Background: an optimization exercise with open tools, aiming at small area. Do not read the settings as production practice. Only simulation tests tie the RTL to the original design; equivalence was not proved. Not every run is shown, and edits may drop behaviour that the tests do not exercise. The clock cells of runs 5 to 7 come from the design's own scripts or RTL, not from TritonCTS. The flow treats the clock pin as an ideal source. Dropping or thinning the clock tree relies on that and would not hold on a real chip.

<file path="design/flow/design.v">
module spr_p1(input wire [2:0] a, input wire [1:0] f, input wire [3:0] row, input wire [3:0] col, output reg [1:0] q);
reg [3:0] id;
always @(*) begin
  case ({a,f})
    5'd0: id = 4'd0;
    5'd4: id = 4'd1;
    5'd5: id = 4'd2;
    5'd6: id = 4'd2;
    5'd7: id = 4'd1;
    5'd8: id = 4'd3;
    5'd9: id = 4'd2;
    5'd10: id = 4'd2;
    5'd11: id = 4'd1;
    5'd12: id = 4'd4;
    5'd13: id = 4'd4;
    5'd14: id = 4'd5;
    5'd15: id = 4'd5;
    5'd16: id = 4'd6;
    5'd17: id = 4'd7;
    5'd18: id = 4'd8;
    5'd19: id = 4'd9;
    default: id = 4'd0;
  endcase
  case ({id,row,col})
    12'd0: q = 2'd3;
    12'd1: q = 2'd3;
    12'd2: q = 2'd3;
    12'd3: q = 2'd3;
    12'd4: q = 2'd3;
    12'd5: q = 2'd3;
    12'd6: q = 2'd0;
    12'd7: q = 2'd0;
    12'd8: q = 2'd0;
    12'd9: q = 2'd0;
    12'd10: q = 2'd3;
    12'd11: q = 2'd3;
    12'd12: q = 2'd3;
    12'd13: q = 2'd3;
    12'd14: q = 2'd3;
    12'd15: q = 2'd3;
    12'd16: q = 2'd3;
    12'd17: q = 2'd3;
    12'd18: q = 2'd3;
    12'd19: q = 2'd3;
    12'd20: q = 2'd3;
    12'd21: q = 2'd0;
    12'd22: q = 2'd0;
    12'd23: q = 2'd0;
    12'd24: q = 2'd0;
    12'd25: q = 2'd0;
    12'd26: q = 2'd0;
    12'd27: q = 2'd3;
    12'd28: q = 2'd3;
    12'd29: q = 2'd3;
    12'd30: q = 2'd3;
    12'd31: q = 2'd3;
    12'd32: q = 2'd3;
    12'd33: q = 2'd3;
    12'd34: q = 2'd3;
    12'd35: q = 2'd3;
    12'd36: q = 2'd3;
    12'd37: q = 2'd3;
    12'd38: q = 2'd0;
    12'd39: q = 2'd0;
    12'd40: q = 2'd0;
    12'd41: q = 2'd0;
    12'd42: q = 2'd3;
    12'd43: q = 2'd3;
    12'd44: q = 2'd3;
    12'd45: q = 2'd3;
    12'd46: q = 2'd3;
    12'd47: q = 2'd3;
    12'd48: q = 2'd3;
    12'd49: q = 2'd3;
    12'd50: q = 2'd3;
    12'd51: q = 2'd3;
    12'd52: q = 2'd2;
    12'd53: q = 2'd2;
    12'd54: q = 2'd0;
    12'd55: q = 2'd0;
    12'd56: q = 2'd0;
    12'd57: q = 2'd0;
    12'd58: q = 2'd0;
    12'd59: q = 2'd3;
    12'd60: q = 2'd3;
    12'd61: q = 2'd3;
    12'd62: q = 2'd3;
    12'd63: q = 2'd3;
    12'd64: q = 2'd3;
    12'd65: q = 2'd3;
    12'd66: q = 2'd2;
    12'd67: q = 2'd2;
    12'd68: q = 2'd2;
    12'd69: q = 2'd0;
    12'd70: q = 2'd2;
    12'd71: q = 2'd2;
    12'd72: q = 2'd2;
    12'd73: q = 2'd0;
    12'd74: q = 2'd0;
    12'd75: q = 2'd3;
    12'd76: q = 2'd3;
    12'd77: q = 2'd3;
    12'd78: q = 2'd2;
    12'd79: q = 2'd2;
    12'd80: q = 2'd2;
    12'd81: q = 2'd2;
    12'd82: q = 2'd2;
    12'd83: q = 2'd3;
    12'd84: q = 2'd3;
    12'd85: q = 2'd0;
    12'd86: q = 2'd2;
    12'd87: q = 2'd2;
    12'd88: q = 2'd2;
    12'd89: q = 2'd2;
    12'd90: q = 2'd0;
    12'd91: q = 2'd3;
    12'd92: q = 2'd2;
    12'd93: q = 2'd2;
    12'd94: q = 2'd2;
    12'd95: q = 2'd3;
    12'd96: q = 2'd3;
    12'd97: q = 2'd2;
    12'd98: q = 2'd2;
    12'd99: q = 2'd2;
    12'd100: q = 2'd3;
    12'd101: q = 2'd3;
    12'd102: q = 2'd0;
    12'd103: q = 2'd2;
    12'd104: q = 2'd2;
    12'd105: q = 2'd2;
    12'd106: q = 2'd0;
    12'd107: q = 2'd2;
    12'd108: q = 2'd2;
    12'd109: q = 2'd3;
    12'd110: q = 2'd3;
    12'd111: q = 2'd3;
    12'd112: q = 2'd3;
    12'd113: q = 2'd3;
    12'd114: q = 2'd3;
    12'd115: q = 2'd3;
    12'd116: q = 2'd3;
    12'd117: q = 2'd0;
    12'd118: q = 2'd0;
    12'd119: q = 2'd0;
    12'd120: q = 2'd0;
    12'd121: q = 2'd2;
    12'd122: q = 2'd2;
    12'd123: q = 2'd3;
    12'd124: q = 2'd3;
    12'd125: q = 2'd3;
    12'd126: q = 2'd3;
    12'd127: q = 2'd3;
    12'd128: q = 2'd3;
    12'd129: q = 2'd3;
    12'd130: q = 2'd3;
    12'd131: q = 2'd3;
    12'd132: q = 2'd3;
    12'd133: q = 2'd2;
    12'd134: q = 2'd2;
    12'd135: q = 2'd2;
    12'd136: q = 2'd2;
    12'd137: q = 2'd2;
    12'd138: q = 2'd3;
    12'd139: q = 2'd3;
    12'd140: q = 2'd3;
    12'd141: q = 2'd3;
    12'd142: q = 2'd3;
    12'd143: q = 2'd3;
    12'd144: q = 2'd3;
    12'd145: q = 2'd3;
    12'd146: q = 2'd3;
    12'd147: q = 2'd3;
    12'd148: q = 2'd2;
    12'd149: q = 2'd2;
    12'd150: q = 2'd2;
    12'd151: q = 2'd2;
    12'd152: q = 2'd2;
    12'd153: q = 2'd2;
    12'd154: q = 2'd2;
    12'd155: q = 2'd3;
    12'd156: q = 2'd3;
    12'd157: q = 2'd3;
    12'd158: q = 2'd3;
    12'd159: q = 2'd3;
    12'd160: q = 2'd3;
    12'd161: q = 2'd3;
    12'd162: q = 2'd3;
    12'd163: q = 2'd3;
    12'd164: q = 2'd2;
    12'd165: q = 2'd2;
    12'd166: q = 2'd2;
    12'd167: q = 2'd2;
    12'd168: q = 2'd2;
    12'd169: q = 2'd2;
    12'd170: q = 2'd2;
    12'd171: q = 2'd2;
    12'd172: q = 2'd3;
    12'd173: q = 2'd3;
    12'd174: q = 2'd3;
    12'd175: q = 2'd3;
    12'd176: q = 2'd3;
    12'd177: q = 2'd3;
    12'd178: q = 2'd3;
    12'd179: q = 2'd2;
    12'd180: q = 2'd2;
    12'd181: q = 2'd2;
    12'd182: q = 2'd2;
    12'd183: q = 2'd3;
    12'd184: q = 2'd3;
    12'd185: q = 2'd2;
    12'd186: q = 2'd2;
    12'd187: q = 2'd2;
    12'd188: q = 2'd2;
    12'd189: q = 2'd3;
    12'd190: q = 2'd3;
    12'd191: q = 2'd3;
    12'd192: q = 2'd3;
    12'd193: q = 2'd3;
    12'd194: q = 2'd3;
    12'd195: q = 2'd2;
    12'd196: q = 2'd2;
    12'd197: q = 2'd2;
    12'd198: q = 2'd3;
    12'd199: q = 2'd3;
    12'd200: q = 2'd3;
    12'd201: q = 2'd3;
    12'd202: q = 2'd2;
    12'd203: q = 2'd2;
    12'd204: q = 2'd2;
    12'd205: q = 2'd2;
    12'd206: q = 2'd3;
    12'd207: q = 2'd3;
    12'd208: q = 2'd3;
    12'd209: q = 2'd3;
    12'd210: q = 2'd2;
    12'd211: q = 2'd2;
    12'd212: q = 2'd2;
    12'd213: q = 2'd3;
    12'd214: q = 2'd3;
    12'd215: q = 2'd3;
    12'd216: q = 2'd3;
    12'd217: q = 2'd3;
    12'd218: q = 2'd3;
    12'd219: q = 2'd2;
    12'd220: q = 2'd2;
    12'd221: q = 2'd2;
    12'd222: q = 2'd3;
    12'd223: q = 2'd3;
    12'd224: q = 2'd2;
    12'd225: q = 2'd2;
    12'd226: q = 2'd2;
    12'd227: q = 2'd2;
    12'd228: q = 2'd3;
    12'd229: q = 2'd3;
    12'd230: q = 2'd3;
    12'd231: q = 2'd3;
    12'd232: q = 2'd3;
    12'd233: q = 2'd3;
    12'd234: q = 2'd3;
    12'd235: q = 2'd2;
    12'd236: q = 2'd2;
    12'd237: q = 2'd2;
    12'd238: q = 2'd2;
    12'd239: q = 2'd3;
    12'd240: q = 2'd2;
    12'd241: q = 2'd2;
    12'd242: q = 2'd2;
    12'd243: q = 2'd2;
    12'd244: q = 2'd3;
    12'd245: q = 2'd3;
    12'd246: q = 2'd3;
    12'd247: q = 2'd3;
    12'd248: q = 2'd3;
    12'd249: q = 2'd3;
    12'd250: q = 2'd3;
    12'd251: q = 2'd3;
    12'd252: q = 2'd2;
    12'd253: q = 2'd2;
    12'd254: q = 2'd2;
    12'd255: q = 2'd2;
    12'd256: q = 2'd3;
    12'd257: q = 2'd3;
    12'd258: q = 2'd3;
    12'd259: q = 2'd3;
    12'd260: q = 2'd3;
    12'd261: q = 2'd3;
    12'd262: q = 2'd0;
    12'd263: q = 2'd0;
    12'd264: q = 2'd0;
    12'd265: q = 2'd0;
    12'd266: q = 2'd3;
    12'd267: q = 2'd3;
    12'd268: q = 2'd3;
    12'd269: q = 2'd3;
    12'd270: q = 2'd3;
    12'd271: q = 2'd3;
    12'd272: q = 2'd3;
    12'd273: q = 2'd3;
    12'd274: q = 2'd3;
    12'd275: q = 2'd3;
    12'd276: q = 2'd3;
    12'd277: q = 2'd0;
    12'd278: q = 2'd0;
    12'd279: q = 2'd0;
    12'd280: q = 2'd0;
    12'd281: q = 2'd0;
    12'd282: q = 2'd0;
    12'd283: q = 2'd3;
    12'd284: q = 2'd3;
    12'd285: q = 2'd3;
    12'd286: q = 2'd3;
    12'd287: q = 2'd3;
    12'd288: q = 2'd3;
    12'd289: q = 2'd3;
    12'd290: q = 2'd3;
    12'd291: q = 2'd3;
    12'd292: q = 2'd3;
    12'd293: q = 2'd3;
    12'd294: q = 2'd0;
    12'd295: q = 2'd0;
    12'd296: q = 2'd0;
    12'd297: q = 2'd0;
    12'd298: q = 2'd3;
    12'd299: q = 2'd3;
    12'd300: q = 2'd3;
    12'd301: q = 2'd3;
    12'd302: q = 2'd3;
    12'd303: q = 2'd3;
    12'd304: q = 2'd3;
    12'd305: q = 2'd3;
    12'd306: q = 2'd3;
    12'd307: q = 2'd3;
    12'd308: q = 2'd3;
    12'd309: q = 2'd3;
    12'd310: q = 2'd0;
    12'd311: q = 2'd0;
    12'd312: q = 2'd0;
    12'd313: q = 2'd0;
    12'd314: q = 2'd0;
    12'd315: q = 2'd3;
    12'd316: q = 2'd3;
    12'd317: q = 2'd3;
    12'd318: q = 2'd3;
    12'd319: q = 2'd3;
    12'd320: q = 2'd3;
    12'd321: q = 2'd3;
    12'd322: q = 2'd3;
    12'd323: q = 2'd3;
    12'd324: q = 2'd3;
    12'd325: q = 2'd0;
    12'd326: q = 2'd2;
    12'd327: q = 2'd2;
    12'd328: q = 2'd2;
    12'd329: q = 2'd0;
    12'd330: q = 2'd0;
    12'd331: q = 2'd3;
    12'd332: q = 2'd3;
    12'd333: q = 2'd3;
    12'd334: q = 2'd3;
    12'd335: q = 2'd3;
    12'd336: q = 2'd3;
    12'd337: q = 2'd3;
    12'd338: q = 2'd3;
    12'd339: q = 2'd3;
    12'd340: q = 2'd3;
    12'd341: q = 2'd0;
    12'd342: q = 2'd2;
    12'd343: q = 2'd2;
    12'd344: q = 2'd2;
    12'd345: q = 2'd2;
    12'd346: q = 2'd0;
    12'd347: q = 2'd3;
    12'd348: q = 2'd1;
    12'd349: q = 2'd3;
    12'd350: q = 2'd3;
    12'd351: q = 2'd3;
    12'd352: q = 2'd3;
    12'd353: q = 2'd3;
    12'd354: q = 2'd3;
    12'd355: q = 2'd3;
    12'd356: q = 2'd3;
    12'd357: q = 2'd3;
    12'd358: q = 2'd2;
    12'd359: q = 2'd2;
    12'd360: q = 2'd2;
    12'd361: q = 2'd2;
    12'd362: q = 2'd3;
    12'd363: q = 2'd3;
    12'd364: q = 2'd3;
    12'd365: q = 2'd3;
    12'd366: q = 2'd3;
    12'd367: q = 2'd3;
    12'd368: q = 2'd3;
    12'd369: q = 2'd3;
    12'd370: q = 2'd3;
    12'd371: q = 2'd3;
    12'd372: q = 2'd3;
    12'd373: q = 2'd0;
    12'd374: q = 2'd0;
    12'd375: q = 2'd2;
    12'd376: q = 2'd2;
    12'd377: q = 2'd2;
    12'd378: q = 2'd2;
    12'd379: q = 2'd2;
    12'd380: q = 2'd2;
    12'd381: q = 2'd3;
    12'd382: q = 2'd3;
    12'd383: q = 2'd3;
    12'd384: q = 2'd3;
    12'd385: q = 2'd3;
    12'd386: q = 2'd3;
    12'd387: q = 2'd3;
    12'd388: q = 2'd3;
    12'd389: q = 2'd2;
    12'd390: q = 2'd2;
    12'd391: q = 2'd2;
    12'd392: q = 2'd2;
    12'd393: q = 2'd2;
    12'd394: q = 2'd3;
    12'd395: q = 2'd3;
    12'd396: q = 2'd3;
    12'd397: q = 2'd3;
    12'd398: q = 2'd3;
    12'd399: q = 2'd3;
    12'd400: q = 2'd3;
    12'd401: q = 2'd3;
    12'd402: q = 2'd3;
    12'd403: q = 2'd3;
    12'd404: q = 2'd3;
    12'd405: q = 2'd2;
    12'd406: q = 2'd2;
    12'd407: q = 2'd2;
    12'd408: q = 2'd2;
    12'd409: q = 2'd2;
    12'd410: q = 2'd2;
    12'd411: q = 2'd2;
    12'd412: q = 2'd3;
    12'd413: q = 2'd3;
    12'd414: q = 2'd3;
    12'd415: q = 2'd3;
    12'd416: q = 2'd3;
    12'd417: q = 2'd3;
    12'd418: q = 2'd3;
    12'd419: q = 2'd3;
    12'd420: q = 2'd2;
    12'd421: q = 2'd2;
    12'd422: q = 2'd2;
    12'd423: q = 2'd2;
    12'd424: q = 2'd3;
    12'd425: q = 2'd2;
    12'd426: q = 2'd2;
    12'd427: q = 2'd2;
    12'd428: q = 2'd2;
    12'd429: q = 2'd3;
    12'd430: q = 2'd3;
    12'd431: q = 2'd3;
    12'd432: q = 2'd3;
    12'd433: q = 2'd3;
    12'd434: q = 2'd3;
    12'd435: q = 2'd2;
    12'd436: q = 2'd2;
    12'd437: q = 2'd2;
    12'd438: q = 2'd2;
    12'd439: q = 2'd3;
    12'd440: q = 2'd3;
    12'd441: q = 2'd3;
    12'd442: q = 2'd2;
    12'd443: q = 2'd2;
    12'd444: q = 2'd2;
    12'd445: q = 2'd3;
    12'd446: q = 2'd3;
    12'd447: q = 2'd3;
    12'd448: q = 2'd3;
    12'd449: q = 2'd3;
    12'd450: q = 2'd3;
    12'd451: q = 2'd2;
    12'd452: q = 2'd2;
    12'd453: q = 2'd2;
    12'd454: q = 2'd3;
    12'd455: q = 2'd3;
    12'd456: q = 2'd3;
    12'd457: q = 2'd3;
    12'd458: q = 2'd3;
    12'd459: q = 2'd2;
    12'd460: q = 2'd2;
    12'd461: q = 2'd2;
    12'd462: q = 2'd3;
    12'd463: q = 2'd3;
    12'd464: q = 2'd3;
    12'd465: q = 2'd3;
    12'd466: q = 2'd2;
    12'd467: q = 2'd2;
    12'd468: q = 2'd2;
    12'd469: q = 2'd3;
    12'd470: q = 2'd3;
    12'd471: q = 2'd3;
    12'd472: q = 2'd3;
    12'd473: q = 2'd3;
    12'd474: q = 2'd2;
    12'd475: q = 2'd2;
    12'd476: q = 2'd2;
    12'd477: q = 2'd3;
    12'd478: q = 2'd3;
    12'd479: q = 2'd3;
    12'd480: q = 2'd2;
    12'd481: q = 2'd2;
    12'd482: q = 2'd2;
    12'd483: q = 2'd2;
    12'd484: q = 2'd3;
    12'd485: q = 2'd3;
    12'd486: q = 2'd3;
    12'd487: q = 2'd3;
    12'd488: q = 2'd3;
    12'd489: q = 2'd2;
    12'd490: q = 2'd2;
    12'd491: q = 2'd2;
    12'd492: q = 2'd2;
    12'd493: q = 2'd3;
    12'd494: q = 2'd3;
    12'd495: q = 2'd3;
    12'd496: q = 2'd2;
    12'd497: q = 2'd2;
    12'd498: q = 2'd2;
    12'd499: q = 2'd2;
    12'd500: q = 2'd3;
    12'd501: q = 2'd3;
    12'd502: q = 2'd3;
    12'd503: q = 2'd3;
    12'd504: q = 2'd2;
    12'd505: q = 2'd2;
    12'd506: q = 2'd2;
    12'd507: q = 2'd2;
    12'd508: q = 2'd3;
    12'd509: q = 2'd3;
    12'd510: q = 2'd3;
    12'd511: q = 2'd3;
    12'd512: q = 2'd3;
    12'd513: q = 2'd3;
    12'd514: q = 2'd3;
    12'd515: q = 2'd3;
    12'd516: q = 2'd3;
    12'd517: q = 2'd3;
    12'd518: q = 2'd0;
    12'd519: q = 2'd0;
    12'd520: q = 2'd0;
    12'd521: q = 2'd0;
    12'd522: q = 2'd3;
    12'd523: q = 2'd3;
    12'd524: q = 2'd3;
    12'd525: q = 2'd3;
    12'd526: q = 2'd3;
    12'd527: q = 2'd3;
    12'd528: q = 2'd3;
    12'd529: q = 2'd3;
    12'd530: q = 2'd3;
    12'd531: q = 2'd3;
    12'd532: q = 2'd3;
    12'd533: q = 2'd0;
    12'd534: q = 2'd0;
    12'd535: q = 2'd0;
    12'd536: q = 2'd0;
    12'd537: q = 2'd0;
    12'd538: q = 2'd0;
    12'd539: q = 2'd3;
    12'd540: q = 2'd3;
    12'd541: q = 2'd3;
    12'd542: q = 2'd3;
    12'd543: q = 2'd3;
    12'd544: q = 2'd3;
    12'd545: q = 2'd3;
    12'd546: q = 2'd3;
    12'd547: q = 2'd3;
    12'd548: q = 2'd3;
    12'd549: q = 2'd3;
    12'd550: q = 2'd0;
    12'd551: q = 2'd0;
    12'd552: q = 2'd0;
    12'd553: q = 2'd0;
    12'd554: q = 2'd3;
    12'd555: q = 2'd3;
    12'd556: q = 2'd3;
    12'd557: q = 2'd3;
    12'd558: q = 2'd3;
    12'd559: q = 2'd3;
    12'd560: q = 2'd3;
    12'd561: q = 2'd3;
    12'd562: q = 2'd3;
    12'd563: q = 2'd3;
    12'd564: q = 2'd3;
    12'd565: q = 2'd3;
    12'd566: q = 2'd0;
    12'd567: q = 2'd0;
    12'd568: q = 2'd0;
    12'd569: q = 2'd0;
    12'd570: q = 2'd0;
    12'd571: q = 2'd3;
    12'd572: q = 2'd3;
    12'd573: q = 2'd3;
    12'd574: q = 2'd3;
    12'd575: q = 2'd3;
    12'd576: q = 2'd3;
    12'd577: q = 2'd3;
    12'd578: q = 2'd3;
    12'd579: q = 2'd3;
    12'd580: q = 2'd3;
    12'd581: q = 2'd0;
    12'd582: q = 2'd0;
    12'd583: q = 2'd2;
    12'd584: q = 2'd2;
    12'd585: q = 2'd2;
    12'd586: q = 2'd0;
    12'd587: q = 2'd3;
    12'd588: q = 2'd3;
    12'd589: q = 2'd3;
    12'd590: q = 2'd2;
    12'd591: q = 2'd2;
    12'd592: q = 2'd3;
    12'd593: q = 2'd3;
    12'd594: q = 2'd3;
    12'd595: q = 2'd3;
    12'd596: q = 2'd2;
    12'd597: q = 2'd2;
    12'd598: q = 2'd2;
    12'd599: q = 2'd2;
    12'd600: q = 2'd0;
    12'd601: q = 2'd0;
    12'd602: q = 2'd0;
    12'd603: q = 2'd3;
    12'd604: q = 2'd3;
    12'd605: q = 2'd2;
    12'd606: q = 2'd2;
    12'd607: q = 2'd3;
    12'd608: q = 2'd3;
    12'd609: q = 2'd3;
    12'd610: q = 2'd2;
    12'd611: q = 2'd2;
    12'd612: q = 2'd2;
    12'd613: q = 2'd2;
    12'd614: q = 2'd0;
    12'd615: q = 2'd0;
    12'd616: q = 2'd0;
    12'd617: q = 2'd0;
    12'd618: q = 2'd0;
    12'd619: q = 2'd2;
    12'd620: q = 2'd2;
    12'd621: q = 2'd3;
    12'd622: q = 2'd3;
    12'd623: q = 2'd3;
    12'd624: q = 2'd3;
    12'd625: q = 2'd3;
    12'd626: q = 2'd3;
    12'd627: q = 2'd3;
    12'd628: q = 2'd2;
    12'd629: q = 2'd2;
    12'd630: q = 2'd0;
    12'd631: q = 2'd0;
    12'd632: q = 2'd0;
    12'd633: q = 2'd0;
    12'd634: q = 2'd0;
    12'd635: q = 2'd3;
    12'd636: q = 2'd3;
    12'd637: q = 2'd3;
    12'd638: q = 2'd3;
    12'd639: q = 2'd3;
    12'd640: q = 2'd3;
    12'd641: q = 2'd3;
    12'd642: q = 2'd3;
    12'd643: q = 2'd3;
    12'd644: q = 2'd3;
    12'd645: q = 2'd2;
    12'd646: q = 2'd2;
    12'd647: q = 2'd2;
    12'd648: q = 2'd2;
    12'd649: q = 2'd2;
    12'd650: q = 2'd3;
    12'd651: q = 2'd3;
    12'd652: q = 2'd3;
    12'd653: q = 2'd3;
    12'd654: q = 2'd3;
    12'd655: q = 2'd3;
    12'd656: q = 2'd3;
    12'd657: q = 2'd3;
    12'd658: q = 2'd3;
    12'd659: q = 2'd3;
    12'd660: q = 2'd3;
    12'd661: q = 2'd2;
    12'd662: q = 2'd2;
    12'd663: q = 2'd2;
    12'd664: q = 2'd2;
    12'd665: q = 2'd2;
    12'd666: q = 2'd3;
    12'd667: q = 2'd3;
    12'd668: q = 2'd3;
    12'd669: q = 2'd3;
    12'd670: q = 2'd3;
    12'd671: q = 2'd3;
    12'd672: q = 2'd3;
    12'd673: q = 2'd3;
    12'd674: q = 2'd3;
    12'd675: q = 2'd3;
    12'd676: q = 2'd3;
    12'd677: q = 2'd2;
    12'd678: q = 2'd2;
    12'd679: q = 2'd2;
    12'd680: q = 2'd2;
    12'd681: q = 2'd2;
    12'd682: q = 2'd3;
    12'd683: q = 2'd3;
    12'd684: q = 2'd3;
    12'd685: q = 2'd3;
    12'd686: q = 2'd3;
    12'd687: q = 2'd3;
    12'd688: q = 2'd3;
    12'd689: q = 2'd3;
    12'd690: q = 2'd3;
    12'd691: q = 2'd3;
    12'd692: q = 2'd3;
    12'd693: q = 2'd2;
    12'd694: q = 2'd2;
    12'd695: q = 2'd2;
    12'd696: q = 2'd2;
    12'd697: q = 2'd2;
    12'd698: q = 2'd3;
    12'd699: q = 2'd3;
    12'd700: q = 2'd3;
    12'd701: q = 2'd3;
    12'd702: q = 2'd3;
    12'd703: q = 2'd3;
    12'd704: q = 2'd3;
    12'd705: q = 2'd3;
    12'd706: q = 2'd3;
    12'd707: q = 2'd3;
    12'd708: q = 2'd3;
    12'd709: q = 2'd2;
    12'd710: q = 2'd2;
    12'd711: q = 2'd2;
    12'd712: q = 2'd2;
    12'd713: q = 2'd2;
    12'd714: q = 2'd3;
    12'd715: q = 2'd3;
    12'd716: q = 2'd3;
    12'd717: q = 2'd3;
    12'd718: q = 2'd3;
    12'd719: q = 2'd3;
    12'd720: q = 2'd3;
    12'd721: q = 2'd3;
    12'd722: q = 2'd3;
    12'd723: q = 2'd3;
    12'd724: q = 2'd3;
    12'd725: q = 2'd2;
    12'd726: q = 2'd2;
    12'd727: q = 2'd2;
    12'd728: q = 2'd2;
    12'd729: q = 2'd2;
    12'd730: q = 2'd3;
    12'd731: q = 2'd3;
    12'd732: q = 2'd3;
    12'd733: q = 2'd3;
    12'd734: q = 2'd3;
    12'd735: q = 2'd3;
    12'd736: q = 2'd3;
    12'd737: q = 2'd3;
    12'd738: q = 2'd3;
    12'd739: q = 2'd3;
    12'd740: q = 2'd3;
    12'd741: q = 2'd2;
    12'd742: q = 2'd2;
    12'd743: q = 2'd2;
    12'd744: q = 2'd2;
    12'd745: q = 2'd2;
    12'd746: q = 2'd3;
    12'd747: q = 2'd3;
    12'd748: q = 2'd3;
    12'd749: q = 2'd3;
    12'd750: q = 2'd3;
    12'd751: q = 2'd3;
    12'd752: q = 2'd3;
    12'd753: q = 2'd3;
    12'd754: q = 2'd3;
    12'd755: q = 2'd3;
    12'd756: q = 2'd3;
    12'd757: q = 2'd2;
    12'd758: q = 2'd2;
    12'd759: q = 2'd2;
    12'd760: q = 2'd2;
    12'd761: q = 2'd2;
    12'd762: q = 2'd3;
    12'd763: q = 2'd3;
    12'd764: q = 2'd3;
    12'd765: q = 2'd3;
    12'd766: q = 2'd3;
    12'd767: q = 2'd3;
    12'd768: q = 2'd2;
    12'd769: q = 2'd3;
    12'd770: q = 2'd3;
    12'd771: q = 2'd3;
    12'd772: q = 2'd3;
    12'd773: q = 2'd3;
    12'd774: q = 2'd1;
    12'd775: q = 2'd0;
    12'd776: q = 2'd0;
    12'd777: q = 2'd0;
    12'd778: q = 2'd2;
    12'd779: q = 2'd3;
    12'd780: q = 2'd3;
    12'd781: q = 2'd3;
    12'd782: q = 2'd3;
    12'd783: q = 2'd3;
    12'd784: q = 2'd3;
    12'd785: q = 2'd3;
    12'd786: q = 2'd3;
    12'd787: q = 2'd3;
    12'd788: q = 2'd3;
    12'd789: q = 2'd0;
    12'd790: q = 2'd0;
    12'd791: q = 2'd0;
    12'd792: q = 2'd0;
    12'd793: q = 2'd0;
    12'd794: q = 2'd0;
    12'd795: q = 2'd3;
    12'd796: q = 2'd3;
    12'd797: q = 2'd3;
    12'd798: q = 2'd3;
    12'd799: q = 2'd3;
    12'd800: q = 2'd3;
    12'd801: q = 2'd3;
    12'd802: q = 2'd3;
    12'd803: q = 2'd3;
    12'd804: q = 2'd3;
    12'd805: q = 2'd3;
    12'd806: q = 2'd0;
    12'd807: q = 2'd0;
    12'd808: q = 2'd0;
    12'd809: q = 2'd0;
    12'd810: q = 2'd3;
    12'd811: q = 2'd3;
    12'd812: q = 2'd3;
    12'd813: q = 2'd3;
    12'd814: q = 2'd3;
    12'd815: q = 2'd3;
    12'd816: q = 2'd3;
    12'd817: q = 2'd3;
    12'd818: q = 2'd3;
    12'd819: q = 2'd3;
    12'd820: q = 2'd3;
    12'd821: q = 2'd3;
    12'd822: q = 2'd0;
    12'd823: q = 2'd0;
    12'd824: q = 2'd0;
    12'd825: q = 2'd0;
    12'd826: q = 2'd0;
    12'd827: q = 2'd3;
    12'd828: q = 2'd3;
    12'd829: q = 2'd3;
    12'd830: q = 2'd3;
    12'd831: q = 2'd3;
    12'd832: q = 2'd3;
    12'd833: q = 2'd3;
    12'd834: q = 2'd3;
    12'd835: q = 2'd3;
    12'd836: q = 2'd3;
    12'd837: q = 2'd0;
    12'd838: q = 2'd2;
    12'd839: q = 2'd2;
    12'd840: q = 2'd2;
    12'd841: q = 2'd0;
    12'd842: q = 2'd0;
    12'd843: q = 2'd3;
    12'd844: q = 2'd3;
    12'd845: q = 2'd3;
    12'd846: q = 2'd3;
    12'd847: q = 2'd3;
    12'd848: q = 2'd3;
    12'd849: q = 2'd3;
    12'd850: q = 2'd3;
    12'd851: q = 2'd3;
    12'd852: q = 2'd3;
    12'd853: q = 2'd0;
    12'd854: q = 2'd2;
    12'd855: q = 2'd2;
    12'd856: q = 2'd2;
    12'd857: q = 2'd2;
    12'd858: q = 2'd0;
    12'd859: q = 2'd3;
    12'd860: q = 2'd1;
    12'd861: q = 2'd3;
    12'd862: q = 2'd3;
    12'd863: q = 2'd3;
    12'd864: q = 2'd3;
    12'd865: q = 2'd3;
    12'd866: q = 2'd3;
    12'd867: q = 2'd3;
    12'd868: q = 2'd3;
    12'd869: q = 2'd3;
    12'd870: q = 2'd2;
    12'd871: q = 2'd2;
    12'd872: q = 2'd2;
    12'd873: q = 2'd2;
    12'd874: q = 2'd3;
    12'd875: q = 2'd3;
    12'd876: q = 2'd3;
    12'd877: q = 2'd3;
    12'd878: q = 2'd3;
    12'd879: q = 2'd3;
    12'd880: q = 2'd3;
    12'd881: q = 2'd3;
    12'd882: q = 2'd3;
    12'd883: q = 2'd3;
    12'd884: q = 2'd3;
    12'd885: q = 2'd0;
    12'd886: q = 2'd0;
    12'd887: q = 2'd2;
    12'd888: q = 2'd2;
    12'd889: q = 2'd2;
    12'd890: q = 2'd2;
    12'd891: q = 2'd2;
    12'd892: q = 2'd2;
    12'd893: q = 2'd3;
    12'd894: q = 2'd3;
    12'd895: q = 2'd3;
    12'd896: q = 2'd3;
    12'd897: q = 2'd3;
    12'd898: q = 2'd3;
    12'd899: q = 2'd3;
    12'd900: q = 2'd3;
    12'd901: q = 2'd2;
    12'd902: q = 2'd2;
    12'd903: q = 2'd2;
    12'd904: q = 2'd2;
    12'd905: q = 2'd2;
    12'd906: q = 2'd3;
    12'd907: q = 2'd3;
    12'd908: q = 2'd3;
    12'd909: q = 2'd3;
    12'd910: q = 2'd3;
    12'd911: q = 2'd3;
    12'd912: q = 2'd3;
    12'd913: q = 2'd3;
    12'd914: q = 2'd3;
    12'd915: q = 2'd3;
    12'd916: q = 2'd3;
    12'd917: q = 2'd2;
    12'd918: q = 2'd2;
    12'd919: q = 2'd2;
    12'd920: q = 2'd2;
    12'd921: q = 2'd2;
    12'd922: q = 2'd2;
    12'd923: q = 2'd2;
    12'd924: q = 2'd3;
    12'd925: q = 2'd3;
    12'd926: q = 2'd3;
    12'd927: q = 2'd3;
    12'd928: q = 2'd3;
    12'd929: q = 2'd3;
    12'd930: q = 2'd3;
    12'd931: q = 2'd3;
    12'd932: q = 2'd2;
    12'd933: q = 2'd2;
    12'd934: q = 2'd2;
    12'd935: q = 2'd2;
    12'd936: q = 2'd3;
    12'd937: q = 2'd2;
    12'd938: q = 2'd2;
    12'd939: q = 2'd2;
    12'd940: q = 2'd2;
    12'd941: q = 2'd3;
    12'd942: q = 2'd3;
    12'd943: q = 2'd3;
    12'd944: q = 2'd3;
    12'd945: q = 2'd3;
    12'd946: q = 2'd3;
    12'd947: q = 2'd2;
    12'd948: q = 2'd2;
    12'd949: q = 2'd2;
    12'd950: q = 2'd2;
    12'd951: q = 2'd3;
    12'd952: q = 2'd3;
    12'd953: q = 2'd3;
    12'd954: q = 2'd2;
    12'd955: q = 2'd2;
    12'd956: q = 2'd2;
    12'd957: q = 2'd3;
    12'd958: q = 2'd3;
    12'd959: q = 2'd3;
    12'd960: q = 2'd3;
    12'd961: q = 2'd3;
    12'd962: q = 2'd3;
    12'd963: q = 2'd2;
    12'd964: q = 2'd2;
    12'd965: q = 2'd2;
    12'd966: q = 2'd3;
    12'd967: q = 2'd3;
    12'd968: q = 2'd3;
    12'd969: q = 2'd3;
    12'd970: q = 2'd3;
    12'd971: q = 2'd2;
    12'd972: q = 2'd2;
    12'd973: q = 2'd2;
    12'd974: q = 2'd3;
    12'd975: q = 2'd3;
    12'd976: q = 2'd3;
    12'd977: q = 2'd3;
    12'd978: q = 2'd2;
    12'd979: q = 2'd2;
    12'd980: q = 2'd2;
    12'd981: q = 2'd3;
    12'd982: q = 2'd3;
    12'd983: q = 2'd3;
    12'd984: q = 2'd3;
    12'd985: q = 2'd3;
    12'd986: q = 2'd2;
    12'd987: q = 2'd2;
    12'd988: q = 2'd2;
    12'd989: q = 2'd3;
    12'd990: q = 2'd3;
    12'd991: q = 2'd3;
    12'd992: q = 2'd2;
    12'd993: q = 2'd2;
    12'd994: q = 2'd2;
    12'd995: q = 2'd2;
    12'd996: q = 2'd3;
    12'd997: q = 2'd3;
    12'd998: q = 2'd3;
    12'd999: q = 2'd3;
    12'd1000: q = 2'd3;
    12'd1001: q = 2'd2;
    12'd1002: q = 2'd2;
    12'd1003: q = 2'd2;
    12'd1004: q = 2'd2;
    12'd1005: q = 2'd3;
    12'd1006: q = 2'd3;
    12'd1007: q = 2'd3;
    12'd1008: q = 2'd2;
    12'd1009: q = 2'd2;
    12'd1010: q = 2'd2;
    12'd1011: q = 2'd2;
    12'd1012: q = 2'd3;
    12'd1013: q = 2'd3;
    12'd1014: q = 2'd3;
    12'd1015: q = 2'd3;
    12'd1016: q = 2'd2;
    12'd1017: q = 2'd2;
    12'd1018: q = 2'd2;
    12'd1019: q = 2'd2;
    12'd1020: q = 2'd3;
    12'd1021: q = 2'd3;
    12'd1022: q = 2'd3;
    12'd1023: q = 2'd3;
    12'd1024: q = 2'd3;
    12'd1025: q = 2'd3;
    12'd1026: q = 2'd3;
    12'd1027: q = 2'd3;
    12'd1028: q = 2'd0;
    12'd1029: q = 2'd0;
    12'd1030: q = 2'd0;
    12'd1031: q = 2'd0;
    12'd1032: q = 2'd3;
    12'd1033: q = 2'd3;
    12'd1034: q = 2'd3;
    12'd1035: q = 2'd3;
    12'd1036: q = 2'd3;
    12'd1037: q = 2'd3;
    12'd1038: q = 2'd3;
    12'd1039: q = 2'd3;
    12'd1040: q = 2'd3;
    12'd1041: q = 2'd3;
    12'd1042: q = 2'd3;
    12'd1043: q = 2'd0;
    12'd1044: q = 2'd0;
    12'd1045: q = 2'd0;
    12'd1046: q = 2'd0;
    12'd1047: q = 2'd0;
    12'd1048: q = 2'd0;
    12'd1049: q = 2'd3;
    12'd1050: q = 2'd3;
    12'd1051: q = 2'd3;
    12'd1052: q = 2'd3;
    12'd1053: q = 2'd3;
    12'd1054: q = 2'd3;
    12'd1055: q = 2'd3;
    12'd1056: q = 2'd3;
    12'd1057: q = 2'd3;
    12'd1058: q = 2'd3;
    12'd1059: q = 2'd3;
    12'd1060: q = 2'd0;
    12'd1061: q = 2'd0;
    12'd1062: q = 2'd0;
    12'd1063: q = 2'd0;
    12'd1064: q = 2'd3;
    12'd1065: q = 2'd3;
    12'd1066: q = 2'd3;
    12'd1067: q = 2'd3;
    12'd1068: q = 2'd3;
    12'd1069: q = 2'd3;
    12'd1070: q = 2'd3;
    12'd1071: q = 2'd3;
    12'd1072: q = 2'd3;
    12'd1073: q = 2'd3;
    12'd1074: q = 2'd3;
    12'd1075: q = 2'd3;
    12'd1076: q = 2'd3;
    12'd1077: q = 2'd0;
    12'd1078: q = 2'd0;
    12'd1079: q = 2'd0;
    12'd1080: q = 2'd0;
    12'd1081: q = 2'd0;
    12'd1082: q = 2'd3;
    12'd1083: q = 2'd3;
    12'd1084: q = 2'd3;
    12'd1085: q = 2'd3;
    12'd1086: q = 2'd3;
    12'd1087: q = 2'd3;
    12'd1088: q = 2'd3;
    12'd1089: q = 2'd3;
    12'd1090: q = 2'd3;
    12'd1091: q = 2'd3;
    12'd1092: q = 2'd3;
    12'd1093: q = 2'd0;
    12'd1094: q = 2'd2;
    12'd1095: q = 2'd2;
    12'd1096: q = 2'd2;
    12'd1097: q = 2'd0;
    12'd1098: q = 2'd0;
    12'd1099: q = 2'd3;
    12'd1100: q = 2'd3;
    12'd1101: q = 2'd3;
    12'd1102: q = 2'd3;
    12'd1103: q = 2'd3;
    12'd1104: q = 2'd3;
    12'd1105: q = 2'd3;
    12'd1106: q = 2'd3;
    12'd1107: q = 2'd3;
    12'd1108: q = 2'd3;
    12'd1109: q = 2'd0;
    12'd1110: q = 2'd2;
    12'd1111: q = 2'd2;
    12'd1112: q = 2'd2;
    12'd1113: q = 2'd2;
    12'd1114: q = 2'd0;
    12'd1115: q = 2'd3;
    12'd1116: q = 2'd3;
    12'd1117: q = 2'd3;
    12'd1118: q = 2'd3;
    12'd1119: q = 2'd3;
    12'd1120: q = 2'd3;
    12'd1121: q = 2'd3;
    12'd1122: q = 2'd3;
    12'd1123: q = 2'd3;
    12'd1124: q = 2'd3;
    12'd1125: q = 2'd3;
    12'd1126: q = 2'd2;
    12'd1127: q = 2'd2;
    12'd1128: q = 2'd2;
    12'd1129: q = 2'd2;
    12'd1130: q = 2'd3;
    12'd1131: q = 2'd3;
    12'd1132: q = 2'd3;
    12'd1133: q = 2'd3;
    12'd1134: q = 2'd3;
    12'd1135: q = 2'd3;
    12'd1136: q = 2'd3;
    12'd1137: q = 2'd3;
    12'd1138: q = 2'd3;
    12'd1139: q = 2'd3;
    12'd1140: q = 2'd3;
    12'd1141: q = 2'd0;
    12'd1142: q = 2'd0;
    12'd1143: q = 2'd2;
    12'd1144: q = 2'd2;
    12'd1145: q = 2'd2;
    12'd1146: q = 2'd2;
    12'd1147: q = 2'd2;
    12'd1148: q = 2'd2;
    12'd1149: q = 2'd3;
    12'd1150: q = 2'd3;
    12'd1151: q = 2'd3;
    12'd1152: q = 2'd3;
    12'd1153: q = 2'd3;
    12'd1154: q = 2'd3;
    12'd1155: q = 2'd3;
    12'd1156: q = 2'd3;
    12'd1157: q = 2'd2;
    12'd1158: q = 2'd2;
    12'd1159: q = 2'd2;
    12'd1160: q = 2'd2;
    12'd1161: q = 2'd2;
    12'd1162: q = 2'd3;
    12'd1163: q = 2'd3;
    12'd1164: q = 2'd3;
    12'd1165: q = 2'd3;
    12'd1166: q = 2'd3;
    12'd1167: q = 2'd3;
    12'd1168: q = 2'd3;
    12'd1169: q = 2'd3;
    12'd1170: q = 2'd3;
    12'd1171: q = 2'd3;
    12'd1172: q = 2'd3;
    12'd1173: q = 2'd2;
    12'd1174: q = 2'd2;
    12'd1175: q = 2'd2;
    12'd1176: q = 2'd2;
    12'd1177: q = 2'd2;
    12'd1178: q = 2'd2;
    12'd1179: q = 2'd2;
    12'd1180: q = 2'd3;
    12'd1181: q = 2'd3;
    12'd1182: q = 2'd3;
    12'd1183: q = 2'd3;
    12'd1184: q = 2'd3;
    12'd1185: q = 2'd3;
    12'd1186: q = 2'd3;
    12'd1187: q = 2'd3;
    12'd1188: q = 2'd2;
    12'd1189: q = 2'd2;
    12'd1190: q = 2'd2;
    12'd1191: q = 2'd2;
    12'd1192: q = 2'd3;
    12'd1193: q = 2'd2;
    12'd1194: q = 2'd2;
    12'd1195: q = 2'd2;
    12'd1196: q = 2'd2;
    12'd1197: q = 2'd3;
    12'd1198: q = 2'd3;
    12'd1199: q = 2'd3;
    12'd1200: q = 2'd3;
    12'd1201: q = 2'd3;
    12'd1202: q = 2'd3;
    12'd1203: q = 2'd2;
    12'd1204: q = 2'd2;
    12'd1205: q = 2'd2;
    12'd1206: q = 2'd2;
    12'd1207: q = 2'd3;
    12'd1208: q = 2'd3;
    12'd1209: q = 2'd3;
    12'd1210: q = 2'd2;
    12'd1211: q = 2'd2;
    12'd1212: q = 2'd2;
    12'd1213: q = 2'd3;
    12'd1214: q = 2'd3;
    12'd1215: q = 2'd3;
    12'd1216: q = 2'd3;
    12'd1217: q = 2'd3;
    12'd1218: q = 2'd3;
    12'd1219: q = 2'd2;
    12'd1220: q = 2'd2;
    12'd1221: q = 2'd2;
    12'd1222: q = 2'd3;
    12'd1223: q = 2'd3;
    12'd1224: q = 2'd3;
    12'd1225: q = 2'd3;
    12'd1226: q = 2'd3;
    12'd1227: q = 2'd2;
    12'd1228: q = 2'd2;
    12'd1229: q = 2'd2;
    12'd1230: q = 2'd3;
    12'd1231: q = 2'd3;
    12'd1232: q = 2'd3;
    12'd1233: q = 2'd3;
    12'd1234: q = 2'd2;
    12'd1235: q = 2'd2;
    12'd1236: q = 2'd2;
    12'd1237: q = 2'd3;
    12'd1238: q = 2'd3;
    12'd1239: q = 2'd3;
    12'd1240: q = 2'd3;
    12'd1241: q = 2'd3;
    12'd1242: q = 2'd2;
    12'd1243: q = 2'd2;
    12'd1244: q = 2'd2;
    12'd1245: q = 2'd3;
    12'd1246: q = 2'd3;
    12'd1247: q = 2'd3;
    12'd1248: q = 2'd2;
    12'd1249: q = 2'd2;
    12'd1250: q = 2'd2;
    12'd1251: q = 2'd2;
    12'd1252: q = 2'd3;
    12'd1253: q = 2'd3;
    12'd1254: q = 2'd3;
    12'd1255: q = 2'd3;
    12'd1256: q = 2'd3;
    12'd1257: q = 2'd2;
    12'd1258: q = 2'd2;
    12'd1259: q = 2'd2;
    12'd1260: q = 2'd2;
    12'd1261: q = 2'd3;
    12'd1262: q = 2'd3;
    12'd1263: q = 2'd3;
    12'd1264: q = 2'd2;
    12'd1265: q = 2'd2;
    12'd1266: q = 2'd2;
    12'd1267: q = 2'd2;
    12'd1268: q = 2'd3;
    12'd1269: q = 2'd3;
    12'd1270: q = 2'd3;
    12'd1271: q = 2'd3;
    12'd1272: q = 2'd2;
    12'd1273: q = 2'd2;
    12'd1274: q = 2'd2;
    12'd1275: q = 2'd2;
    12'd1276: q = 2'd3;
    12'd1277: q = 2'd3;
    12'd1278: q = 2'd3;
    12'd1279: q = 2'd3;
    12'd1280: q = 2'd3;
    12'd1281: q = 2'd3;
    12'd1282: q = 2'd3;
    12'd1283: q = 2'd3;
    12'd1284: q = 2'd3;
    12'd1285: q = 2'd3;
    12'd1286: q = 2'd3;
    12'd1287: q = 2'd3;
    12'd1288: q = 2'd3;
    12'd1289: q = 2'd0;
    12'd1290: q = 2'd0;
    12'd1291: q = 2'd0;
    12'd1292: q = 2'd0;
    12'd1293: q = 2'd3;
    12'd1294: q = 2'd3;
    12'd1295: q = 2'd3;
    12'd1296: q = 2'd3;
    12'd1297: q = 2'd3;
    12'd1298: q = 2'd3;
    12'd1299: q = 2'd3;
    12'd1300: q = 2'd3;
    12'd1301: q = 2'd3;
    12'd1302: q = 2'd3;
    12'd1303: q = 2'd3;
    12'd1304: q = 2'd0;
    12'd1305: q = 2'd0;
    12'd1306: q = 2'd0;
    12'd1307: q = 2'd0;
    12'd1308: q = 2'd0;
    12'd1309: q = 2'd0;
    12'd1310: q = 2'd3;
    12'd1311: q = 2'd3;
    12'd1312: q = 2'd3;
    12'd1313: q = 2'd3;
    12'd1314: q = 2'd3;
    12'd1315: q = 2'd3;
    12'd1316: q = 2'd3;
    12'd1317: q = 2'd3;
    12'd1318: q = 2'd3;
    12'd1319: q = 2'd3;
    12'd1320: q = 2'd3;
    12'd1321: q = 2'd0;
    12'd1322: q = 2'd0;
    12'd1323: q = 2'd0;
    12'd1324: q = 2'd0;
    12'd1325: q = 2'd3;
    12'd1326: q = 2'd3;
    12'd1327: q = 2'd3;
    12'd1328: q = 2'd3;
    12'd1329: q = 2'd3;
    12'd1330: q = 2'd3;
    12'd1331: q = 2'd3;
    12'd1332: q = 2'd3;
    12'd1333: q = 2'd3;
    12'd1334: q = 2'd3;
    12'd1335: q = 2'd0;
    12'd1336: q = 2'd0;
    12'd1337: q = 2'd0;
    12'd1338: q = 2'd0;
    12'd1339: q = 2'd0;
    12'd1340: q = 2'd3;
    12'd1341: q = 2'd3;
    12'd1342: q = 2'd3;
    12'd1343: q = 2'd3;
    12'd1344: q = 2'd3;
    12'd1345: q = 2'd3;
    12'd1346: q = 2'd3;
    12'd1347: q = 2'd3;
    12'd1348: q = 2'd3;
    12'd1349: q = 2'd0;
    12'd1350: q = 2'd2;
    12'd1351: q = 2'd2;
    12'd1352: q = 2'd2;
    12'd1353: q = 2'd2;
    12'd1354: q = 2'd2;
    12'd1355: q = 2'd2;
    12'd1356: q = 2'd2;
    12'd1357: q = 2'd2;
    12'd1358: q = 2'd2;
    12'd1359: q = 2'd2;
    12'd1360: q = 2'd3;
    12'd1361: q = 2'd3;
    12'd1362: q = 2'd3;
    12'd1363: q = 2'd3;
    12'd1364: q = 2'd3;
    12'd1365: q = 2'd0;
    12'd1366: q = 2'd0;
    12'd1367: q = 2'd0;
    12'd1368: q = 2'd0;
    12'd1369: q = 2'd0;
    12'd1370: q = 2'd3;
    12'd1371: q = 2'd3;
    12'd1372: q = 2'd3;
    12'd1373: q = 2'd3;
    12'd1374: q = 2'd3;
    12'd1375: q = 2'd3;
    12'd1376: q = 2'd3;
    12'd1377: q = 2'd3;
    12'd1378: q = 2'd3;
    12'd1379: q = 2'd3;
    12'd1380: q = 2'd3;
    12'd1381: q = 2'd3;
    12'd1382: q = 2'd0;
    12'd1383: q = 2'd0;
    12'd1384: q = 2'd0;
    12'd1385: q = 2'd0;
    12'd1386: q = 2'd3;
    12'd1387: q = 2'd3;
    12'd1388: q = 2'd3;
    12'd1389: q = 2'd3;
    12'd1390: q = 2'd3;
    12'd1391: q = 2'd3;
    12'd1392: q = 2'd3;
    12'd1393: q = 2'd3;
    12'd1394: q = 2'd3;
    12'd1395: q = 2'd3;
    12'd1396: q = 2'd3;
    12'd1397: q = 2'd0;
    12'd1398: q = 2'd0;
    12'd1399: q = 2'd0;
    12'd1400: q = 2'd0;
    12'd1401: q = 2'd0;
    12'd1402: q = 2'd3;
    12'd1403: q = 2'd3;
    12'd1404: q = 2'd3;
    12'd1405: q = 2'd3;
    12'd1406: q = 2'd3;
    12'd1407: q = 2'd3;
    12'd1408: q = 2'd3;
    12'd1409: q = 2'd3;
    12'd1410: q = 2'd3;
    12'd1411: q = 2'd3;
    12'd1412: q = 2'd3;
    12'd1413: q = 2'd2;
    12'd1414: q = 2'd2;
    12'd1415: q = 2'd2;
    12'd1416: q = 2'd2;
    12'd1417: q = 2'd2;
    12'd1418: q = 2'd3;
    12'd1419: q = 2'd3;
    12'd1420: q = 2'd3;
    12'd1421: q = 2'd3;
    12'd1422: q = 2'd3;
    12'd1423: q = 2'd3;
    12'd1424: q = 2'd3;
    12'd1425: q = 2'd3;
    12'd1426: q = 2'd3;
    12'd1427: q = 2'd3;
    12'd1428: q = 2'd3;
    12'd1429: q = 2'd2;
    12'd1430: q = 2'd2;
    12'd1431: q = 2'd2;
    12'd1432: q = 2'd2;
    12'd1433: q = 2'd2;
    12'd1434: q = 2'd2;
    12'd1435: q = 2'd2;
    12'd1436: q = 2'd3;
    12'd1437: q = 2'd3;
    12'd1438: q = 2'd3;
    12'd1439: q = 2'd3;
    12'd1440: q = 2'd3;
    12'd1441: q = 2'd3;
    12'd1442: q = 2'd3;
    12'd1443: q = 2'd3;
    12'd1444: q = 2'd2;
    12'd1445: q = 2'd2;
    12'd1446: q = 2'd2;
    12'd1447: q = 2'd2;
    12'd1448: q = 2'd3;
    12'd1449: q = 2'd2;
    12'd1450: q = 2'd2;
    12'd1451: q = 2'd2;
    12'd1452: q = 2'd2;
    12'd1453: q = 2'd3;
    12'd1454: q = 2'd3;
    12'd1455: q = 2'd3;
    12'd1456: q = 2'd3;
    12'd1457: q = 2'd3;
    12'd1458: q = 2'd3;
    12'd1459: q = 2'd2;
    12'd1460: q = 2'd2;
    12'd1461: q = 2'd2;
    12'd1462: q = 2'd2;
    12'd1463: q = 2'd3;
    12'd1464: q = 2'd3;
    12'd1465: q = 2'd3;
    12'd1466: q = 2'd2;
    12'd1467: q = 2'd2;
    12'd1468: q = 2'd2;
    12'd1469: q = 2'd3;
    12'd1470: q = 2'd3;
    12'd1471: q = 2'd3;
    12'd1472: q = 2'd3;
    12'd1473: q = 2'd3;
    12'd1474: q = 2'd3;
    12'd1475: q = 2'd2;
    12'd1476: q = 2'd2;
    12'd1477: q = 2'd2;
    12'd1478: q = 2'd3;
    12'd1479: q = 2'd3;
    12'd1480: q = 2'd3;
    12'd1481: q = 2'd3;
    12'd1482: q = 2'd3;
    12'd1483: q = 2'd2;
    12'd1484: q = 2'd2;
    12'd1485: q = 2'd2;
    12'd1486: q = 2'd3;
    12'd1487: q = 2'd3;
    12'd1488: q = 2'd3;
    12'd1489: q = 2'd3;
    12'd1490: q = 2'd2;
    12'd1491: q = 2'd2;
    12'd1492: q = 2'd2;
    12'd1493: q = 2'd3;
    12'd1494: q = 2'd3;
    12'd1495: q = 2'd3;
    12'd1496: q = 2'd3;
    12'd1497: q = 2'd3;
    12'd1498: q = 2'd2;
    12'd1499: q = 2'd2;
    12'd1500: q = 2'd2;
    12'd1501: q = 2'd3;
    12'd1502: q = 2'd3;
    12'd1503: q = 2'd3;
    12'd1504: q = 2'd2;
    12'd1505: q = 2'd2;
    12'd1506: q = 2'd2;
    12'd1507: q = 2'd2;
    12'd1508: q = 2'd3;
    12'd1509: q = 2'd3;
    12'd1510: q = 2'd3;
    12'd1511: q = 2'd3;
    12'd1512: q = 2'd3;
    12'd1513: q = 2'd2;
    12'd1514: q = 2'd2;
    12'd1515: q = 2'd2;
    12'd1516: q = 2'd2;
    12'd1517: q = 2'd3;
    12'd1518: q = 2'd3;
    12'd1519: q = 2'd3;
    12'd1520: q = 2'd2;
    12'd1521: q = 2'd2;
    12'd1522: q = 2'd2;
    12'd1523: q = 2'd2;
    12'd1524: q = 2'd3;
    12'd1525: q = 2'd3;
    12'd1526: q = 2'd3;
    12'd1527: q = 2'd3;
    12'd1528: q = 2'd2;
    12'd1529: q = 2'd2;
    12'd1530: q = 2'd2;
    12'd1531: q = 2'd2;
    12'd1532: q = 2'd3;
    12'd1533: q = 2'd3;
    12'd1534: q = 2'd3;
    12'd1535: q = 2'd3;
    12'd1536: q = 2'd3;
    12'd1537: q = 2'd3;
    12'd1538: q = 2'd3;
    12'd1539: q = 2'd3;
    12'd1540: q = 2'd3;
    12'd1541: q = 2'd3;
    12'd1542: q = 2'd0;
    12'd1543: q = 2'd0;
    12'd1544: q = 2'd0;
    12'd1545: q = 2'd0;
    12'd1546: q = 2'd3;
    12'd1547: q = 2'd3;
    12'd1548: q = 2'd3;
    12'd1549: q = 2'd3;
    12'd1550: q = 2'd3;
    12'd1551: q = 2'd3;
    12'd1552: q = 2'd3;
    12'd1553: q = 2'd3;
    12'd1554: q = 2'd3;
    12'd1555: q = 2'd3;
    12'd1556: q = 2'd3;
    12'd1557: q = 2'd0;
    12'd1558: q = 2'd0;
    12'd1559: q = 2'd0;
    12'd1560: q = 2'd0;
    12'd1561: q = 2'd0;
    12'd1562: q = 2'd0;
    12'd1563: q = 2'd3;
    12'd1564: q = 2'd3;
    12'd1565: q = 2'd3;
    12'd1566: q = 2'd3;
    12'd1567: q = 2'd3;
    12'd1568: q = 2'd3;
    12'd1569: q = 2'd3;
    12'd1570: q = 2'd3;
    12'd1571: q = 2'd3;
    12'd1572: q = 2'd3;
    12'd1573: q = 2'd3;
    12'd1574: q = 2'd0;
    12'd1575: q = 2'd0;
    12'd1576: q = 2'd0;
    12'd1577: q = 2'd0;
    12'd1578: q = 2'd3;
    12'd1579: q = 2'd3;
    12'd1580: q = 2'd3;
    12'd1581: q = 2'd3;
    12'd1582: q = 2'd3;
    12'd1583: q = 2'd3;
    12'd1584: q = 2'd3;
    12'd1585: q = 2'd3;
    12'd1586: q = 2'd3;
    12'd1587: q = 2'd3;
    12'd1588: q = 2'd2;
    12'd1589: q = 2'd2;
    12'd1590: q = 2'd0;
    12'd1591: q = 2'd0;
    12'd1592: q = 2'd0;
    12'd1593: q = 2'd0;
    12'd1594: q = 2'd0;
    12'd1595: q = 2'd3;
    12'd1596: q = 2'd3;
    12'd1597: q = 2'd3;
    12'd1598: q = 2'd3;
    12'd1599: q = 2'd3;
    12'd1600: q = 2'd3;
    12'd1601: q = 2'd3;
    12'd1602: q = 2'd2;
    12'd1603: q = 2'd2;
    12'd1604: q = 2'd2;
    12'd1605: q = 2'd0;
    12'd1606: q = 2'd2;
    12'd1607: q = 2'd2;
    12'd1608: q = 2'd2;
    12'd1609: q = 2'd0;
    12'd1610: q = 2'd0;
    12'd1611: q = 2'd3;
    12'd1612: q = 2'd3;
    12'd1613: q = 2'd3;
    12'd1614: q = 2'd2;
    12'd1615: q = 2'd2;
    12'd1616: q = 2'd2;
    12'd1617: q = 2'd2;
    12'd1618: q = 2'd2;
    12'd1619: q = 2'd3;
    12'd1620: q = 2'd3;
    12'd1621: q = 2'd0;
    12'd1622: q = 2'd2;
    12'd1623: q = 2'd2;
    12'd1624: q = 2'd2;
    12'd1625: q = 2'd2;
    12'd1626: q = 2'd0;
    12'd1627: q = 2'd3;
    12'd1628: q = 2'd2;
    12'd1629: q = 2'd2;
    12'd1630: q = 2'd2;
    12'd1631: q = 2'd3;
    12'd1632: q = 2'd3;
    12'd1633: q = 2'd2;
    12'd1634: q = 2'd2;
    12'd1635: q = 2'd2;
    12'd1636: q = 2'd3;
    12'd1637: q = 2'd3;
    12'd1638: q = 2'd0;
    12'd1639: q = 2'd2;
    12'd1640: q = 2'd2;
    12'd1641: q = 2'd2;
    12'd1642: q = 2'd0;
    12'd1643: q = 2'd2;
    12'd1644: q = 2'd2;
    12'd1645: q = 2'd3;
    12'd1646: q = 2'd3;
    12'd1647: q = 2'd3;
    12'd1648: q = 2'd3;
    12'd1649: q = 2'd3;
    12'd1650: q = 2'd3;
    12'd1651: q = 2'd3;
    12'd1652: q = 2'd3;
    12'd1653: q = 2'd0;
    12'd1654: q = 2'd0;
    12'd1655: q = 2'd0;
    12'd1656: q = 2'd0;
    12'd1657: q = 2'd2;
    12'd1658: q = 2'd2;
    12'd1659: q = 2'd3;
    12'd1660: q = 2'd3;
    12'd1661: q = 2'd3;
    12'd1662: q = 2'd3;
    12'd1663: q = 2'd3;
    12'd1664: q = 2'd3;
    12'd1665: q = 2'd3;
    12'd1666: q = 2'd3;
    12'd1667: q = 2'd3;
    12'd1668: q = 2'd3;
    12'd1669: q = 2'd2;
    12'd1670: q = 2'd2;
    12'd1671: q = 2'd2;
    12'd1672: q = 2'd2;
    12'd1673: q = 2'd2;
    12'd1674: q = 2'd3;
    12'd1675: q = 2'd3;
    12'd1676: q = 2'd3;
    12'd1677: q = 2'd3;
    12'd1678: q = 2'd3;
    12'd1679: q = 2'd3;
    12'd1680: q = 2'd3;
    12'd1681: q = 2'd3;
    12'd1682: q = 2'd3;
    12'd1683: q = 2'd3;
    12'd1684: q = 2'd3;
    12'd1685: q = 2'd2;
    12'd1686: q = 2'd2;
    12'd1687: q = 2'd2;
    12'd1688: q = 2'd2;
    12'd1689: q = 2'd2;
    12'd1690: q = 2'd2;
    12'd1691: q = 2'd2;
    12'd1692: q = 2'd3;
    12'd1693: q = 2'd3;
    12'd1694: q = 2'd3;
    12'd1695: q = 2'd3;
    12'd1696: q = 2'd3;
    12'd1697: q = 2'd3;
    12'd1698: q = 2'd3;
    12'd1699: q = 2'd3;
    12'd1700: q = 2'd2;
    12'd1701: q = 2'd2;
    12'd1702: q = 2'd2;
    12'd1703: q = 2'd2;
    12'd1704: q = 2'd3;
    12'd1705: q = 2'd2;
    12'd1706: q = 2'd2;
    12'd1707: q = 2'd2;
    12'd1708: q = 2'd2;
    12'd1709: q = 2'd3;
    12'd1710: q = 2'd3;
    12'd1711: q = 2'd3;
    12'd1712: q = 2'd3;
    12'd1713: q = 2'd3;
    12'd1714: q = 2'd3;
    12'd1715: q = 2'd2;
    12'd1716: q = 2'd2;
    12'd1717: q = 2'd2;
    12'd1718: q = 2'd2;
    12'd1719: q = 2'd3;
    12'd1720: q = 2'd3;
    12'd1721: q = 2'd3;
    12'd1722: q = 2'd2;
    12'd1723: q = 2'd2;
    12'd1724: q = 2'd2;
    12'd1725: q = 2'd3;
    12'd1726: q = 2'd3;
    12'd1727: q = 2'd3;
    12'd1728: q = 2'd3;
    12'd1729: q = 2'd3;
    12'd1730: q = 2'd3;
    12'd1731: q = 2'd2;
    12'd1732: q = 2'd2;
    12'd1733: q = 2'd2;
    12'd1734: q = 2'd3;
    12'd1735: q = 2'd3;
    12'd1736: q = 2'd3;
    12'd1737: q = 2'd3;
    12'd1738: q = 2'd3;
    12'd1739: q = 2'd2;
    12'd1740: q = 2'd2;
    12'd1741: q = 2'd2;
    12'd1742: q = 2'd3;
    12'd1743: q = 2'd3;
    12'd1744: q = 2'd3;
    12'd1745: q = 2'd3;
    12'd1746: q = 2'd2;
    12'd1747: q = 2'd2;
    12'd1748: q = 2'd2;
    12'd1749: q = 2'd3;
    12'd1750: q = 2'd3;
    12'd1751: q = 2'd3;
    12'd1752: q = 2'd3;
    12'd1753: q = 2'd3;
    12'd1754: q = 2'd2;
    12'd1755: q = 2'd2;
    12'd1756: q = 2'd2;
    12'd1757: q = 2'd3;
    12'd1758: q = 2'd3;
    12'd1759: q = 2'd3;
    12'd1760: q = 2'd2;
    12'd1761: q = 2'd2;
    12'd1762: q = 2'd2;
    12'd1763: q = 2'd2;
    12'd1764: q = 2'd3;
    12'd1765: q = 2'd3;
    12'd1766: q = 2'd3;
    12'd1767: q = 2'd3;
    12'd1768: q = 2'd3;
    12'd1769: q = 2'd2;
    12'd1770: q = 2'd2;
    12'd1771: q = 2'd2;
    12'd1772: q = 2'd2;
    12'd1773: q = 2'd3;
    12'd1774: q = 2'd3;
    12'd1775: q = 2'd3;
    12'd1776: q = 2'd2;
    12'd1777: q = 2'd2;
    12'd1778: q = 2'd2;
    12'd1779: q = 2'd2;
    12'd1780: q = 2'd3;
    12'd1781: q = 2'd3;
    12'd1782: q = 2'd3;
    12'd1783: q = 2'd3;
    12'd1784: q = 2'd2;
    12'd1785: q = 2'd2;
    12'd1786: q = 2'd2;
    12'd1787: q = 2'd2;
    12'd1788: q = 2'd3;
    12'd1789: q = 2'd3;
    12'd1790: q = 2'd3;
    12'd1791: q = 2'd3;
    12'd1792: q = 2'd3;
    12'd1793: q = 2'd3;
    12'd1794: q = 2'd3;
    12'd1795: q = 2'd3;
    12'd1796: q = 2'd3;
    12'd1797: q = 2'd3;
    12'd1798: q = 2'd0;
    12'd1799: q = 2'd0;
    12'd1800: q = 2'd0;
    12'd1801: q = 2'd0;
    12'd1802: q = 2'd3;
    12'd1803: q = 2'd3;
    12'd1804: q = 2'd3;
    12'd1805: q = 2'd3;
    12'd1806: q = 2'd3;
    12'd1807: q = 2'd3;
    12'd1808: q = 2'd3;
    12'd1809: q = 2'd3;
    12'd1810: q = 2'd3;
    12'd1811: q = 2'd3;
    12'd1812: q = 2'd3;
    12'd1813: q = 2'd0;
    12'd1814: q = 2'd0;
    12'd1815: q = 2'd0;
    12'd1816: q = 2'd0;
    12'd1817: q = 2'd0;
    12'd1818: q = 2'd0;
    12'd1819: q = 2'd3;
    12'd1820: q = 2'd3;
    12'd1821: q = 2'd3;
    12'd1822: q = 2'd3;
    12'd1823: q = 2'd3;
    12'd1824: q = 2'd3;
    12'd1825: q = 2'd3;
    12'd1826: q = 2'd3;
    12'd1827: q = 2'd3;
    12'd1828: q = 2'd3;
    12'd1829: q = 2'd3;
    12'd1830: q = 2'd0;
    12'd1831: q = 2'd0;
    12'd1832: q = 2'd0;
    12'd1833: q = 2'd0;
    12'd1834: q = 2'd3;
    12'd1835: q = 2'd3;
    12'd1836: q = 2'd3;
    12'd1837: q = 2'd3;
    12'd1838: q = 2'd3;
    12'd1839: q = 2'd3;
    12'd1840: q = 2'd3;
    12'd1841: q = 2'd3;
    12'd1842: q = 2'd3;
    12'd1843: q = 2'd3;
    12'd1844: q = 2'd3;
    12'd1845: q = 2'd3;
    12'd1846: q = 2'd0;
    12'd1847: q = 2'd0;
    12'd1848: q = 2'd0;
    12'd1849: q = 2'd0;
    12'd1850: q = 2'd0;
    12'd1851: q = 2'd3;
    12'd1852: q = 2'd3;
    12'd1853: q = 2'd3;
    12'd1854: q = 2'd3;
    12'd1855: q = 2'd3;
    12'd1856: q = 2'd3;
    12'd1857: q = 2'd3;
    12'd1858: q = 2'd3;
    12'd1859: q = 2'd3;
    12'd1860: q = 2'd3;
    12'd1861: q = 2'd0;
    12'd1862: q = 2'd0;
    12'd1863: q = 2'd2;
    12'd1864: q = 2'd2;
    12'd1865: q = 2'd2;
    12'd1866: q = 2'd0;
    12'd1867: q = 2'd3;
    12'd1868: q = 2'd3;
    12'd1869: q = 2'd3;
    12'd1870: q = 2'd2;
    12'd1871: q = 2'd2;
    12'd1872: q = 2'd3;
    12'd1873: q = 2'd3;
    12'd1874: q = 2'd3;
    12'd1875: q = 2'd3;
    12'd1876: q = 2'd2;
    12'd1877: q = 2'd2;
    12'd1878: q = 2'd2;
    12'd1879: q = 2'd2;
    12'd1880: q = 2'd0;
    12'd1881: q = 2'd0;
    12'd1882: q = 2'd0;
    12'd1883: q = 2'd3;
    12'd1884: q = 2'd3;
    12'd1885: q = 2'd2;
    12'd1886: q = 2'd2;
    12'd1887: q = 2'd3;
    12'd1888: q = 2'd3;
    12'd1889: q = 2'd3;
    12'd1890: q = 2'd2;
    12'd1891: q = 2'd2;
    12'd1892: q = 2'd2;
    12'd1893: q = 2'd2;
    12'd1894: q = 2'd0;
    12'd1895: q = 2'd0;
    12'd1896: q = 2'd0;
    12'd1897: q = 2'd0;
    12'd1898: q = 2'd0;
    12'd1899: q = 2'd2;
    12'd1900: q = 2'd2;
    12'd1901: q = 2'd3;
    12'd1902: q = 2'd3;
    12'd1903: q = 2'd3;
    12'd1904: q = 2'd3;
    12'd1905: q = 2'd3;
    12'd1906: q = 2'd3;
    12'd1907: q = 2'd3;
    12'd1908: q = 2'd2;
    12'd1909: q = 2'd2;
    12'd1910: q = 2'd0;
    12'd1911: q = 2'd0;
    12'd1912: q = 2'd0;
    12'd1913: q = 2'd0;
    12'd1914: q = 2'd0;
    12'd1915: q = 2'd3;
    12'd1916: q = 2'd3;
    12'd1917: q = 2'd3;
    12'd1918: q = 2'd3;
    12'd1919: q = 2'd3;
    12'd1920: q = 2'd3;
    12'd1921: q = 2'd3;
    12'd1922: q = 2'd3;
    12'd1923: q = 2'd3;
    12'd1924: q = 2'd3;
    12'd1925: q = 2'd2;
    12'd1926: q = 2'd2;
    12'd1927: q = 2'd2;
    12'd1928: q = 2'd2;
    12'd1929: q = 2'd2;
    12'd1930: q = 2'd3;
    12'd1931: q = 2'd3;
    12'd1932: q = 2'd3;
    12'd1933: q = 2'd3;
    12'd1934: q = 2'd3;
    12'd1935: q = 2'd3;
    12'd1936: q = 2'd3;
    12'd1937: q = 2'd3;
    12'd1938: q = 2'd3;
    12'd1939: q = 2'd3;
    12'd1940: q = 2'd3;
    12'd1941: q = 2'd2;
    12'd1942: q = 2'd2;
    12'd1943: q = 2'd2;
    12'd1944: q = 2'd2;
    12'd1945: q = 2'd2;
    12'd1946: q = 2'd3;
    12'd1947: q = 2'd3;
    12'd1948: q = 2'd3;
    12'd1949: q = 2'd3;
    12'd1950: q = 2'd3;
    12'd1951: q = 2'd3;
    12'd1952: q = 2'd3;
    12'd1953: q = 2'd3;
    12'd1954: q = 2'd3;
    12'd1955: q = 2'd3;
    12'd1956: q = 2'd3;
    12'd1957: q = 2'd2;
    12'd1958: q = 2'd2;
    12'd1959: q = 2'd2;
    12'd1960: q = 2'd2;
    12'd1961: q = 2'd2;
    12'd1962: q = 2'd3;
    12'd1963: q = 2'd3;
    12'd1964: q = 2'd3;
    12'd1965: q = 2'd3;
    12'd1966: q = 2'd3;
    12'd1967: q = 2'd3;
    12'd1968: q = 2'd2;
    12'd1969: q = 2'd2;
    12'd1970: q = 2'd2;
    12'd1971: q = 2'd2;
    12'd1972: q = 2'd2;
    12'd1973: q = 2'd2;
    12'd1974: q = 2'd2;
    12'd1975: q = 2'd2;
    12'd1976: q = 2'd2;
    12'd1977: q = 2'd2;
    12'd1978: q = 2'd3;
    12'd1979: q = 2'd3;
    12'd1980: q = 2'd3;
    12'd1981: q = 2'd3;
    12'd1982: q = 2'd3;
    12'd1983: q = 2'd3;
    12'd1984: q = 2'd3;
    12'd1985: q = 2'd3;
    12'd1986: q = 2'd3;
    12'd1987: q = 2'd3;
    12'd1988: q = 2'd3;
    12'd1989: q = 2'd2;
    12'd1990: q = 2'd2;
    12'd1991: q = 2'd2;
    12'd1992: q = 2'd3;
    12'd1993: q = 2'd3;
    12'd1994: q = 2'd3;
    12'd1995: q = 2'd3;
    12'd1996: q = 2'd3;
    12'd1997: q = 2'd3;
    12'd1998: q = 2'd3;
    12'd1999: q = 2'd3;
    12'd2000: q = 2'd3;
    12'd2001: q = 2'd3;
    12'd2002: q = 2'd3;
    12'd2003: q = 2'd3;
    12'd2004: q = 2'd3;
    12'd2005: q = 2'd2;
    12'd2006: q = 2'd2;
    12'd2007: q = 2'd2;
    12'd2008: q = 2'd3;
    12'd2009: q = 2'd3;
    12'd2010: q = 2'd3;
    12'd2011: q = 2'd3;
    12'd2012: q = 2'd3;
    12'd2013: q = 2'd3;
    12'd2014: q = 2'd3;
    12'd2015: q = 2'd3;
    12'd2016: q = 2'd3;
    12'd2017: q = 2'd3;
    12'd2018: q = 2'd3;
    12'd2019: q = 2'd3;
    12'd2020: q = 2'd3;
    12'd2021: q = 2'd2;
    12'd2022: q = 2'd2;
    12'd2023: q = 2'd2;
    12'd2024: q = 2'd3;
    12'd2025: q = 2'd3;
    12'd2026: q = 2'd3;
    12'd2027: q = 2'd3;
    12'd2028: q = 2'd3;
    12'd2029: q = 2'd3;
    12'd2030: q = 2'd3;
    12'd2031: q = 2'd3;
    12'd2032: q = 2'd3;
    12'd2033: q = 2'd3;
    12'd2034: q = 2'd3;
    12'd2035: q = 2'd3;
    12'd2036: q = 2'd3;
    12'd2037: q = 2'd2;
    12'd2038: q = 2'd2;
    12'd2039: q = 2'd2;
    12'd2040: q = 2'd3;
    12'd2041: q = 2'd3;
    12'd2042: q = 2'd3;
    12'd2043: q = 2'd3;
    12'd2044: q = 2'd3;
    12'd2045: q = 2'd3;
    12'd2046: q = 2'd3;
    12'd2047: q = 2'd3;
    12'd2048: q = 2'd3;
    12'd2049: q = 2'd3;
    12'd2050: q = 2'd3;
    12'd2051: q = 2'd3;
    12'd2052: q = 2'd2;
    12'd2053: q = 2'd2;
    12'd2054: q = 2'd0;
    12'd2055: q = 2'd0;
    12'd2056: q = 2'd1;
    12'd2057: q = 2'd1;
    12'd2058: q = 2'd3;
    12'd2059: q = 2'd3;
    12'd2060: q = 2'd3;
    12'd2061: q = 2'd3;
    12'd2062: q = 2'd3;
    12'd2063: q = 2'd3;
    12'd2064: q = 2'd3;
    12'd2065: q = 2'd3;
    12'd2066: q = 2'd3;
    12'd2067: q = 2'd2;
    12'd2068: q = 2'd2;
    12'd2069: q = 2'd0;
    12'd2070: q = 2'd0;
    12'd2071: q = 2'd0;
    12'd2072: q = 2'd0;
    12'd2073: q = 2'd1;
    12'd2074: q = 2'd1;
    12'd2075: q = 2'd3;
    12'd2076: q = 2'd3;
    12'd2077: q = 2'd3;
    12'd2078: q = 2'd3;
    12'd2079: q = 2'd3;
    12'd2080: q = 2'd3;
    12'd2081: q = 2'd3;
    12'd2082: q = 2'd3;
    12'd2083: q = 2'd3;
    12'd2084: q = 2'd2;
    12'd2085: q = 2'd2;
    12'd2086: q = 2'd0;
    12'd2087: q = 2'd0;
    12'd2088: q = 2'd1;
    12'd2089: q = 2'd1;
    12'd2090: q = 2'd3;
    12'd2091: q = 2'd3;
    12'd2092: q = 2'd3;
    12'd2093: q = 2'd3;
    12'd2094: q = 2'd3;
    12'd2095: q = 2'd3;
    12'd2096: q = 2'd3;
    12'd2097: q = 2'd3;
    12'd2098: q = 2'd3;
    12'd2099: q = 2'd3;
    12'd2100: q = 2'd3;
    12'd2101: q = 2'd2;
    12'd2102: q = 2'd0;
    12'd2103: q = 2'd0;
    12'd2104: q = 2'd0;
    12'd2105: q = 2'd0;
    12'd2106: q = 2'd1;
    12'd2107: q = 2'd3;
    12'd2108: q = 2'd3;
    12'd2109: q = 2'd3;
    12'd2110: q = 2'd3;
    12'd2111: q = 2'd3;
    12'd2112: q = 2'd3;
    12'd2113: q = 2'd3;
    12'd2114: q = 2'd3;
    12'd2115: q = 2'd3;
    12'd2116: q = 2'd3;
    12'd2117: q = 2'd0;
    12'd2118: q = 2'd0;
    12'd2119: q = 2'd2;
    12'd2120: q = 2'd2;
    12'd2121: q = 2'd2;
    12'd2122: q = 2'd0;
    12'd2123: q = 2'd3;
    12'd2124: q = 2'd3;
    12'd2125: q = 2'd3;
    12'd2126: q = 2'd2;
    12'd2127: q = 2'd2;
    12'd2128: q = 2'd3;
    12'd2129: q = 2'd3;
    12'd2130: q = 2'd3;
    12'd2131: q = 2'd3;
    12'd2132: q = 2'd2;
    12'd2133: q = 2'd2;
    12'd2134: q = 2'd2;
    12'd2135: q = 2'd2;
    12'd2136: q = 2'd0;
    12'd2137: q = 2'd0;
    12'd2138: q = 2'd0;
    12'd2139: q = 2'd3;
    12'd2140: q = 2'd3;
    12'd2141: q = 2'd2;
    12'd2142: q = 2'd2;
    12'd2143: q = 2'd3;
    12'd2144: q = 2'd3;
    12'd2145: q = 2'd3;
    12'd2146: q = 2'd2;
    12'd2147: q = 2'd2;
    12'd2148: q = 2'd2;
    12'd2149: q = 2'd2;
    12'd2150: q = 2'd0;
    12'd2151: q = 2'd0;
    12'd2152: q = 2'd0;
    12'd2153: q = 2'd0;
    12'd2154: q = 2'd0;
    12'd2155: q = 2'd2;
    12'd2156: q = 2'd2;
    12'd2157: q = 2'd3;
    12'd2158: q = 2'd3;
    12'd2159: q = 2'd3;
    12'd2160: q = 2'd3;
    12'd2161: q = 2'd3;
    12'd2162: q = 2'd3;
    12'd2163: q = 2'd3;
    12'd2164: q = 2'd2;
    12'd2165: q = 2'd2;
    12'd2166: q = 2'd0;
    12'd2167: q = 2'd0;
    12'd2168: q = 2'd0;
    12'd2169: q = 2'd0;
    12'd2170: q = 2'd0;
    12'd2171: q = 2'd3;
    12'd2172: q = 2'd3;
    12'd2173: q = 2'd3;
    12'd2174: q = 2'd3;
    12'd2175: q = 2'd3;
    12'd2176: q = 2'd3;
    12'd2177: q = 2'd3;
    12'd2178: q = 2'd3;
    12'd2179: q = 2'd3;
    12'd2180: q = 2'd3;
    12'd2181: q = 2'd2;
    12'd2182: q = 2'd2;
    12'd2183: q = 2'd2;
    12'd2184: q = 2'd2;
    12'd2185: q = 2'd2;
    12'd2186: q = 2'd3;
    12'd2187: q = 2'd3;
    12'd2188: q = 2'd3;
    12'd2189: q = 2'd3;
    12'd2190: q = 2'd3;
    12'd2191: q = 2'd3;
    12'd2192: q = 2'd3;
    12'd2193: q = 2'd3;
    12'd2194: q = 2'd3;
    12'd2195: q = 2'd3;
    12'd2196: q = 2'd3;
    12'd2197: q = 2'd2;
    12'd2198: q = 2'd2;
    12'd2199: q = 2'd2;
    12'd2200: q = 2'd3;
    12'd2201: q = 2'd2;
    12'd2202: q = 2'd2;
    12'd2203: q = 2'd2;
    12'd2204: q = 2'd3;
    12'd2205: q = 2'd3;
    12'd2206: q = 2'd3;
    12'd2207: q = 2'd3;
    12'd2208: q = 2'd3;
    12'd2209: q = 2'd3;
    12'd2210: q = 2'd3;
    12'd2211: q = 2'd3;
    12'd2212: q = 2'd3;
    12'd2213: q = 2'd2;
    12'd2214: q = 2'd2;
    12'd2215: q = 2'd2;
    12'd2216: q = 2'd3;
    12'd2217: q = 2'd3;
    12'd2218: q = 2'd2;
    12'd2219: q = 2'd2;
    12'd2220: q = 2'd2;
    12'd2221: q = 2'd3;
    12'd2222: q = 2'd3;
    12'd2223: q = 2'd3;
    12'd2224: q = 2'd3;
    12'd2225: q = 2'd3;
    12'd2226: q = 2'd3;
    12'd2227: q = 2'd3;
    12'd2228: q = 2'd3;
    12'd2229: q = 2'd2;
    12'd2230: q = 2'd2;
    12'd2231: q = 2'd2;
    12'd2232: q = 2'd3;
    12'd2233: q = 2'd3;
    12'd2234: q = 2'd3;
    12'd2235: q = 2'd2;
    12'd2236: q = 2'd2;
    12'd2237: q = 2'd2;
    12'd2238: q = 2'd3;
    12'd2239: q = 2'd3;
    12'd2240: q = 2'd3;
    12'd2241: q = 2'd3;
    12'd2242: q = 2'd3;
    12'd2243: q = 2'd3;
    12'd2244: q = 2'd3;
    12'd2245: q = 2'd2;
    12'd2246: q = 2'd2;
    12'd2247: q = 2'd2;
    12'd2248: q = 2'd3;
    12'd2249: q = 2'd3;
    12'd2250: q = 2'd3;
    12'd2251: q = 2'd3;
    12'd2252: q = 2'd2;
    12'd2253: q = 2'd2;
    12'd2254: q = 2'd2;
    12'd2255: q = 2'd3;
    12'd2256: q = 2'd3;
    12'd2257: q = 2'd3;
    12'd2258: q = 2'd3;
    12'd2259: q = 2'd3;
    12'd2260: q = 2'd3;
    12'd2261: q = 2'd2;
    12'd2262: q = 2'd2;
    12'd2263: q = 2'd2;
    12'd2264: q = 2'd3;
    12'd2265: q = 2'd3;
    12'd2266: q = 2'd3;
    12'd2267: q = 2'd3;
    12'd2268: q = 2'd3;
    12'd2269: q = 2'd2;
    12'd2270: q = 2'd2;
    12'd2271: q = 2'd2;
    12'd2272: q = 2'd3;
    12'd2273: q = 2'd3;
    12'd2274: q = 2'd3;
    12'd2275: q = 2'd3;
    12'd2276: q = 2'd3;
    12'd2277: q = 2'd2;
    12'd2278: q = 2'd2;
    12'd2279: q = 2'd2;
    12'd2280: q = 2'd3;
    12'd2281: q = 2'd3;
    12'd2282: q = 2'd3;
    12'd2283: q = 2'd3;
    12'd2284: q = 2'd3;
    12'd2285: q = 2'd3;
    12'd2286: q = 2'd2;
    12'd2287: q = 2'd2;
    12'd2288: q = 2'd3;
    12'd2289: q = 2'd3;
    12'd2290: q = 2'd3;
    12'd2291: q = 2'd3;
    12'd2292: q = 2'd3;
    12'd2293: q = 2'd2;
    12'd2294: q = 2'd2;
    12'd2295: q = 2'd2;
    12'd2296: q = 2'd3;
    12'd2297: q = 2'd3;
    12'd2298: q = 2'd3;
    12'd2299: q = 2'd3;
    12'd2300: q = 2'd3;
    12'd2301: q = 2'd3;
    12'd2302: q = 2'd3;
    12'd2303: q = 2'd2;
    12'd2304: q = 2'd3;
    12'd2305: q = 2'd3;
    12'd2306: q = 2'd3;
    12'd2307: q = 2'd3;
    12'd2308: q = 2'd1;
    12'd2309: q = 2'd1;
    12'd2310: q = 2'd0;
    12'd2311: q = 2'd0;
    12'd2312: q = 2'd2;
    12'd2313: q = 2'd2;
    12'd2314: q = 2'd3;
    12'd2315: q = 2'd3;
    12'd2316: q = 2'd3;
    12'd2317: q = 2'd3;
    12'd2318: q = 2'd3;
    12'd2319: q = 2'd3;
    12'd2320: q = 2'd3;
    12'd2321: q = 2'd3;
    12'd2322: q = 2'd3;
    12'd2323: q = 2'd1;
    12'd2324: q = 2'd1;
    12'd2325: q = 2'd0;
    12'd2326: q = 2'd0;
    12'd2327: q = 2'd0;
    12'd2328: q = 2'd0;
    12'd2329: q = 2'd2;
    12'd2330: q = 2'd2;
    12'd2331: q = 2'd3;
    12'd2332: q = 2'd3;
    12'd2333: q = 2'd3;
    12'd2334: q = 2'd3;
    12'd2335: q = 2'd3;
    12'd2336: q = 2'd3;
    12'd2337: q = 2'd3;
    12'd2338: q = 2'd3;
    12'd2339: q = 2'd3;
    12'd2340: q = 2'd1;
    12'd2341: q = 2'd1;
    12'd2342: q = 2'd0;
    12'd2343: q = 2'd0;
    12'd2344: q = 2'd2;
    12'd2345: q = 2'd2;
    12'd2346: q = 2'd3;
    12'd2347: q = 2'd3;
    12'd2348: q = 2'd3;
    12'd2349: q = 2'd3;
    12'd2350: q = 2'd3;
    12'd2351: q = 2'd3;
    12'd2352: q = 2'd3;
    12'd2353: q = 2'd3;
    12'd2354: q = 2'd3;
    12'd2355: q = 2'd3;
    12'd2356: q = 2'd3;
    12'd2357: q = 2'd1;
    12'd2358: q = 2'd0;
    12'd2359: q = 2'd0;
    12'd2360: q = 2'd0;
    12'd2361: q = 2'd0;
    12'd2362: q = 2'd2;
    12'd2363: q = 2'd3;
    12'd2364: q = 2'd3;
    12'd2365: q = 2'd3;
    12'd2366: q = 2'd3;
    12'd2367: q = 2'd3;
    12'd2368: q = 2'd3;
    12'd2369: q = 2'd3;
    12'd2370: q = 2'd3;
    12'd2371: q = 2'd3;
    12'd2372: q = 2'd3;
    12'd2373: q = 2'd0;
    12'd2374: q = 2'd0;
    12'd2375: q = 2'd2;
    12'd2376: q = 2'd2;
    12'd2377: q = 2'd2;
    12'd2378: q = 2'd0;
    12'd2379: q = 2'd3;
    12'd2380: q = 2'd3;
    12'd2381: q = 2'd3;
    12'd2382: q = 2'd2;
    12'd2383: q = 2'd2;
    12'd2384: q = 2'd3;
    12'd2385: q = 2'd3;
    12'd2386: q = 2'd3;
    12'd2387: q = 2'd3;
    12'd2388: q = 2'd2;
    12'd2389: q = 2'd2;
    12'd2390: q = 2'd2;
    12'd2391: q = 2'd2;
    12'd2392: q = 2'd0;
    12'd2393: q = 2'd0;
    12'd2394: q = 2'd0;
    12'd2395: q = 2'd3;
    12'd2396: q = 2'd3;
    12'd2397: q = 2'd2;
    12'd2398: q = 2'd2;
    12'd2399: q = 2'd3;
    12'd2400: q = 2'd3;
    12'd2401: q = 2'd3;
    12'd2402: q = 2'd2;
    12'd2403: q = 2'd2;
    12'd2404: q = 2'd2;
    12'd2405: q = 2'd2;
    12'd2406: q = 2'd0;
    12'd2407: q = 2'd0;
    12'd2408: q = 2'd0;
    12'd2409: q = 2'd0;
    12'd2410: q = 2'd0;
    12'd2411: q = 2'd2;
    12'd2412: q = 2'd2;
    12'd2413: q = 2'd3;
    12'd2414: q = 2'd3;
    12'd2415: q = 2'd3;
    12'd2416: q = 2'd3;
    12'd2417: q = 2'd3;
    12'd2418: q = 2'd3;
    12'd2419: q = 2'd3;
    12'd2420: q = 2'd2;
    12'd2421: q = 2'd2;
    12'd2422: q = 2'd0;
    12'd2423: q = 2'd0;
    12'd2424: q = 2'd0;
    12'd2425: q = 2'd0;
    12'd2426: q = 2'd0;
    12'd2427: q = 2'd3;
    12'd2428: q = 2'd3;
    12'd2429: q = 2'd3;
    12'd2430: q = 2'd3;
    12'd2431: q = 2'd3;
    12'd2432: q = 2'd3;
    12'd2433: q = 2'd3;
    12'd2434: q = 2'd3;
    12'd2435: q = 2'd3;
    12'd2436: q = 2'd3;
    12'd2437: q = 2'd2;
    12'd2438: q = 2'd2;
    12'd2439: q = 2'd2;
    12'd2440: q = 2'd2;
    12'd2441: q = 2'd2;
    12'd2442: q = 2'd3;
    12'd2443: q = 2'd3;
    12'd2444: q = 2'd3;
    12'd2445: q = 2'd3;
    12'd2446: q = 2'd3;
    12'd2447: q = 2'd3;
    12'd2448: q = 2'd3;
    12'd2449: q = 2'd3;
    12'd2450: q = 2'd3;
    12'd2451: q = 2'd3;
    12'd2452: q = 2'd3;
    12'd2453: q = 2'd2;
    12'd2454: q = 2'd2;
    12'd2455: q = 2'd2;
    12'd2456: q = 2'd2;
    12'd2457: q = 2'd2;
    12'd2458: q = 2'd3;
    12'd2459: q = 2'd3;
    12'd2460: q = 2'd3;
    12'd2461: q = 2'd3;
    12'd2462: q = 2'd3;
    12'd2463: q = 2'd3;
    12'd2464: q = 2'd3;
    12'd2465: q = 2'd3;
    12'd2466: q = 2'd3;
    12'd2467: q = 2'd3;
    12'd2468: q = 2'd3;
    12'd2469: q = 2'd2;
    12'd2470: q = 2'd2;
    12'd2471: q = 2'd2;
    12'd2472: q = 2'd2;
    12'd2473: q = 2'd2;
    12'd2474: q = 2'd3;
    12'd2475: q = 2'd3;
    12'd2476: q = 2'd3;
    12'd2477: q = 2'd3;
    12'd2478: q = 2'd3;
    12'd2479: q = 2'd3;
    12'd2480: q = 2'd2;
    12'd2481: q = 2'd2;
    12'd2482: q = 2'd2;
    12'd2483: q = 2'd2;
    12'd2484: q = 2'd2;
    12'd2485: q = 2'd2;
    12'd2486: q = 2'd2;
    12'd2487: q = 2'd2;
    12'd2488: q = 2'd2;
    12'd2489: q = 2'd2;
    12'd2490: q = 2'd3;
    12'd2491: q = 2'd3;
    12'd2492: q = 2'd3;
    12'd2493: q = 2'd3;
    12'd2494: q = 2'd3;
    12'd2495: q = 2'd3;
    12'd2496: q = 2'd3;
    12'd2497: q = 2'd3;
    12'd2498: q = 2'd3;
    12'd2499: q = 2'd3;
    12'd2500: q = 2'd3;
    12'd2501: q = 2'd2;
    12'd2502: q = 2'd2;
    12'd2503: q = 2'd2;
    12'd2504: q = 2'd3;
    12'd2505: q = 2'd3;
    12'd2506: q = 2'd3;
    12'd2507: q = 2'd3;
    12'd2508: q = 2'd3;
    12'd2509: q = 2'd3;
    12'd2510: q = 2'd3;
    12'd2511: q = 2'd3;
    12'd2512: q = 2'd3;
    12'd2513: q = 2'd3;
    12'd2514: q = 2'd3;
    12'd2515: q = 2'd3;
    12'd2516: q = 2'd3;
    12'd2517: q = 2'd2;
    12'd2518: q = 2'd2;
    12'd2519: q = 2'd2;
    12'd2520: q = 2'd3;
    12'd2521: q = 2'd3;
    12'd2522: q = 2'd3;
    12'd2523: q = 2'd3;
    12'd2524: q = 2'd3;
    12'd2525: q = 2'd3;
    12'd2526: q = 2'd3;
    12'd2527: q = 2'd3;
    12'd2528: q = 2'd3;
    12'd2529: q = 2'd3;
    12'd2530: q = 2'd3;
    12'd2531: q = 2'd3;
    12'd2532: q = 2'd3;
    12'd2533: q = 2'd2;
    12'd2534: q = 2'd2;
    12'd2535: q = 2'd2;
    12'd2536: q = 2'd3;
    12'd2537: q = 2'd3;
    12'd2538: q = 2'd3;
    12'd2539: q = 2'd3;
    12'd2540: q = 2'd3;
    12'd2541: q = 2'd3;
    12'd2542: q = 2'd3;
    12'd2543: q = 2'd3;
    12'd2544: q = 2'd3;
    12'd2545: q = 2'd3;
    12'd2546: q = 2'd3;
    12'd2547: q = 2'd3;
    12'd2548: q = 2'd3;
    12'd2549: q = 2'd2;
    12'd2550: q = 2'd2;
    12'd2551: q = 2'd2;
    12'd2552: q = 2'd3;
    12'd2553: q = 2'd3;
    12'd2554: q = 2'd3;
    12'd2555: q = 2'd3;
    12'd2556: q = 2'd3;
    12'd2557: q = 2'd3;
    12'd2558: q = 2'd3;
    12'd2559: q = 2'd3;
    default: q = 2'b11;
  endcase
end
endmodule
module spr_p2x(input wire [2:0] a, input wire [1:0] f, input wire [3:0] row, input wire [3:0] col, output reg [1:0] q);
always @(*) begin
  case ({a,f,row,col})
    13'd1024: q = 2'd2;
    13'd1792: q = 2'd2;
    13'd2048: q = 2'd2;
    13'd2053: q = 2'd2;
    13'd2057: q = 2'd2;
    13'd2063: q = 2'd2;
    13'd2816: q = 2'd2;
    13'd3168: q = 2'd2;
    13'd3184: q = 2'd2;
    13'd3424: q = 2'd2;
    13'd3440: q = 2'd2;
    13'd4102: q = 2'd2;
    13'd4106: q = 2'd2;
    default: q = 2'd0;
  endcase
end
endmodule
module txt_start(input wire [4:0] x, input wire [2:0] r, input wire [2:0] c, output reg q);
always @(*)
  case ({x,r,c})
    11'd322: q = 1'b1;
    11'd323: q = 1'b1;
    11'd324: q = 1'b1;
    11'd325: q = 1'b1;
    11'd329: q = 1'b1;
    11'd334: q = 1'b1;
    11'd337: q = 1'b1;
    11'd342: q = 1'b1;
    11'd345: q = 1'b1;
    11'd354: q = 1'b1;
    11'd355: q = 1'b1;
    11'd356: q = 1'b1;
    11'd357: q = 1'b1;
    11'd366: q = 1'b1;
    11'd369: q = 1'b1;
    11'd374: q = 1'b1;
    11'd378: q = 1'b1;
    11'd379: q = 1'b1;
    11'd380: q = 1'b1;
    11'd381: q = 1'b1;
    11'd384: q = 1'b1;
    11'd385: q = 1'b1;
    11'd386: q = 1'b1;
    11'd387: q = 1'b1;
    11'd388: q = 1'b1;
    11'd389: q = 1'b1;
    11'd390: q = 1'b1;
    11'd391: q = 1'b1;
    11'd395: q = 1'b1;
    11'd396: q = 1'b1;
    11'd403: q = 1'b1;
    11'd404: q = 1'b1;
    11'd411: q = 1'b1;
    11'd412: q = 1'b1;
    11'd419: q = 1'b1;
    11'd420: q = 1'b1;
    11'd427: q = 1'b1;
    11'd428: q = 1'b1;
    11'd435: q = 1'b1;
    11'd436: q = 1'b1;
    11'd443: q = 1'b1;
    11'd444: q = 1'b1;
    11'd451: q = 1'b1;
    11'd452: q = 1'b1;
    11'd458: q = 1'b1;
    11'd461: q = 1'b1;
    11'd465: q = 1'b1;
    11'd470: q = 1'b1;
    11'd473: q = 1'b1;
    11'd478: q = 1'b1;
    11'd481: q = 1'b1;
    11'd486: q = 1'b1;
    11'd489: q = 1'b1;
    11'd490: q = 1'b1;
    11'd491: q = 1'b1;
    11'd492: q = 1'b1;
    11'd493: q = 1'b1;
    11'd494: q = 1'b1;
    11'd497: q = 1'b1;
    11'd502: q = 1'b1;
    11'd505: q = 1'b1;
    11'd510: q = 1'b1;
    11'd513: q = 1'b1;
    11'd514: q = 1'b1;
    11'd515: q = 1'b1;
    11'd516: q = 1'b1;
    11'd517: q = 1'b1;
    11'd521: q = 1'b1;
    11'd526: q = 1'b1;
    11'd529: q = 1'b1;
    11'd534: q = 1'b1;
    11'd537: q = 1'b1;
    11'd538: q = 1'b1;
    11'd539: q = 1'b1;
    11'd540: q = 1'b1;
    11'd541: q = 1'b1;
    11'd545: q = 1'b1;
    11'd546: q = 1'b1;
    11'd553: q = 1'b1;
    11'd555: q = 1'b1;
    11'd556: q = 1'b1;
    11'd561: q = 1'b1;
    11'd564: q = 1'b1;
    11'd565: q = 1'b1;
    11'd569: q = 1'b1;
    11'd574: q = 1'b1;
    11'd576: q = 1'b1;
    11'd577: q = 1'b1;
    11'd578: q = 1'b1;
    11'd579: q = 1'b1;
    11'd580: q = 1'b1;
    11'd581: q = 1'b1;
    11'd582: q = 1'b1;
    11'd583: q = 1'b1;
    11'd587: q = 1'b1;
    11'd588: q = 1'b1;
    11'd595: q = 1'b1;
    11'd596: q = 1'b1;
    11'd603: q = 1'b1;
    11'd604: q = 1'b1;
    11'd611: q = 1'b1;
    11'd612: q = 1'b1;
    11'd619: q = 1'b1;
    11'd620: q = 1'b1;
    11'd627: q = 1'b1;
    11'd628: q = 1'b1;
    11'd635: q = 1'b1;
    11'd636: q = 1'b1;
    default: q = 1'b0;
  endcase
endmodule
module txt_go(input wire [4:0] x, input wire [2:0] r, input wire [2:0] c, output reg q);
always @(*)
  case ({x,r,c})
    11'd258: q = 1'b1;
    11'd259: q = 1'b1;
    11'd260: q = 1'b1;
    11'd261: q = 1'b1;
    11'd265: q = 1'b1;
    11'd270: q = 1'b1;
    11'd273: q = 1'b1;
    11'd278: q = 1'b1;
    11'd281: q = 1'b1;
    11'd289: q = 1'b1;
    11'd293: q = 1'b1;
    11'd294: q = 1'b1;
    11'd297: q = 1'b1;
    11'd302: q = 1'b1;
    11'd305: q = 1'b1;
    11'd310: q = 1'b1;
    11'd314: q = 1'b1;
    11'd315: q = 1'b1;
    11'd316: q = 1'b1;
    11'd317: q = 1'b1;
    11'd323: q = 1'b1;
    11'd324: q = 1'b1;
    11'd330: q = 1'b1;
    11'd333: q = 1'b1;
    11'd337: q = 1'b1;
    11'd342: q = 1'b1;
    11'd345: q = 1'b1;
    11'd350: q = 1'b1;
    11'd353: q = 1'b1;
    11'd358: q = 1'b1;
    11'd361: q = 1'b1;
    11'd362: q = 1'b1;
    11'd363: q = 1'b1;
    11'd364: q = 1'b1;
    11'd365: q = 1'b1;
    11'd366: q = 1'b1;
    11'd369: q = 1'b1;
    11'd374: q = 1'b1;
    11'd377: q = 1'b1;
    11'd382: q = 1'b1;
    11'd384: q = 1'b1;
    11'd390: q = 1'b1;
    11'd392: q = 1'b1;
    11'd393: q = 1'b1;
    11'd397: q = 1'b1;
    11'd398: q = 1'b1;
    11'd400: q = 1'b1;
    11'd402: q = 1'b1;
    11'd404: q = 1'b1;
    11'd406: q = 1'b1;
    11'd408: q = 1'b1;
    11'd411: q = 1'b1;
    11'd414: q = 1'b1;
    11'd416: q = 1'b1;
    11'd419: q = 1'b1;
    11'd422: q = 1'b1;
    11'd424: q = 1'b1;
    11'd427: q = 1'b1;
    11'd430: q = 1'b1;
    11'd432: q = 1'b1;
    11'd435: q = 1'b1;
    11'd438: q = 1'b1;
    11'd440: q = 1'b1;
    11'd443: q = 1'b1;
    11'd446: q = 1'b1;
    11'd449: q = 1'b1;
    11'd450: q = 1'b1;
    11'd451: q = 1'b1;
    11'd452: q = 1'b1;
    11'd453: q = 1'b1;
    11'd454: q = 1'b1;
    11'd457: q = 1'b1;
    11'd465: q = 1'b1;
    11'd473: q = 1'b1;
    11'd481: q = 1'b1;
    11'd482: q = 1'b1;
    11'd483: q = 1'b1;
    11'd484: q = 1'b1;
    11'd485: q = 1'b1;
    11'd486: q = 1'b1;
    11'd489: q = 1'b1;
    11'd497: q = 1'b1;
    11'd505: q = 1'b1;
    11'd506: q = 1'b1;
    11'd507: q = 1'b1;
    11'd508: q = 1'b1;
    11'd509: q = 1'b1;
    11'd510: q = 1'b1;
    11'd578: q = 1'b1;
    11'd579: q = 1'b1;
    11'd580: q = 1'b1;
    11'd581: q = 1'b1;
    11'd585: q = 1'b1;
    11'd590: q = 1'b1;
    11'd593: q = 1'b1;
    11'd598: q = 1'b1;
    11'd601: q = 1'b1;
    11'd606: q = 1'b1;
    11'd609: q = 1'b1;
    11'd614: q = 1'b1;
    11'd617: q = 1'b1;
    11'd622: q = 1'b1;
    11'd625: q = 1'b1;
    11'd630: q = 1'b1;
    11'd634: q = 1'b1;
    11'd635: q = 1'b1;
    11'd636: q = 1'b1;
    11'd637: q = 1'b1;
    11'd640: q = 1'b1;
    11'd647: q = 1'b1;
    11'd648: q = 1'b1;
    11'd655: q = 1'b1;
    11'd656: q = 1'b1;
    11'd663: q = 1'b1;
    11'd664: q = 1'b1;
    11'd671: q = 1'b1;
    11'd672: q = 1'b1;
    11'd679: q = 1'b1;
    11'd681: q = 1'b1;
    11'd686: q = 1'b1;
    11'd690: q = 1'b1;
    11'd693: q = 1'b1;
    11'd699: q = 1'b1;
    11'd700: q = 1'b1;
    11'd705: q = 1'b1;
    11'd706: q = 1'b1;
    11'd707: q = 1'b1;
    11'd708: q = 1'b1;
    11'd709: q = 1'b1;
    11'd710: q = 1'b1;
    11'd713: q = 1'b1;
    11'd721: q = 1'b1;
    11'd729: q = 1'b1;
    11'd737: q = 1'b1;
    11'd738: q = 1'b1;
    11'd739: q = 1'b1;
    11'd740: q = 1'b1;
    11'd741: q = 1'b1;
    11'd742: q = 1'b1;
    11'd745: q = 1'b1;
    11'd753: q = 1'b1;
    11'd761: q = 1'b1;
    11'd762: q = 1'b1;
    11'd763: q = 1'b1;
    11'd764: q = 1'b1;
    11'd765: q = 1'b1;
    11'd766: q = 1'b1;
    11'd769: q = 1'b1;
    11'd770: q = 1'b1;
    11'd771: q = 1'b1;
    11'd772: q = 1'b1;
    11'd773: q = 1'b1;
    11'd777: q = 1'b1;
    11'd782: q = 1'b1;
    11'd785: q = 1'b1;
    11'd790: q = 1'b1;
    11'd793: q = 1'b1;
    11'd794: q = 1'b1;
    11'd795: q = 1'b1;
    11'd796: q = 1'b1;
    11'd797: q = 1'b1;
    11'd801: q = 1'b1;
    11'd802: q = 1'b1;
    11'd809: q = 1'b1;
    11'd811: q = 1'b1;
    11'd812: q = 1'b1;
    11'd817: q = 1'b1;
    11'd820: q = 1'b1;
    11'd821: q = 1'b1;
    11'd825: q = 1'b1;
    11'd830: q = 1'b1;
    default: q = 1'b0;
  endcase
endmodule
module txt_to(input wire [4:0] x, input wire [2:0] r, input wire [2:0] c, output reg q);
always @(*)
  case ({x,r,c})
    11'd256: q = 1'b1;
    11'd257: q = 1'b1;
    11'd258: q = 1'b1;
    11'd259: q = 1'b1;
    11'd260: q = 1'b1;
    11'd261: q = 1'b1;
    11'd262: q = 1'b1;
    11'd263: q = 1'b1;
    11'd267: q = 1'b1;
    11'd268: q = 1'b1;
    11'd275: q = 1'b1;
    11'd276: q = 1'b1;
    11'd283: q = 1'b1;
    11'd284: q = 1'b1;
    11'd291: q = 1'b1;
    11'd292: q = 1'b1;
    11'd299: q = 1'b1;
    11'd300: q = 1'b1;
    11'd307: q = 1'b1;
    11'd308: q = 1'b1;
    11'd315: q = 1'b1;
    11'd316: q = 1'b1;
    11'd322: q = 1'b1;
    11'd323: q = 1'b1;
    11'd324: q = 1'b1;
    11'd325: q = 1'b1;
    11'd331: q = 1'b1;
    11'd332: q = 1'b1;
    11'd339: q = 1'b1;
    11'd340: q = 1'b1;
    11'd347: q = 1'b1;
    11'd348: q = 1'b1;
    11'd355: q = 1'b1;
    11'd356: q = 1'b1;
    11'd363: q = 1'b1;
    11'd364: q = 1'b1;
    11'd371: q = 1'b1;
    11'd372: q = 1'b1;
    11'd378: q = 1'b1;
    11'd379: q = 1'b1;
    11'd380: q = 1'b1;
    11'd381: q = 1'b1;
    11'd384: q = 1'b1;
    11'd390: q = 1'b1;
    11'd392: q = 1'b1;
    11'd393: q = 1'b1;
    11'd397: q = 1'b1;
    11'd398: q = 1'b1;
    11'd400: q = 1'b1;
    11'd402: q = 1'b1;
    11'd404: q = 1'b1;
    11'd406: q = 1'b1;
    11'd408: q = 1'b1;
    11'd411: q = 1'b1;
    11'd414: q = 1'b1;
    11'd416: q = 1'b1;
    11'd419: q = 1'b1;
    11'd422: q = 1'b1;
    11'd424: q = 1'b1;
    11'd427: q = 1'b1;
    11'd430: q = 1'b1;
    11'd432: q = 1'b1;
    11'd435: q = 1'b1;
    11'd438: q = 1'b1;
    11'd440: q = 1'b1;
    11'd443: q = 1'b1;
    11'd446: q = 1'b1;
    11'd449: q = 1'b1;
    11'd450: q = 1'b1;
    11'd451: q = 1'b1;
    11'd452: q = 1'b1;
    11'd453: q = 1'b1;
    11'd454: q = 1'b1;
    11'd457: q = 1'b1;
    11'd465: q = 1'b1;
    11'd473: q = 1'b1;
    11'd481: q = 1'b1;
    11'd482: q = 1'b1;
    11'd483: q = 1'b1;
    11'd484: q = 1'b1;
    11'd485: q = 1'b1;
    11'd486: q = 1'b1;
    11'd489: q = 1'b1;
    11'd497: q = 1'b1;
    11'd505: q = 1'b1;
    11'd506: q = 1'b1;
    11'd507: q = 1'b1;
    11'd508: q = 1'b1;
    11'd509: q = 1'b1;
    11'd510: q = 1'b1;
    11'd514: q = 1'b1;
    11'd515: q = 1'b1;
    11'd516: q = 1'b1;
    11'd517: q = 1'b1;
    11'd521: q = 1'b1;
    11'd526: q = 1'b1;
    11'd529: q = 1'b1;
    11'd534: q = 1'b1;
    11'd537: q = 1'b1;
    11'd542: q = 1'b1;
    11'd545: q = 1'b1;
    11'd550: q = 1'b1;
    11'd553: q = 1'b1;
    11'd558: q = 1'b1;
    11'd561: q = 1'b1;
    11'd566: q = 1'b1;
    11'd570: q = 1'b1;
    11'd571: q = 1'b1;
    11'd572: q = 1'b1;
    11'd573: q = 1'b1;
    11'd577: q = 1'b1;
    11'd582: q = 1'b1;
    11'd585: q = 1'b1;
    11'd590: q = 1'b1;
    11'd593: q = 1'b1;
    11'd598: q = 1'b1;
    11'd601: q = 1'b1;
    11'd606: q = 1'b1;
    11'd609: q = 1'b1;
    11'd614: q = 1'b1;
    11'd617: q = 1'b1;
    11'd622: q = 1'b1;
    11'd625: q = 1'b1;
    11'd630: q = 1'b1;
    11'd634: q = 1'b1;
    11'd635: q = 1'b1;
    11'd636: q = 1'b1;
    11'd637: q = 1'b1;
    11'd640: q = 1'b1;
    11'd641: q = 1'b1;
    11'd642: q = 1'b1;
    11'd643: q = 1'b1;
    11'd644: q = 1'b1;
    11'd645: q = 1'b1;
    11'd646: q = 1'b1;
    11'd647: q = 1'b1;
    11'd651: q = 1'b1;
    11'd652: q = 1'b1;
    11'd659: q = 1'b1;
    11'd660: q = 1'b1;
    11'd667: q = 1'b1;
    11'd668: q = 1'b1;
    11'd675: q = 1'b1;
    11'd676: q = 1'b1;
    11'd683: q = 1'b1;
    11'd684: q = 1'b1;
    11'd691: q = 1'b1;
    11'd692: q = 1'b1;
    11'd699: q = 1'b1;
    11'd700: q = 1'b1;
    default: q = 1'b0;
  endcase
endmodule
module txt_win(input wire [4:0] x, input wire [2:0] r, input wire [2:0] c, output reg q);
always @(*)
  case ({x,r,c})
    11'd321: q = 1'b1;
    11'd322: q = 1'b1;
    11'd323: q = 1'b1;
    11'd324: q = 1'b1;
    11'd325: q = 1'b1;
    11'd329: q = 1'b1;
    11'd334: q = 1'b1;
    11'd337: q = 1'b1;
    11'd342: q = 1'b1;
    11'd345: q = 1'b1;
    11'd346: q = 1'b1;
    11'd347: q = 1'b1;
    11'd348: q = 1'b1;
    11'd349: q = 1'b1;
    11'd353: q = 1'b1;
    11'd361: q = 1'b1;
    11'd369: q = 1'b1;
    11'd377: q = 1'b1;
    11'd387: q = 1'b1;
    11'd388: q = 1'b1;
    11'd394: q = 1'b1;
    11'd395: q = 1'b1;
    11'd396: q = 1'b1;
    11'd401: q = 1'b1;
    11'd402: q = 1'b1;
    11'd403: q = 1'b1;
    11'd404: q = 1'b1;
    11'd411: q = 1'b1;
    11'd412: q = 1'b1;
    11'd419: q = 1'b1;
    11'd420: q = 1'b1;
    11'd427: q = 1'b1;
    11'd428: q = 1'b1;
    11'd435: q = 1'b1;
    11'd436: q = 1'b1;
    11'd443: q = 1'b1;
    11'd444: q = 1'b1;
    11'd512: q = 1'b1;
    11'd515: q = 1'b1;
    11'd518: q = 1'b1;
    11'd520: q = 1'b1;
    11'd523: q = 1'b1;
    11'd526: q = 1'b1;
    11'd528: q = 1'b1;
    11'd531: q = 1'b1;
    11'd534: q = 1'b1;
    11'd536: q = 1'b1;
    11'd539: q = 1'b1;
    11'd542: q = 1'b1;
    11'd544: q = 1'b1;
    11'd547: q = 1'b1;
    11'd550: q = 1'b1;
    11'd552: q = 1'b1;
    11'd555: q = 1'b1;
    11'd558: q = 1'b1;
    11'd561: q = 1'b1;
    11'd563: q = 1'b1;
    11'd565: q = 1'b1;
    11'd570: q = 1'b1;
    11'd572: q = 1'b1;
    11'd578: q = 1'b1;
    11'd579: q = 1'b1;
    11'd580: q = 1'b1;
    11'd581: q = 1'b1;
    11'd587: q = 1'b1;
    11'd588: q = 1'b1;
    11'd595: q = 1'b1;
    11'd596: q = 1'b1;
    11'd603: q = 1'b1;
    11'd604: q = 1'b1;
    11'd611: q = 1'b1;
    11'd612: q = 1'b1;
    11'd619: q = 1'b1;
    11'd620: q = 1'b1;
    11'd627: q = 1'b1;
    11'd628: q = 1'b1;
    11'd634: q = 1'b1;
    11'd635: q = 1'b1;
    11'd636: q = 1'b1;
    11'd637: q = 1'b1;
    11'd641: q = 1'b1;
    11'd646: q = 1'b1;
    11'd649: q = 1'b1;
    11'd650: q = 1'b1;
    11'd654: q = 1'b1;
    11'd657: q = 1'b1;
    11'd658: q = 1'b1;
    11'd659: q = 1'b1;
    11'd662: q = 1'b1;
    11'd665: q = 1'b1;
    11'd667: q = 1'b1;
    11'd670: q = 1'b1;
    11'd673: q = 1'b1;
    11'd676: q = 1'b1;
    11'd678: q = 1'b1;
    11'd681: q = 1'b1;
    11'd684: q = 1'b1;
    11'd685: q = 1'b1;
    11'd686: q = 1'b1;
    11'd689: q = 1'b1;
    11'd693: q = 1'b1;
    11'd694: q = 1'b1;
    11'd697: q = 1'b1;
    11'd702: q = 1'b1;
    default: q = 1'b0;
  endcase
endmodule
module txt_digit(input wire [3:0] d, input wire [2:0] r, input wire [2:0] c, output reg q);
always @(*)
  case ({d,r,c})
    10'd2: q = 1'b1;
    10'd3: q = 1'b1;
    10'd4: q = 1'b1;
    10'd5: q = 1'b1;
    10'd9: q = 1'b1;
    10'd14: q = 1'b1;
    10'd17: q = 1'b1;
    10'd22: q = 1'b1;
    10'd25: q = 1'b1;
    10'd30: q = 1'b1;
    10'd33: q = 1'b1;
    10'd38: q = 1'b1;
    10'd41: q = 1'b1;
    10'd46: q = 1'b1;
    10'd49: q = 1'b1;
    10'd54: q = 1'b1;
    10'd58: q = 1'b1;
    10'd59: q = 1'b1;
    10'd60: q = 1'b1;
    10'd61: q = 1'b1;
    10'd67: q = 1'b1;
    10'd68: q = 1'b1;
    10'd74: q = 1'b1;
    10'd75: q = 1'b1;
    10'd76: q = 1'b1;
    10'd81: q = 1'b1;
    10'd82: q = 1'b1;
    10'd83: q = 1'b1;
    10'd84: q = 1'b1;
    10'd91: q = 1'b1;
    10'd92: q = 1'b1;
    10'd99: q = 1'b1;
    10'd100: q = 1'b1;
    10'd107: q = 1'b1;
    10'd108: q = 1'b1;
    10'd115: q = 1'b1;
    10'd116: q = 1'b1;
    10'd123: q = 1'b1;
    10'd124: q = 1'b1;
    10'd130: q = 1'b1;
    10'd131: q = 1'b1;
    10'd132: q = 1'b1;
    10'd133: q = 1'b1;
    10'd137: q = 1'b1;
    10'd142: q = 1'b1;
    10'd145: q = 1'b1;
    10'd150: q = 1'b1;
    10'd158: q = 1'b1;
    10'd162: q = 1'b1;
    10'd163: q = 1'b1;
    10'd164: q = 1'b1;
    10'd165: q = 1'b1;
    10'd169: q = 1'b1;
    10'd177: q = 1'b1;
    10'd185: q = 1'b1;
    10'd186: q = 1'b1;
    10'd187: q = 1'b1;
    10'd188: q = 1'b1;
    10'd189: q = 1'b1;
    10'd190: q = 1'b1;
    10'd194: q = 1'b1;
    10'd195: q = 1'b1;
    10'd196: q = 1'b1;
    10'd197: q = 1'b1;
    10'd201: q = 1'b1;
    10'd206: q = 1'b1;
    10'd209: q = 1'b1;
    10'd214: q = 1'b1;
    10'd222: q = 1'b1;
    10'd226: q = 1'b1;
    10'd227: q = 1'b1;
    10'd228: q = 1'b1;
    10'd229: q = 1'b1;
    10'd238: q = 1'b1;
    10'd241: q = 1'b1;
    10'd246: q = 1'b1;
    10'd250: q = 1'b1;
    10'd251: q = 1'b1;
    10'd252: q = 1'b1;
    10'd253: q = 1'b1;
    10'd260: q = 1'b1;
    10'd261: q = 1'b1;
    10'd267: q = 1'b1;
    10'd268: q = 1'b1;
    10'd269: q = 1'b1;
    10'd274: q = 1'b1;
    10'd276: q = 1'b1;
    10'd277: q = 1'b1;
    10'd281: q = 1'b1;
    10'd284: q = 1'b1;
    10'd285: q = 1'b1;
    10'd289: q = 1'b1;
    10'd292: q = 1'b1;
    10'd293: q = 1'b1;
    10'd297: q = 1'b1;
    10'd298: q = 1'b1;
    10'd299: q = 1'b1;
    10'd300: q = 1'b1;
    10'd301: q = 1'b1;
    10'd302: q = 1'b1;
    10'd303: q = 1'b1;
    10'd308: q = 1'b1;
    10'd309: q = 1'b1;
    10'd316: q = 1'b1;
    10'd317: q = 1'b1;
    10'd321: q = 1'b1;
    10'd322: q = 1'b1;
    10'd323: q = 1'b1;
    10'd324: q = 1'b1;
    10'd325: q = 1'b1;
    10'd326: q = 1'b1;
    10'd329: q = 1'b1;
    10'd337: q = 1'b1;
    10'd345: q = 1'b1;
    10'd346: q = 1'b1;
    10'd347: q = 1'b1;
    10'd348: q = 1'b1;
    10'd349: q = 1'b1;
    10'd358: q = 1'b1;
    10'd366: q = 1'b1;
    10'd369: q = 1'b1;
    10'd374: q = 1'b1;
    10'd378: q = 1'b1;
    10'd379: q = 1'b1;
    10'd380: q = 1'b1;
    10'd381: q = 1'b1;
    10'd386: q = 1'b1;
    10'd387: q = 1'b1;
    10'd388: q = 1'b1;
    10'd389: q = 1'b1;
    10'd393: q = 1'b1;
    10'd401: q = 1'b1;
    10'd409: q = 1'b1;
    10'd417: q = 1'b1;
    10'd418: q = 1'b1;
    10'd419: q = 1'b1;
    10'd420: q = 1'b1;
    10'd421: q = 1'b1;
    10'd425: q = 1'b1;
    10'd430: q = 1'b1;
    10'd433: q = 1'b1;
    10'd438: q = 1'b1;
    10'd442: q = 1'b1;
    10'd443: q = 1'b1;
    10'd444: q = 1'b1;
    10'd445: q = 1'b1;
    10'd449: q = 1'b1;
    10'd450: q = 1'b1;
    10'd451: q = 1'b1;
    10'd452: q = 1'b1;
    10'd453: q = 1'b1;
    10'd454: q = 1'b1;
    10'd455: q = 1'b1;
    10'd462: q = 1'b1;
    10'd463: q = 1'b1;
    10'd469: q = 1'b1;
    10'd470: q = 1'b1;
    10'd476: q = 1'b1;
    10'd484: q = 1'b1;
    10'd492: q = 1'b1;
    10'd500: q = 1'b1;
    10'd508: q = 1'b1;
    10'd514: q = 1'b1;
    10'd515: q = 1'b1;
    10'd516: q = 1'b1;
    10'd517: q = 1'b1;
    10'd521: q = 1'b1;
    10'd526: q = 1'b1;
    10'd529: q = 1'b1;
    10'd534: q = 1'b1;
    10'd538: q = 1'b1;
    10'd539: q = 1'b1;
    10'd540: q = 1'b1;
    10'd541: q = 1'b1;
    10'd546: q = 1'b1;
    10'd547: q = 1'b1;
    10'd548: q = 1'b1;
    10'd549: q = 1'b1;
    10'd553: q = 1'b1;
    10'd558: q = 1'b1;
    10'd561: q = 1'b1;
    10'd566: q = 1'b1;
    10'd570: q = 1'b1;
    10'd571: q = 1'b1;
    10'd572: q = 1'b1;
    10'd573: q = 1'b1;
    10'd578: q = 1'b1;
    10'd579: q = 1'b1;
    10'd580: q = 1'b1;
    10'd581: q = 1'b1;
    10'd585: q = 1'b1;
    10'd590: q = 1'b1;
    10'd593: q = 1'b1;
    10'd598: q = 1'b1;
    10'd602: q = 1'b1;
    10'd603: q = 1'b1;
    10'd604: q = 1'b1;
    10'd605: q = 1'b1;
    10'd606: q = 1'b1;
    10'd614: q = 1'b1;
    10'd622: q = 1'b1;
    10'd625: q = 1'b1;
    10'd630: q = 1'b1;
    10'd634: q = 1'b1;
    10'd635: q = 1'b1;
    10'd636: q = 1'b1;
    10'd637: q = 1'b1;
    default: q = 1'b0;
  endcase
endmodule
`timescale 1ns / 1ps
module kof_top(input wire clk, input wire rst, input wire [3:0] btn, input wire ps2d, ps2c,
			input wire [7:0] sw, output wire [3:0] an, output wire [7:0] segment,
			output wire hsync, vsync, output wire [2:0] rgb);
	wire grst = rst | ~sw[0];           
	reg mod2;
	reg [9:0] hc, vc;
	reg hs, vs;
	wire h_end = (hc == 10'd799);
	wire v_end = (vc == 10'd524);
	always @(posedge clk)
		if (rst) begin
			mod2 <= 1'b0; hc <= 10'd0; vc <= 10'd0;
		end else begin
			mod2 <= ~mod2;
			if (mod2) hc <= h_end ? 10'd0 : hc + 10'd1;
			if (mod2 & h_end) vc <= v_end ? 10'd0 : vc + 10'd1;
		end
	always @(posedge clk) begin
		hs <= (hc >= 10'd656) && (hc <= 10'd751);
		vs <= (vc >= 10'd513) && (vc <= 10'd514);
	end
	assign hsync = hs;
	assign vsync = vs;
	wire video_on = (hc < 10'd640) && (vc < 10'd480);
	wire frame = (vc == 10'd481) && (hc == 10'd0) && ~mod2;
	reg [1:0] gs;
	reg over, timeout;
	wire gs_start = (gs == 2'd0);
	wire gs_run = (gs == 2'd1);
	always @(posedge clk)
		if (grst) gs <= 2'd0;
		else case (gs)
			2'd0: gs <= 2'd1;
			2'd1: if (over) gs <= 2'd3; else if (timeout) gs <= 2'd2;
			default: ;
		endcase
	wire greset = rst | gs_start;        
	reg pr;                              
	reg pdec;                            
	reg pdm;                             
	reg [2:0] t1L;
	reg [3:0] t0L;
	reg [3:0] b1L, b2L;
	reg [2:0] hv;                        
	reg [3:0] R;                         
	reg [2:0] t1;
	reg [3:0] t0;
	always @(*) begin
		t1 = t1L; t0 = t0L;
		if (pr) begin t1 = 3'd6; t0 = 4'd0; end
		else if (pdec) begin
			if (t0L == 4'd0) begin t0 = 4'd9; t1 = t1L - 3'd1; end
			else t0 = t0L - 4'd1;
		end
	end
	wire tzero = (t1 == 3'd0) && (t0 == 4'd0);
	reg [18:0] c1s;
	wire sec = (c1s == 19'h0fbf1);
	always @(posedge clk)
		if (greset | sec) c1s <= 19'd0;
		else c1s <= {c1s[17:0], ~(c1s[18] ^ c1s[17])};
	wire c1p = R[3] | (R[2] ? (b1L <= 4'd10) : (b1L == 4'd0));
	wire c2p = R[1] | (R[0] ? (b2L <= 4'd10) : (b2L == 4'd0));
	wire [3:0] b1 = pr ? 4'd15 : ~pdm ? b1L : c1p ? 4'd0 : R[2] ? b1L - 4'd10 : b1L;
	wire [3:0] b2 = pr ? 4'd15 : ~pdm ? b2L : c2p ? 4'd0 : R[0] ? b2L - 4'd10 : b2L;
	wire dmg = (hv == 3'd0);
	wire c1 = (dmg & R[3]) | ((dmg & R[2]) ? (b1 <= 4'd10) : (b1 == 4'd0));
	wire c2 = (dmg & R[1]) | ((dmg & R[0]) ? (b2 <= 4'd10) : (b2 == 4'd0));
	always @(posedge clk) begin
		pr <= greset;
		pdec <= ~greset & gs_run & ~tzero & sec;
		pdm <= ~greset & frame & gs_run & dmg;
		t1L <= t1; t0L <= t0;
		b1L <= b1; b2L <= b2;
	end
	always @(posedge clk)
		if (greset) begin
			timeout <= 1'b0; over <= 1'b0;
		end else begin
			if (gs_run & tzero) timeout <= 1'b1;
			if (frame & gs_run & (c1 | c2)) over <= 1'b1;
		end
	always @(posedge clk)
		if (grst) hv <= 3'd7;
		else if (frame & ~gs_start) hv <= (hv == 3'd5) ? 3'd0 : (hv == 3'd7) ? 3'd1 : hv + 3'd1;
	wire [3:0] hitn;
	always @(posedge clk)
		if (frame & ~gs_start & (hv == 3'd4)) R <= gs_run ? hitn : 4'd0;
	reg [12:0] cd;
	always @(posedge clk)
		if (rst) cd <= 13'd0;
		else if (mod2 && (hc[4:0] == 5'd31)) cd <= cd + 13'd1;
	wire [1:0] sel = cd[12:11];
	assign an = ~(4'b0001 << sel);
	wire [3:0] dv = sel[1] ? b1L : b2L;
	wire tens = (dv >= 4'd10);
	wire [3:0] units = tens ? dv - 4'd10 : dv;
	wire [3:0] digit = sel[0] ? {3'b000, tens} : units;
	reg [6:0] seg;
	always @(*)
		case (digit)
			4'd0: seg = 7'b1000000;
			4'd1: seg = 7'b1111001;
			4'd2: seg = 7'b0100100;
			4'd3: seg = 7'b0110000;
			4'd4: seg = 7'b0011001;
			4'd5: seg = 7'b0010010;
			4'd6: seg = 7'b0000010;
			4'd7: seg = 7'b1111000;
			4'd8: seg = 7'b0000000;
			4'd9: seg = 7'b0010000;
			4'd10: seg = 7'b0001000;
			4'd11: seg = 7'b0000011;
			4'd12: seg = 7'b1000110;
			4'd13: seg = 7'b0100001;
			4'd14: seg = 7'b0000110;
			default: seg = 7'b0001110;
		endcase
	assign segment = {1'b1, seg};
	reg s0, s1, s2, s3;
	wire ne = ~s0 & ~s1 & s2 & s3;
	reg [3:0] cnt;
	reg nsh;
	reg [7:0] din;
	reg kbrk, kexp, kdone;
	reg [3:0] rs;
	reg kb;                              
	reg [3:0] asc;                       
	reg [3:0] cls;
	always @(*) begin
		cls = 4'd0;
		if (~kexp)
			case (din)
				8'h23: cls = 4'b1000;    
				8'h1C: cls = 4'b1001;    
				8'h1D: cls = 4'b1010;    
				8'h1B: cls = 4'b1011;    
				default: cls = 4'd0;
			endcase
		else
			case (din)
				8'h6B: cls = 4'b1100;    
				8'h74: cls = 4'b1101;    
				8'h75: cls = 4'b1110;    
				8'h72: cls = 4'b1111;    
				default: cls = 4'd0;
			endcase
	end
	always @(posedge clk) nsh <= ne;
	always @(posedge clk)
		if (nsh && (cnt >= 4'd2) && (cnt <= 4'd9)) din <= {ps2d, din[7:1]};
	always @(posedge clk)
		if (grst) begin
			s0 <= 1'b0; s1 <= 1'b0; s2 <= 1'b0; s3 <= 1'b0;
			cnt <= 4'd0;
			kbrk <= 1'b0; kexp <= 1'b0; kdone <= 1'b0;
			kb <= 1'b0; rs <= 4'd0; asc <= 4'd0;
		end else begin
			s0 <= ps2c; s1 <= s0; s2 <= s1; s3 <= s2;
			if (cnt == 4'd11) cnt <= 4'd0;
			else if (ne) cnt <= cnt + 4'd1;
			kdone <= (cnt == 4'd11) && (din != 8'hE0) && (din != 8'hF0);
			if (cnt == 4'd11) begin
				if (din == 8'hE0) kexp <= 1'b1;
				else if (din == 8'hF0) kbrk <= 1'b1;
			end
			if (kdone) begin
				kb <= kbrk;
				kbrk <= 1'b0;
			end
			rs <= {rs[2:0], kdone};
			if (rs[3]) begin
				kexp <= 1'b0;
				if (~kb) asc <= cls;
			end
		end
	wire [3:0] act = (~kb & asc[3]) ? asc : 4'd0;
	reg [7:0] x1, x2;
	reg [2:0] a1, a2;
	reg [1:0] f1, f2;
	reg dl1, dl2;
	reg [2:0] a1n, a2n;
	reg [1:0] f1n, f2n;
	reg dl1n, dl2n;
	reg [7:0] x1n, x2n;
	reg p1f, p1b;
	wire [7:0] dx = x2 - x1;
	wire hitc = (dx < 8'd16);             
	assign hitn = {(a2 == 3'd3) && (f2 == 2'd2) && hitc, (a2 == 3'd4) && (f2 == 2'd2) && hitc,
	                   (a1 == 3'd3) && (f1 == 2'd2) && hitc, (a1 == 3'd4) && (f1 == 2'd2) && hitc};
	always @(*) begin
		a1n = a1; f1n = f1; dl1n = dl1;
		a2n = a2; f2n = f2; dl2n = dl2;
		if (a1 == 3'd0) begin
			if (act[3] & ~act[2]) begin a1n = {1'b0, act[1:0]} + 3'd1; f1n = 2'd0; end
		end else if (f1 != 2'd3) begin
			if (dl1) begin f1n = f1 + 2'd1; dl1n = 1'b0; end
			else dl1n = 1'b1;
		end else begin
			a1n = 3'd0; f1n = 2'd0; dl1n = 1'b0;
		end
		if (a2 == 3'd0) begin
			if (act[3] & act[2]) begin a2n = {1'b0, act[1:0]} + 3'd1; f2n = 2'd0; end
		end else if (f2 != 2'd3) begin
			if (dl2) begin f2n = f2 + 2'd1; dl2n = 1'b0; end
			else dl2n = 1'b1;
		end else begin
			a2n = 3'd0; f2n = 2'd0; dl2n = 1'b0;
		end
		x1n = x1;
		p1f = (a1n == 3'd1) && (dx >= 8'd9);
		p1b = (a1n == 3'd2) && (x1 > 8'd8);
		if (p1f) x1n = x1 + 8'd1;
		else if (p1b) x1n = x1 - 8'd1;
		x2n = x2;
		if ((a2n == 3'd1) && (p1f ? (dx >= 8'd10) : p1b ? (dx >= 8'd8) : (dx >= 8'd9))) x2n = x2 - 8'd1;
		else if ((a2n == 3'd2) && (x2 <= 8'd138)) x2n = x2 + 8'd1;
	end
	always @(posedge clk)
		if (rst | (frame & ~gs[0])) begin
			x1 <= 8'd25; x2 <= 8'd37;
			a1 <= 3'd0; f1 <= 2'd0; dl1 <= 1'b0;
			a2 <= 3'd0; f2 <= 2'd0; dl2 <= 1'b0;
		end else if (frame & gs_run) begin
			x1 <= x1n; x2 <= x2n;
			a1 <= a1n; f1 <= f1n; dl1 <= dl1n;
			a2 <= a2n; f2 <= f2n; dl2 <= dl2n;
		end
	wire [9:0] ry = vc - 10'd380;
	wire on_y = (vc >= 10'd380) && (vc <= 10'd444);
	wire [10:0] dxs = {1'b0, hc} - {1'b0, (mod2 ? {x2, 2'b10} : {x1, 2'b00})};
	wire s_on = on_y && ~dxs[10] && ((dxs[9:6] == 4'd0) || (dxs[9:0] == 10'd64));
	wire [1:0] qb, qx;
	spr_p1 sp(.a(mod2 ? a2 : a1), .f(mod2 ? f2 : f1), .row(ry[5:2]), .col(mod2 ? ~dxs[5:2] : dxs[5:2]), .q(qb));
	spr_p2x sx(.a(a2), .f(f2), .row(ry[5:2]), .col(dxs[5:2]), .q(qx));
	reg [1:0] q1r;
	always @(posedge clk) q1r <= s_on ? qb : 2'b11;
	wire [1:0] q1 = q1r;
	wire [1:0] q2 = {qb[0], qb[1]} ^ qx;
	wire p1_vis = (q1 != 2'b11);
	wire p2_vis = s_on && (q2 != 2'b11);
	wire bar_y = (vc >= 10'd10) && (vc <= 10'd60);
	wire p1bar = bar_y && (hc >= 10'd10) && (hc <= 10'd210);
	wire p2bar = bar_y && (hc >= 10'd330) && (hc <= 10'd530);
	wire red1 = (hc <= 10'd10 + {5'd0, b1, 1'b0});
	wire red2 = (hc >= 10'd530 - {5'd0, b2, 1'b0});
	wire ground = (vc >= 10'd444);
	reg [2:0] grgb;
	always @(*)
		if (p1_vis) grgb = {q1[1], q1[0], q1[0]};
		else if (p2_vis) grgb = {q2[1], q2[1], q2[0]};
		else if (p1bar) grgb = red1 ? 3'b100 : 3'b111;
		else if (p2bar) grgb = red2 ? 3'b100 : 3'b111;
		else if (ground) grgb = 3'b010;
		else grgb = 3'b111;
	wire [4:0] X5 = hc[9:5];
	wire [4:0] Y5 = vc[9:5];
	wire br_start = gs_start && (Y5 == 5'd4) && (X5 >= 5'd5) && (X5 <= 5'd9);
	wire br_go = (gs == 2'd3) && (Y5 == 5'd4) && (X5 >= 5'd4) && (X5 <= 5'd12);
	wire br_to = (gs == 2'd2) && (Y5 == 5'd4) && (X5 >= 5'd4) && (X5 <= 5'd10);
	wire br_win = gs[1] && (Y5 == 5'd6) && (X5 >= 5'd5) && (X5 <= 5'd10);
	wire br_time = (Y5 == 5'd1) && (X5 >= 5'd7) && (X5 <= 5'd8);
	wire p1wins = (b2 == 4'd0);
	wire txt = br_start | br_go | br_to | br_win | br_time;
	wire txt_real = br_start | br_go | br_to | (br_win & p1wins) | br_time;
	wire [7:0] c0row = 8'b00011000;
	wire tb_start, tb_go, tb_to, tb_win, tb_dig;
	txt_start u_ts(.x(X5), .r(vc[4:2]), .c(hc[4:2]), .q(tb_start));
	txt_go u_tg(.x(X5), .r(vc[4:2]), .c(hc[4:2]), .q(tb_go));
	txt_to u_tt(.x(X5), .r(vc[4:2]), .c(hc[4:2]), .q(tb_to));
	txt_win u_tw(.x(X5), .r(vc[4:2]), .c(hc[4:2]), .q(tb_win));
	txt_digit u_td(.d((X5 == 5'd7) ? {1'b0, t1L} : t0L), .r(vc[4:2]), .c(hc[4:2]), .q(tb_dig));
	wire tbit = br_start ? tb_start : br_go ? tb_go : br_to ? tb_to : (br_win & p1wins) ? tb_win :
	            br_time ? tb_dig : c0row[~hc[4:2]];
	reg fbit;
	always @(posedge clk) fbit <= tbit;
	wire [2:0] frgb = (txt_real & fbit) ? 3'b000 : 3'b111;
	wire [2:0] rgb_next = ~video_on ? 3'b000 : txt ? frgb : grgb;
	reg [2:0] rgb_reg;
	always @(posedge clk)
		if (rst | sw[1]) rgb_reg <= 3'b000;
		else if (mod2) rgb_reg <= rgb_next;
	assign rgb = rgb_reg;
endmodule
</file>
<file path="design/flow/flow/run.sh">
#!/bin/bash
# Standard synthesis; then the combinational logic is re-mapped for area with a stronger ABC
# script (registers, their names and cell types are kept), trying a few ABC seeds in parallel
# and keeping the smallest; then the standard layout flow, with small port buffers and a
# clock tree without dummy loads.
set -euo pipefail
LIB=$FLOW_HOME/platforms/sky130hd/lib/sky130_fd_sc_hd__tt_025C_1v80.lib
RES=orfs/results/sky130hd/kof_top/base
T=${DEEPSYN_T:-300}
bash standard.sh synth > synth.log 2>&1
cp $RES/1_2_yosys.v std_synth.v
python3 flow/mk_techmap.py $LIB > cells_comb.v
DU=$(sed -n '/DONT_USE_CELLS/,/^$/p' $FLOW_HOME/platforms/sky130hd/config.mk | grep -o "sky130_fd_sc_hd__[a-z0-9_]*" | sed 's/^/-dont_use /' | tr '\n' ' ')
for S in 0 1 2 3; do
  cat > deep_$S.abc <<EOS
strash
&get -n
&deepsyn -T $T -S $S
&put
dch -f
amap
EOS
  cat > remap_$S.ys <<EOS
read_liberty -lib $LIB
read_verilog std_synth.v
hierarchy -check -top kof_top
techmap -map cells_comb.v
techmap
opt -purge
abc -liberty $LIB $DU -script deep_$S.abc
splitnets
opt_clean -purge
hilomap -singleton -hicell sky130_fd_sc_hd__conb_1 HI -locell sky130_fd_sc_hd__conb_1 LO
insbuf -buf sky130_fd_sc_hd__buf_4 A X
opt_clean -purge
tee -o remap_stat_$S.txt stat -liberty $LIB
write_verilog -noattr -nohex -nodec remap_$S.v
EOS
  yosys -s remap_$S.ys > remap_$S.log 2>&1 &
done
wait
BEST=$(for S in 0 1 2 3; do echo "$(grep 'Chip area' remap_stat_$S.txt | awk '{print $NF}') $S"; done | sort -g | head -1 | awk '{print $2}')
echo "areas:"; grep 'Chip area' remap_stat_*.txt; echo "best seed $BEST"
cp remap_$BEST.v $RES/1_2_yosys.v
rm -f $RES/1_synth.odb $RES/1_synth.sdc
bash standard.sh BUFFER_PORTS_ARGS="-buffer_cell sky130_fd_sc_hd__buf_1" \
  CTS_ARGS="-sink_clustering_enable -repair_clock_nets -dont_use_dummy_load -buf_list sky130_fd_sc_hd__clkbuf_8" finish > finish.log 2>&1
</file>
<file path="design/flow/flow/mk_techmap.py">
# Generate a yosys techmap turning combinational sky130 cells into generic logic.
import re, sys
lib = open(sys.argv[1]).read()
out = []
# crude liberty parser: cell blocks
seen = set()
for m in re.finditer(r'\n\s*cell\s*\(\s*"?([\w]+)"?\s*\)\s*\{', lib):
    name = m.group(1)
    if name in seen:
        continue
    seen.add(name)
    # find block end by brace matching
    i = m.end(); depth = 1
    while depth:
        c = lib[i]
        if c == '{': depth += 1
        elif c == '}': depth -= 1
        i += 1
    body = lib[m.end():i]
    if re.search(r'\bff\s*\(|\blatch\s*\(|statetable', body):
        continue
    pins = []
    for pm in re.finditer(r'\n\s*pin\s*\(\s*"?(\w+)"?\s*\)\s*\{', body):
        j = pm.end(); d = 1
        while d:
            c = body[j]
            if c == '{': d += 1
            elif c == '}': d -= 1
            j += 1
        pb = body[pm.end():j]
        dirm = re.search(r'direction\s*:\s*"?(\w+)"?', pb)
        fm = re.search(r'function\s*:\s*"([^"]*)"', pb)
        pins.append((pm.group(1), dirm.group(1) if dirm else None, fm.group(1) if fm else None))
    outs = [p for p in pins if p[1] == 'output']
    ins = [p for p in pins if p[1] == 'input']
    if not outs or any(o[2] is None for o in outs):
        continue
    if re.search(r'three_state|tristate', body):
        continue
    ports = [p[0] for p in ins] + [o[0] for o in outs]
    s = f"module {name}(" + ", ".join(ports) + ");\n"
    for p in ins: s += f"  input {p[0]};\n"
    for o in outs:
        f = o[2].replace('!', '~')
        f = re.sub(r'\)\s*\(', ') & (', f)
        s += f"  output {o[0]};\n  assign {o[0]} = {f};\n"
    s += "endmodule\n"
    out.append(s)
print("\n".join(out))
</file>
<file path="design/flow/standard.sh">
#!/bin/bash
# synth_recipe.tcl (not shown) runs the flow's synth.tcl, then flattens the netlist and writes it again
# the make line also repeats each setting of config.mk as NAME=value (left out here)
make -C /OpenROAD-flow-scripts/flow DESIGN_CONFIG=/design/flow/config.mk WORK_HOME=/design/flow/orfs CLKGATE_MAP_FILE= SYNTH_SCRIPT=/design/flow/synth_recipe.tcl "${@:-finish}"
</file>
<file path="design/flow/config.mk">
export PLATFORM = sky130hd
export DESIGN_NAME = kof_top
export DESIGN_NICKNAME = kof_top
export VERILOG_FILES = /design/flow/design.v
export SDC_FILE = /design/flow/constraint.sdc
export NUM_CORES = 4
export LEC_CHECK = 0
export CAP_MARGIN = 20
export CORE_MARGIN = 2
export CORE_UTILIZATION = 60
export SLEW_MARGIN = 20
export SYNTH_MEMORY_MAX_BITS = 131072
</file>
<file path="design/flow/constraint.sdc">
create_clock -name core_clock -period 20.0 [get_ports {clk}]
set_input_delay 4.0000 -clock core_clock [delete_from_list [all_inputs] [get_ports {clk}]]
set_output_delay 4.0000 -clock core_clock [all_outputs]
set_load 0.01 [all_outputs]
</file>
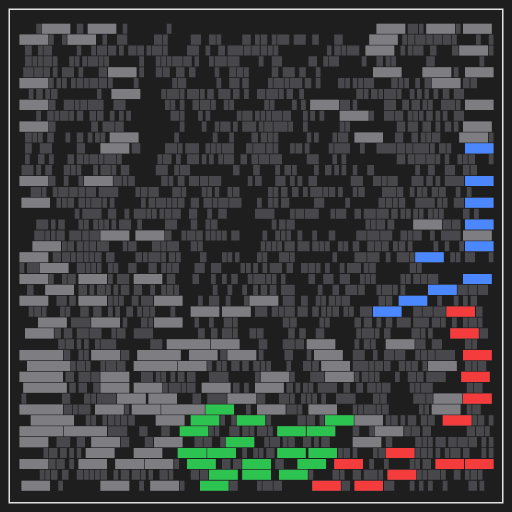
Fig. 1. Register map, names as in the netlist (run 1).
(4 px per µm)
- red: `cd` (placed flops 13; where bottom right)
- green: `c1s` (placed flops 19; where bottom middle)
- blue: `hc` (placed flops 10; where right middle)
- not coloured: 105

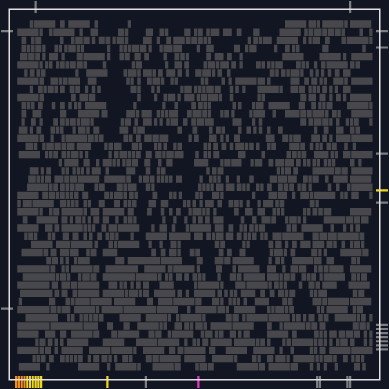
Fig. 2. Ports around the boundary (run 1).
(3 px per µm) Pins as bars across the die edge, other pins in grey.
- orange: `btn` (pins 4; direction input; edge bottom)
- magenta: `rst` (pins 1; direction input; edge bottom)
- all pins by edge: 17 bottom, 12 right, 2 left, 2 top

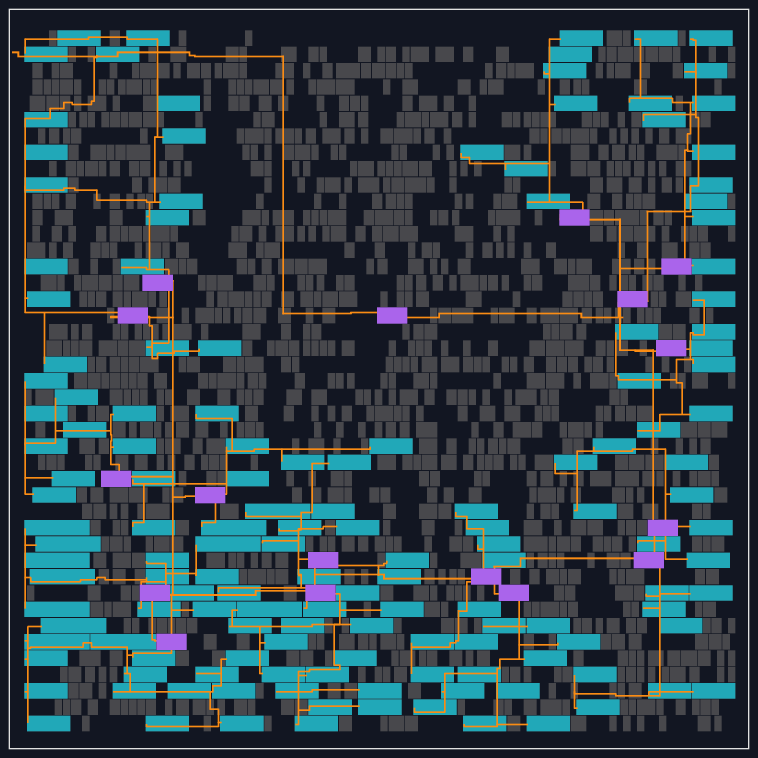
Fig. 3. Clock distribution (run 1).
(6 px per µm)
- purple: clock-net drivers (count 17)
- cyan: flip-flops (count 147)
- orange: clock wires (length 1660 µm)
- flops lie: spread over the die
- routed clock nets: 18

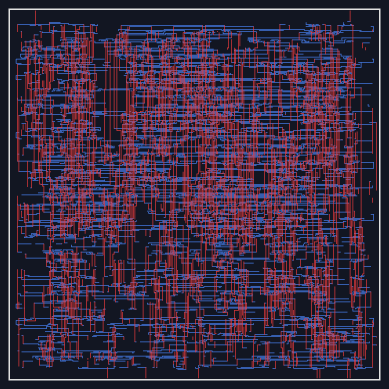
Fig. 4. Signal wires by layer (run 1).
(3 px per µm) Only two layers are drawn.
- red: M2 (wire length 11300 µm)
- blue: M1 (wire length 11000 µm)
Via Count: 9279
gr usage total: 34.6%
WL final: 25800 µm

==> out/qor.csv, run 1 <==
metric,value,unit
initial_utilization,61.2,%
drcViolationCount,0,
end_kind,flop,
worstSkewPairLatency,0.46,ns
use_met1,46.2,%
grt_pass1_vias,8360,
wl_met2,11300,µm
path_clk_slew,0.09,ns
syn_to_final_growth,6.86,%
use_met2,54.7,%
path_class,reg2reg,
setup_viol,0,
cts_setup_buffers,0,
antenna_left,0,
fin_skew,0.0342,ns
finalSetupTns,0,ns
ios,33,
wl_met3,2610,µm
drt-pass1-iter-count,6,
syn_area,8500,µm²
die_area,15100,µm²
grt_remaining_overflow,0,
cts-root-buf,clkbuf_8,
setup_ws,12.76,ns
grt_first_pass_wirelength,41400,µm
largest_reg_flops,19,
cp.required,20.31,ns
critPathMaxFanout,20,
num_antenna_cells,0,
grt-busiest-layer,met2,
yosys_warnings,8,
top_register,c1s,
htreeDepth,4,
wl_per_cell,17.9,µm
outcome,no timing/DRC/antenna violations,
hp-class,reg2reg,
dpl_worst_slack,13.28,ns
max_freq,0.138,GHz
drt_first_iter_violations,1035,
slew_viol_final,0,
synth_cells,1214,
cts_tree,built,
die_x,123,µm
rsz0062_at_grt,no,
drt-vias-per-instance,6.45,
numCtsBuffers,17,
min_period,7.24,ns
tightest_slew,0.869,ns
max_slew_margin,41.5,%
antenna_found_initial,0,
cts.sinks,147,
drive_above_1_share,1.91,%
hold_depth,2,
finalHoldViolations,0,
clockBufferDepth,2,
arrival,7.55,ns
dr.max_layer_used,met4,
avgSynthCellArea,7.00,µm²
post_cts_resized,0,
grtUsageMet3,8.16,%
routedLengthMet1,11000,µm
ctsHoldBuffers,0,
die_h,123,µm
finalNetCount,1276,
dpl.hpwl,19500,µm
grt_max_degree,24,
startpoint_type,flop,
numPortBuffers,21,
rr_worst_depth,27,
gp_congestion,1.09,
coreArea,13900,µm²
largestRegisters,"c1s: 19 flops, cd: 13 flops",
post-route-period-util,36.2,%
cap_violations,0,
rows,43,
syn_nets,1230,
-- run 1: stage by stage --
stage	util (%)	cells	hold WS [ns]	area, µm²
floorplan	-	1214	0.385	8500
global placement	63.7	1421	0.413	8850
detailed placement	63.7	1421	0.414	8850
CTS	65.4	1438	0.418	9080
global route	65.4	1438	0.434	9080
finish	65.4	1438	0.415	9080
-- run 1: layout make-up --
type | instances | area [µm²]
tap | 180 | 225
sequential | 147 | 3060
multi-input combinational | 896 | 4790
inverter | 170 | 638
timing repair buffer | 28 | 131
clock buffer | 17 | 234
fill | 1286 | 4800
-- run 1: worst max-delay path, cell delays in order (launching register included) --
cell and delay [ns]:
dfxtp_1 0.34, clkinv_1 0.53, o22ai_1 0.50, nor2_1 0.10, nor2_1 0.15, nor2_1 0.06, a21oi_1 0.37, clkinv_1 0.16
o22ai_1 0.68, clkinv_1 0.37, nor2_1 0.48, clkinv_1 0.18, nor2_1 0.26, clkinv_1 0.17, o21ai_0 0.28, a222oi_1 0.18
a211oi_1 0.47, a221oi_1 0.20, o32ai_1 0.32, a31oi_1 0.08, o2111a_1 0.32, nor2_1 0.12, a21oi_1 0.05, nor2_1 0.24
a21oi_1 0.07, o21a_1 0.19, o21ai_0 0.14, o21ai_0 0.09
-- run 1: path summary, 6_finish.rpt --
check | from | end | slack (ns)
worst max-delay path | mod2$_SDFF_PP0_ | rgb_reg[2]$_SDFFE_PP0P_ | 12.76
worst min-delay path | c1s[12]$_SDFF_PP0_ | c1s[13]$_SDFF_PP0_ | 0.42
worst max register to register | mod2$_SDFF_PP0_ | rgb_reg[2]$_SDFFE_PP0P_ | 12.76
worst min register to register | c1s[12]$_SDFF_PP0_ | c1s[13]$_SDFF_PP0_ | 0.42
-- run 1: layout by cell type, fill, tap and decap left out, types with 17 or more instances in the layout --
cell and count:
nor2_1 277, clkinv_1 170, dfxtp_1 135, o21ai_0 74, nand2_1 73, nor3_1 72, a21oi_1 66, o22ai_1 47
a211oi_1 24, nor2b_1 22, buf_1 21, nand3_1 20, clkbuf_8 17
Fig. 5: run 1, routing congestion
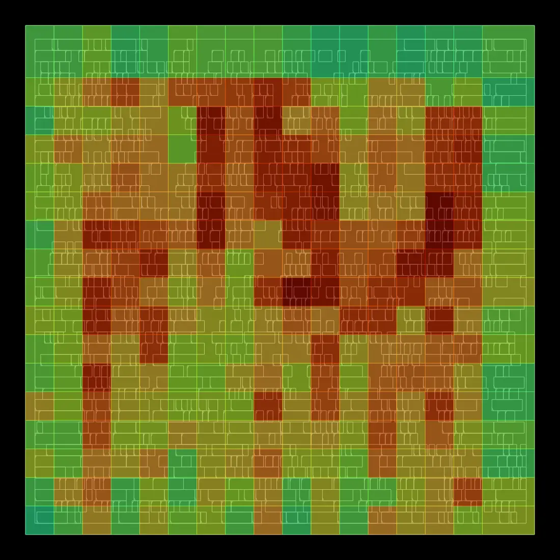

==> run 2, diff against run 1 <==
--- a/design/flow/flow/run.sh
+++ b/design/flow/flow/run.sh
@@ -46,2 +46,2 @@
 bash standard.sh BUFFER_PORTS_ARGS="-buffer_cell sky130_fd_sc_hd__buf_1" \
-  CTS_ARGS="-sink_clustering_enable -repair_clock_nets -dont_use_dummy_load -buf_list sky130_fd_sc_hd__clkbuf_8" finish > finish.log 2>&1
+  CTS_ARGS="-sink_clustering_enable -repair_clock_nets -dont_use_dummy_load" finish > finish.log 2>&1
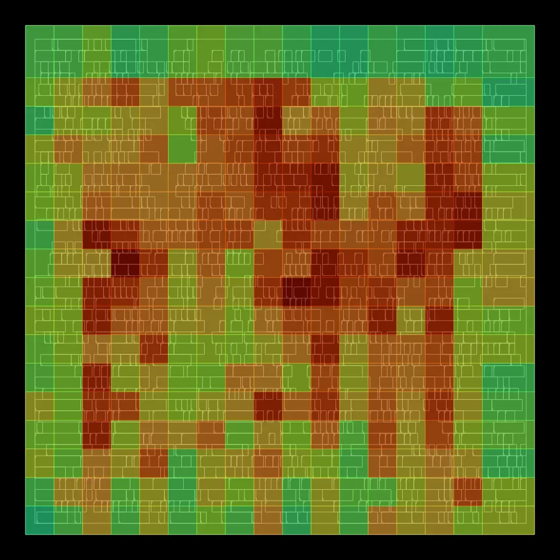
Fig. 6. Routing congestion (run 2).
grt met3 use: 7.75%
met1 Use GR: 46.9%

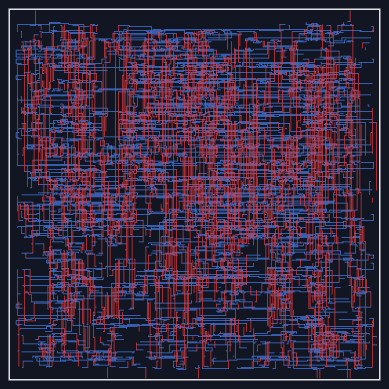
Fig. 7. Signal wires by layer (run 2).
(3 px per µm) Only two layers are drawn.
- blue: M1 (wire length 11100 µm)
- red: M2 (wire length 11400 µm)
WL/cell: 18.2 µm
Via Count: 9345
WL final: 26200 µm
gr usage total: 35.1%

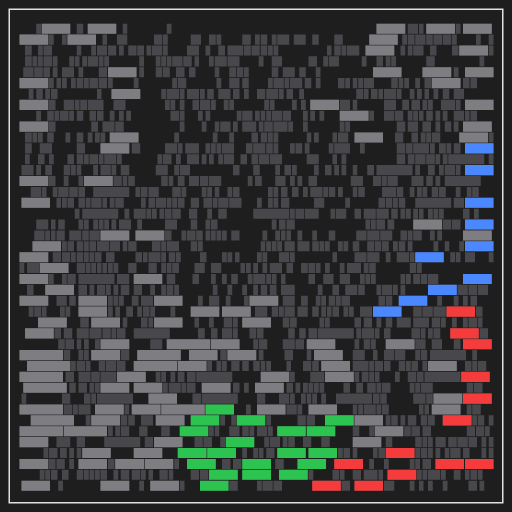
Fig. 8. Register map, names as in the netlist (run 2).
(4 px per µm)
- red: `cd` (placed flops 13; where bottom right)
- blue: `hc` (placed flops 10; where right middle)
- green: `c1s` (placed flops 19; where bottom middle)

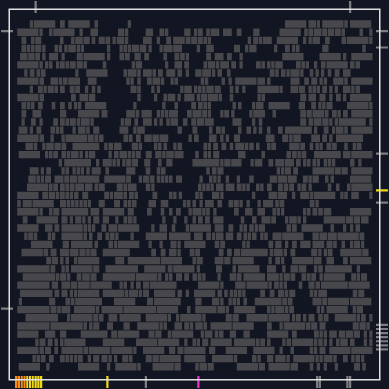
Fig. 9. Ports around the boundary (run 2).
(3 px per µm) Pins as bars across the die edge, other pins in grey.
- magenta: `rst` (pins 1; direction input; edge bottom)
- orange: `btn` (pins 4; direction input; edge bottom)
Die Y: 123 µm
Die W: 123 µm
PortBufs: 21

==> out/qor.csv, run 2 <==
metric,value,unit,change
outcome,no timing/DRC/antenna violations,,unchanged
worstSkewPairLatency,0.43,ns,was 0.46 ns
min_period,7.31,ns,was 7.24 ns
coreArea,13900,µm²,unchanged
clockBufferDepth,2,,unchanged
drt-vias-per-instance,6.50,,was 6.45
cts_setup_buffers,0,,unchanged
yosys_warnings,8,,unchanged
gp_congestion,1.09,,unchanged
syn_nets,1230,,unchanged
path_class,reg2reg,,unchanged
critPathMaxFanout,20,,unchanged
finalHoldViolations,0,,unchanged
final_common_cell,nor2_1,,unchanged
arrival,7.60,ns,was 7.55 ns
drive_above_1_share,1.91,%,unchanged
final_area,9270,µm²,was 9080 µm²
final_cell_mix,"nor2_1 (277), clkinv_1 (170), dfxtp_1 (135), o21ai_0 (74), nand2_1 (73)",,unchanged
grt_remaining_overflow,0,,unchanged
hp-class,reg2reg,,unchanged
final_cells,1438,,unchanged
die_area,15100,µm²,unchanged
largest_reg_flops,19,,unchanged
antenna_found_initial,0,,unchanged
syn_area,8500,µm²,unchanged
drt-pass1-iter-count,7,,was 6
slew_viol_final,0,,unchanged
synth_cells,1214,,unchanged
post_cts_resized,0,,unchanged
place_area,8850,µm²,unchanged
syn_to_final_growth,9.11,%,was 6.86%
num_antenna_cells,0,,unchanged
setup_viol,0,,unchanged
antenna_left,0,,unchanged
worst_hold_slack,0.415,ns,about the same
cp.required,20.29,ns,was 20.31 ns
max_slew_margin,40.3,%,was 41.5%
fin_skew,0.0258,ns,was 0.0342 ns
post-route-period-util,36.6,%,was 36.2%
grt_max_degree,24,,unchanged
avgSynthCellArea,7.00,µm²,unchanged
htreeDepth,4,,unchanged
drt_first_iter_violations,1095,,was 1035
cts.sinks,147,,unchanged
initial_utilization,61.2,%,unchanged
cap_violations,0,,unchanged
dp.cells,1421,,unchanged
top_register,c1s,,unchanged
max_freq,0.137,GHz,was 0.138 GHz
dpl.hpwl,19500,µm,unchanged
numCtsBuffers,17,,unchanged
rsz0062_at_grt,no,,unchanged
grt_pass1_vias,8404,,was 8360
cts_tree,built,,unchanged
tightest_slew,0.895,ns,was 0.869 ns
finalSetupTns,0,ns,unchanged
finalNetCount,1276,,unchanged
drcViolationCount,0,,unchanged
end_kind,flop,,unchanged
largestRegisters,"c1s: 19 flops, cd: 13 flops",,unchanged
rows,43,,unchanged
cts-root-buf,clkbuf_16,,was clkbuf_8
ios,33,,unchanged
ctsHoldBuffers,0,,unchanged
grt_first_pass_wirelength,41700,µm,was 41400 µm
path_clk_slew,0.07,ns,was 0.09 ns
startpoint_type,flop,,unchanged
## run 2: path summary, 6_finish.rpt
check        cells past startpoint                from                      end  slack, ns
max                             27     mod2$_SDFF_PP0_  rgb_reg[2]$_SDFFE_PP0P_      12.69
min                              2  c1s[12]$_SDFF_PP0_       c1s[13]$_SDFF_PP0_       0.42
max reg2reg                     27     mod2$_SDFF_PP0_  rgb_reg[2]$_SDFFE_PP0P_      12.69
min reg2reg                      2  c1s[12]$_SDFF_PP0_       c1s[13]$_SDFF_PP0_       0.42
## run 2: worst max-delay path, stage by stage (launching register included)
cell and delay (ns):
dfxtp_1 0.33, clkinv_1 0.53, o22ai_1 0.50, nor2_1 0.10, nor2_1 0.15, nor2_1 0.06
a21oi_1 0.40, clkinv_1 0.17, o22ai_1 0.70, clkinv_1 0.37, nor2_1 0.47, clkinv_1 0.18
nor2_1 0.28, clkinv_1 0.17, o21ai_0 0.28, a222oi_1 0.19, a211oi_1 0.47, a221oi_1 0.20
o32ai_1 0.34, a31oi_1 0.08, o2111a_1 0.31, nor2_1 0.11, a21oi_1 0.05, nor2_1 0.24
a21oi_1 0.07, o21a_1 0.19, o21ai_0 0.14, o21ai_0 0.09
## run 2: layer usage
layer	GRT usage, %	share of wire [%]
met5	0	0
met4	14.0	3.4
met3	7.75	11
met2	55.1	44
met1	46.9	42
## run 2: final cells by class
type	count	area (µm²)
Fill cell	1245	4610
Inverter	170	638
Clock buffer	17	425
Multi-Input combinational cell	896	4790
Timing Repair Buffer	28	131
Tap cell	180	225
Sequential cell	147	3060
## run 2: through the flow
stage / worst slack [ns] / util [%]
6_report: 12.69 / 66.8
4_1_cts: 13.22 / 66.8
3_3_place_gp: 13.09 / 63.7
3_5_place_dp: 13.28 / 63.7
2_1_floorplan: 13.91 / -
5_1_grt: 12.24 / 66.8
Fig. 10: run 2, clock distribution
(6 px per µm)
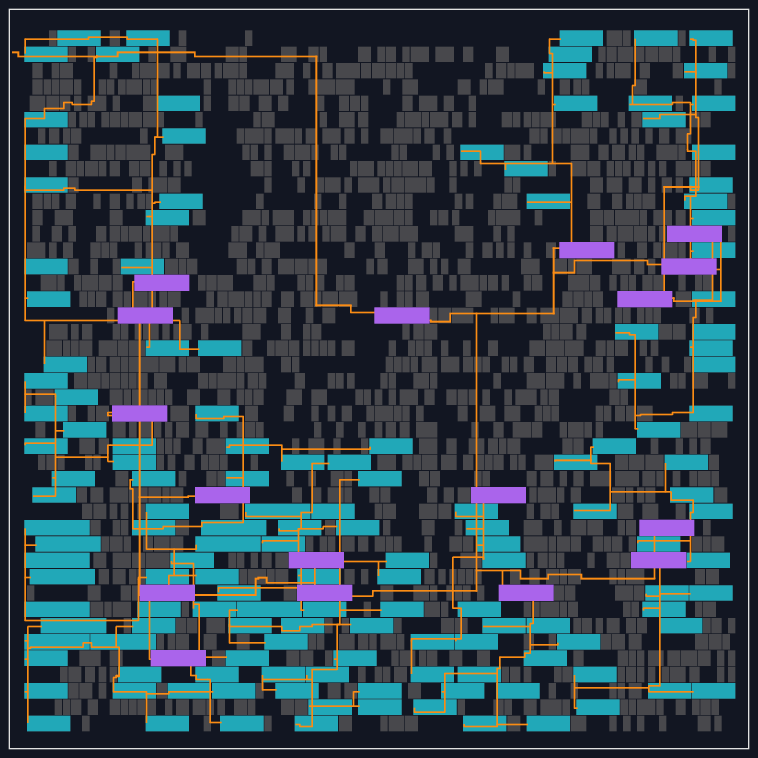

==> run 3, diff against run 2 <==
==> design/flow/flow/run.sh (replaced) <==
#!/bin/bash
# Standard synthesis; then the combinational logic is re-mapped for area with a stronger ABC
# script (registers, their names and cell types are kept): a few deepsyn seeds run in
# parallel, each result is mapped a few ways, and the smallest netlist is kept. Then the
# standard layout flow, with small port buffers and a clock tree without dummy loads.
set -euo pipefail
LIB=$FLOW_HOME/platforms/sky130hd/lib/sky130_fd_sc_hd__tt_025C_1v80.lib
RES=orfs/results/sky130hd/kof_top/base
T=${DEEPSYN_T:-300}
W=$PWD
bash standard.sh synth > synth.log 2>&1
cp $RES/1_2_yosys.v std_synth.v
python3 flow/mk_techmap.py $LIB > cells_comb.v
DU=$(sed -n '/DONT_USE_CELLS/,/^$/p' $FLOW_HOME/platforms/sky130hd/config.mk | grep -o "sky130_fd_sc_hd__[a-z0-9_]*" | sed 's/^/-dont_use /' | tr '\n' ' ')
remap() {  # remap NAME SCRIPT
  cat > remap_$1.ys <<EOS
read_liberty -lib $LIB
read_verilog std_synth.v
hierarchy -check -top kof_top
techmap -map cells_comb.v
techmap
opt -purge
abc -liberty $LIB $DU -script $2
splitnets
opt_clean -purge
hilomap -singleton -hicell sky130_fd_sc_hd__conb_1 HI -locell sky130_fd_sc_hd__conb_1 LO
insbuf -buf sky130_fd_sc_hd__buf_4 A X
opt_clean -purge
tee -o remap_stat_$1.txt stat -liberty $LIB
write_verilog -noattr -nohex -nodec remap_$1.v
EOS
  yosys -s remap_$1.ys > remap_$1.log 2>&1 || true
}
for S in 0 1 2 3; do
  printf 'strash\n&get -n\n&deepsyn -T %s -S %s\n&put\nwrite_blif %s/deep_%s.blif\ndch -f\namap\n' $T $S $W $S > s${S}_a.abc
  remap s${S}_a s${S}_a.abc &
done
wait
for S in 0 1 2 3; do
  printf 'read_blif %s/deep_%s.blif\nstrash\namap\n' $W $S > s${S}_b.abc
  printf 'read_blif %s/deep_%s.blif\nstrash\namap -F 5 -A 5\n' $W $S > s${S}_c.abc
  printf 'read_blif %s/deep_%s.blif\nstrash\ndch -f\namap -F 5 -A 5\n' $W $S > s${S}_d.abc
  for V in b c d; do remap s${S}_$V s${S}_$V.abc & done
done
wait
grep 'Chip area' remap_stat_*.txt > remap_areas.txt || true
BEST=$(for f in remap_stat_*.txt; do a=$(grep 'Chip area' $f | awk '{print $NF}'); n=${f#remap_stat_}; n=${n%.txt}; [ -n "$a" ] && [ -s remap_$n.v ] && echo "$a $n"; done | sort -g | head -1 | awk '{print $2}')
echo "best $BEST" >> remap_areas.txt
cp remap_$BEST.v $RES/1_2_yosys.v
rm -f $RES/1_synth.odb $RES/1_synth.sdc
bash standard.sh BUFFER_PORTS_ARGS="-buffer_cell sky130_fd_sc_hd__buf_1" \
  CTS_ARGS="-sink_clustering_enable -repair_clock_nets -dont_use_dummy_load -buf_list sky130_fd_sc_hd__clkbuf_8" finish > finish.log 2>&1
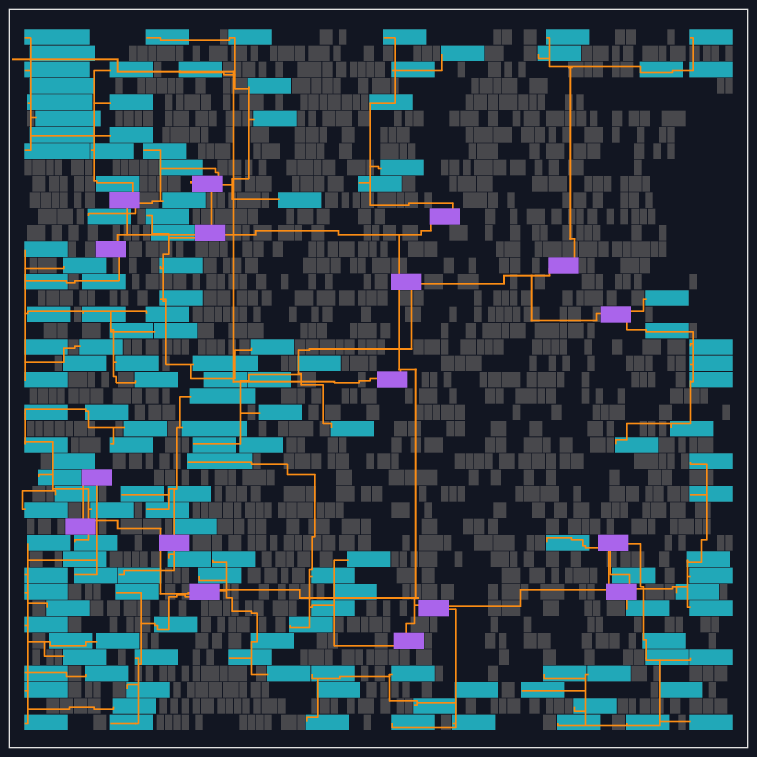
Fig. 11. Clock distribution (run 3).
(6 px per µm)
- orange: clock wires (length 1750 µm)
- purple: clock-net drivers (count 17)
- cyan: flip-flops (count 147)
- routed clock nets: 18
Worst Skew: 0.0280 ns

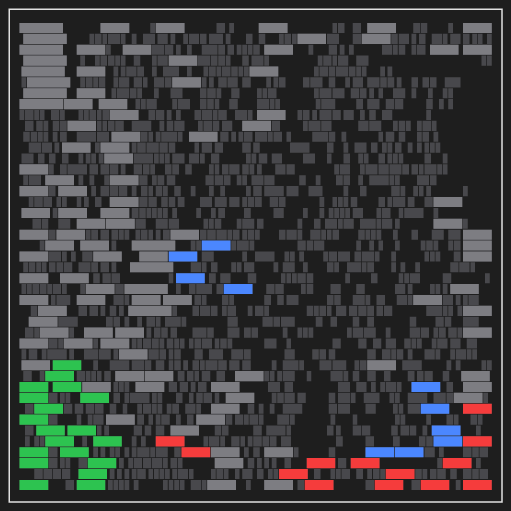
Fig. 12. Register map, names as in the netlist (run 3).
(4 px per µm)
- red: `cd` (placed flops 13)
- blue: `hc` (placed flops 10)
- green: `c1s` (placed flops 19; where bottom left)

==> out/qor.csv, run 3 <==
metric,value,unit,change
outcome,no timing/DRC/antenna violations,,unchanged
post-route-period-util,34.3,%,was 36.6%
rsz0062_at_grt,no,,unchanged
n_fill_cell,1260,,was 1245
drive_above_1_share,2.26,%,was 1.91%
grt_first_pass_wirelength,41100,µm,was 41700 µm
tightest_slew,0.874,ns,was 0.895 ns
vias,9317,,was 9345
rows,43,,unchanged
syn_area,8470,µm²,was 8500 µm²
seq_area,3060,µm²,unchanged
syn_nets,1206,,was 1230
slew_viol_final,0,,unchanged
drcViolationCount,0,,unchanged
yosys_warnings,8,,unchanged
finalHoldViolations,0,,unchanged
htreeDepth,4,,unchanged
clockBufferDepth,2,,unchanged
gp_congestion,1.03,,was 1.09
final_cell_mix,"nor2_1 (215), clkinv_1 (194), dfxtp_1 (135), o21ai_0 (108), nand2_1 (64)",,"was nor2_1 (277), clkinv_1 (170), dfxtp_1 (135), o21ai_0 (74), nand2_1 (73)"
worst_hold_slack,0.428,ns,was 0.415 ns
routedLengthMet1,11000,µm,was 11100 µm
hp-class,reg2reg,,unchanged
top_register,c1s,,unchanged
finalSetupTns,0,ns,unchanged
path_class,reg2out,,was reg2reg
largestRegisters,"c1s: 19 flops, cd: 13 flops",,unchanged
antenna_found_initial,0,,unchanged
place_area,8850,µm²,about the same
die_area,15100,µm²,about the same
finalNetCount,1256,,was 1276
largest_reg_flops,19,,unchanged
wl_met2,11600,µm,was 11400 µm
numPortBuffers,21,,unchanged
reg2reg_setup_slack,13.15,ns,was 12.69 ns
hold_depth,2,,unchanged
avgSynthCellArea,7.12,µm²,was 7.00 µm²
finalWirelength,26200,µm,about the same
coreArea,13800,µm²,was 13900 µm²
drt-vias-per-instance,6.57,,was 6.50
final_area,9080,µm²,was 9270 µm²
drt_first_iter_violations,1313,,was 1095
arrival,2.85,ns,was 7.60 ns
startpoint_type,flop,,unchanged
dp.cells,1401,,was 1421
cap_violations,0,,unchanged
path_clk_slew,0.09,ns,was 0.07 ns
die_x,123,µm,about the same
max_freq,0.146,GHz,was 0.137 GHz
rr_worst_depth,32,,was 27
min_period,6.85,ns,was 7.31 ns
grt_remaining_overflow,0,,unchanged
critPathMaxFanout,8,,was 20
cp.required,16.00,ns,was 20.29 ns
ios,33,,unchanged
initial_utilization,61.3,%,was 61.2%
wl_per_cell,18.5,µm,was 18.2 µm
syn_to_final_growth,7.24,%,was 9.11%
synth_cells,1190,,was 1214
grt_max_degree,29,,was 24
multi_input_area,4670,µm²,was 4790 µm²
dpl.hpwl,19600,µm,was 19500 µm
numCtsBuffers,17,,unchanged
setup_ws,13.15,ns,was 12.69 ns
cts.sinks,147,,unchanged
wl_met3,2390,µm,was 2810 µm
dpl_worst_slack,13.45,ns,was 13.28 ns
drt-pass1-iter-count,6,,was 7
final_common_cell,nor2_1,,unchanged
dr.max_layer_used,met4,,unchanged
end_kind,primary output,,was flop
max_slew_margin,41.5,%,was 40.3%
final_cells,1418,,was 1438
cts_setup_buffers,0,,unchanged
worstSkewPairLatency,0.46,ns,was 0.43 ns
die_h,123,µm,about the same
cts-root-buf,clkbuf_8,,was clkbuf_16
antenna_left,0,,unchanged
grt_pass1_vias,8226,,was 8404
num_antenna_cells,0,,unchanged
setup_viol,0,,unchanged
ctsHoldBuffers,0,,unchanged
cts_tree,built,,unchanged
post_cts_resized,0,,unchanged
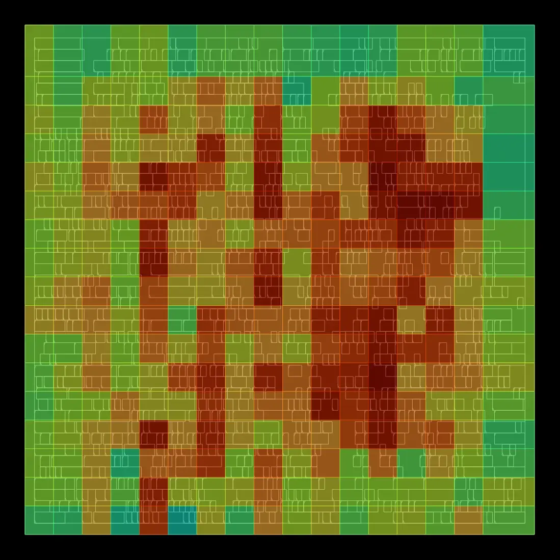
Fig. 13. Routing congestion (run 3).
met1 Use GR: 45.3%
Final Util: 65.7%
GRT busiest layer: met2
gr usage total: 35.0%

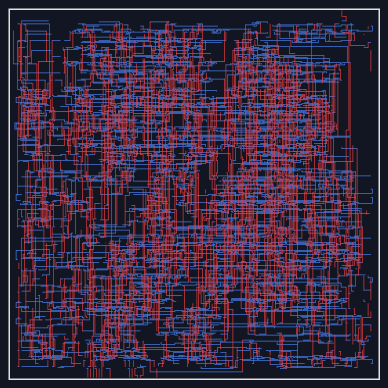
Fig. 14. Signal wires by layer (run 3).
(3 px per µm) Only two layers are drawn.
- red: M2 (wire length 11600 µm)
- blue: M1 (wire length 11000 µm)

==> run 3: path summary, 6_finish.rpt <==
path | end | startpoint
worst max-delay path | segment[2] | cd[12]$_SDFFE_PP0P_
worst min-delay path | c1s[11]$_SDFF_PP0_ | c1s[10]$_SDFF_PP0_
worst max register to register | rgb_reg[2]$_SDFFE_PP0P_ | hc[2]$_SDFFE_PP0P_
worst min register to register | c1s[11]$_SDFF_PP0_ | c1s[10]$_SDFF_PP0_
==> run 3: cell type report <==
class                      count  area share, %
multi-input combinational    848           51.4
sequential                   147           33.7
tap                          180           2.48
inverter                     194           8.02
timing repair buffer          32           1.78
clock buffer                  17           2.58
==> run 3: per-layer routing <==
| metal | GRT usage, % | up-vias |
|---|---|---|
| li1 | - | 4459 |
| met1 | 45.3 | 4278 |
| met2 | 54.8 | 479 |
| met3 | 7.90 | 101 |
| met4 | 17.5 | 0 |
| met5 | 0 | - |
==> run 3: critical path, cell delays in order (launching register included) <==
cell and delay, ns:
dfxtp_1 0.46, clkinv_1 0.23, nor2_1 0.21, a221oi_1 0.12, nor2b_1 0.17, o21ai_0 0.30, o221ai_1 0.19, a31oi_1 0.32
o22ai_1 0.15, nor2_1 0.11, buf_1 0.15
Fig. 15: run 3, ports around the boundary
(3 px per µm) Pins as bars across the die edge, other pins in grey.
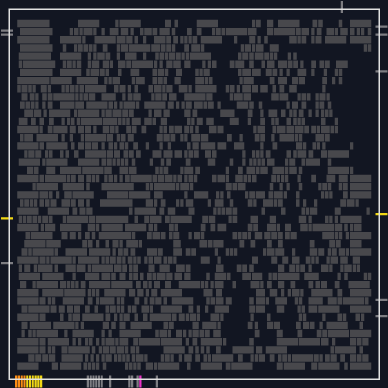

==> run 4, diff against run 3 <==
--- a/design/flow/design.v
+++ b/design/flow/design.v
@@ -3444,5 +3444,7 @@
 	wire [3:0] b2 = pr ? 4'd15 : ~pdm ? b2L : c2p ? 4'd0 : R[0] ? b2L - 4'd10 : b2L;
+	wire [3:0] b1v = pr ? 4'd15 : b1L;
+	wire [3:0] b2v = pr ? 4'd15 : b2L;
 	wire dmg = (hv == 3'd0);
-	wire c1 = (dmg & R[3]) | ((dmg & R[2]) ? (b1 <= 4'd10) : (b1 == 4'd0));
-	wire c2 = (dmg & R[1]) | ((dmg & R[0]) ? (b2 <= 4'd10) : (b2 == 4'd0));
+	wire c1 = (dmg & R[3]) | ((dmg & R[2]) ? (b1v <= 4'd10) : (b1v == 4'd0));
+	wire c2 = (dmg & R[1]) | ((dmg & R[0]) ? (b2v <= 4'd10) : (b2v == 4'd0));
 	always @(posedge clk) begin
@@ -3623,4 +3625,4 @@
 	wire p2bar = bar_y && (hc >= 10'd330) && (hc <= 10'd530);
-	wire red1 = (hc <= 10'd10 + {5'd0, b1, 1'b0});
-	wire red2 = (hc >= 10'd530 - {5'd0, b2, 1'b0});
+	wire red1 = (hc <= 10'd10 + {5'd0, b1v, 1'b0});
+	wire red2 = (hc >= 10'd530 - {5'd0, b2v, 1'b0});
 	wire ground = (vc >= 10'd444);
@@ -3641,3 +3643,3 @@
 	wire br_time = (Y5 == 5'd1) && (X5 >= 5'd7) && (X5 <= 5'd8);
-	wire p1wins = (b2 == 4'd0);
+	wire p1wins = (b2v == 4'd0);
 	wire txt = br_start | br_go | br_to | br_win | br_time;
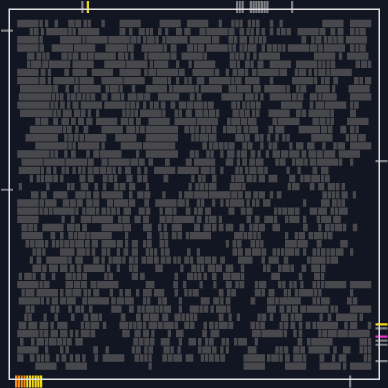
Fig. 16. Ports around the boundary (run 4).
(3 px per µm) Pins as bars across the die edge, other pins in grey.
- orange: `btn` (pins 4; direction input; edge bottom)
- magenta: `rst` (pins 1; direction input; edge right)

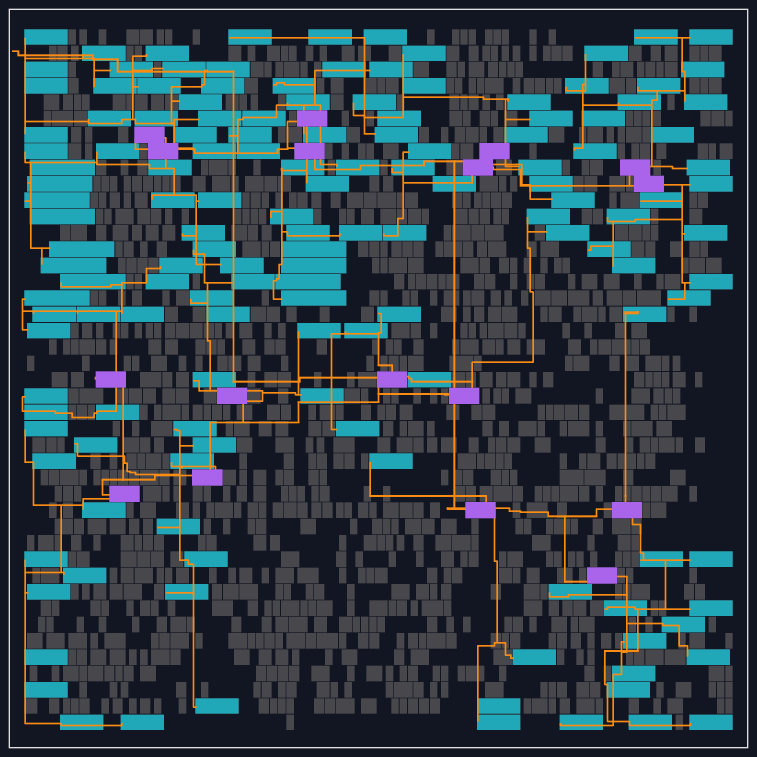
Fig. 17. Clock distribution (run 4).
(6 px per µm)
- cyan: flip-flops (count 147)
- orange: clock wires (length 1790 µm)
- purple: clock-net drivers (count 17)
- flops lie: spread over the die
- routed clock nets: 18
Clock Latency Late Sink: 0.47 ns
Worst Skew: 0.0376 ns

==> out/qor.csv, run 4 <==
metric,value,unit,change
numPortBuffers,21,,unchanged
cts_tree,built,,unchanged
grt_pass1_vias,8301,,was 8226
max_stage_delay,0.46,ns,about the same
max_freq,0.141,GHz,was 0.146 GHz
arrival,3.11,ns,was 2.85 ns
wl_per_cell,18.1,µm,was 18.5 µm
setup_ws,12.89,ns,was 13.15 ns
top_register,c1s,,unchanged
critPathMaxFanout,8,,unchanged
min_period,7.11,ns,was 6.85 ns
syn_to_final_growth,6.88,%,was 7.24%
cp.required,16.00,ns,about the same
dpl.hpwl,19100,µm,was 19600 µm
drcViolationCount,0,,unchanged
yosys_warnings,8,,unchanged
n_fill_cell,1277,,was 1260
max_slew_margin,35.8,%,was 41.5%
cp_top_family,compound AO/OA/AOI/OAI gates,,unchanged
rows,43,,unchanged
drive_above_1_share,1.93,%,was 2.26%
die_h,123,µm,unchanged
ctsHoldBuffers,0,,unchanged
numCtsBuffers,17,,unchanged
drt-vias-per-instance,6.64,,was 6.57
largestRegisters,"c1s: 19 flops, cd: 13 flops",,unchanged
finalHoldViolations,0,,unchanged
rsz0062_at_grt,no,,unchanged
outcome,no timing/DRC/antenna violations,,unchanged
cp_cell_sequence,clkinv_1 -> o22ai_1 -> clkinv_1 -> nor2_1 -> nor2_1 -> o21ai_0 -> o221ai_1 -> a22oi_1 -> o21ai_0 -> nor2b_1 -> buf_1,,was clkinv_1 -> nor2_1 -> a221oi_1 -> nor2b_1 -> o21ai_0 -> o221ai_1 -> a31oi_1 -> o22ai_1 -> nor2_1 -> buf_1
tightest_slew,0.963,ns,was 0.874 ns
num_antenna_cells,0,,unchanged
path_class,reg2out,,unchanged
place_area,8820,µm²,was 8850 µm²
final_area,9050,µm²,was 9080 µm²
end_kind,primary output,,unchanged
post_cts_resized,0,,unchanged
initial_utilization,61.3,%,unchanged
drt-pass1-iter-count,7,,was 6
avgSynthCellArea,7.06,µm²,was 7.12 µm²
coreArea,13800,µm²,unchanged
cts-root-buf,clkbuf_8,,unchanged
drt_first_iter_violations,1063,,was 1313
largest_reg_flops,19,,unchanged
die_area,15100,µm²,unchanged
finalWirelength,25800,µm,was 26200 µm
grt_max_degree,25,,was 29
finalSetupTns,0,ns,unchanged
crit_buf_inv,3,,was 2
grt_first_pass_wirelength,41000,µm,was 41100 µm
cts.sinks,147,,unchanged
cap_violations,0,,unchanged
multi_input_area,4730,µm²,was 4670 µm²
path_clk_slew,0.10,ns,was 0.09 ns
synth_cells,1200,,was 1190
ios,33,,unchanged
clockBufferDepth,2,,unchanged
slew_viol_final,0,,unchanged
gp_congestion,1.05,,was 1.03
setup_viol,0,,unchanged
antenna_left,0,,unchanged
vias,9453,,was 9317
finalNetCount,1262,,was 1256
hp-class,reg2reg,,unchanged
die_x,123,µm,unchanged
cp_slowest_cell,dfxtp_1,,unchanged
startpoint_type,flop,,unchanged
antenna_found_initial,0,,unchanged
grt_remaining_overflow,0,,unchanged
seq_area,3060,µm²,unchanged
syn_area,8470,µm²,unchanged
final_cell_mix,"nor2_1 (229), clkinv_1 (178), dfxtp_1 (135), o21ai_0 (109), nand2_1 (79)",,"was nor2_1 (215), clkinv_1 (194), dfxtp_1 (135), o21ai_0 (108), nand2_1 (64)"
post-route-period-util,35.5,%,was 34.3%
final_common_cell,nor2_1,,unchanged
htreeDepth,4,,unchanged
cts_setup_buffers,0,,unchanged
syn_nets,1216,,was 1206
dpl_worst_slack,13.21,ns,was 13.45 ns
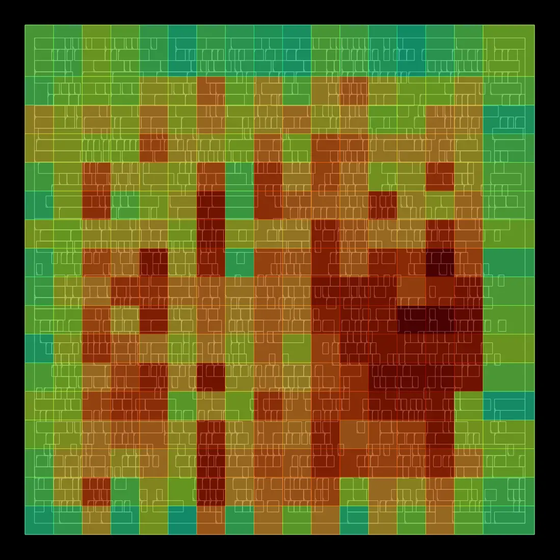
Fig. 18. Routing congestion (run 4).
M2 GR Usage: 54.2%
Final Util: 65.5%
met1 Use GR: 45.1%
gr usage total: 34.6%
grt met3 use: 8.27%

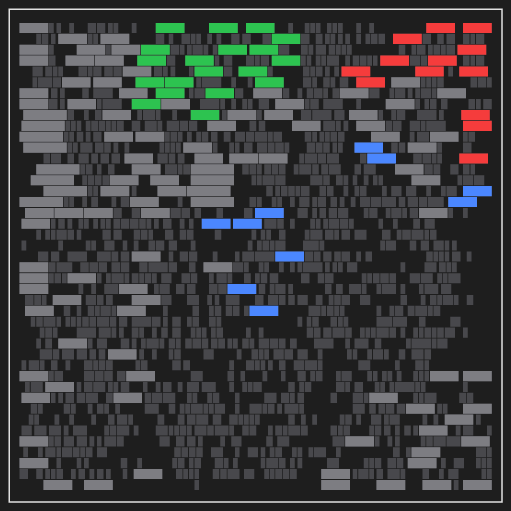
Fig. 19. Register map, names as in the netlist (run 4).
(4 px per µm)
- green: `c1s` (placed flops 19; where top middle)
- red: `cd` (placed flops 13; where top right)
- blue: `hc` (placed flops 10)
- not coloured: 105

[run 4: final cells by class]
type | count | share of cell area (%)
multi-input cells | 874 | 52.3
flip-flops and latches | 147 | 33.8
inverters | 178 | 7.38
clock buffers | 17 | 2.58
well taps | 180 | 2.49
repair buffers | 28 | 1.45
[run 4: path summary, 6_finish.rpt]
check	startpoint	endpoint	slack (ns)	cells after the start
setup reg to reg	hc[2]$_SDFFE_PP0P_	rgb_reg[2]$_SDFFE_PP0P_	12.91	28
hold reg to reg	c1s[6]$_SDFF_PP0_	c1s[7]$_SDFF_PP0_	0.42	2
hold / removal	c1s[6]$_SDFF_PP0_	c1s[7]$_SDFF_PP0_	0.42	2
setup / recovery	cd[12]$_SDFFE_PP0P_	segment[2]	12.89	11
[run 4: worst min-delay path: cells and delay by family (launching register included)]
kind / cells / cell delay (ns)
buffers and inverters: 1 / 0.05
flip-flops: 1 / 0.31
AND/OR/NAND/NOR: 1 / 0.05
[run 4: routing by layer]
metal | part of all wire [%] | up-vias | global-route usage (%)
met5 | 0 | - | 0
met4 | 4.6 | 0 | 15.4
met3 | 11 | 123 | 8.27
met2 | 44 | 612 | 54.2
met1 | 40 | 4244 | 45.1
li1 | - | 4474 | -
[run 4: stage by stage]
| stage | std cells | utilization (%) | hold WS, ns |
|---|---|---|---|
| final | 1424 | 65.5 | 0.423 |
| after global routing | 1424 | 65.5 | 0.436 |
| after CTS | 1424 | 65.5 | 0.426 |
| after detailed placement | 1407 | 63.8 | 0.413 |
| after global placement | 1407 | 63.8 | 0.406 |
| after floorplan | 1200 | - | 0.398 |
Fig. 20: run 4, signal wires by layer
(3 px per µm) Only two layers are drawn.
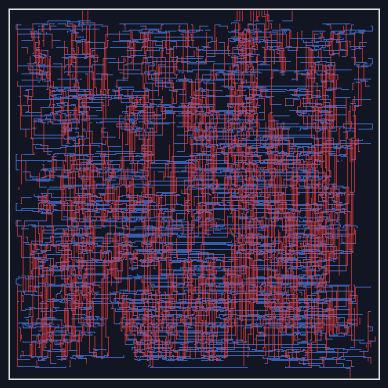

==> run 5, diff against run 4 <==
--- a/design/flow/flow/run.sh
+++ b/design/flow/flow/run.sh
@@ -4,3 +4,3 @@
 # parallel, each result is mapped a few ways, and the smallest netlist is kept. Then the
-# standard layout flow, with small port buffers and a clock tree without dummy loads.
+# standard layout flow, with small port buffers and a smaller clock tree.
 set -euo pipefail
@@ -8,3 +8,3 @@
 RES=orfs/results/sky130hd/kof_top/base
-T=${DEEPSYN_T:-300}
+T=${DEEPSYN_T:-600}
 W=$PWD
@@ -50,3 +50,7 @@
 rm -f $RES/1_synth.odb $RES/1_synth.sdc
+# clock tree: after ORFS's CTS, flow/clock_tree.tcl rebuilds it as one clkbuf_8 root driving
+# CT_NB clkbuf_8 buffers, each driving one positional cluster of flip-flops
+export CT_NB=12 CT_LEAF=sky130_fd_sc_hd__clkbuf_8 CT_ROOT=sky130_fd_sc_hd__clkbuf_8
 bash standard.sh BUFFER_PORTS_ARGS="-buffer_cell sky130_fd_sc_hd__buf_1" \
-  CTS_ARGS="-sink_clustering_enable -repair_clock_nets -dont_use_dummy_load -buf_list sky130_fd_sc_hd__clkbuf_8" finish > finish.log 2>&1
+  CTS_ARGS="-sink_clustering_enable -repair_clock_nets -dont_use_dummy_load -buf_list sky130_fd_sc_hd__clkbuf_8" \
+  POST_CTS_TCL=$W/flow/clock_tree.tcl finish > finish.log 2>&1
==> design/flow/flow/clock_tree.tcl (new file) <==
set NB [expr {[info exists ::env(CT_NB)] ? $::env(CT_NB) : 4}]
set LEAF [expr {[info exists ::env(CT_LEAF)] ? $::env(CT_LEAF) : "sky130_fd_sc_hd__clkbuf_16"}]
set ROOT [expr {[info exists ::env(CT_ROOT)] ? $::env(CT_ROOT) : ""}]
set block [ord::get_db_block]
set clknet [$block findNet clk]
set bufm [[ord::get_db] findMaster $LEAF]
# walk the tree from the clock port: buffers to remove, flip-flop clock pins to reconnect
set sinks {}
set oldbufs {}
set oldnets {}
set todo [list $clknet]
while {[llength $todo]} {
  set net [lindex $todo 0]
  set todo [lrange $todo 1 end]
  foreach it [$net getITerms] {
    if {![$it isInputSignal]} { continue }
    set inst [$it getInst]
    set mname [[$inst getMaster] getName]
    if {[string match "sky130_fd_sc_hd__clkbuf_*" $mname] || [string match "sky130_fd_sc_hd__clkinv_*" $mname] && [string match "clk*" [$inst getName]]} {
      if {[lsearch -exact $oldbufs $inst] < 0} {
        lappend oldbufs $inst
        foreach ot [$inst getITerms] {
          if {[$ot isOutputSignal] && [$ot getNet] ne "NULL"} {
            lappend oldnets [$ot getNet]
            lappend todo [$ot getNet]
          }
        }
      }
    } else {
      lappend sinks $it
    }
  }
}
puts "clock_tree.tcl: [llength $sinks] sinks, removing [llength $oldbufs] buffers"
foreach it $sinks { $it disconnect }
foreach inst $oldbufs { odb::dbInst_destroy $inst }
foreach net $oldnets { odb::dbNet_destroy $net }
# sink positions
set pts {}
foreach it $sinks {
  set b [[$it getInst] getBBox]
  lappend pts [list [expr {([$b xMin] + [$b xMax]) / 2}] [expr {([$b yMin] + [$b yMax]) / 2}]]
}
# k-means, started from sinks spread along x+y
set n [llength $pts]
set order [lsort -integer -indices [lmap p $pts {expr {[lindex $p 0] + [lindex $p 1]}}]]
set cent {}
for {set k 0} {$k < $NB} {incr k} {
  lappend cent [lindex $pts [lindex $order [expr {int(($k + 0.5) * $n / $NB)}]]]
}
for {set iter 0} {$iter < 30} {incr iter} {
  set asg {}
  foreach p $pts {
    set best 0; set bd 1e30
    for {set k 0} {$k < $NB} {incr k} {
      set c [lindex $cent $k]
      set d [expr {abs([lindex $p 0] - [lindex $c 0]) + abs([lindex $p 1] - [lindex $c 1])}]
      if {$d < $bd} { set bd $d; set best $k }
    }
    lappend asg $best
  }
  set nc {}
  for {set k 0} {$k < $NB} {incr k} {
    set sx 0; set sy 0; set cnt 0
    foreach p $pts a $asg { if {$a == $k} { incr sx [lindex $p 0]; incr sy [lindex $p 1]; incr cnt } }
    if {$cnt} { lappend nc [list [expr {$sx / $cnt}] [expr {$sy / $cnt}]] } else { lappend nc [lindex $cent $k] }
  }
  set cent $nc
}
set drv $clknet
if {$ROOT ne ""} {
  set rb [odb::dbInst_create $block [[ord::get_db] findMaster $ROOT] "clkbuf_root"]
  set drv [odb::dbNet_create $block "clk_root"]
  $drv setSigType CLOCK
  [$rb findITerm A] connect $clknet
  [$rb findITerm X] connect $drv
  set sx 0; set sy 0
  foreach c $cent { incr sx [lindex $c 0]; incr sy [lindex $c 1] }
  $rb setLocation [expr {$sx / $NB}] [expr {$sy / $NB}]
  $rb setPlacementStatus PLACED
}
for {set k 0} {$k < $NB} {incr k} {
  set buf [odb::dbInst_create $block $bufm "clkbuf_leaf_$k"]
  set net [odb::dbNet_create $block "clk_leaf_$k"]
  $net setSigType CLOCK
  [$buf findITerm A] connect $drv
  [$buf findITerm X] connect $net
  foreach it $sinks a $asg { if {$a == $k} { $it connect $net } }
  set c [lindex $cent $k]
  $buf setLocation [lindex $c 0] [lindex $c 1]
  $buf setPlacementStatus PLACED
}
detailed_placement
check_placement -verbose
estimate_parasitics -placement
report_clock_skew
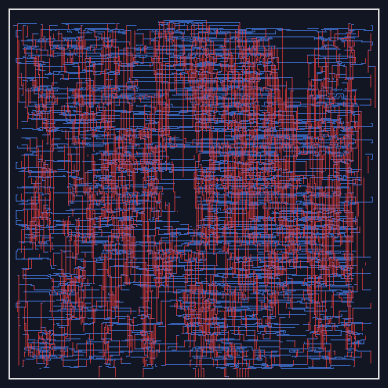
Fig. 21. Signal wires by layer (run 5).
(3 px per µm) Only two layers are drawn.
- blue: M1 (wire length 11100 µm)
- red: M2 (wire length 11200 µm)
gr usage total: 34.0%
WL final: 25700 µm
WL/cell: 18.1 µm
Via Count: 9179

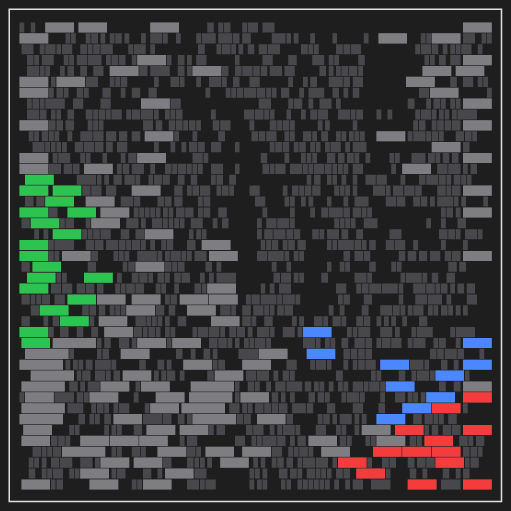
Fig. 22. Register map, names as in the netlist (run 5).
(4 px per µm)
- red: `cd` (placed flops 13; where bottom right)
- green: `c1s` (placed flops 19; where left middle)
- blue: `hc` (placed flops 10; where bottom right)
Final Util: 64.9%
fraction of area in registers: 34.1%
Reg area: 3060 µm²

==> out/qor.csv, run 5 <==
metric,value,unit,change
outcome,no timing/DRC/antenna violations,,unchanged
grt_max_degree,31,,was 25
largest_reg_flops,19,,unchanged
startpoint_type,flop,,unchanged
r2r-end,rgb_reg[2]$_SDFFE_PP0P_,,unchanged
antenna_found_initial,0,,unchanged
syn_area,8450,µm²,was 8470 µm²
cp.required,20.40,ns,was 16.00 ns
place_area,8790,µm²,was 8820 µm²
hold_start,c1s[1]$_SDFF_PP0_,,was c1s[6]$_SDFF_PP0_
finalHoldViolations,0,,unchanged
top_register,c1s,,unchanged
cts.sinks,147,,unchanged
num_antenna_cells,0,,unchanged
largestRegisters,"c1s: 19 flops, cd: 13 flops",,unchanged
tightest_slew,0.921,ns,was 0.963 ns
min_period,6.97,ns,was 7.11 ns
grt_remaining_overflow,0,,unchanged
finalNetCount,1259,,was 1262
final_cell_mix,"nor2_1 (241), clkinv_1 (178), dfxtp_1 (135), nand2_1 (102), o21ai_0 (96)",,"was nor2_1 (229), clkinv_1 (178), dfxtp_1 (135), o21ai_0 (109), nand2_1 (79)"
hp-class,reg2reg,,unchanged
ios,33,,unchanged
finalSetupTns,0,ns,unchanged
cap_violations,0,,unchanged
post-route-period-util,34.9,%,was 35.5%
max_slew_margin,37.9,%,was 35.8%
drt-vias-per-instance,6.46,,was 6.64
final_common_cell,nor2_1,,unchanged
antenna_left,0,,unchanged
arrival,7.37,ns,was 3.11 ns
critPathMaxFanout,22,,was 8
grt_first_pass_wirelength,41200,µm,was 41000 µm
dpl.hpwl,19300,µm,was 19100 µm
min_to,c1s[2]$_SDFF_PP0_,,was c1s[7]$_SDFF_PP0_
setup_ws,13.03,ns,was 12.89 ns
final_area,8970,µm²,was 9050 µm²
slew_viol_final,0,,unchanged
cp_slowest_cell,dfxtp_1,,unchanged
cp_cell_sequence,clkinv_1 -> o22ai_1 -> nor2_1 -> a21o_1 -> nor2_1 -> nor2_1 -> nand2_1 -> o21ai_0 -> o21ai_0 -> clkinv_1 -> o311ai_0 -> clkinv_1 -> a311oi_1 -> o21ai_0 -> o21ai_0 -> o32a_1 -> o21ai_0 -> nor2_1 -> nor2b_1 -> o221ai_1 -> o21a_1 -> nor2_1 -> o32ai_1,,was clkinv_1 -> o22ai_1 -> clkinv_1 -> nor2_1 -> nor2_1 -> o21ai_0 -> o221ai_1 -> a22oi_1 -> o21ai_0 -> nor2b_1 -> buf_1
path_class,reg2reg,,was reg2out
end_kind,flop,,was primary output
rr_worst_depth,23,,was 28
drt_first_iter_violations,962,,was 1063
dpl_worst_slack,13.24,ns,was 13.21 ns
drt-pass1-iter-count,5,,was 7
max_freq,0.143,GHz,was 0.141 GHz
setup_viol,0,,unchanged
hold_depth,2,,unchanged
die_area,15100,µm²,about the same
syn_nets,1218,,was 1216
reg2reg_setup_slack,13.03,ns,was 12.91 ns
drcViolationCount,0,,unchanged
yosys_warnings,8,,unchanged
syn_to_final_growth,6.16,%,was 6.88%
coreArea,13800,µm²,unchanged
initial_utilization,61.1,%,was 61.3%
drive_above_1_share,1.53,%,was 1.93%
avgSynthCellArea,7.03,µm²,was 7.06 µm²
synth_cells,1202,,was 1200
numPortBuffers,21,,unchanged
path_clk_slew,0.10,ns,about the same
gp_congestion,0.997,,was 1.05
rows,43,,unchanged
rsz0062_at_grt,no,,unchanged
grt_pass1_vias,8330,,was 8301
max_stage_delay,0.79,ns,was 0.46 ns
r2r-start,mod2$_SDFF_PP0_,,was hc[2]$_SDFFE_PP0P_
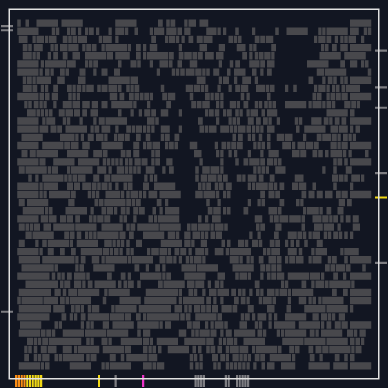
Fig. 23. Ports around the boundary (run 5).
(3 px per µm) Pins as bars across the die edge, other pins in grey.
- orange: `btn` (pins 4; direction input; edge bottom)
- magenta: `rst` (pins 1; direction input; edge bottom)
- all pins by edge: 24 bottom, 6 right, 3 left
Die Y: 123 µm
Die W: 123 µm

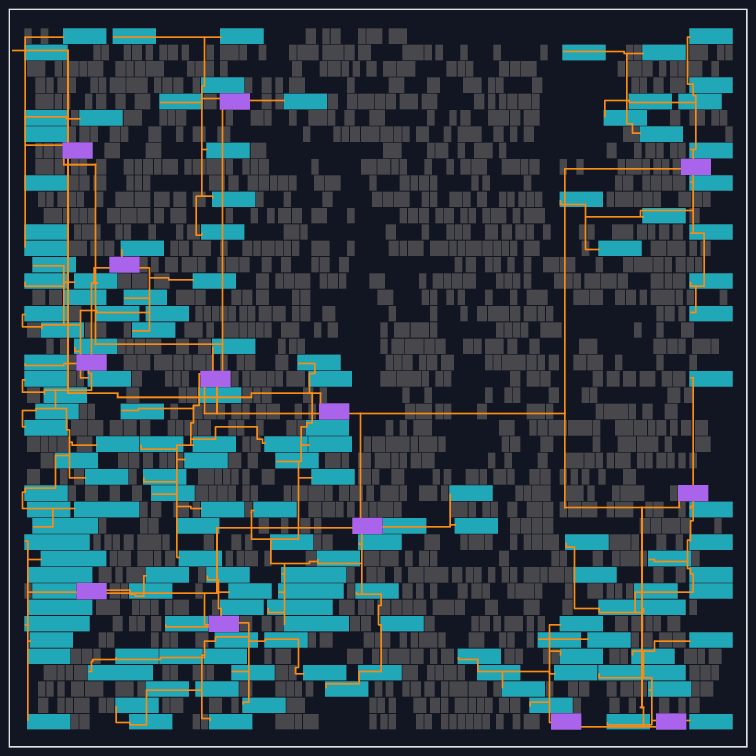
Fig. 24. Clock distribution (run 5).
(6 px per µm)
- cyan: flip-flops (count 147)
- purple: clock-net drivers (count 13)
- orange: clock wires (length 1650 µm)
- routed clock nets: 14
Clock Latency Late Sink: 0.49 ns
Worst Skew: 0.0520 ns

run 5: final cells by class:
class / instances / area (µm²)
Fill cell: 1251 / 4850
Sequential cell: 147 / 3060
Timing Repair Buffer: 27 / 124
Multi-Input combinational cell: 876 / 4710
Tap cell: 180 / 225
Buffer: 13 / 179
Inverter: 178 / 668
run 5: metrics by stage:
stage          std cells  hold slack [ns]
6_report            1421            0.431
5_1_grt             1421            0.448
3_5_place_dp        1408            0.417
3_3_place_gp        1408            0.404
2_1_floorplan       1202            0.393
run 5: worst max path at each step:
stage,start,end,depth (start not counted)
global route,mod2$_SDFF_PP0_,rgb_reg[2]$_SDFFE_PP0P_,23
detailed placement,mod2$_SDFF_PP0_,rgb_reg[2]$_SDFFE_PP0P_,23
global placement,mod2$_SDFF_PP0_,rgb_reg[2]$_SDFFE_PP0P_,23
floorplan,cd[11]$_SDFFE_PP0P_,segment[5],11
finish,mod2$_SDFF_PP0_,rgb_reg[2]$_SDFFE_PP0P_,23
run 5: routing by layer:
layer	up-vias	wire length (µm)	global-route usage, %
met4	0	1150	15.6
met3	95	2270	6.60
met1	4190	11100	45.5
li1	4443	-	-
met2	451	11200	52.8
met5	-	0	0
run 5: worst max-delay path: cells and delay by family (launching register included):
family,cells,cell delay [ns]
AO/OA/AOI/OAI,13,3.93
flip-flops,1,0.79
AND/OR/NAND/NOR,7,0.58
buffers and inverters,3,1.62
Fig. 25: run 5, routing congestion
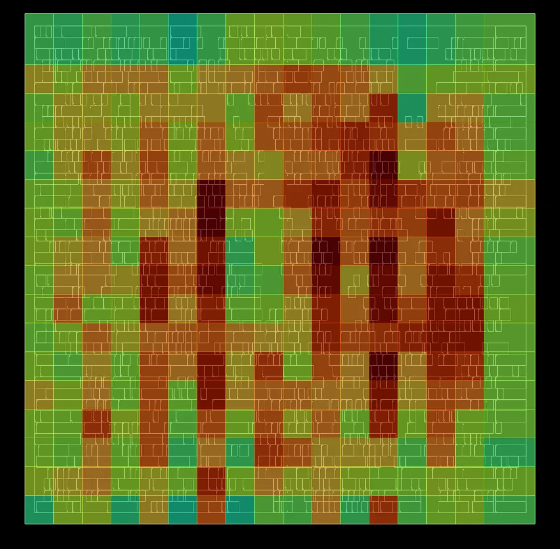

==> run 6, diff against run 5 <==
--- a/design/flow/flow/run.sh
+++ b/design/flow/flow/run.sh
@@ -1,6 +1,2 @@
 #!/bin/bash
-# Standard synthesis; then the combinational logic is re-mapped for area with a stronger ABC
-# script (registers, their names and cell types are kept): a few deepsyn seeds run in
-# parallel, each result is mapped a few ways, and the smallest netlist is kept. Then the
-# standard layout flow, with small port buffers and a smaller clock tree.
 set -euo pipefail
@@ -8,3 +4,4 @@
 RES=orfs/results/sky130hd/kof_top/base
-T=${DEEPSYN_T:-600}
+T=${DEEPSYN_T:-300}
+T2=${DEEPSYN_T2:-300}
 W=$PWD
@@ -33,12 +30,24 @@
 }
+best_of() {  # print the name of the smallest remap_<name>.v among the given names
+  for n in "$@"; do a=$(grep 'Chip area' remap_stat_$n.txt 2>/dev/null | awk '{print $NF}'); [ -n "$a" ] && [ -s remap_$n.v ] && echo "$a $n"; done | sort -g | head -1 | awk '{print $2}'
+}
+# round 1: deepsyn from the standard netlist, 4 seeds
 for S in 0 1 2 3; do
-  printf 'strash\n&get -n\n&deepsyn -T %s -S %s\n&put\nwrite_blif %s/deep_%s.blif\ndch -f\namap\n' $T $S $W $S > s${S}_a.abc
-  remap s${S}_a s${S}_a.abc &
+  printf 'strash\n&get -n\n&deepsyn -T %s -S %s\n&put\nwrite_blif %s/deep_r1_%s.blif\namap\n' $T $S $W $S > r1_$S.abc
+  remap r1_$S r1_$S.abc &
 done
 wait
-for S in 0 1 2 3; do
-  printf 'read_blif %s/deep_%s.blif\nstrash\namap\n' $W $S > s${S}_b.abc
-  printf 'read_blif %s/deep_%s.blif\nstrash\namap -F 5 -A 5\n' $W $S > s${S}_c.abc
-  printf 'read_blif %s/deep_%s.blif\nstrash\ndch -f\namap -F 5 -A 5\n' $W $S > s${S}_d.abc
-  for V in b c d; do remap s${S}_$V s${S}_$V.abc & done
+B1=$(best_of r1_0 r1_1 r1_2 r1_3); B1=${B1#r1_}
+# round 2: deepsyn again from round 1's best, 4 other seeds
+for S in 4 5 6 7; do
+  printf 'read_blif %s/deep_r1_%s.blif\nstrash\n&get -n\n&deepsyn -T %s -S %s\n&put\nwrite_blif %s/deep_r2_%s.blif\namap\n' $W $B1 $T2 $S $W $S > r2_$S.abc
+  remap r2_$S r2_$S.abc &
+done
+wait
+# each round-2 result mapped a few more ways
+for S in 4 5 6 7; do
+  printf 'read_blif %s/deep_r2_%s.blif\nstrash\ndch -f\namap\n' $W $S > r2_${S}_b.abc
+  printf 'read_blif %s/deep_r2_%s.blif\nstrash\namap -F 5 -A 5\n' $W $S > r2_${S}_c.abc
+  printf 'read_blif %s/deep_r2_%s.blif\nstrash\ndch -f\namap -F 5 -A 5\n' $W $S > r2_${S}_d.abc
+  for V in b c d; do remap r2_${S}_$V r2_${S}_$V.abc & done
 done
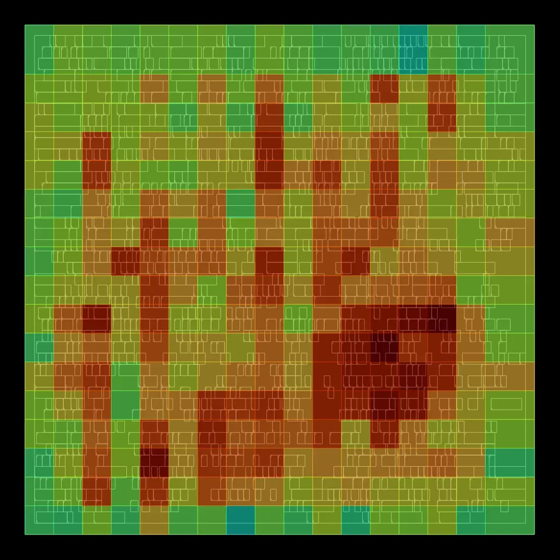
Fig. 26. Routing congestion (run 6).
WL/cell: 18.0 µm
M2 GR Usage: 54.5%
met1 Use GR: 45.3%

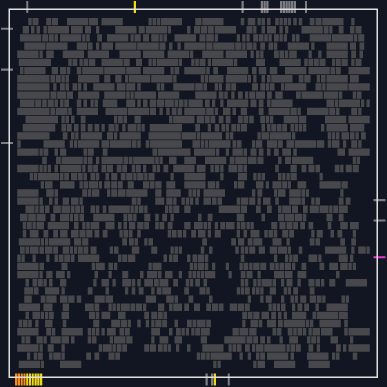
Fig. 27. Ports around the boundary (run 6).
(3 px per µm) Pins as bars across the die edge, other pins in grey.
- orange: `btn` (pins 4; direction input; edge bottom)
- magenta: `rst` (pins 1; direction input; edge right)
- all pins by edge: 14 bottom, 13 top, 3 left, 3 right

==> out/qor.csv, run 6 <==
metric,value,unit,change
grt_remaining_overflow,0,,unchanged
cp.required,20.38,ns,was 20.40 ns
finish.utilization,64.6,%,was 64.9%
drcViolationCount,0,,unchanged
synth_cells,1184,,was 1202
tightest_slew,0.986,ns,was 0.921 ns
end_kind,flop,,unchanged
hp-class,reg2reg,,unchanged
outcome,no timing/DRC/antenna violations,,unchanged
seq_area,3060,µm²,unchanged
slew_viol_final,0,,unchanged
rows,43,,unchanged
multi_input_area,4660,µm²,was 4710 µm²
numPortBuffers,21,,unchanged
max_slew_margin,33.9,%,was 37.9%
grt_max_degree,28,,was 31
largestRegisters,"c1s: 19 flops, cd: 13 flops",,unchanged
max_freq,0.137,GHz,was 0.143 GHz
dpl.hpwl,19100,µm,was 19300 µm
drt-pass1-iter-count,6,,was 5
antenna_left,0,,unchanged
hold_start,c1s[2]$_SDFF_PP0_,,was c1s[1]$_SDFF_PP0_
gp_congestion,1.04,,was 0.997
finalSetupTns,0,ns,unchanged
fin_skew,0.0352,ns,was 0.0520 ns
setup_ws,12.70,ns,was 13.03 ns
n_fill_cell,1230,,was 1251
startpoint_type,flop,,unchanged
num_antenna_cells,0,,unchanged
grt_usage,33.4,%,was 34.0%
cts.sinks,147,,unchanged
finalHoldViolations,0,,unchanged
worst_hold_slack,0.414,ns,was 0.431 ns
cap_violations,0,,unchanged
finalWirelength,25300,µm,was 25700 µm
die_x,122,µm,was 123 µm
top_register,c1s,,unchanged
min_period,7.30,ns,was 6.97 ns
die_area,14900,µm²,was 15100 µm²
syn_nets,1200,,was 1218
path_class,reg2reg,,unchanged
final_cell_mix,"nor2_1 (227), clkinv_1 (174), dfxtp_1 (135), o21ai_0 (109), nand2_1 (76)",,"was nor2_1 (241), clkinv_1 (178), dfxtp_1 (135), nand2_1 (102), o21ai_0 (96)"
finalNetCount,1241,,was 1259
grt_first_pass_wirelength,40100,µm,was 41200 µm
max_stage_delay,0.73,ns,was 0.79 ns
dpl_worst_slack,13.01,ns,was 13.24 ns
crit_path_frequent_cell,o21ai_0,,
rsz0062_at_grt,no,,unchanged
r2r-start,mod2$_SDFF_PP0_,,unchanged
setup_viol,0,,unchanged
syn_to_final_growth,6.21,%,was 6.16%
drt_first_iter_violations,1095,,was 962
initial_utilization,60.9,%,was 61.1%
grt_pass1_vias,7988,,was 8330
antenna_found_initial,0,,unchanged
worstSetupStartpoint,mod2$_SDFF_PP0_,,unchanged
final_area,8900,µm²,was 8970 µm²
critPathMaxFanout,27,,was 22
final_common_cell,nor2_1,,unchanged
largest_reg_flops,19,,unchanged
place_area,8720,µm²,was 8790 µm²
cp_slowest_cell,a31oi_1,,was dfxtp_1
yosys_warnings,8,,unchanged
drt-vias-per-instance,6.46,,about the same
drive_above_1_share,1.55,%,was 1.53%
avgSynthCellArea,7.08,µm²,was 7.03 µm²
path_clk_slew,0.10,ns,about the same
ios,33,,unchanged
vias,9063,,was 9179
coreArea,13800,µm²,about the same
post-route-period-util,36.5,%,was 34.9%
die_h,122,µm,was 123 µm
syn_area,8380,µm²,was 8450 µm²
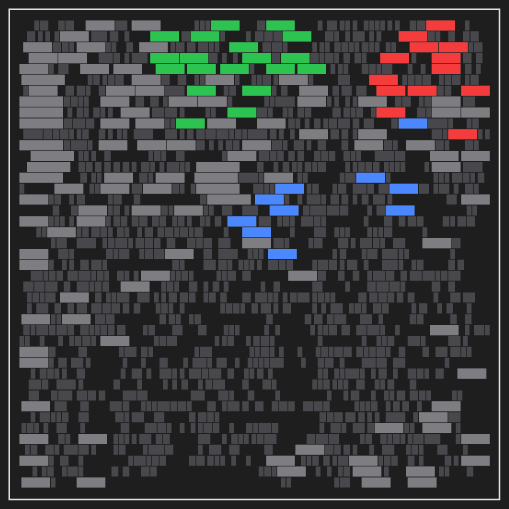
Fig. 28. Register map, names as in the netlist (run 6).
(4 px per µm)
- blue: `hc` (placed flops 10; where middle)
- green: `c1s` (placed flops 19; where top middle)
- red: `cd` (placed flops 13; where top right)

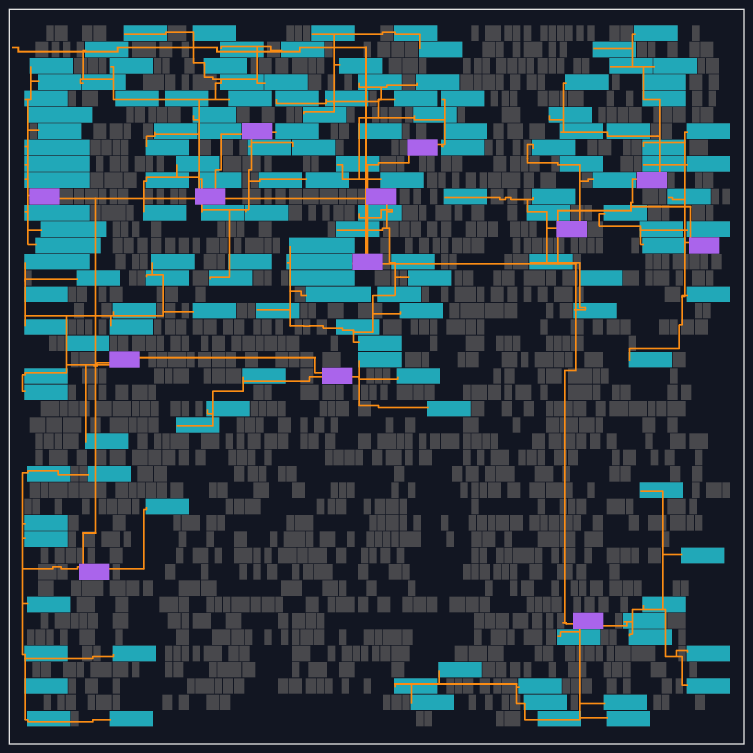
Fig. 29. Clock distribution (run 6).
(6 px per µm)
- orange: clock wires (length 1590 µm)
- cyan: flip-flops (count 147)
- purple: clock-net drivers (count 13)
- routed clock nets: 14
- flops lie: spread over the die
Clock Latency Late Sink: 0.45 ns

==> run 6: changes by cell type in the layout (fill, tap and decap cells not counted), sizes merged, moves of 6 or more <==
| cell | previous run | this run |
|---|---|---|
| nand2 | 102 | 76 |
| nor2 | 241 | 227 |
| o21ai | 96 | 109 |
| a21oi | 55 | 67 |
| o211ai | 19 | 9 |
| and3 | 16 | 9 |
| nand3 | 25 | 18 |
| nor3 | 53 | 60 |
| or3 | 8 | 15 |
| a221oi | 4 | 10 |
==> run 6: stage by stage <==
step / cells
floorplan: 1184
global route: 1403
finish: 1403
detailed placement: 1390
global placement: 1390
==> run 6: area by class of cell <==
class / count / area share (%)
Sequential cell: 147 / 34.4
Timing Repair Buffer: 27 / 1.39
Tap cell: 180 / 2.53
Buffer: 13 / 2.01
Inverter: 174 / 7.34
Multi-Input combinational cell: 862 / 52.3
==> run 6: path summary, 6_finish.rpt <==
kind | endpoint | slack [ns] | cells past startpoint
max | rgb_reg[2]$_SDFFE_PP0P_ | 12.70 | 25
max reg2reg | rgb_reg[2]$_SDFFE_PP0P_ | 12.70 | 25
min reg2reg | c1s[3]$_SDFF_PP0_ | 0.41 | 2
min | c1s[3]$_SDFF_PP0_ | 0.41 | 2
==> run 6: critical path: cells and delay by family (launching register included) <==
kind,cells,cell delay [ns]
flip-flops,1,0.31
AND/OR/NAND/NOR,4,0.94
buffers and inverters,5,1.72
AO/OA/AOI/OAI,16,4.30
==> run 6: metal layers <==
layer	vias up	track usage, %	part of all wire, %
met5	-	0	0
met4	0	10.6	3.7
met3	83	5.48	8.8
met2	451	54.5	45
met1	4124	45.3	43
li1	4405	-	-
Fig. 30: run 6, signal wires by layer
(3 px per µm) Only two layers are drawn.
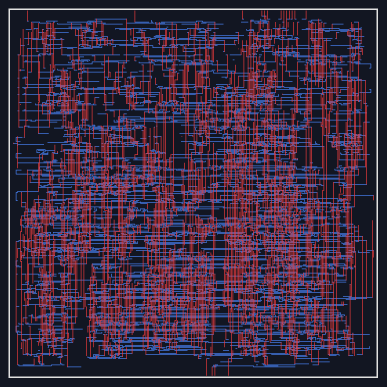

==> run 7, diff against run 6 <==
--- a/design/flow/design.v
+++ b/design/flow/design.v
@@ -3505,4 +3505,5 @@
 	reg [7:0] din;
-	reg kbrk, kexp, kdone;
-	reg [3:0] rs;
+	reg kbrk, kexp;
+	reg [2:0] kc;                        
+	wire kdone = (kc == 3'd1);
 	reg kb;                              
@@ -3536,4 +3537,4 @@
 			cnt <= 4'd0;
-			kbrk <= 1'b0; kexp <= 1'b0; kdone <= 1'b0;
-			kb <= 1'b0; rs <= 4'd0; asc <= 4'd0;
+			kbrk <= 1'b0; kexp <= 1'b0; kc <= 3'd0;
+			kb <= 1'b0; asc <= 4'd0;
 		end else begin
@@ -3542,3 +3543,4 @@
 			else if (ne) cnt <= cnt + 4'd1;
-			kdone <= (cnt == 4'd11) && (din != 8'hE0) && (din != 8'hF0);
+			if ((cnt == 4'd11) && (din != 8'hE0) && (din != 8'hF0)) kc <= 3'd1;
+			else if (kc != 3'd0) kc <= (kc == 3'd5) ? 3'd0 : kc + 3'd1;
 			if (cnt == 4'd11) begin
@@ -3551,4 +3553,3 @@
 			end
-			rs <= {rs[2:0], kdone};
-			if (rs[3]) begin
+			if (kc == 3'd5) begin
 				kexp <= 1'b0;
--- a/design/flow/flow/run.sh
+++ b/design/flow/flow/run.sh
@@ -4,4 +4,5 @@
 RES=orfs/results/sky130hd/kof_top/base
-T=${DEEPSYN_T:-300}
-T2=${DEEPSYN_T2:-300}
+T=${DEEPSYN_T:-240}
+T2=${DEEPSYN_T2:-240}
+ROUNDS=${DEEPSYN_ROUNDS:-4}
 W=$PWD
@@ -39,15 +40,23 @@
 wait
-B1=$(best_of r1_0 r1_1 r1_2 r1_3); B1=${B1#r1_}
-# round 2: deepsyn again from round 1's best, 4 other seeds
-for S in 4 5 6 7; do
-  printf 'read_blif %s/deep_r1_%s.blif\nstrash\n&get -n\n&deepsyn -T %s -S %s\n&put\nwrite_blif %s/deep_r2_%s.blif\namap\n' $W $B1 $T2 $S $W $S > r2_$S.abc
-  remap r2_$S r2_$S.abc &
+# rounds 2..ROUNDS: deepsyn again from the previous round's best, 4 other seeds each
+PREV=$(best_of r1_0 r1_1 r1_2 r1_3)
+for R in $(seq 2 $ROUNDS); do
+  names=""
+  for k in 0 1 2 3; do
+    S=$((4 * (R - 1) + k))
+    printf 'read_blif %s/deep_%s.blif\nstrash\n&get -n\n&deepsyn -T %s -S %s\n&put\nwrite_blif %s/deep_r%s_%s.blif\namap\n' $W $PREV $T2 $S $W $R $S > r${R}_$S.abc
+    remap r${R}_$S r${R}_$S.abc &
+    names="$names r${R}_$S"
+  done
+  wait
+  NEW=$(best_of $PREV $names)
+  PREV=$NEW
 done
-wait
-# each round-2 result mapped a few more ways
-for S in 4 5 6 7; do
-  printf 'read_blif %s/deep_r2_%s.blif\nstrash\ndch -f\namap\n' $W $S > r2_${S}_b.abc
-  printf 'read_blif %s/deep_r2_%s.blif\nstrash\namap -F 5 -A 5\n' $W $S > r2_${S}_c.abc
-  printf 'read_blif %s/deep_r2_%s.blif\nstrash\ndch -f\namap -F 5 -A 5\n' $W $S > r2_${S}_d.abc
-  for V in b c d; do remap r2_${S}_$V r2_${S}_$V.abc & done
+# the last round's results mapped a few more ways
+for f in deep_r${ROUNDS}_*.blif; do
+  n=${f#deep_}; n=${n%.blif}
+  printf 'read_blif %s/%s\nstrash\ndch -f\namap\n' $W $f > ${n}_b.abc
+  printf 'read_blif %s/%s\nstrash\namap -F 5 -A 5\n' $W $f > ${n}_c.abc
+  printf 'read_blif %s/%s\nstrash\ndch -f\namap -F 5 -A 5\n' $W $f > ${n}_d.abc
+  for V in b c d; do remap ${n}_$V ${n}_$V.abc & done
 done
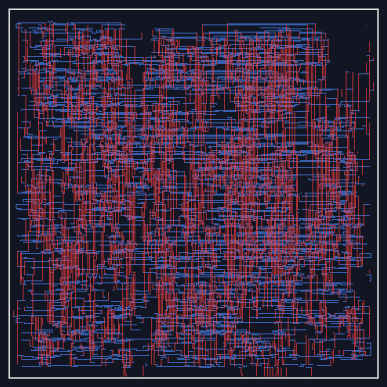
Fig. 31. Signal wires by layer (run 7).
(3 px per µm) Only two layers are drawn.
- blue: M1 (wire length 10900 µm)
- red: M2 (wire length 11800 µm)

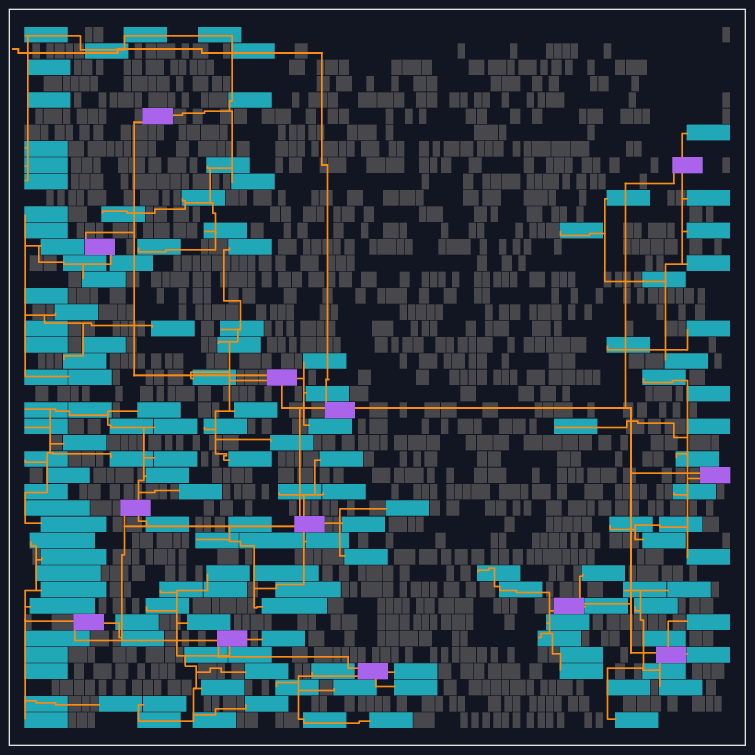
Fig. 32. Clock distribution (run 7).
(6 px per µm)
- orange: clock wires (length 1560 µm)
- cyan: flip-flops (count 145)
- purple: clock-net drivers (count 13)
- flops lie: spread over the die
- routed clock nets: 14

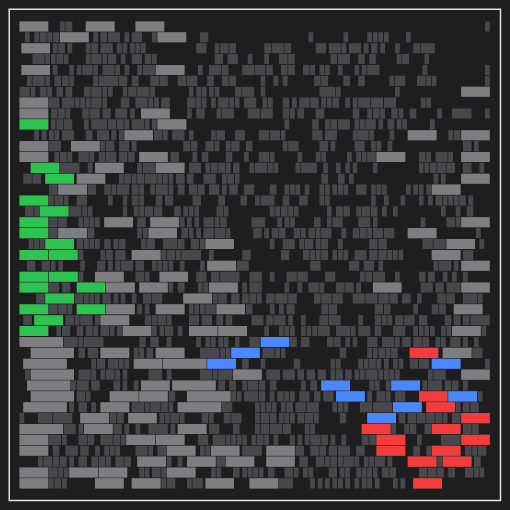
Fig. 33. Register map, names as in the netlist (run 7).
(4 px per µm)
- blue: `hc` (placed flops 10)
- green: `c1s` (placed flops 19; where left middle)
- red: `cd` (placed flops 13; where bottom right)
- not coloured: 103
fraction of area in registers: 33.8%
Reg area: 3020 µm²

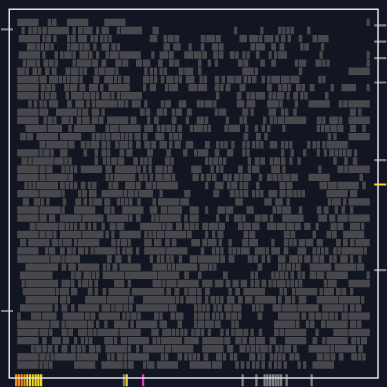
Fig. 34. Ports around the boundary (run 7).
(3 px per µm) Pins as bars across the die edge, other pins in grey.
- orange: `btn` (pins 4; direction input; edge bottom)
- magenta: `rst` (pins 1; direction input; edge bottom)
- all pins by edge: 24 bottom, 7 right, 2 left

==> out/qor.csv, run 7 <==
metric,value,unit,change
outcome,no timing/DRC/antenna violations,,unchanged
finalWirelength,26300,µm,was 25300 µm
slew_viol_final,0,,unchanged
setup_ws,12.17,ns,was 12.70 ns
post-route-period-util,39.2,%,was 36.5%
drt-vias-per-instance,6.59,,was 6.46
min_period,7.83,ns,was 7.30 ns
dpl_worst_slack,12.52,ns,was 13.01 ns
synth_cells,1202,,was 1184
drcViolationCount,0,,unchanged
cts.sinks,145,,was 147
dpl.hpwl,19600,µm,was 19100 µm
yosys_warnings,8,,unchanged
startpoint_type,flop,,unchanged
grt_remaining_overflow,0,,unchanged
reg2reg_setup_slack,12.17,ns,was 12.70 ns
min_to,c1s[2]$_SDFF_PP0_,,was c1s[3]$_SDFF_PP0_
wl_per_cell,18.5,µm,was 18.0 µm
largestRegisters,"c1s: 19 flops, cd: 13 flops",,unchanged
antenna_found_initial,0,,unchanged
avgSynthCellArea,7.00,µm²,was 7.08 µm²
die_area,15000,µm²,was 14900 µm²
fin_skew,0.0430,ns,was 0.0352 ns
gp_congestion,0.993,,was 1.04
hold_start,c1s[1]$_SDFF_PP0_,,was c1s[2]$_SDFF_PP0_
die_x,122,µm,about the same
final_cell_mix,"nor2_1 (274), clkinv_1 (182), dfxtp_1 (133), o21ai_0 (94), nand2_1 (77)",,"was nor2_1 (227), clkinv_1 (174), dfxtp_1 (135), o21ai_0 (109), nand2_1 (76)"
numPortBuffers,21,,unchanged
drt_first_iter_violations,937,,was 1095
finalSetupTns,0,ns,unchanged
grt_max_degree,33,,was 28
final_common_cell,nor2_1,,unchanged
die_h,122,µm,about the same
cp.required,20.33,ns,was 20.38 ns
drt-pass1-iter-count,10,,was 6
coreArea,13800,µm²,unchanged
max_slew_margin,35.9,%,was 33.9%
grt_usage,35.0,%,was 33.4%
rsz0062_at_grt,no,,unchanged
rr_worst_depth,31,,was 25
critPathMaxFanout,23,,was 27
path_class,reg2reg,,unchanged
hold_depth,2,,unchanged
grt_pass1_vias,8562,,was 7988
tightest_slew,0.960,ns,was 0.986 ns
vias,9376,,was 9063
r2r-end,rgb_reg[0]$_SDFFE_PP0P_,,was rgb_reg[2]$_SDFFE_PP0P_
crit_path_frequent_cell,nor2_1,,was o21ai_0
top_register,c1s,,unchanged
finalNetCount,1261,,was 1241
max_freq,0.128,GHz,was 0.137 GHz
path_clk_slew,0.10,ns,about the same
end_kind,flop,,unchanged
num_antenna_cells,0,,unchanged
ios,33,,unchanged
max_stage_delay,0.96,ns,was 0.73 ns
arrival,8.16,ns,was 7.68 ns
n_fill_cell,1250,,was 1230
syn_area,8420,µm²,was 8380 µm²
r2r-start,mod2$_SDFF_PP0_,,unchanged
drive_above_1_share,1.69,%,was 1.55%
initial_utilization,61.1,%,was 60.9%
syn_nets,1218,,was 1200
largest_reg_flops,19,,unchanged
cp_slowest_cell,dfxtp_1,,was a31oi_1
grt_first_pass_wirelength,42400,µm,was 40100 µm
antenna_left,0,,unchanged
hp-class,reg2reg,,unchanged
setup_viol,0,,unchanged
finalHoldViolations,0,,unchanged
rows,43,,unchanged
worstSkewPairLatency,0.47,ns,was 0.45 ns
cap_violations,0,,unchanged
syn_to_final_growth,6.36,%,was 6.21%
## run 7: worst max-delay path by stage
stage / start / to / slack (ns) / cells past startpoint
floorplan: cd[12]$_SDFFE_PP0P_ / segment[2] / 13.87 / 10
finish: mod2$_SDFF_PP0_ / rgb_reg[0]$_SDFFE_PP0P_ / 12.17 / 31
global placement: mod2$_SDFF_PP0_ / rgb_reg[0]$_SDFFE_PP0P_ / 12.43 / 31
detailed placement: mod2$_SDFF_PP0_ / rgb_reg[0]$_SDFFE_PP0P_ / 12.52 / 31
global route: mod2$_SDFF_PP0_ / rgb_reg[0]$_SDFFE_PP0P_ / 11.64 / 31
## run 7: per-layer routing
layer	global-route usage (%)	share of wire, %
met1	46.6	41
met4	13.4	3.7
met5	0	0
met2	57.4	45
met3	5.34	10
## run 7: worst max-delay path: cells and delay by family (launching register included)
kind,cells,cell delay (ns)
simple gates,11,1.71
compound gates,15,3.30
flops,1,0.96
buf+inv,5,1.69
## run 7: layout make-up
type	count	area, µm²	share of cell area [%]
inverter	182	683	7.63
buffer	13	179	2.00
timing repair buffer	29	139	1.55
multi-input combinational	874	4700	52.5
sequential	145	3020	33.8
tap	180	225	2.52
## run 7: through the flow
step	utilization, %	std cells	hold WS, ns	cell area [µm²]
floorplan	-	1202	0.403	8420
global placement	63.7	1410	0.408	8770
detailed placement	63.7	1410	0.421	8770
global route	65.0	1423	0.452	8950
finish	65.0	1423	0.433	8950
==> run 8, diff against run 7 <==
--- a/design/flow/flow/run.sh
+++ b/design/flow/flow/run.sh
@@ -4,5 +4,5 @@
 RES=orfs/results/sky130hd/kof_top/base
-T=${DEEPSYN_T:-240}
-T2=${DEEPSYN_T2:-240}
-ROUNDS=${DEEPSYN_ROUNDS:-4}
+T=${DEEPSYN_T:-150}
+T2=${DEEPSYN_T2:-150}
+ROUNDS=${DEEPSYN_ROUNDS:-2}
 W=$PWD
@@ -69,4 +69,5 @@
 # clock tree: after ORFS's CTS, flow/clock_tree.tcl rebuilds it as one clkbuf_8 root driving
-# CT_NB clkbuf_8 buffers, each driving one positional cluster of flip-flops
-export CT_NB=12 CT_LEAF=sky130_fd_sc_hd__clkbuf_8 CT_ROOT=sky130_fd_sc_hd__clkbuf_8
+# CT_NB or more clkbuf_8 buffers (more if the clock slew estimate is too high), each driving one
+# cluster of flip-flops
+export CT_NB=12 CT_LEAF=sky130_fd_sc_hd__clkbuf_8 CT_ROOT=sky130_fd_sc_hd__clkbuf_8 CT_MAX_SLEW=0.095
 bash standard.sh BUFFER_PORTS_ARGS="-buffer_cell sky130_fd_sc_hd__buf_1" \
==> design/flow/flow/clock_tree.tcl (replaced) <==
# Run after ORFS's clock tree synthesis (POST_CTS_TCL): replace its tree by a CT_ROOT buffer
# driving CT_NB buffers (CT_LEAF), each driving one cluster of the flip-flops (clusters of equal
# size by recursive bisection of their positions). If the estimated slew at any flip-flop clock
# pin exceeds CT_MAX_SLEW, the tree is rebuilt with more buffers.
set NB [expr {[info exists ::env(CT_NB)] ? $::env(CT_NB) : 12}]
set LEAF [expr {[info exists ::env(CT_LEAF)] ? $::env(CT_LEAF) : "sky130_fd_sc_hd__clkbuf_8"}]
set ROOT [expr {[info exists ::env(CT_ROOT)] ? $::env(CT_ROOT) : "sky130_fd_sc_hd__clkbuf_8"}]
set MAXS [expr {[info exists ::env(CT_MAX_SLEW)] ? $::env(CT_MAX_SLEW) : 0.095}]
set db [ord::get_db]
set block [ord::get_db_block]
set clknet [$block findNet clk]
# walk the tree from the clock port: buffers to remove, flip-flop clock pins to reconnect
set sinks {}
set oldbufs {}
set oldnets {}
set todo [list $clknet]
while {[llength $todo]} {
  set net [lindex $todo 0]
  set todo [lrange $todo 1 end]
  foreach it [$net getITerms] {
    if {![$it isInputSignal]} { continue }
    set inst [$it getInst]
    set mname [[$inst getMaster] getName]
    if {[string match "sky130_fd_sc_hd__clkbuf_*" $mname] || [string match "sky130_fd_sc_hd__clkinv_*" $mname] && [string match "clk*" [$inst getName]]} {
      if {[lsearch -exact $oldbufs $inst] < 0} {
        lappend oldbufs $inst
        foreach ot [$inst getITerms] {
          if {[$ot isOutputSignal] && [$ot getNet] ne "NULL"} {
            lappend oldnets [$ot getNet]
            lappend todo [$ot getNet]
          }
        }
      }
    } else {
      lappend sinks $it
    }
  }
}
puts "clock_tree.tcl: [llength $sinks] sinks, removing [llength $oldbufs] buffers"
foreach it $sinks { $it disconnect }
foreach inst $oldbufs { odb::dbInst_destroy $inst }
foreach net $oldnets { odb::dbNet_destroy $net }
set pos {}
foreach it $sinks {
  set b [[$it getInst] getBBox]
  lappend pos [list [expr {([$b xMin] + [$b xMax]) / 2}] [expr {([$b yMin] + [$b yMax]) / 2}] $it]
}
# recursive bisection into n clusters of (nearly) equal size
proc bisect {items n} {
  if {$n <= 1 || [llength $items] <= 1} { return [list $items] }
  set xs [lmap p $items {lindex $p 0}]; set ys [lmap p $items {lindex $p 1}]
  set w [expr {[tcl::mathfunc::max {*}$xs] - [tcl::mathfunc::min {*}$xs]}]
  set h [expr {[tcl::mathfunc::max {*}$ys] - [tcl::mathfunc::min {*}$ys]}]
  set k [expr {$w >= $h ? 0 : 1}]
  set s [lsort -integer -index $k $items]
  set n1 [expr {$n / 2}]
  set cut [expr {int(round([llength $s] * double($n1) / $n))}]
  return [concat [bisect [lrange $s 0 [expr {$cut - 1}]] $n1] [bisect [lrange $s $cut end] [expr {$n - $n1}]]]
}
proc build {nb} {
  global block db clknet pos LEAF ROOT made
  set made {}
  set clusters [bisect $pos $nb]
  set rb [odb::dbInst_create $block [$db findMaster $ROOT] "clkbuf_root"]
  set drv [odb::dbNet_create $block "clk_root"]
  $drv setSigType CLOCK
  [$rb findITerm A] connect $clknet
  [$rb findITerm X] connect $drv
  lappend made $rb $drv
  set ax 0; set ay 0; set k 0
  foreach c $clusters {
    if {![llength $c]} { continue }
    set buf [odb::dbInst_create $block [$db findMaster $LEAF] "clkbuf_leaf_$k"]
    set net [odb::dbNet_create $block "clk_leaf_$k"]
    $net setSigType CLOCK
    [$buf findITerm A] connect $drv
    [$buf findITerm X] connect $net
    set sx 0; set sy 0
    foreach p $c { [lindex $p 2] connect $net; incr sx [lindex $p 0]; incr sy [lindex $p 1] }
    set cx [expr {$sx / [llength $c]}]; set cy [expr {$sy / [llength $c]}]
    $buf setLocation $cx $cy
    $buf setPlacementStatus PLACED
    incr ax $cx; incr ay $cy
    lappend made $buf $net
    incr k
  }
  $rb setLocation [expr {$ax / $k}] [expr {$ay / $k}]
  $rb setPlacementStatus PLACED
}
proc teardown {} {
  global made pos
  foreach p $pos { [lindex $p 2] disconnect }
  foreach {i n} $made { odb::dbInst_destroy $i; odb::dbNet_destroy $n }
}
proc max_clk_slew {} {
  estimate_parasitics -placement
  set mx 0
  foreach p [get_pins -hierarchical */CLK] {
    set s [get_property $p slew_max]
    if {$s > $mx} { set mx $s }
  }
  return $mx
}
set_propagated_clock [all_clocks]
foreach nb [list $NB [expr {$NB + 2}] [expr {$NB + 4}] [expr {$NB + 6}] 24] {
  build $nb
  detailed_placement
  set s [max_clk_slew]
  puts "clock_tree.tcl: $nb leaf buffers, estimated max flip-flop clock slew $s"
  if {$s <= $MAXS || $nb >= 24} { break }
  teardown
}
check_placement -verbose
report_clock_skew
==> out/qor.csv, run 8 <==
metric,value,unit,change
yosys_warnings,8,,unchanged
haltStage,4_1_cts,,
rows,43,,unchanged
syn_nets,1199,,was 1218
dpl.hpwl,18900,µm,was 19600 µm
tool.error,"Error: cts.tcl, 90 can't read ""pos"": no such variable",,
outcome,aborted with a tool error,,was no timing/DRC/antenna violations
avgSynthCellArea,7.10,µm²,was 7.00 µm²
numPortBuffers,21,,unchanged
die_x,122,µm,about the same
ios,33,,unchanged
initial_utilization,61.0,%,was 61.1%
die_h,122,µm,about the same
gp_congestion,1.05,,was 0.993
synth_cells,1183,,was 1202
syn_area,8400,µm²,was 8420 µm²
[run 8: how the worst max path moves through the flow]
stage	startpoint	endpoint	slack, ns	cells past startpoint
floorplan	mod2$_SDFF_PP0_	rgb_reg[1]$_SDFFE_PP0P_	13.47	22
global placement	mod2$_SDFF_PP0_	rgb_reg[1]$_SDFFE_PP0P_	12.49	26
detailed placement	mod2$_SDFF_PP0_	rgb_reg[1]$_SDFFE_PP0P_	12.60	26
[run 8: per-stage QoR]
| step | worst slack [ns] | utilization [%] | hold slack, ns | instances | cell area [µm²] |
|---|---|---|---|---|---|
| 3_5_place_dp | 12.60 | 63.6 | 0.410 | 1391 | 8760 |
| 3_3_place_gp | 12.49 | 63.6 | 0.407 | 1391 | 8760 |
| 2_1_floorplan | 13.47 | - | 0.398 | 1183 | 8400 |

[re-timing with driven ports]
In the flow no input, the clock included, has a driving cell. The finished layouts below were timed again as built, in two steps.
Step 1: set_driving_cell puts a clkbuf_16 on clk and a buf_2 on each other input, an assumption about the parent block.
Step 2 also shifts input and output timing later by t, the mid clock arrival at the registers, as if the neighbouring blocks saw the same clock.
a / b / c = ideal / step 1 / step 2; a / b = the first two.
run | t (ns) | slack for setup (ns) | worst slew at a driven data input, ns
run 1 | 0.485 | 12.765 / 12.765 / 12.765 | 0.04
run 2 | 0.463 | 12.687 / 12.687 / 12.687 | 0.03
run 3 | 0.488 | 13.145 / 13.105 / 13.153 | 0.03
run 4 | 0.490 | 12.894 / 12.856 / 12.906 | 0.03
run 5 | 0.504 | 13.028 / 13.028 / 13.028 | 0.03
run 6 | 0.467 | 12.699 / 12.699 / 12.699 | 0.03
run 7 | 0.490 | 12.168 / 12.168 / 12.168 | 0.03
After both steps setup and hold are still met in every run listed.
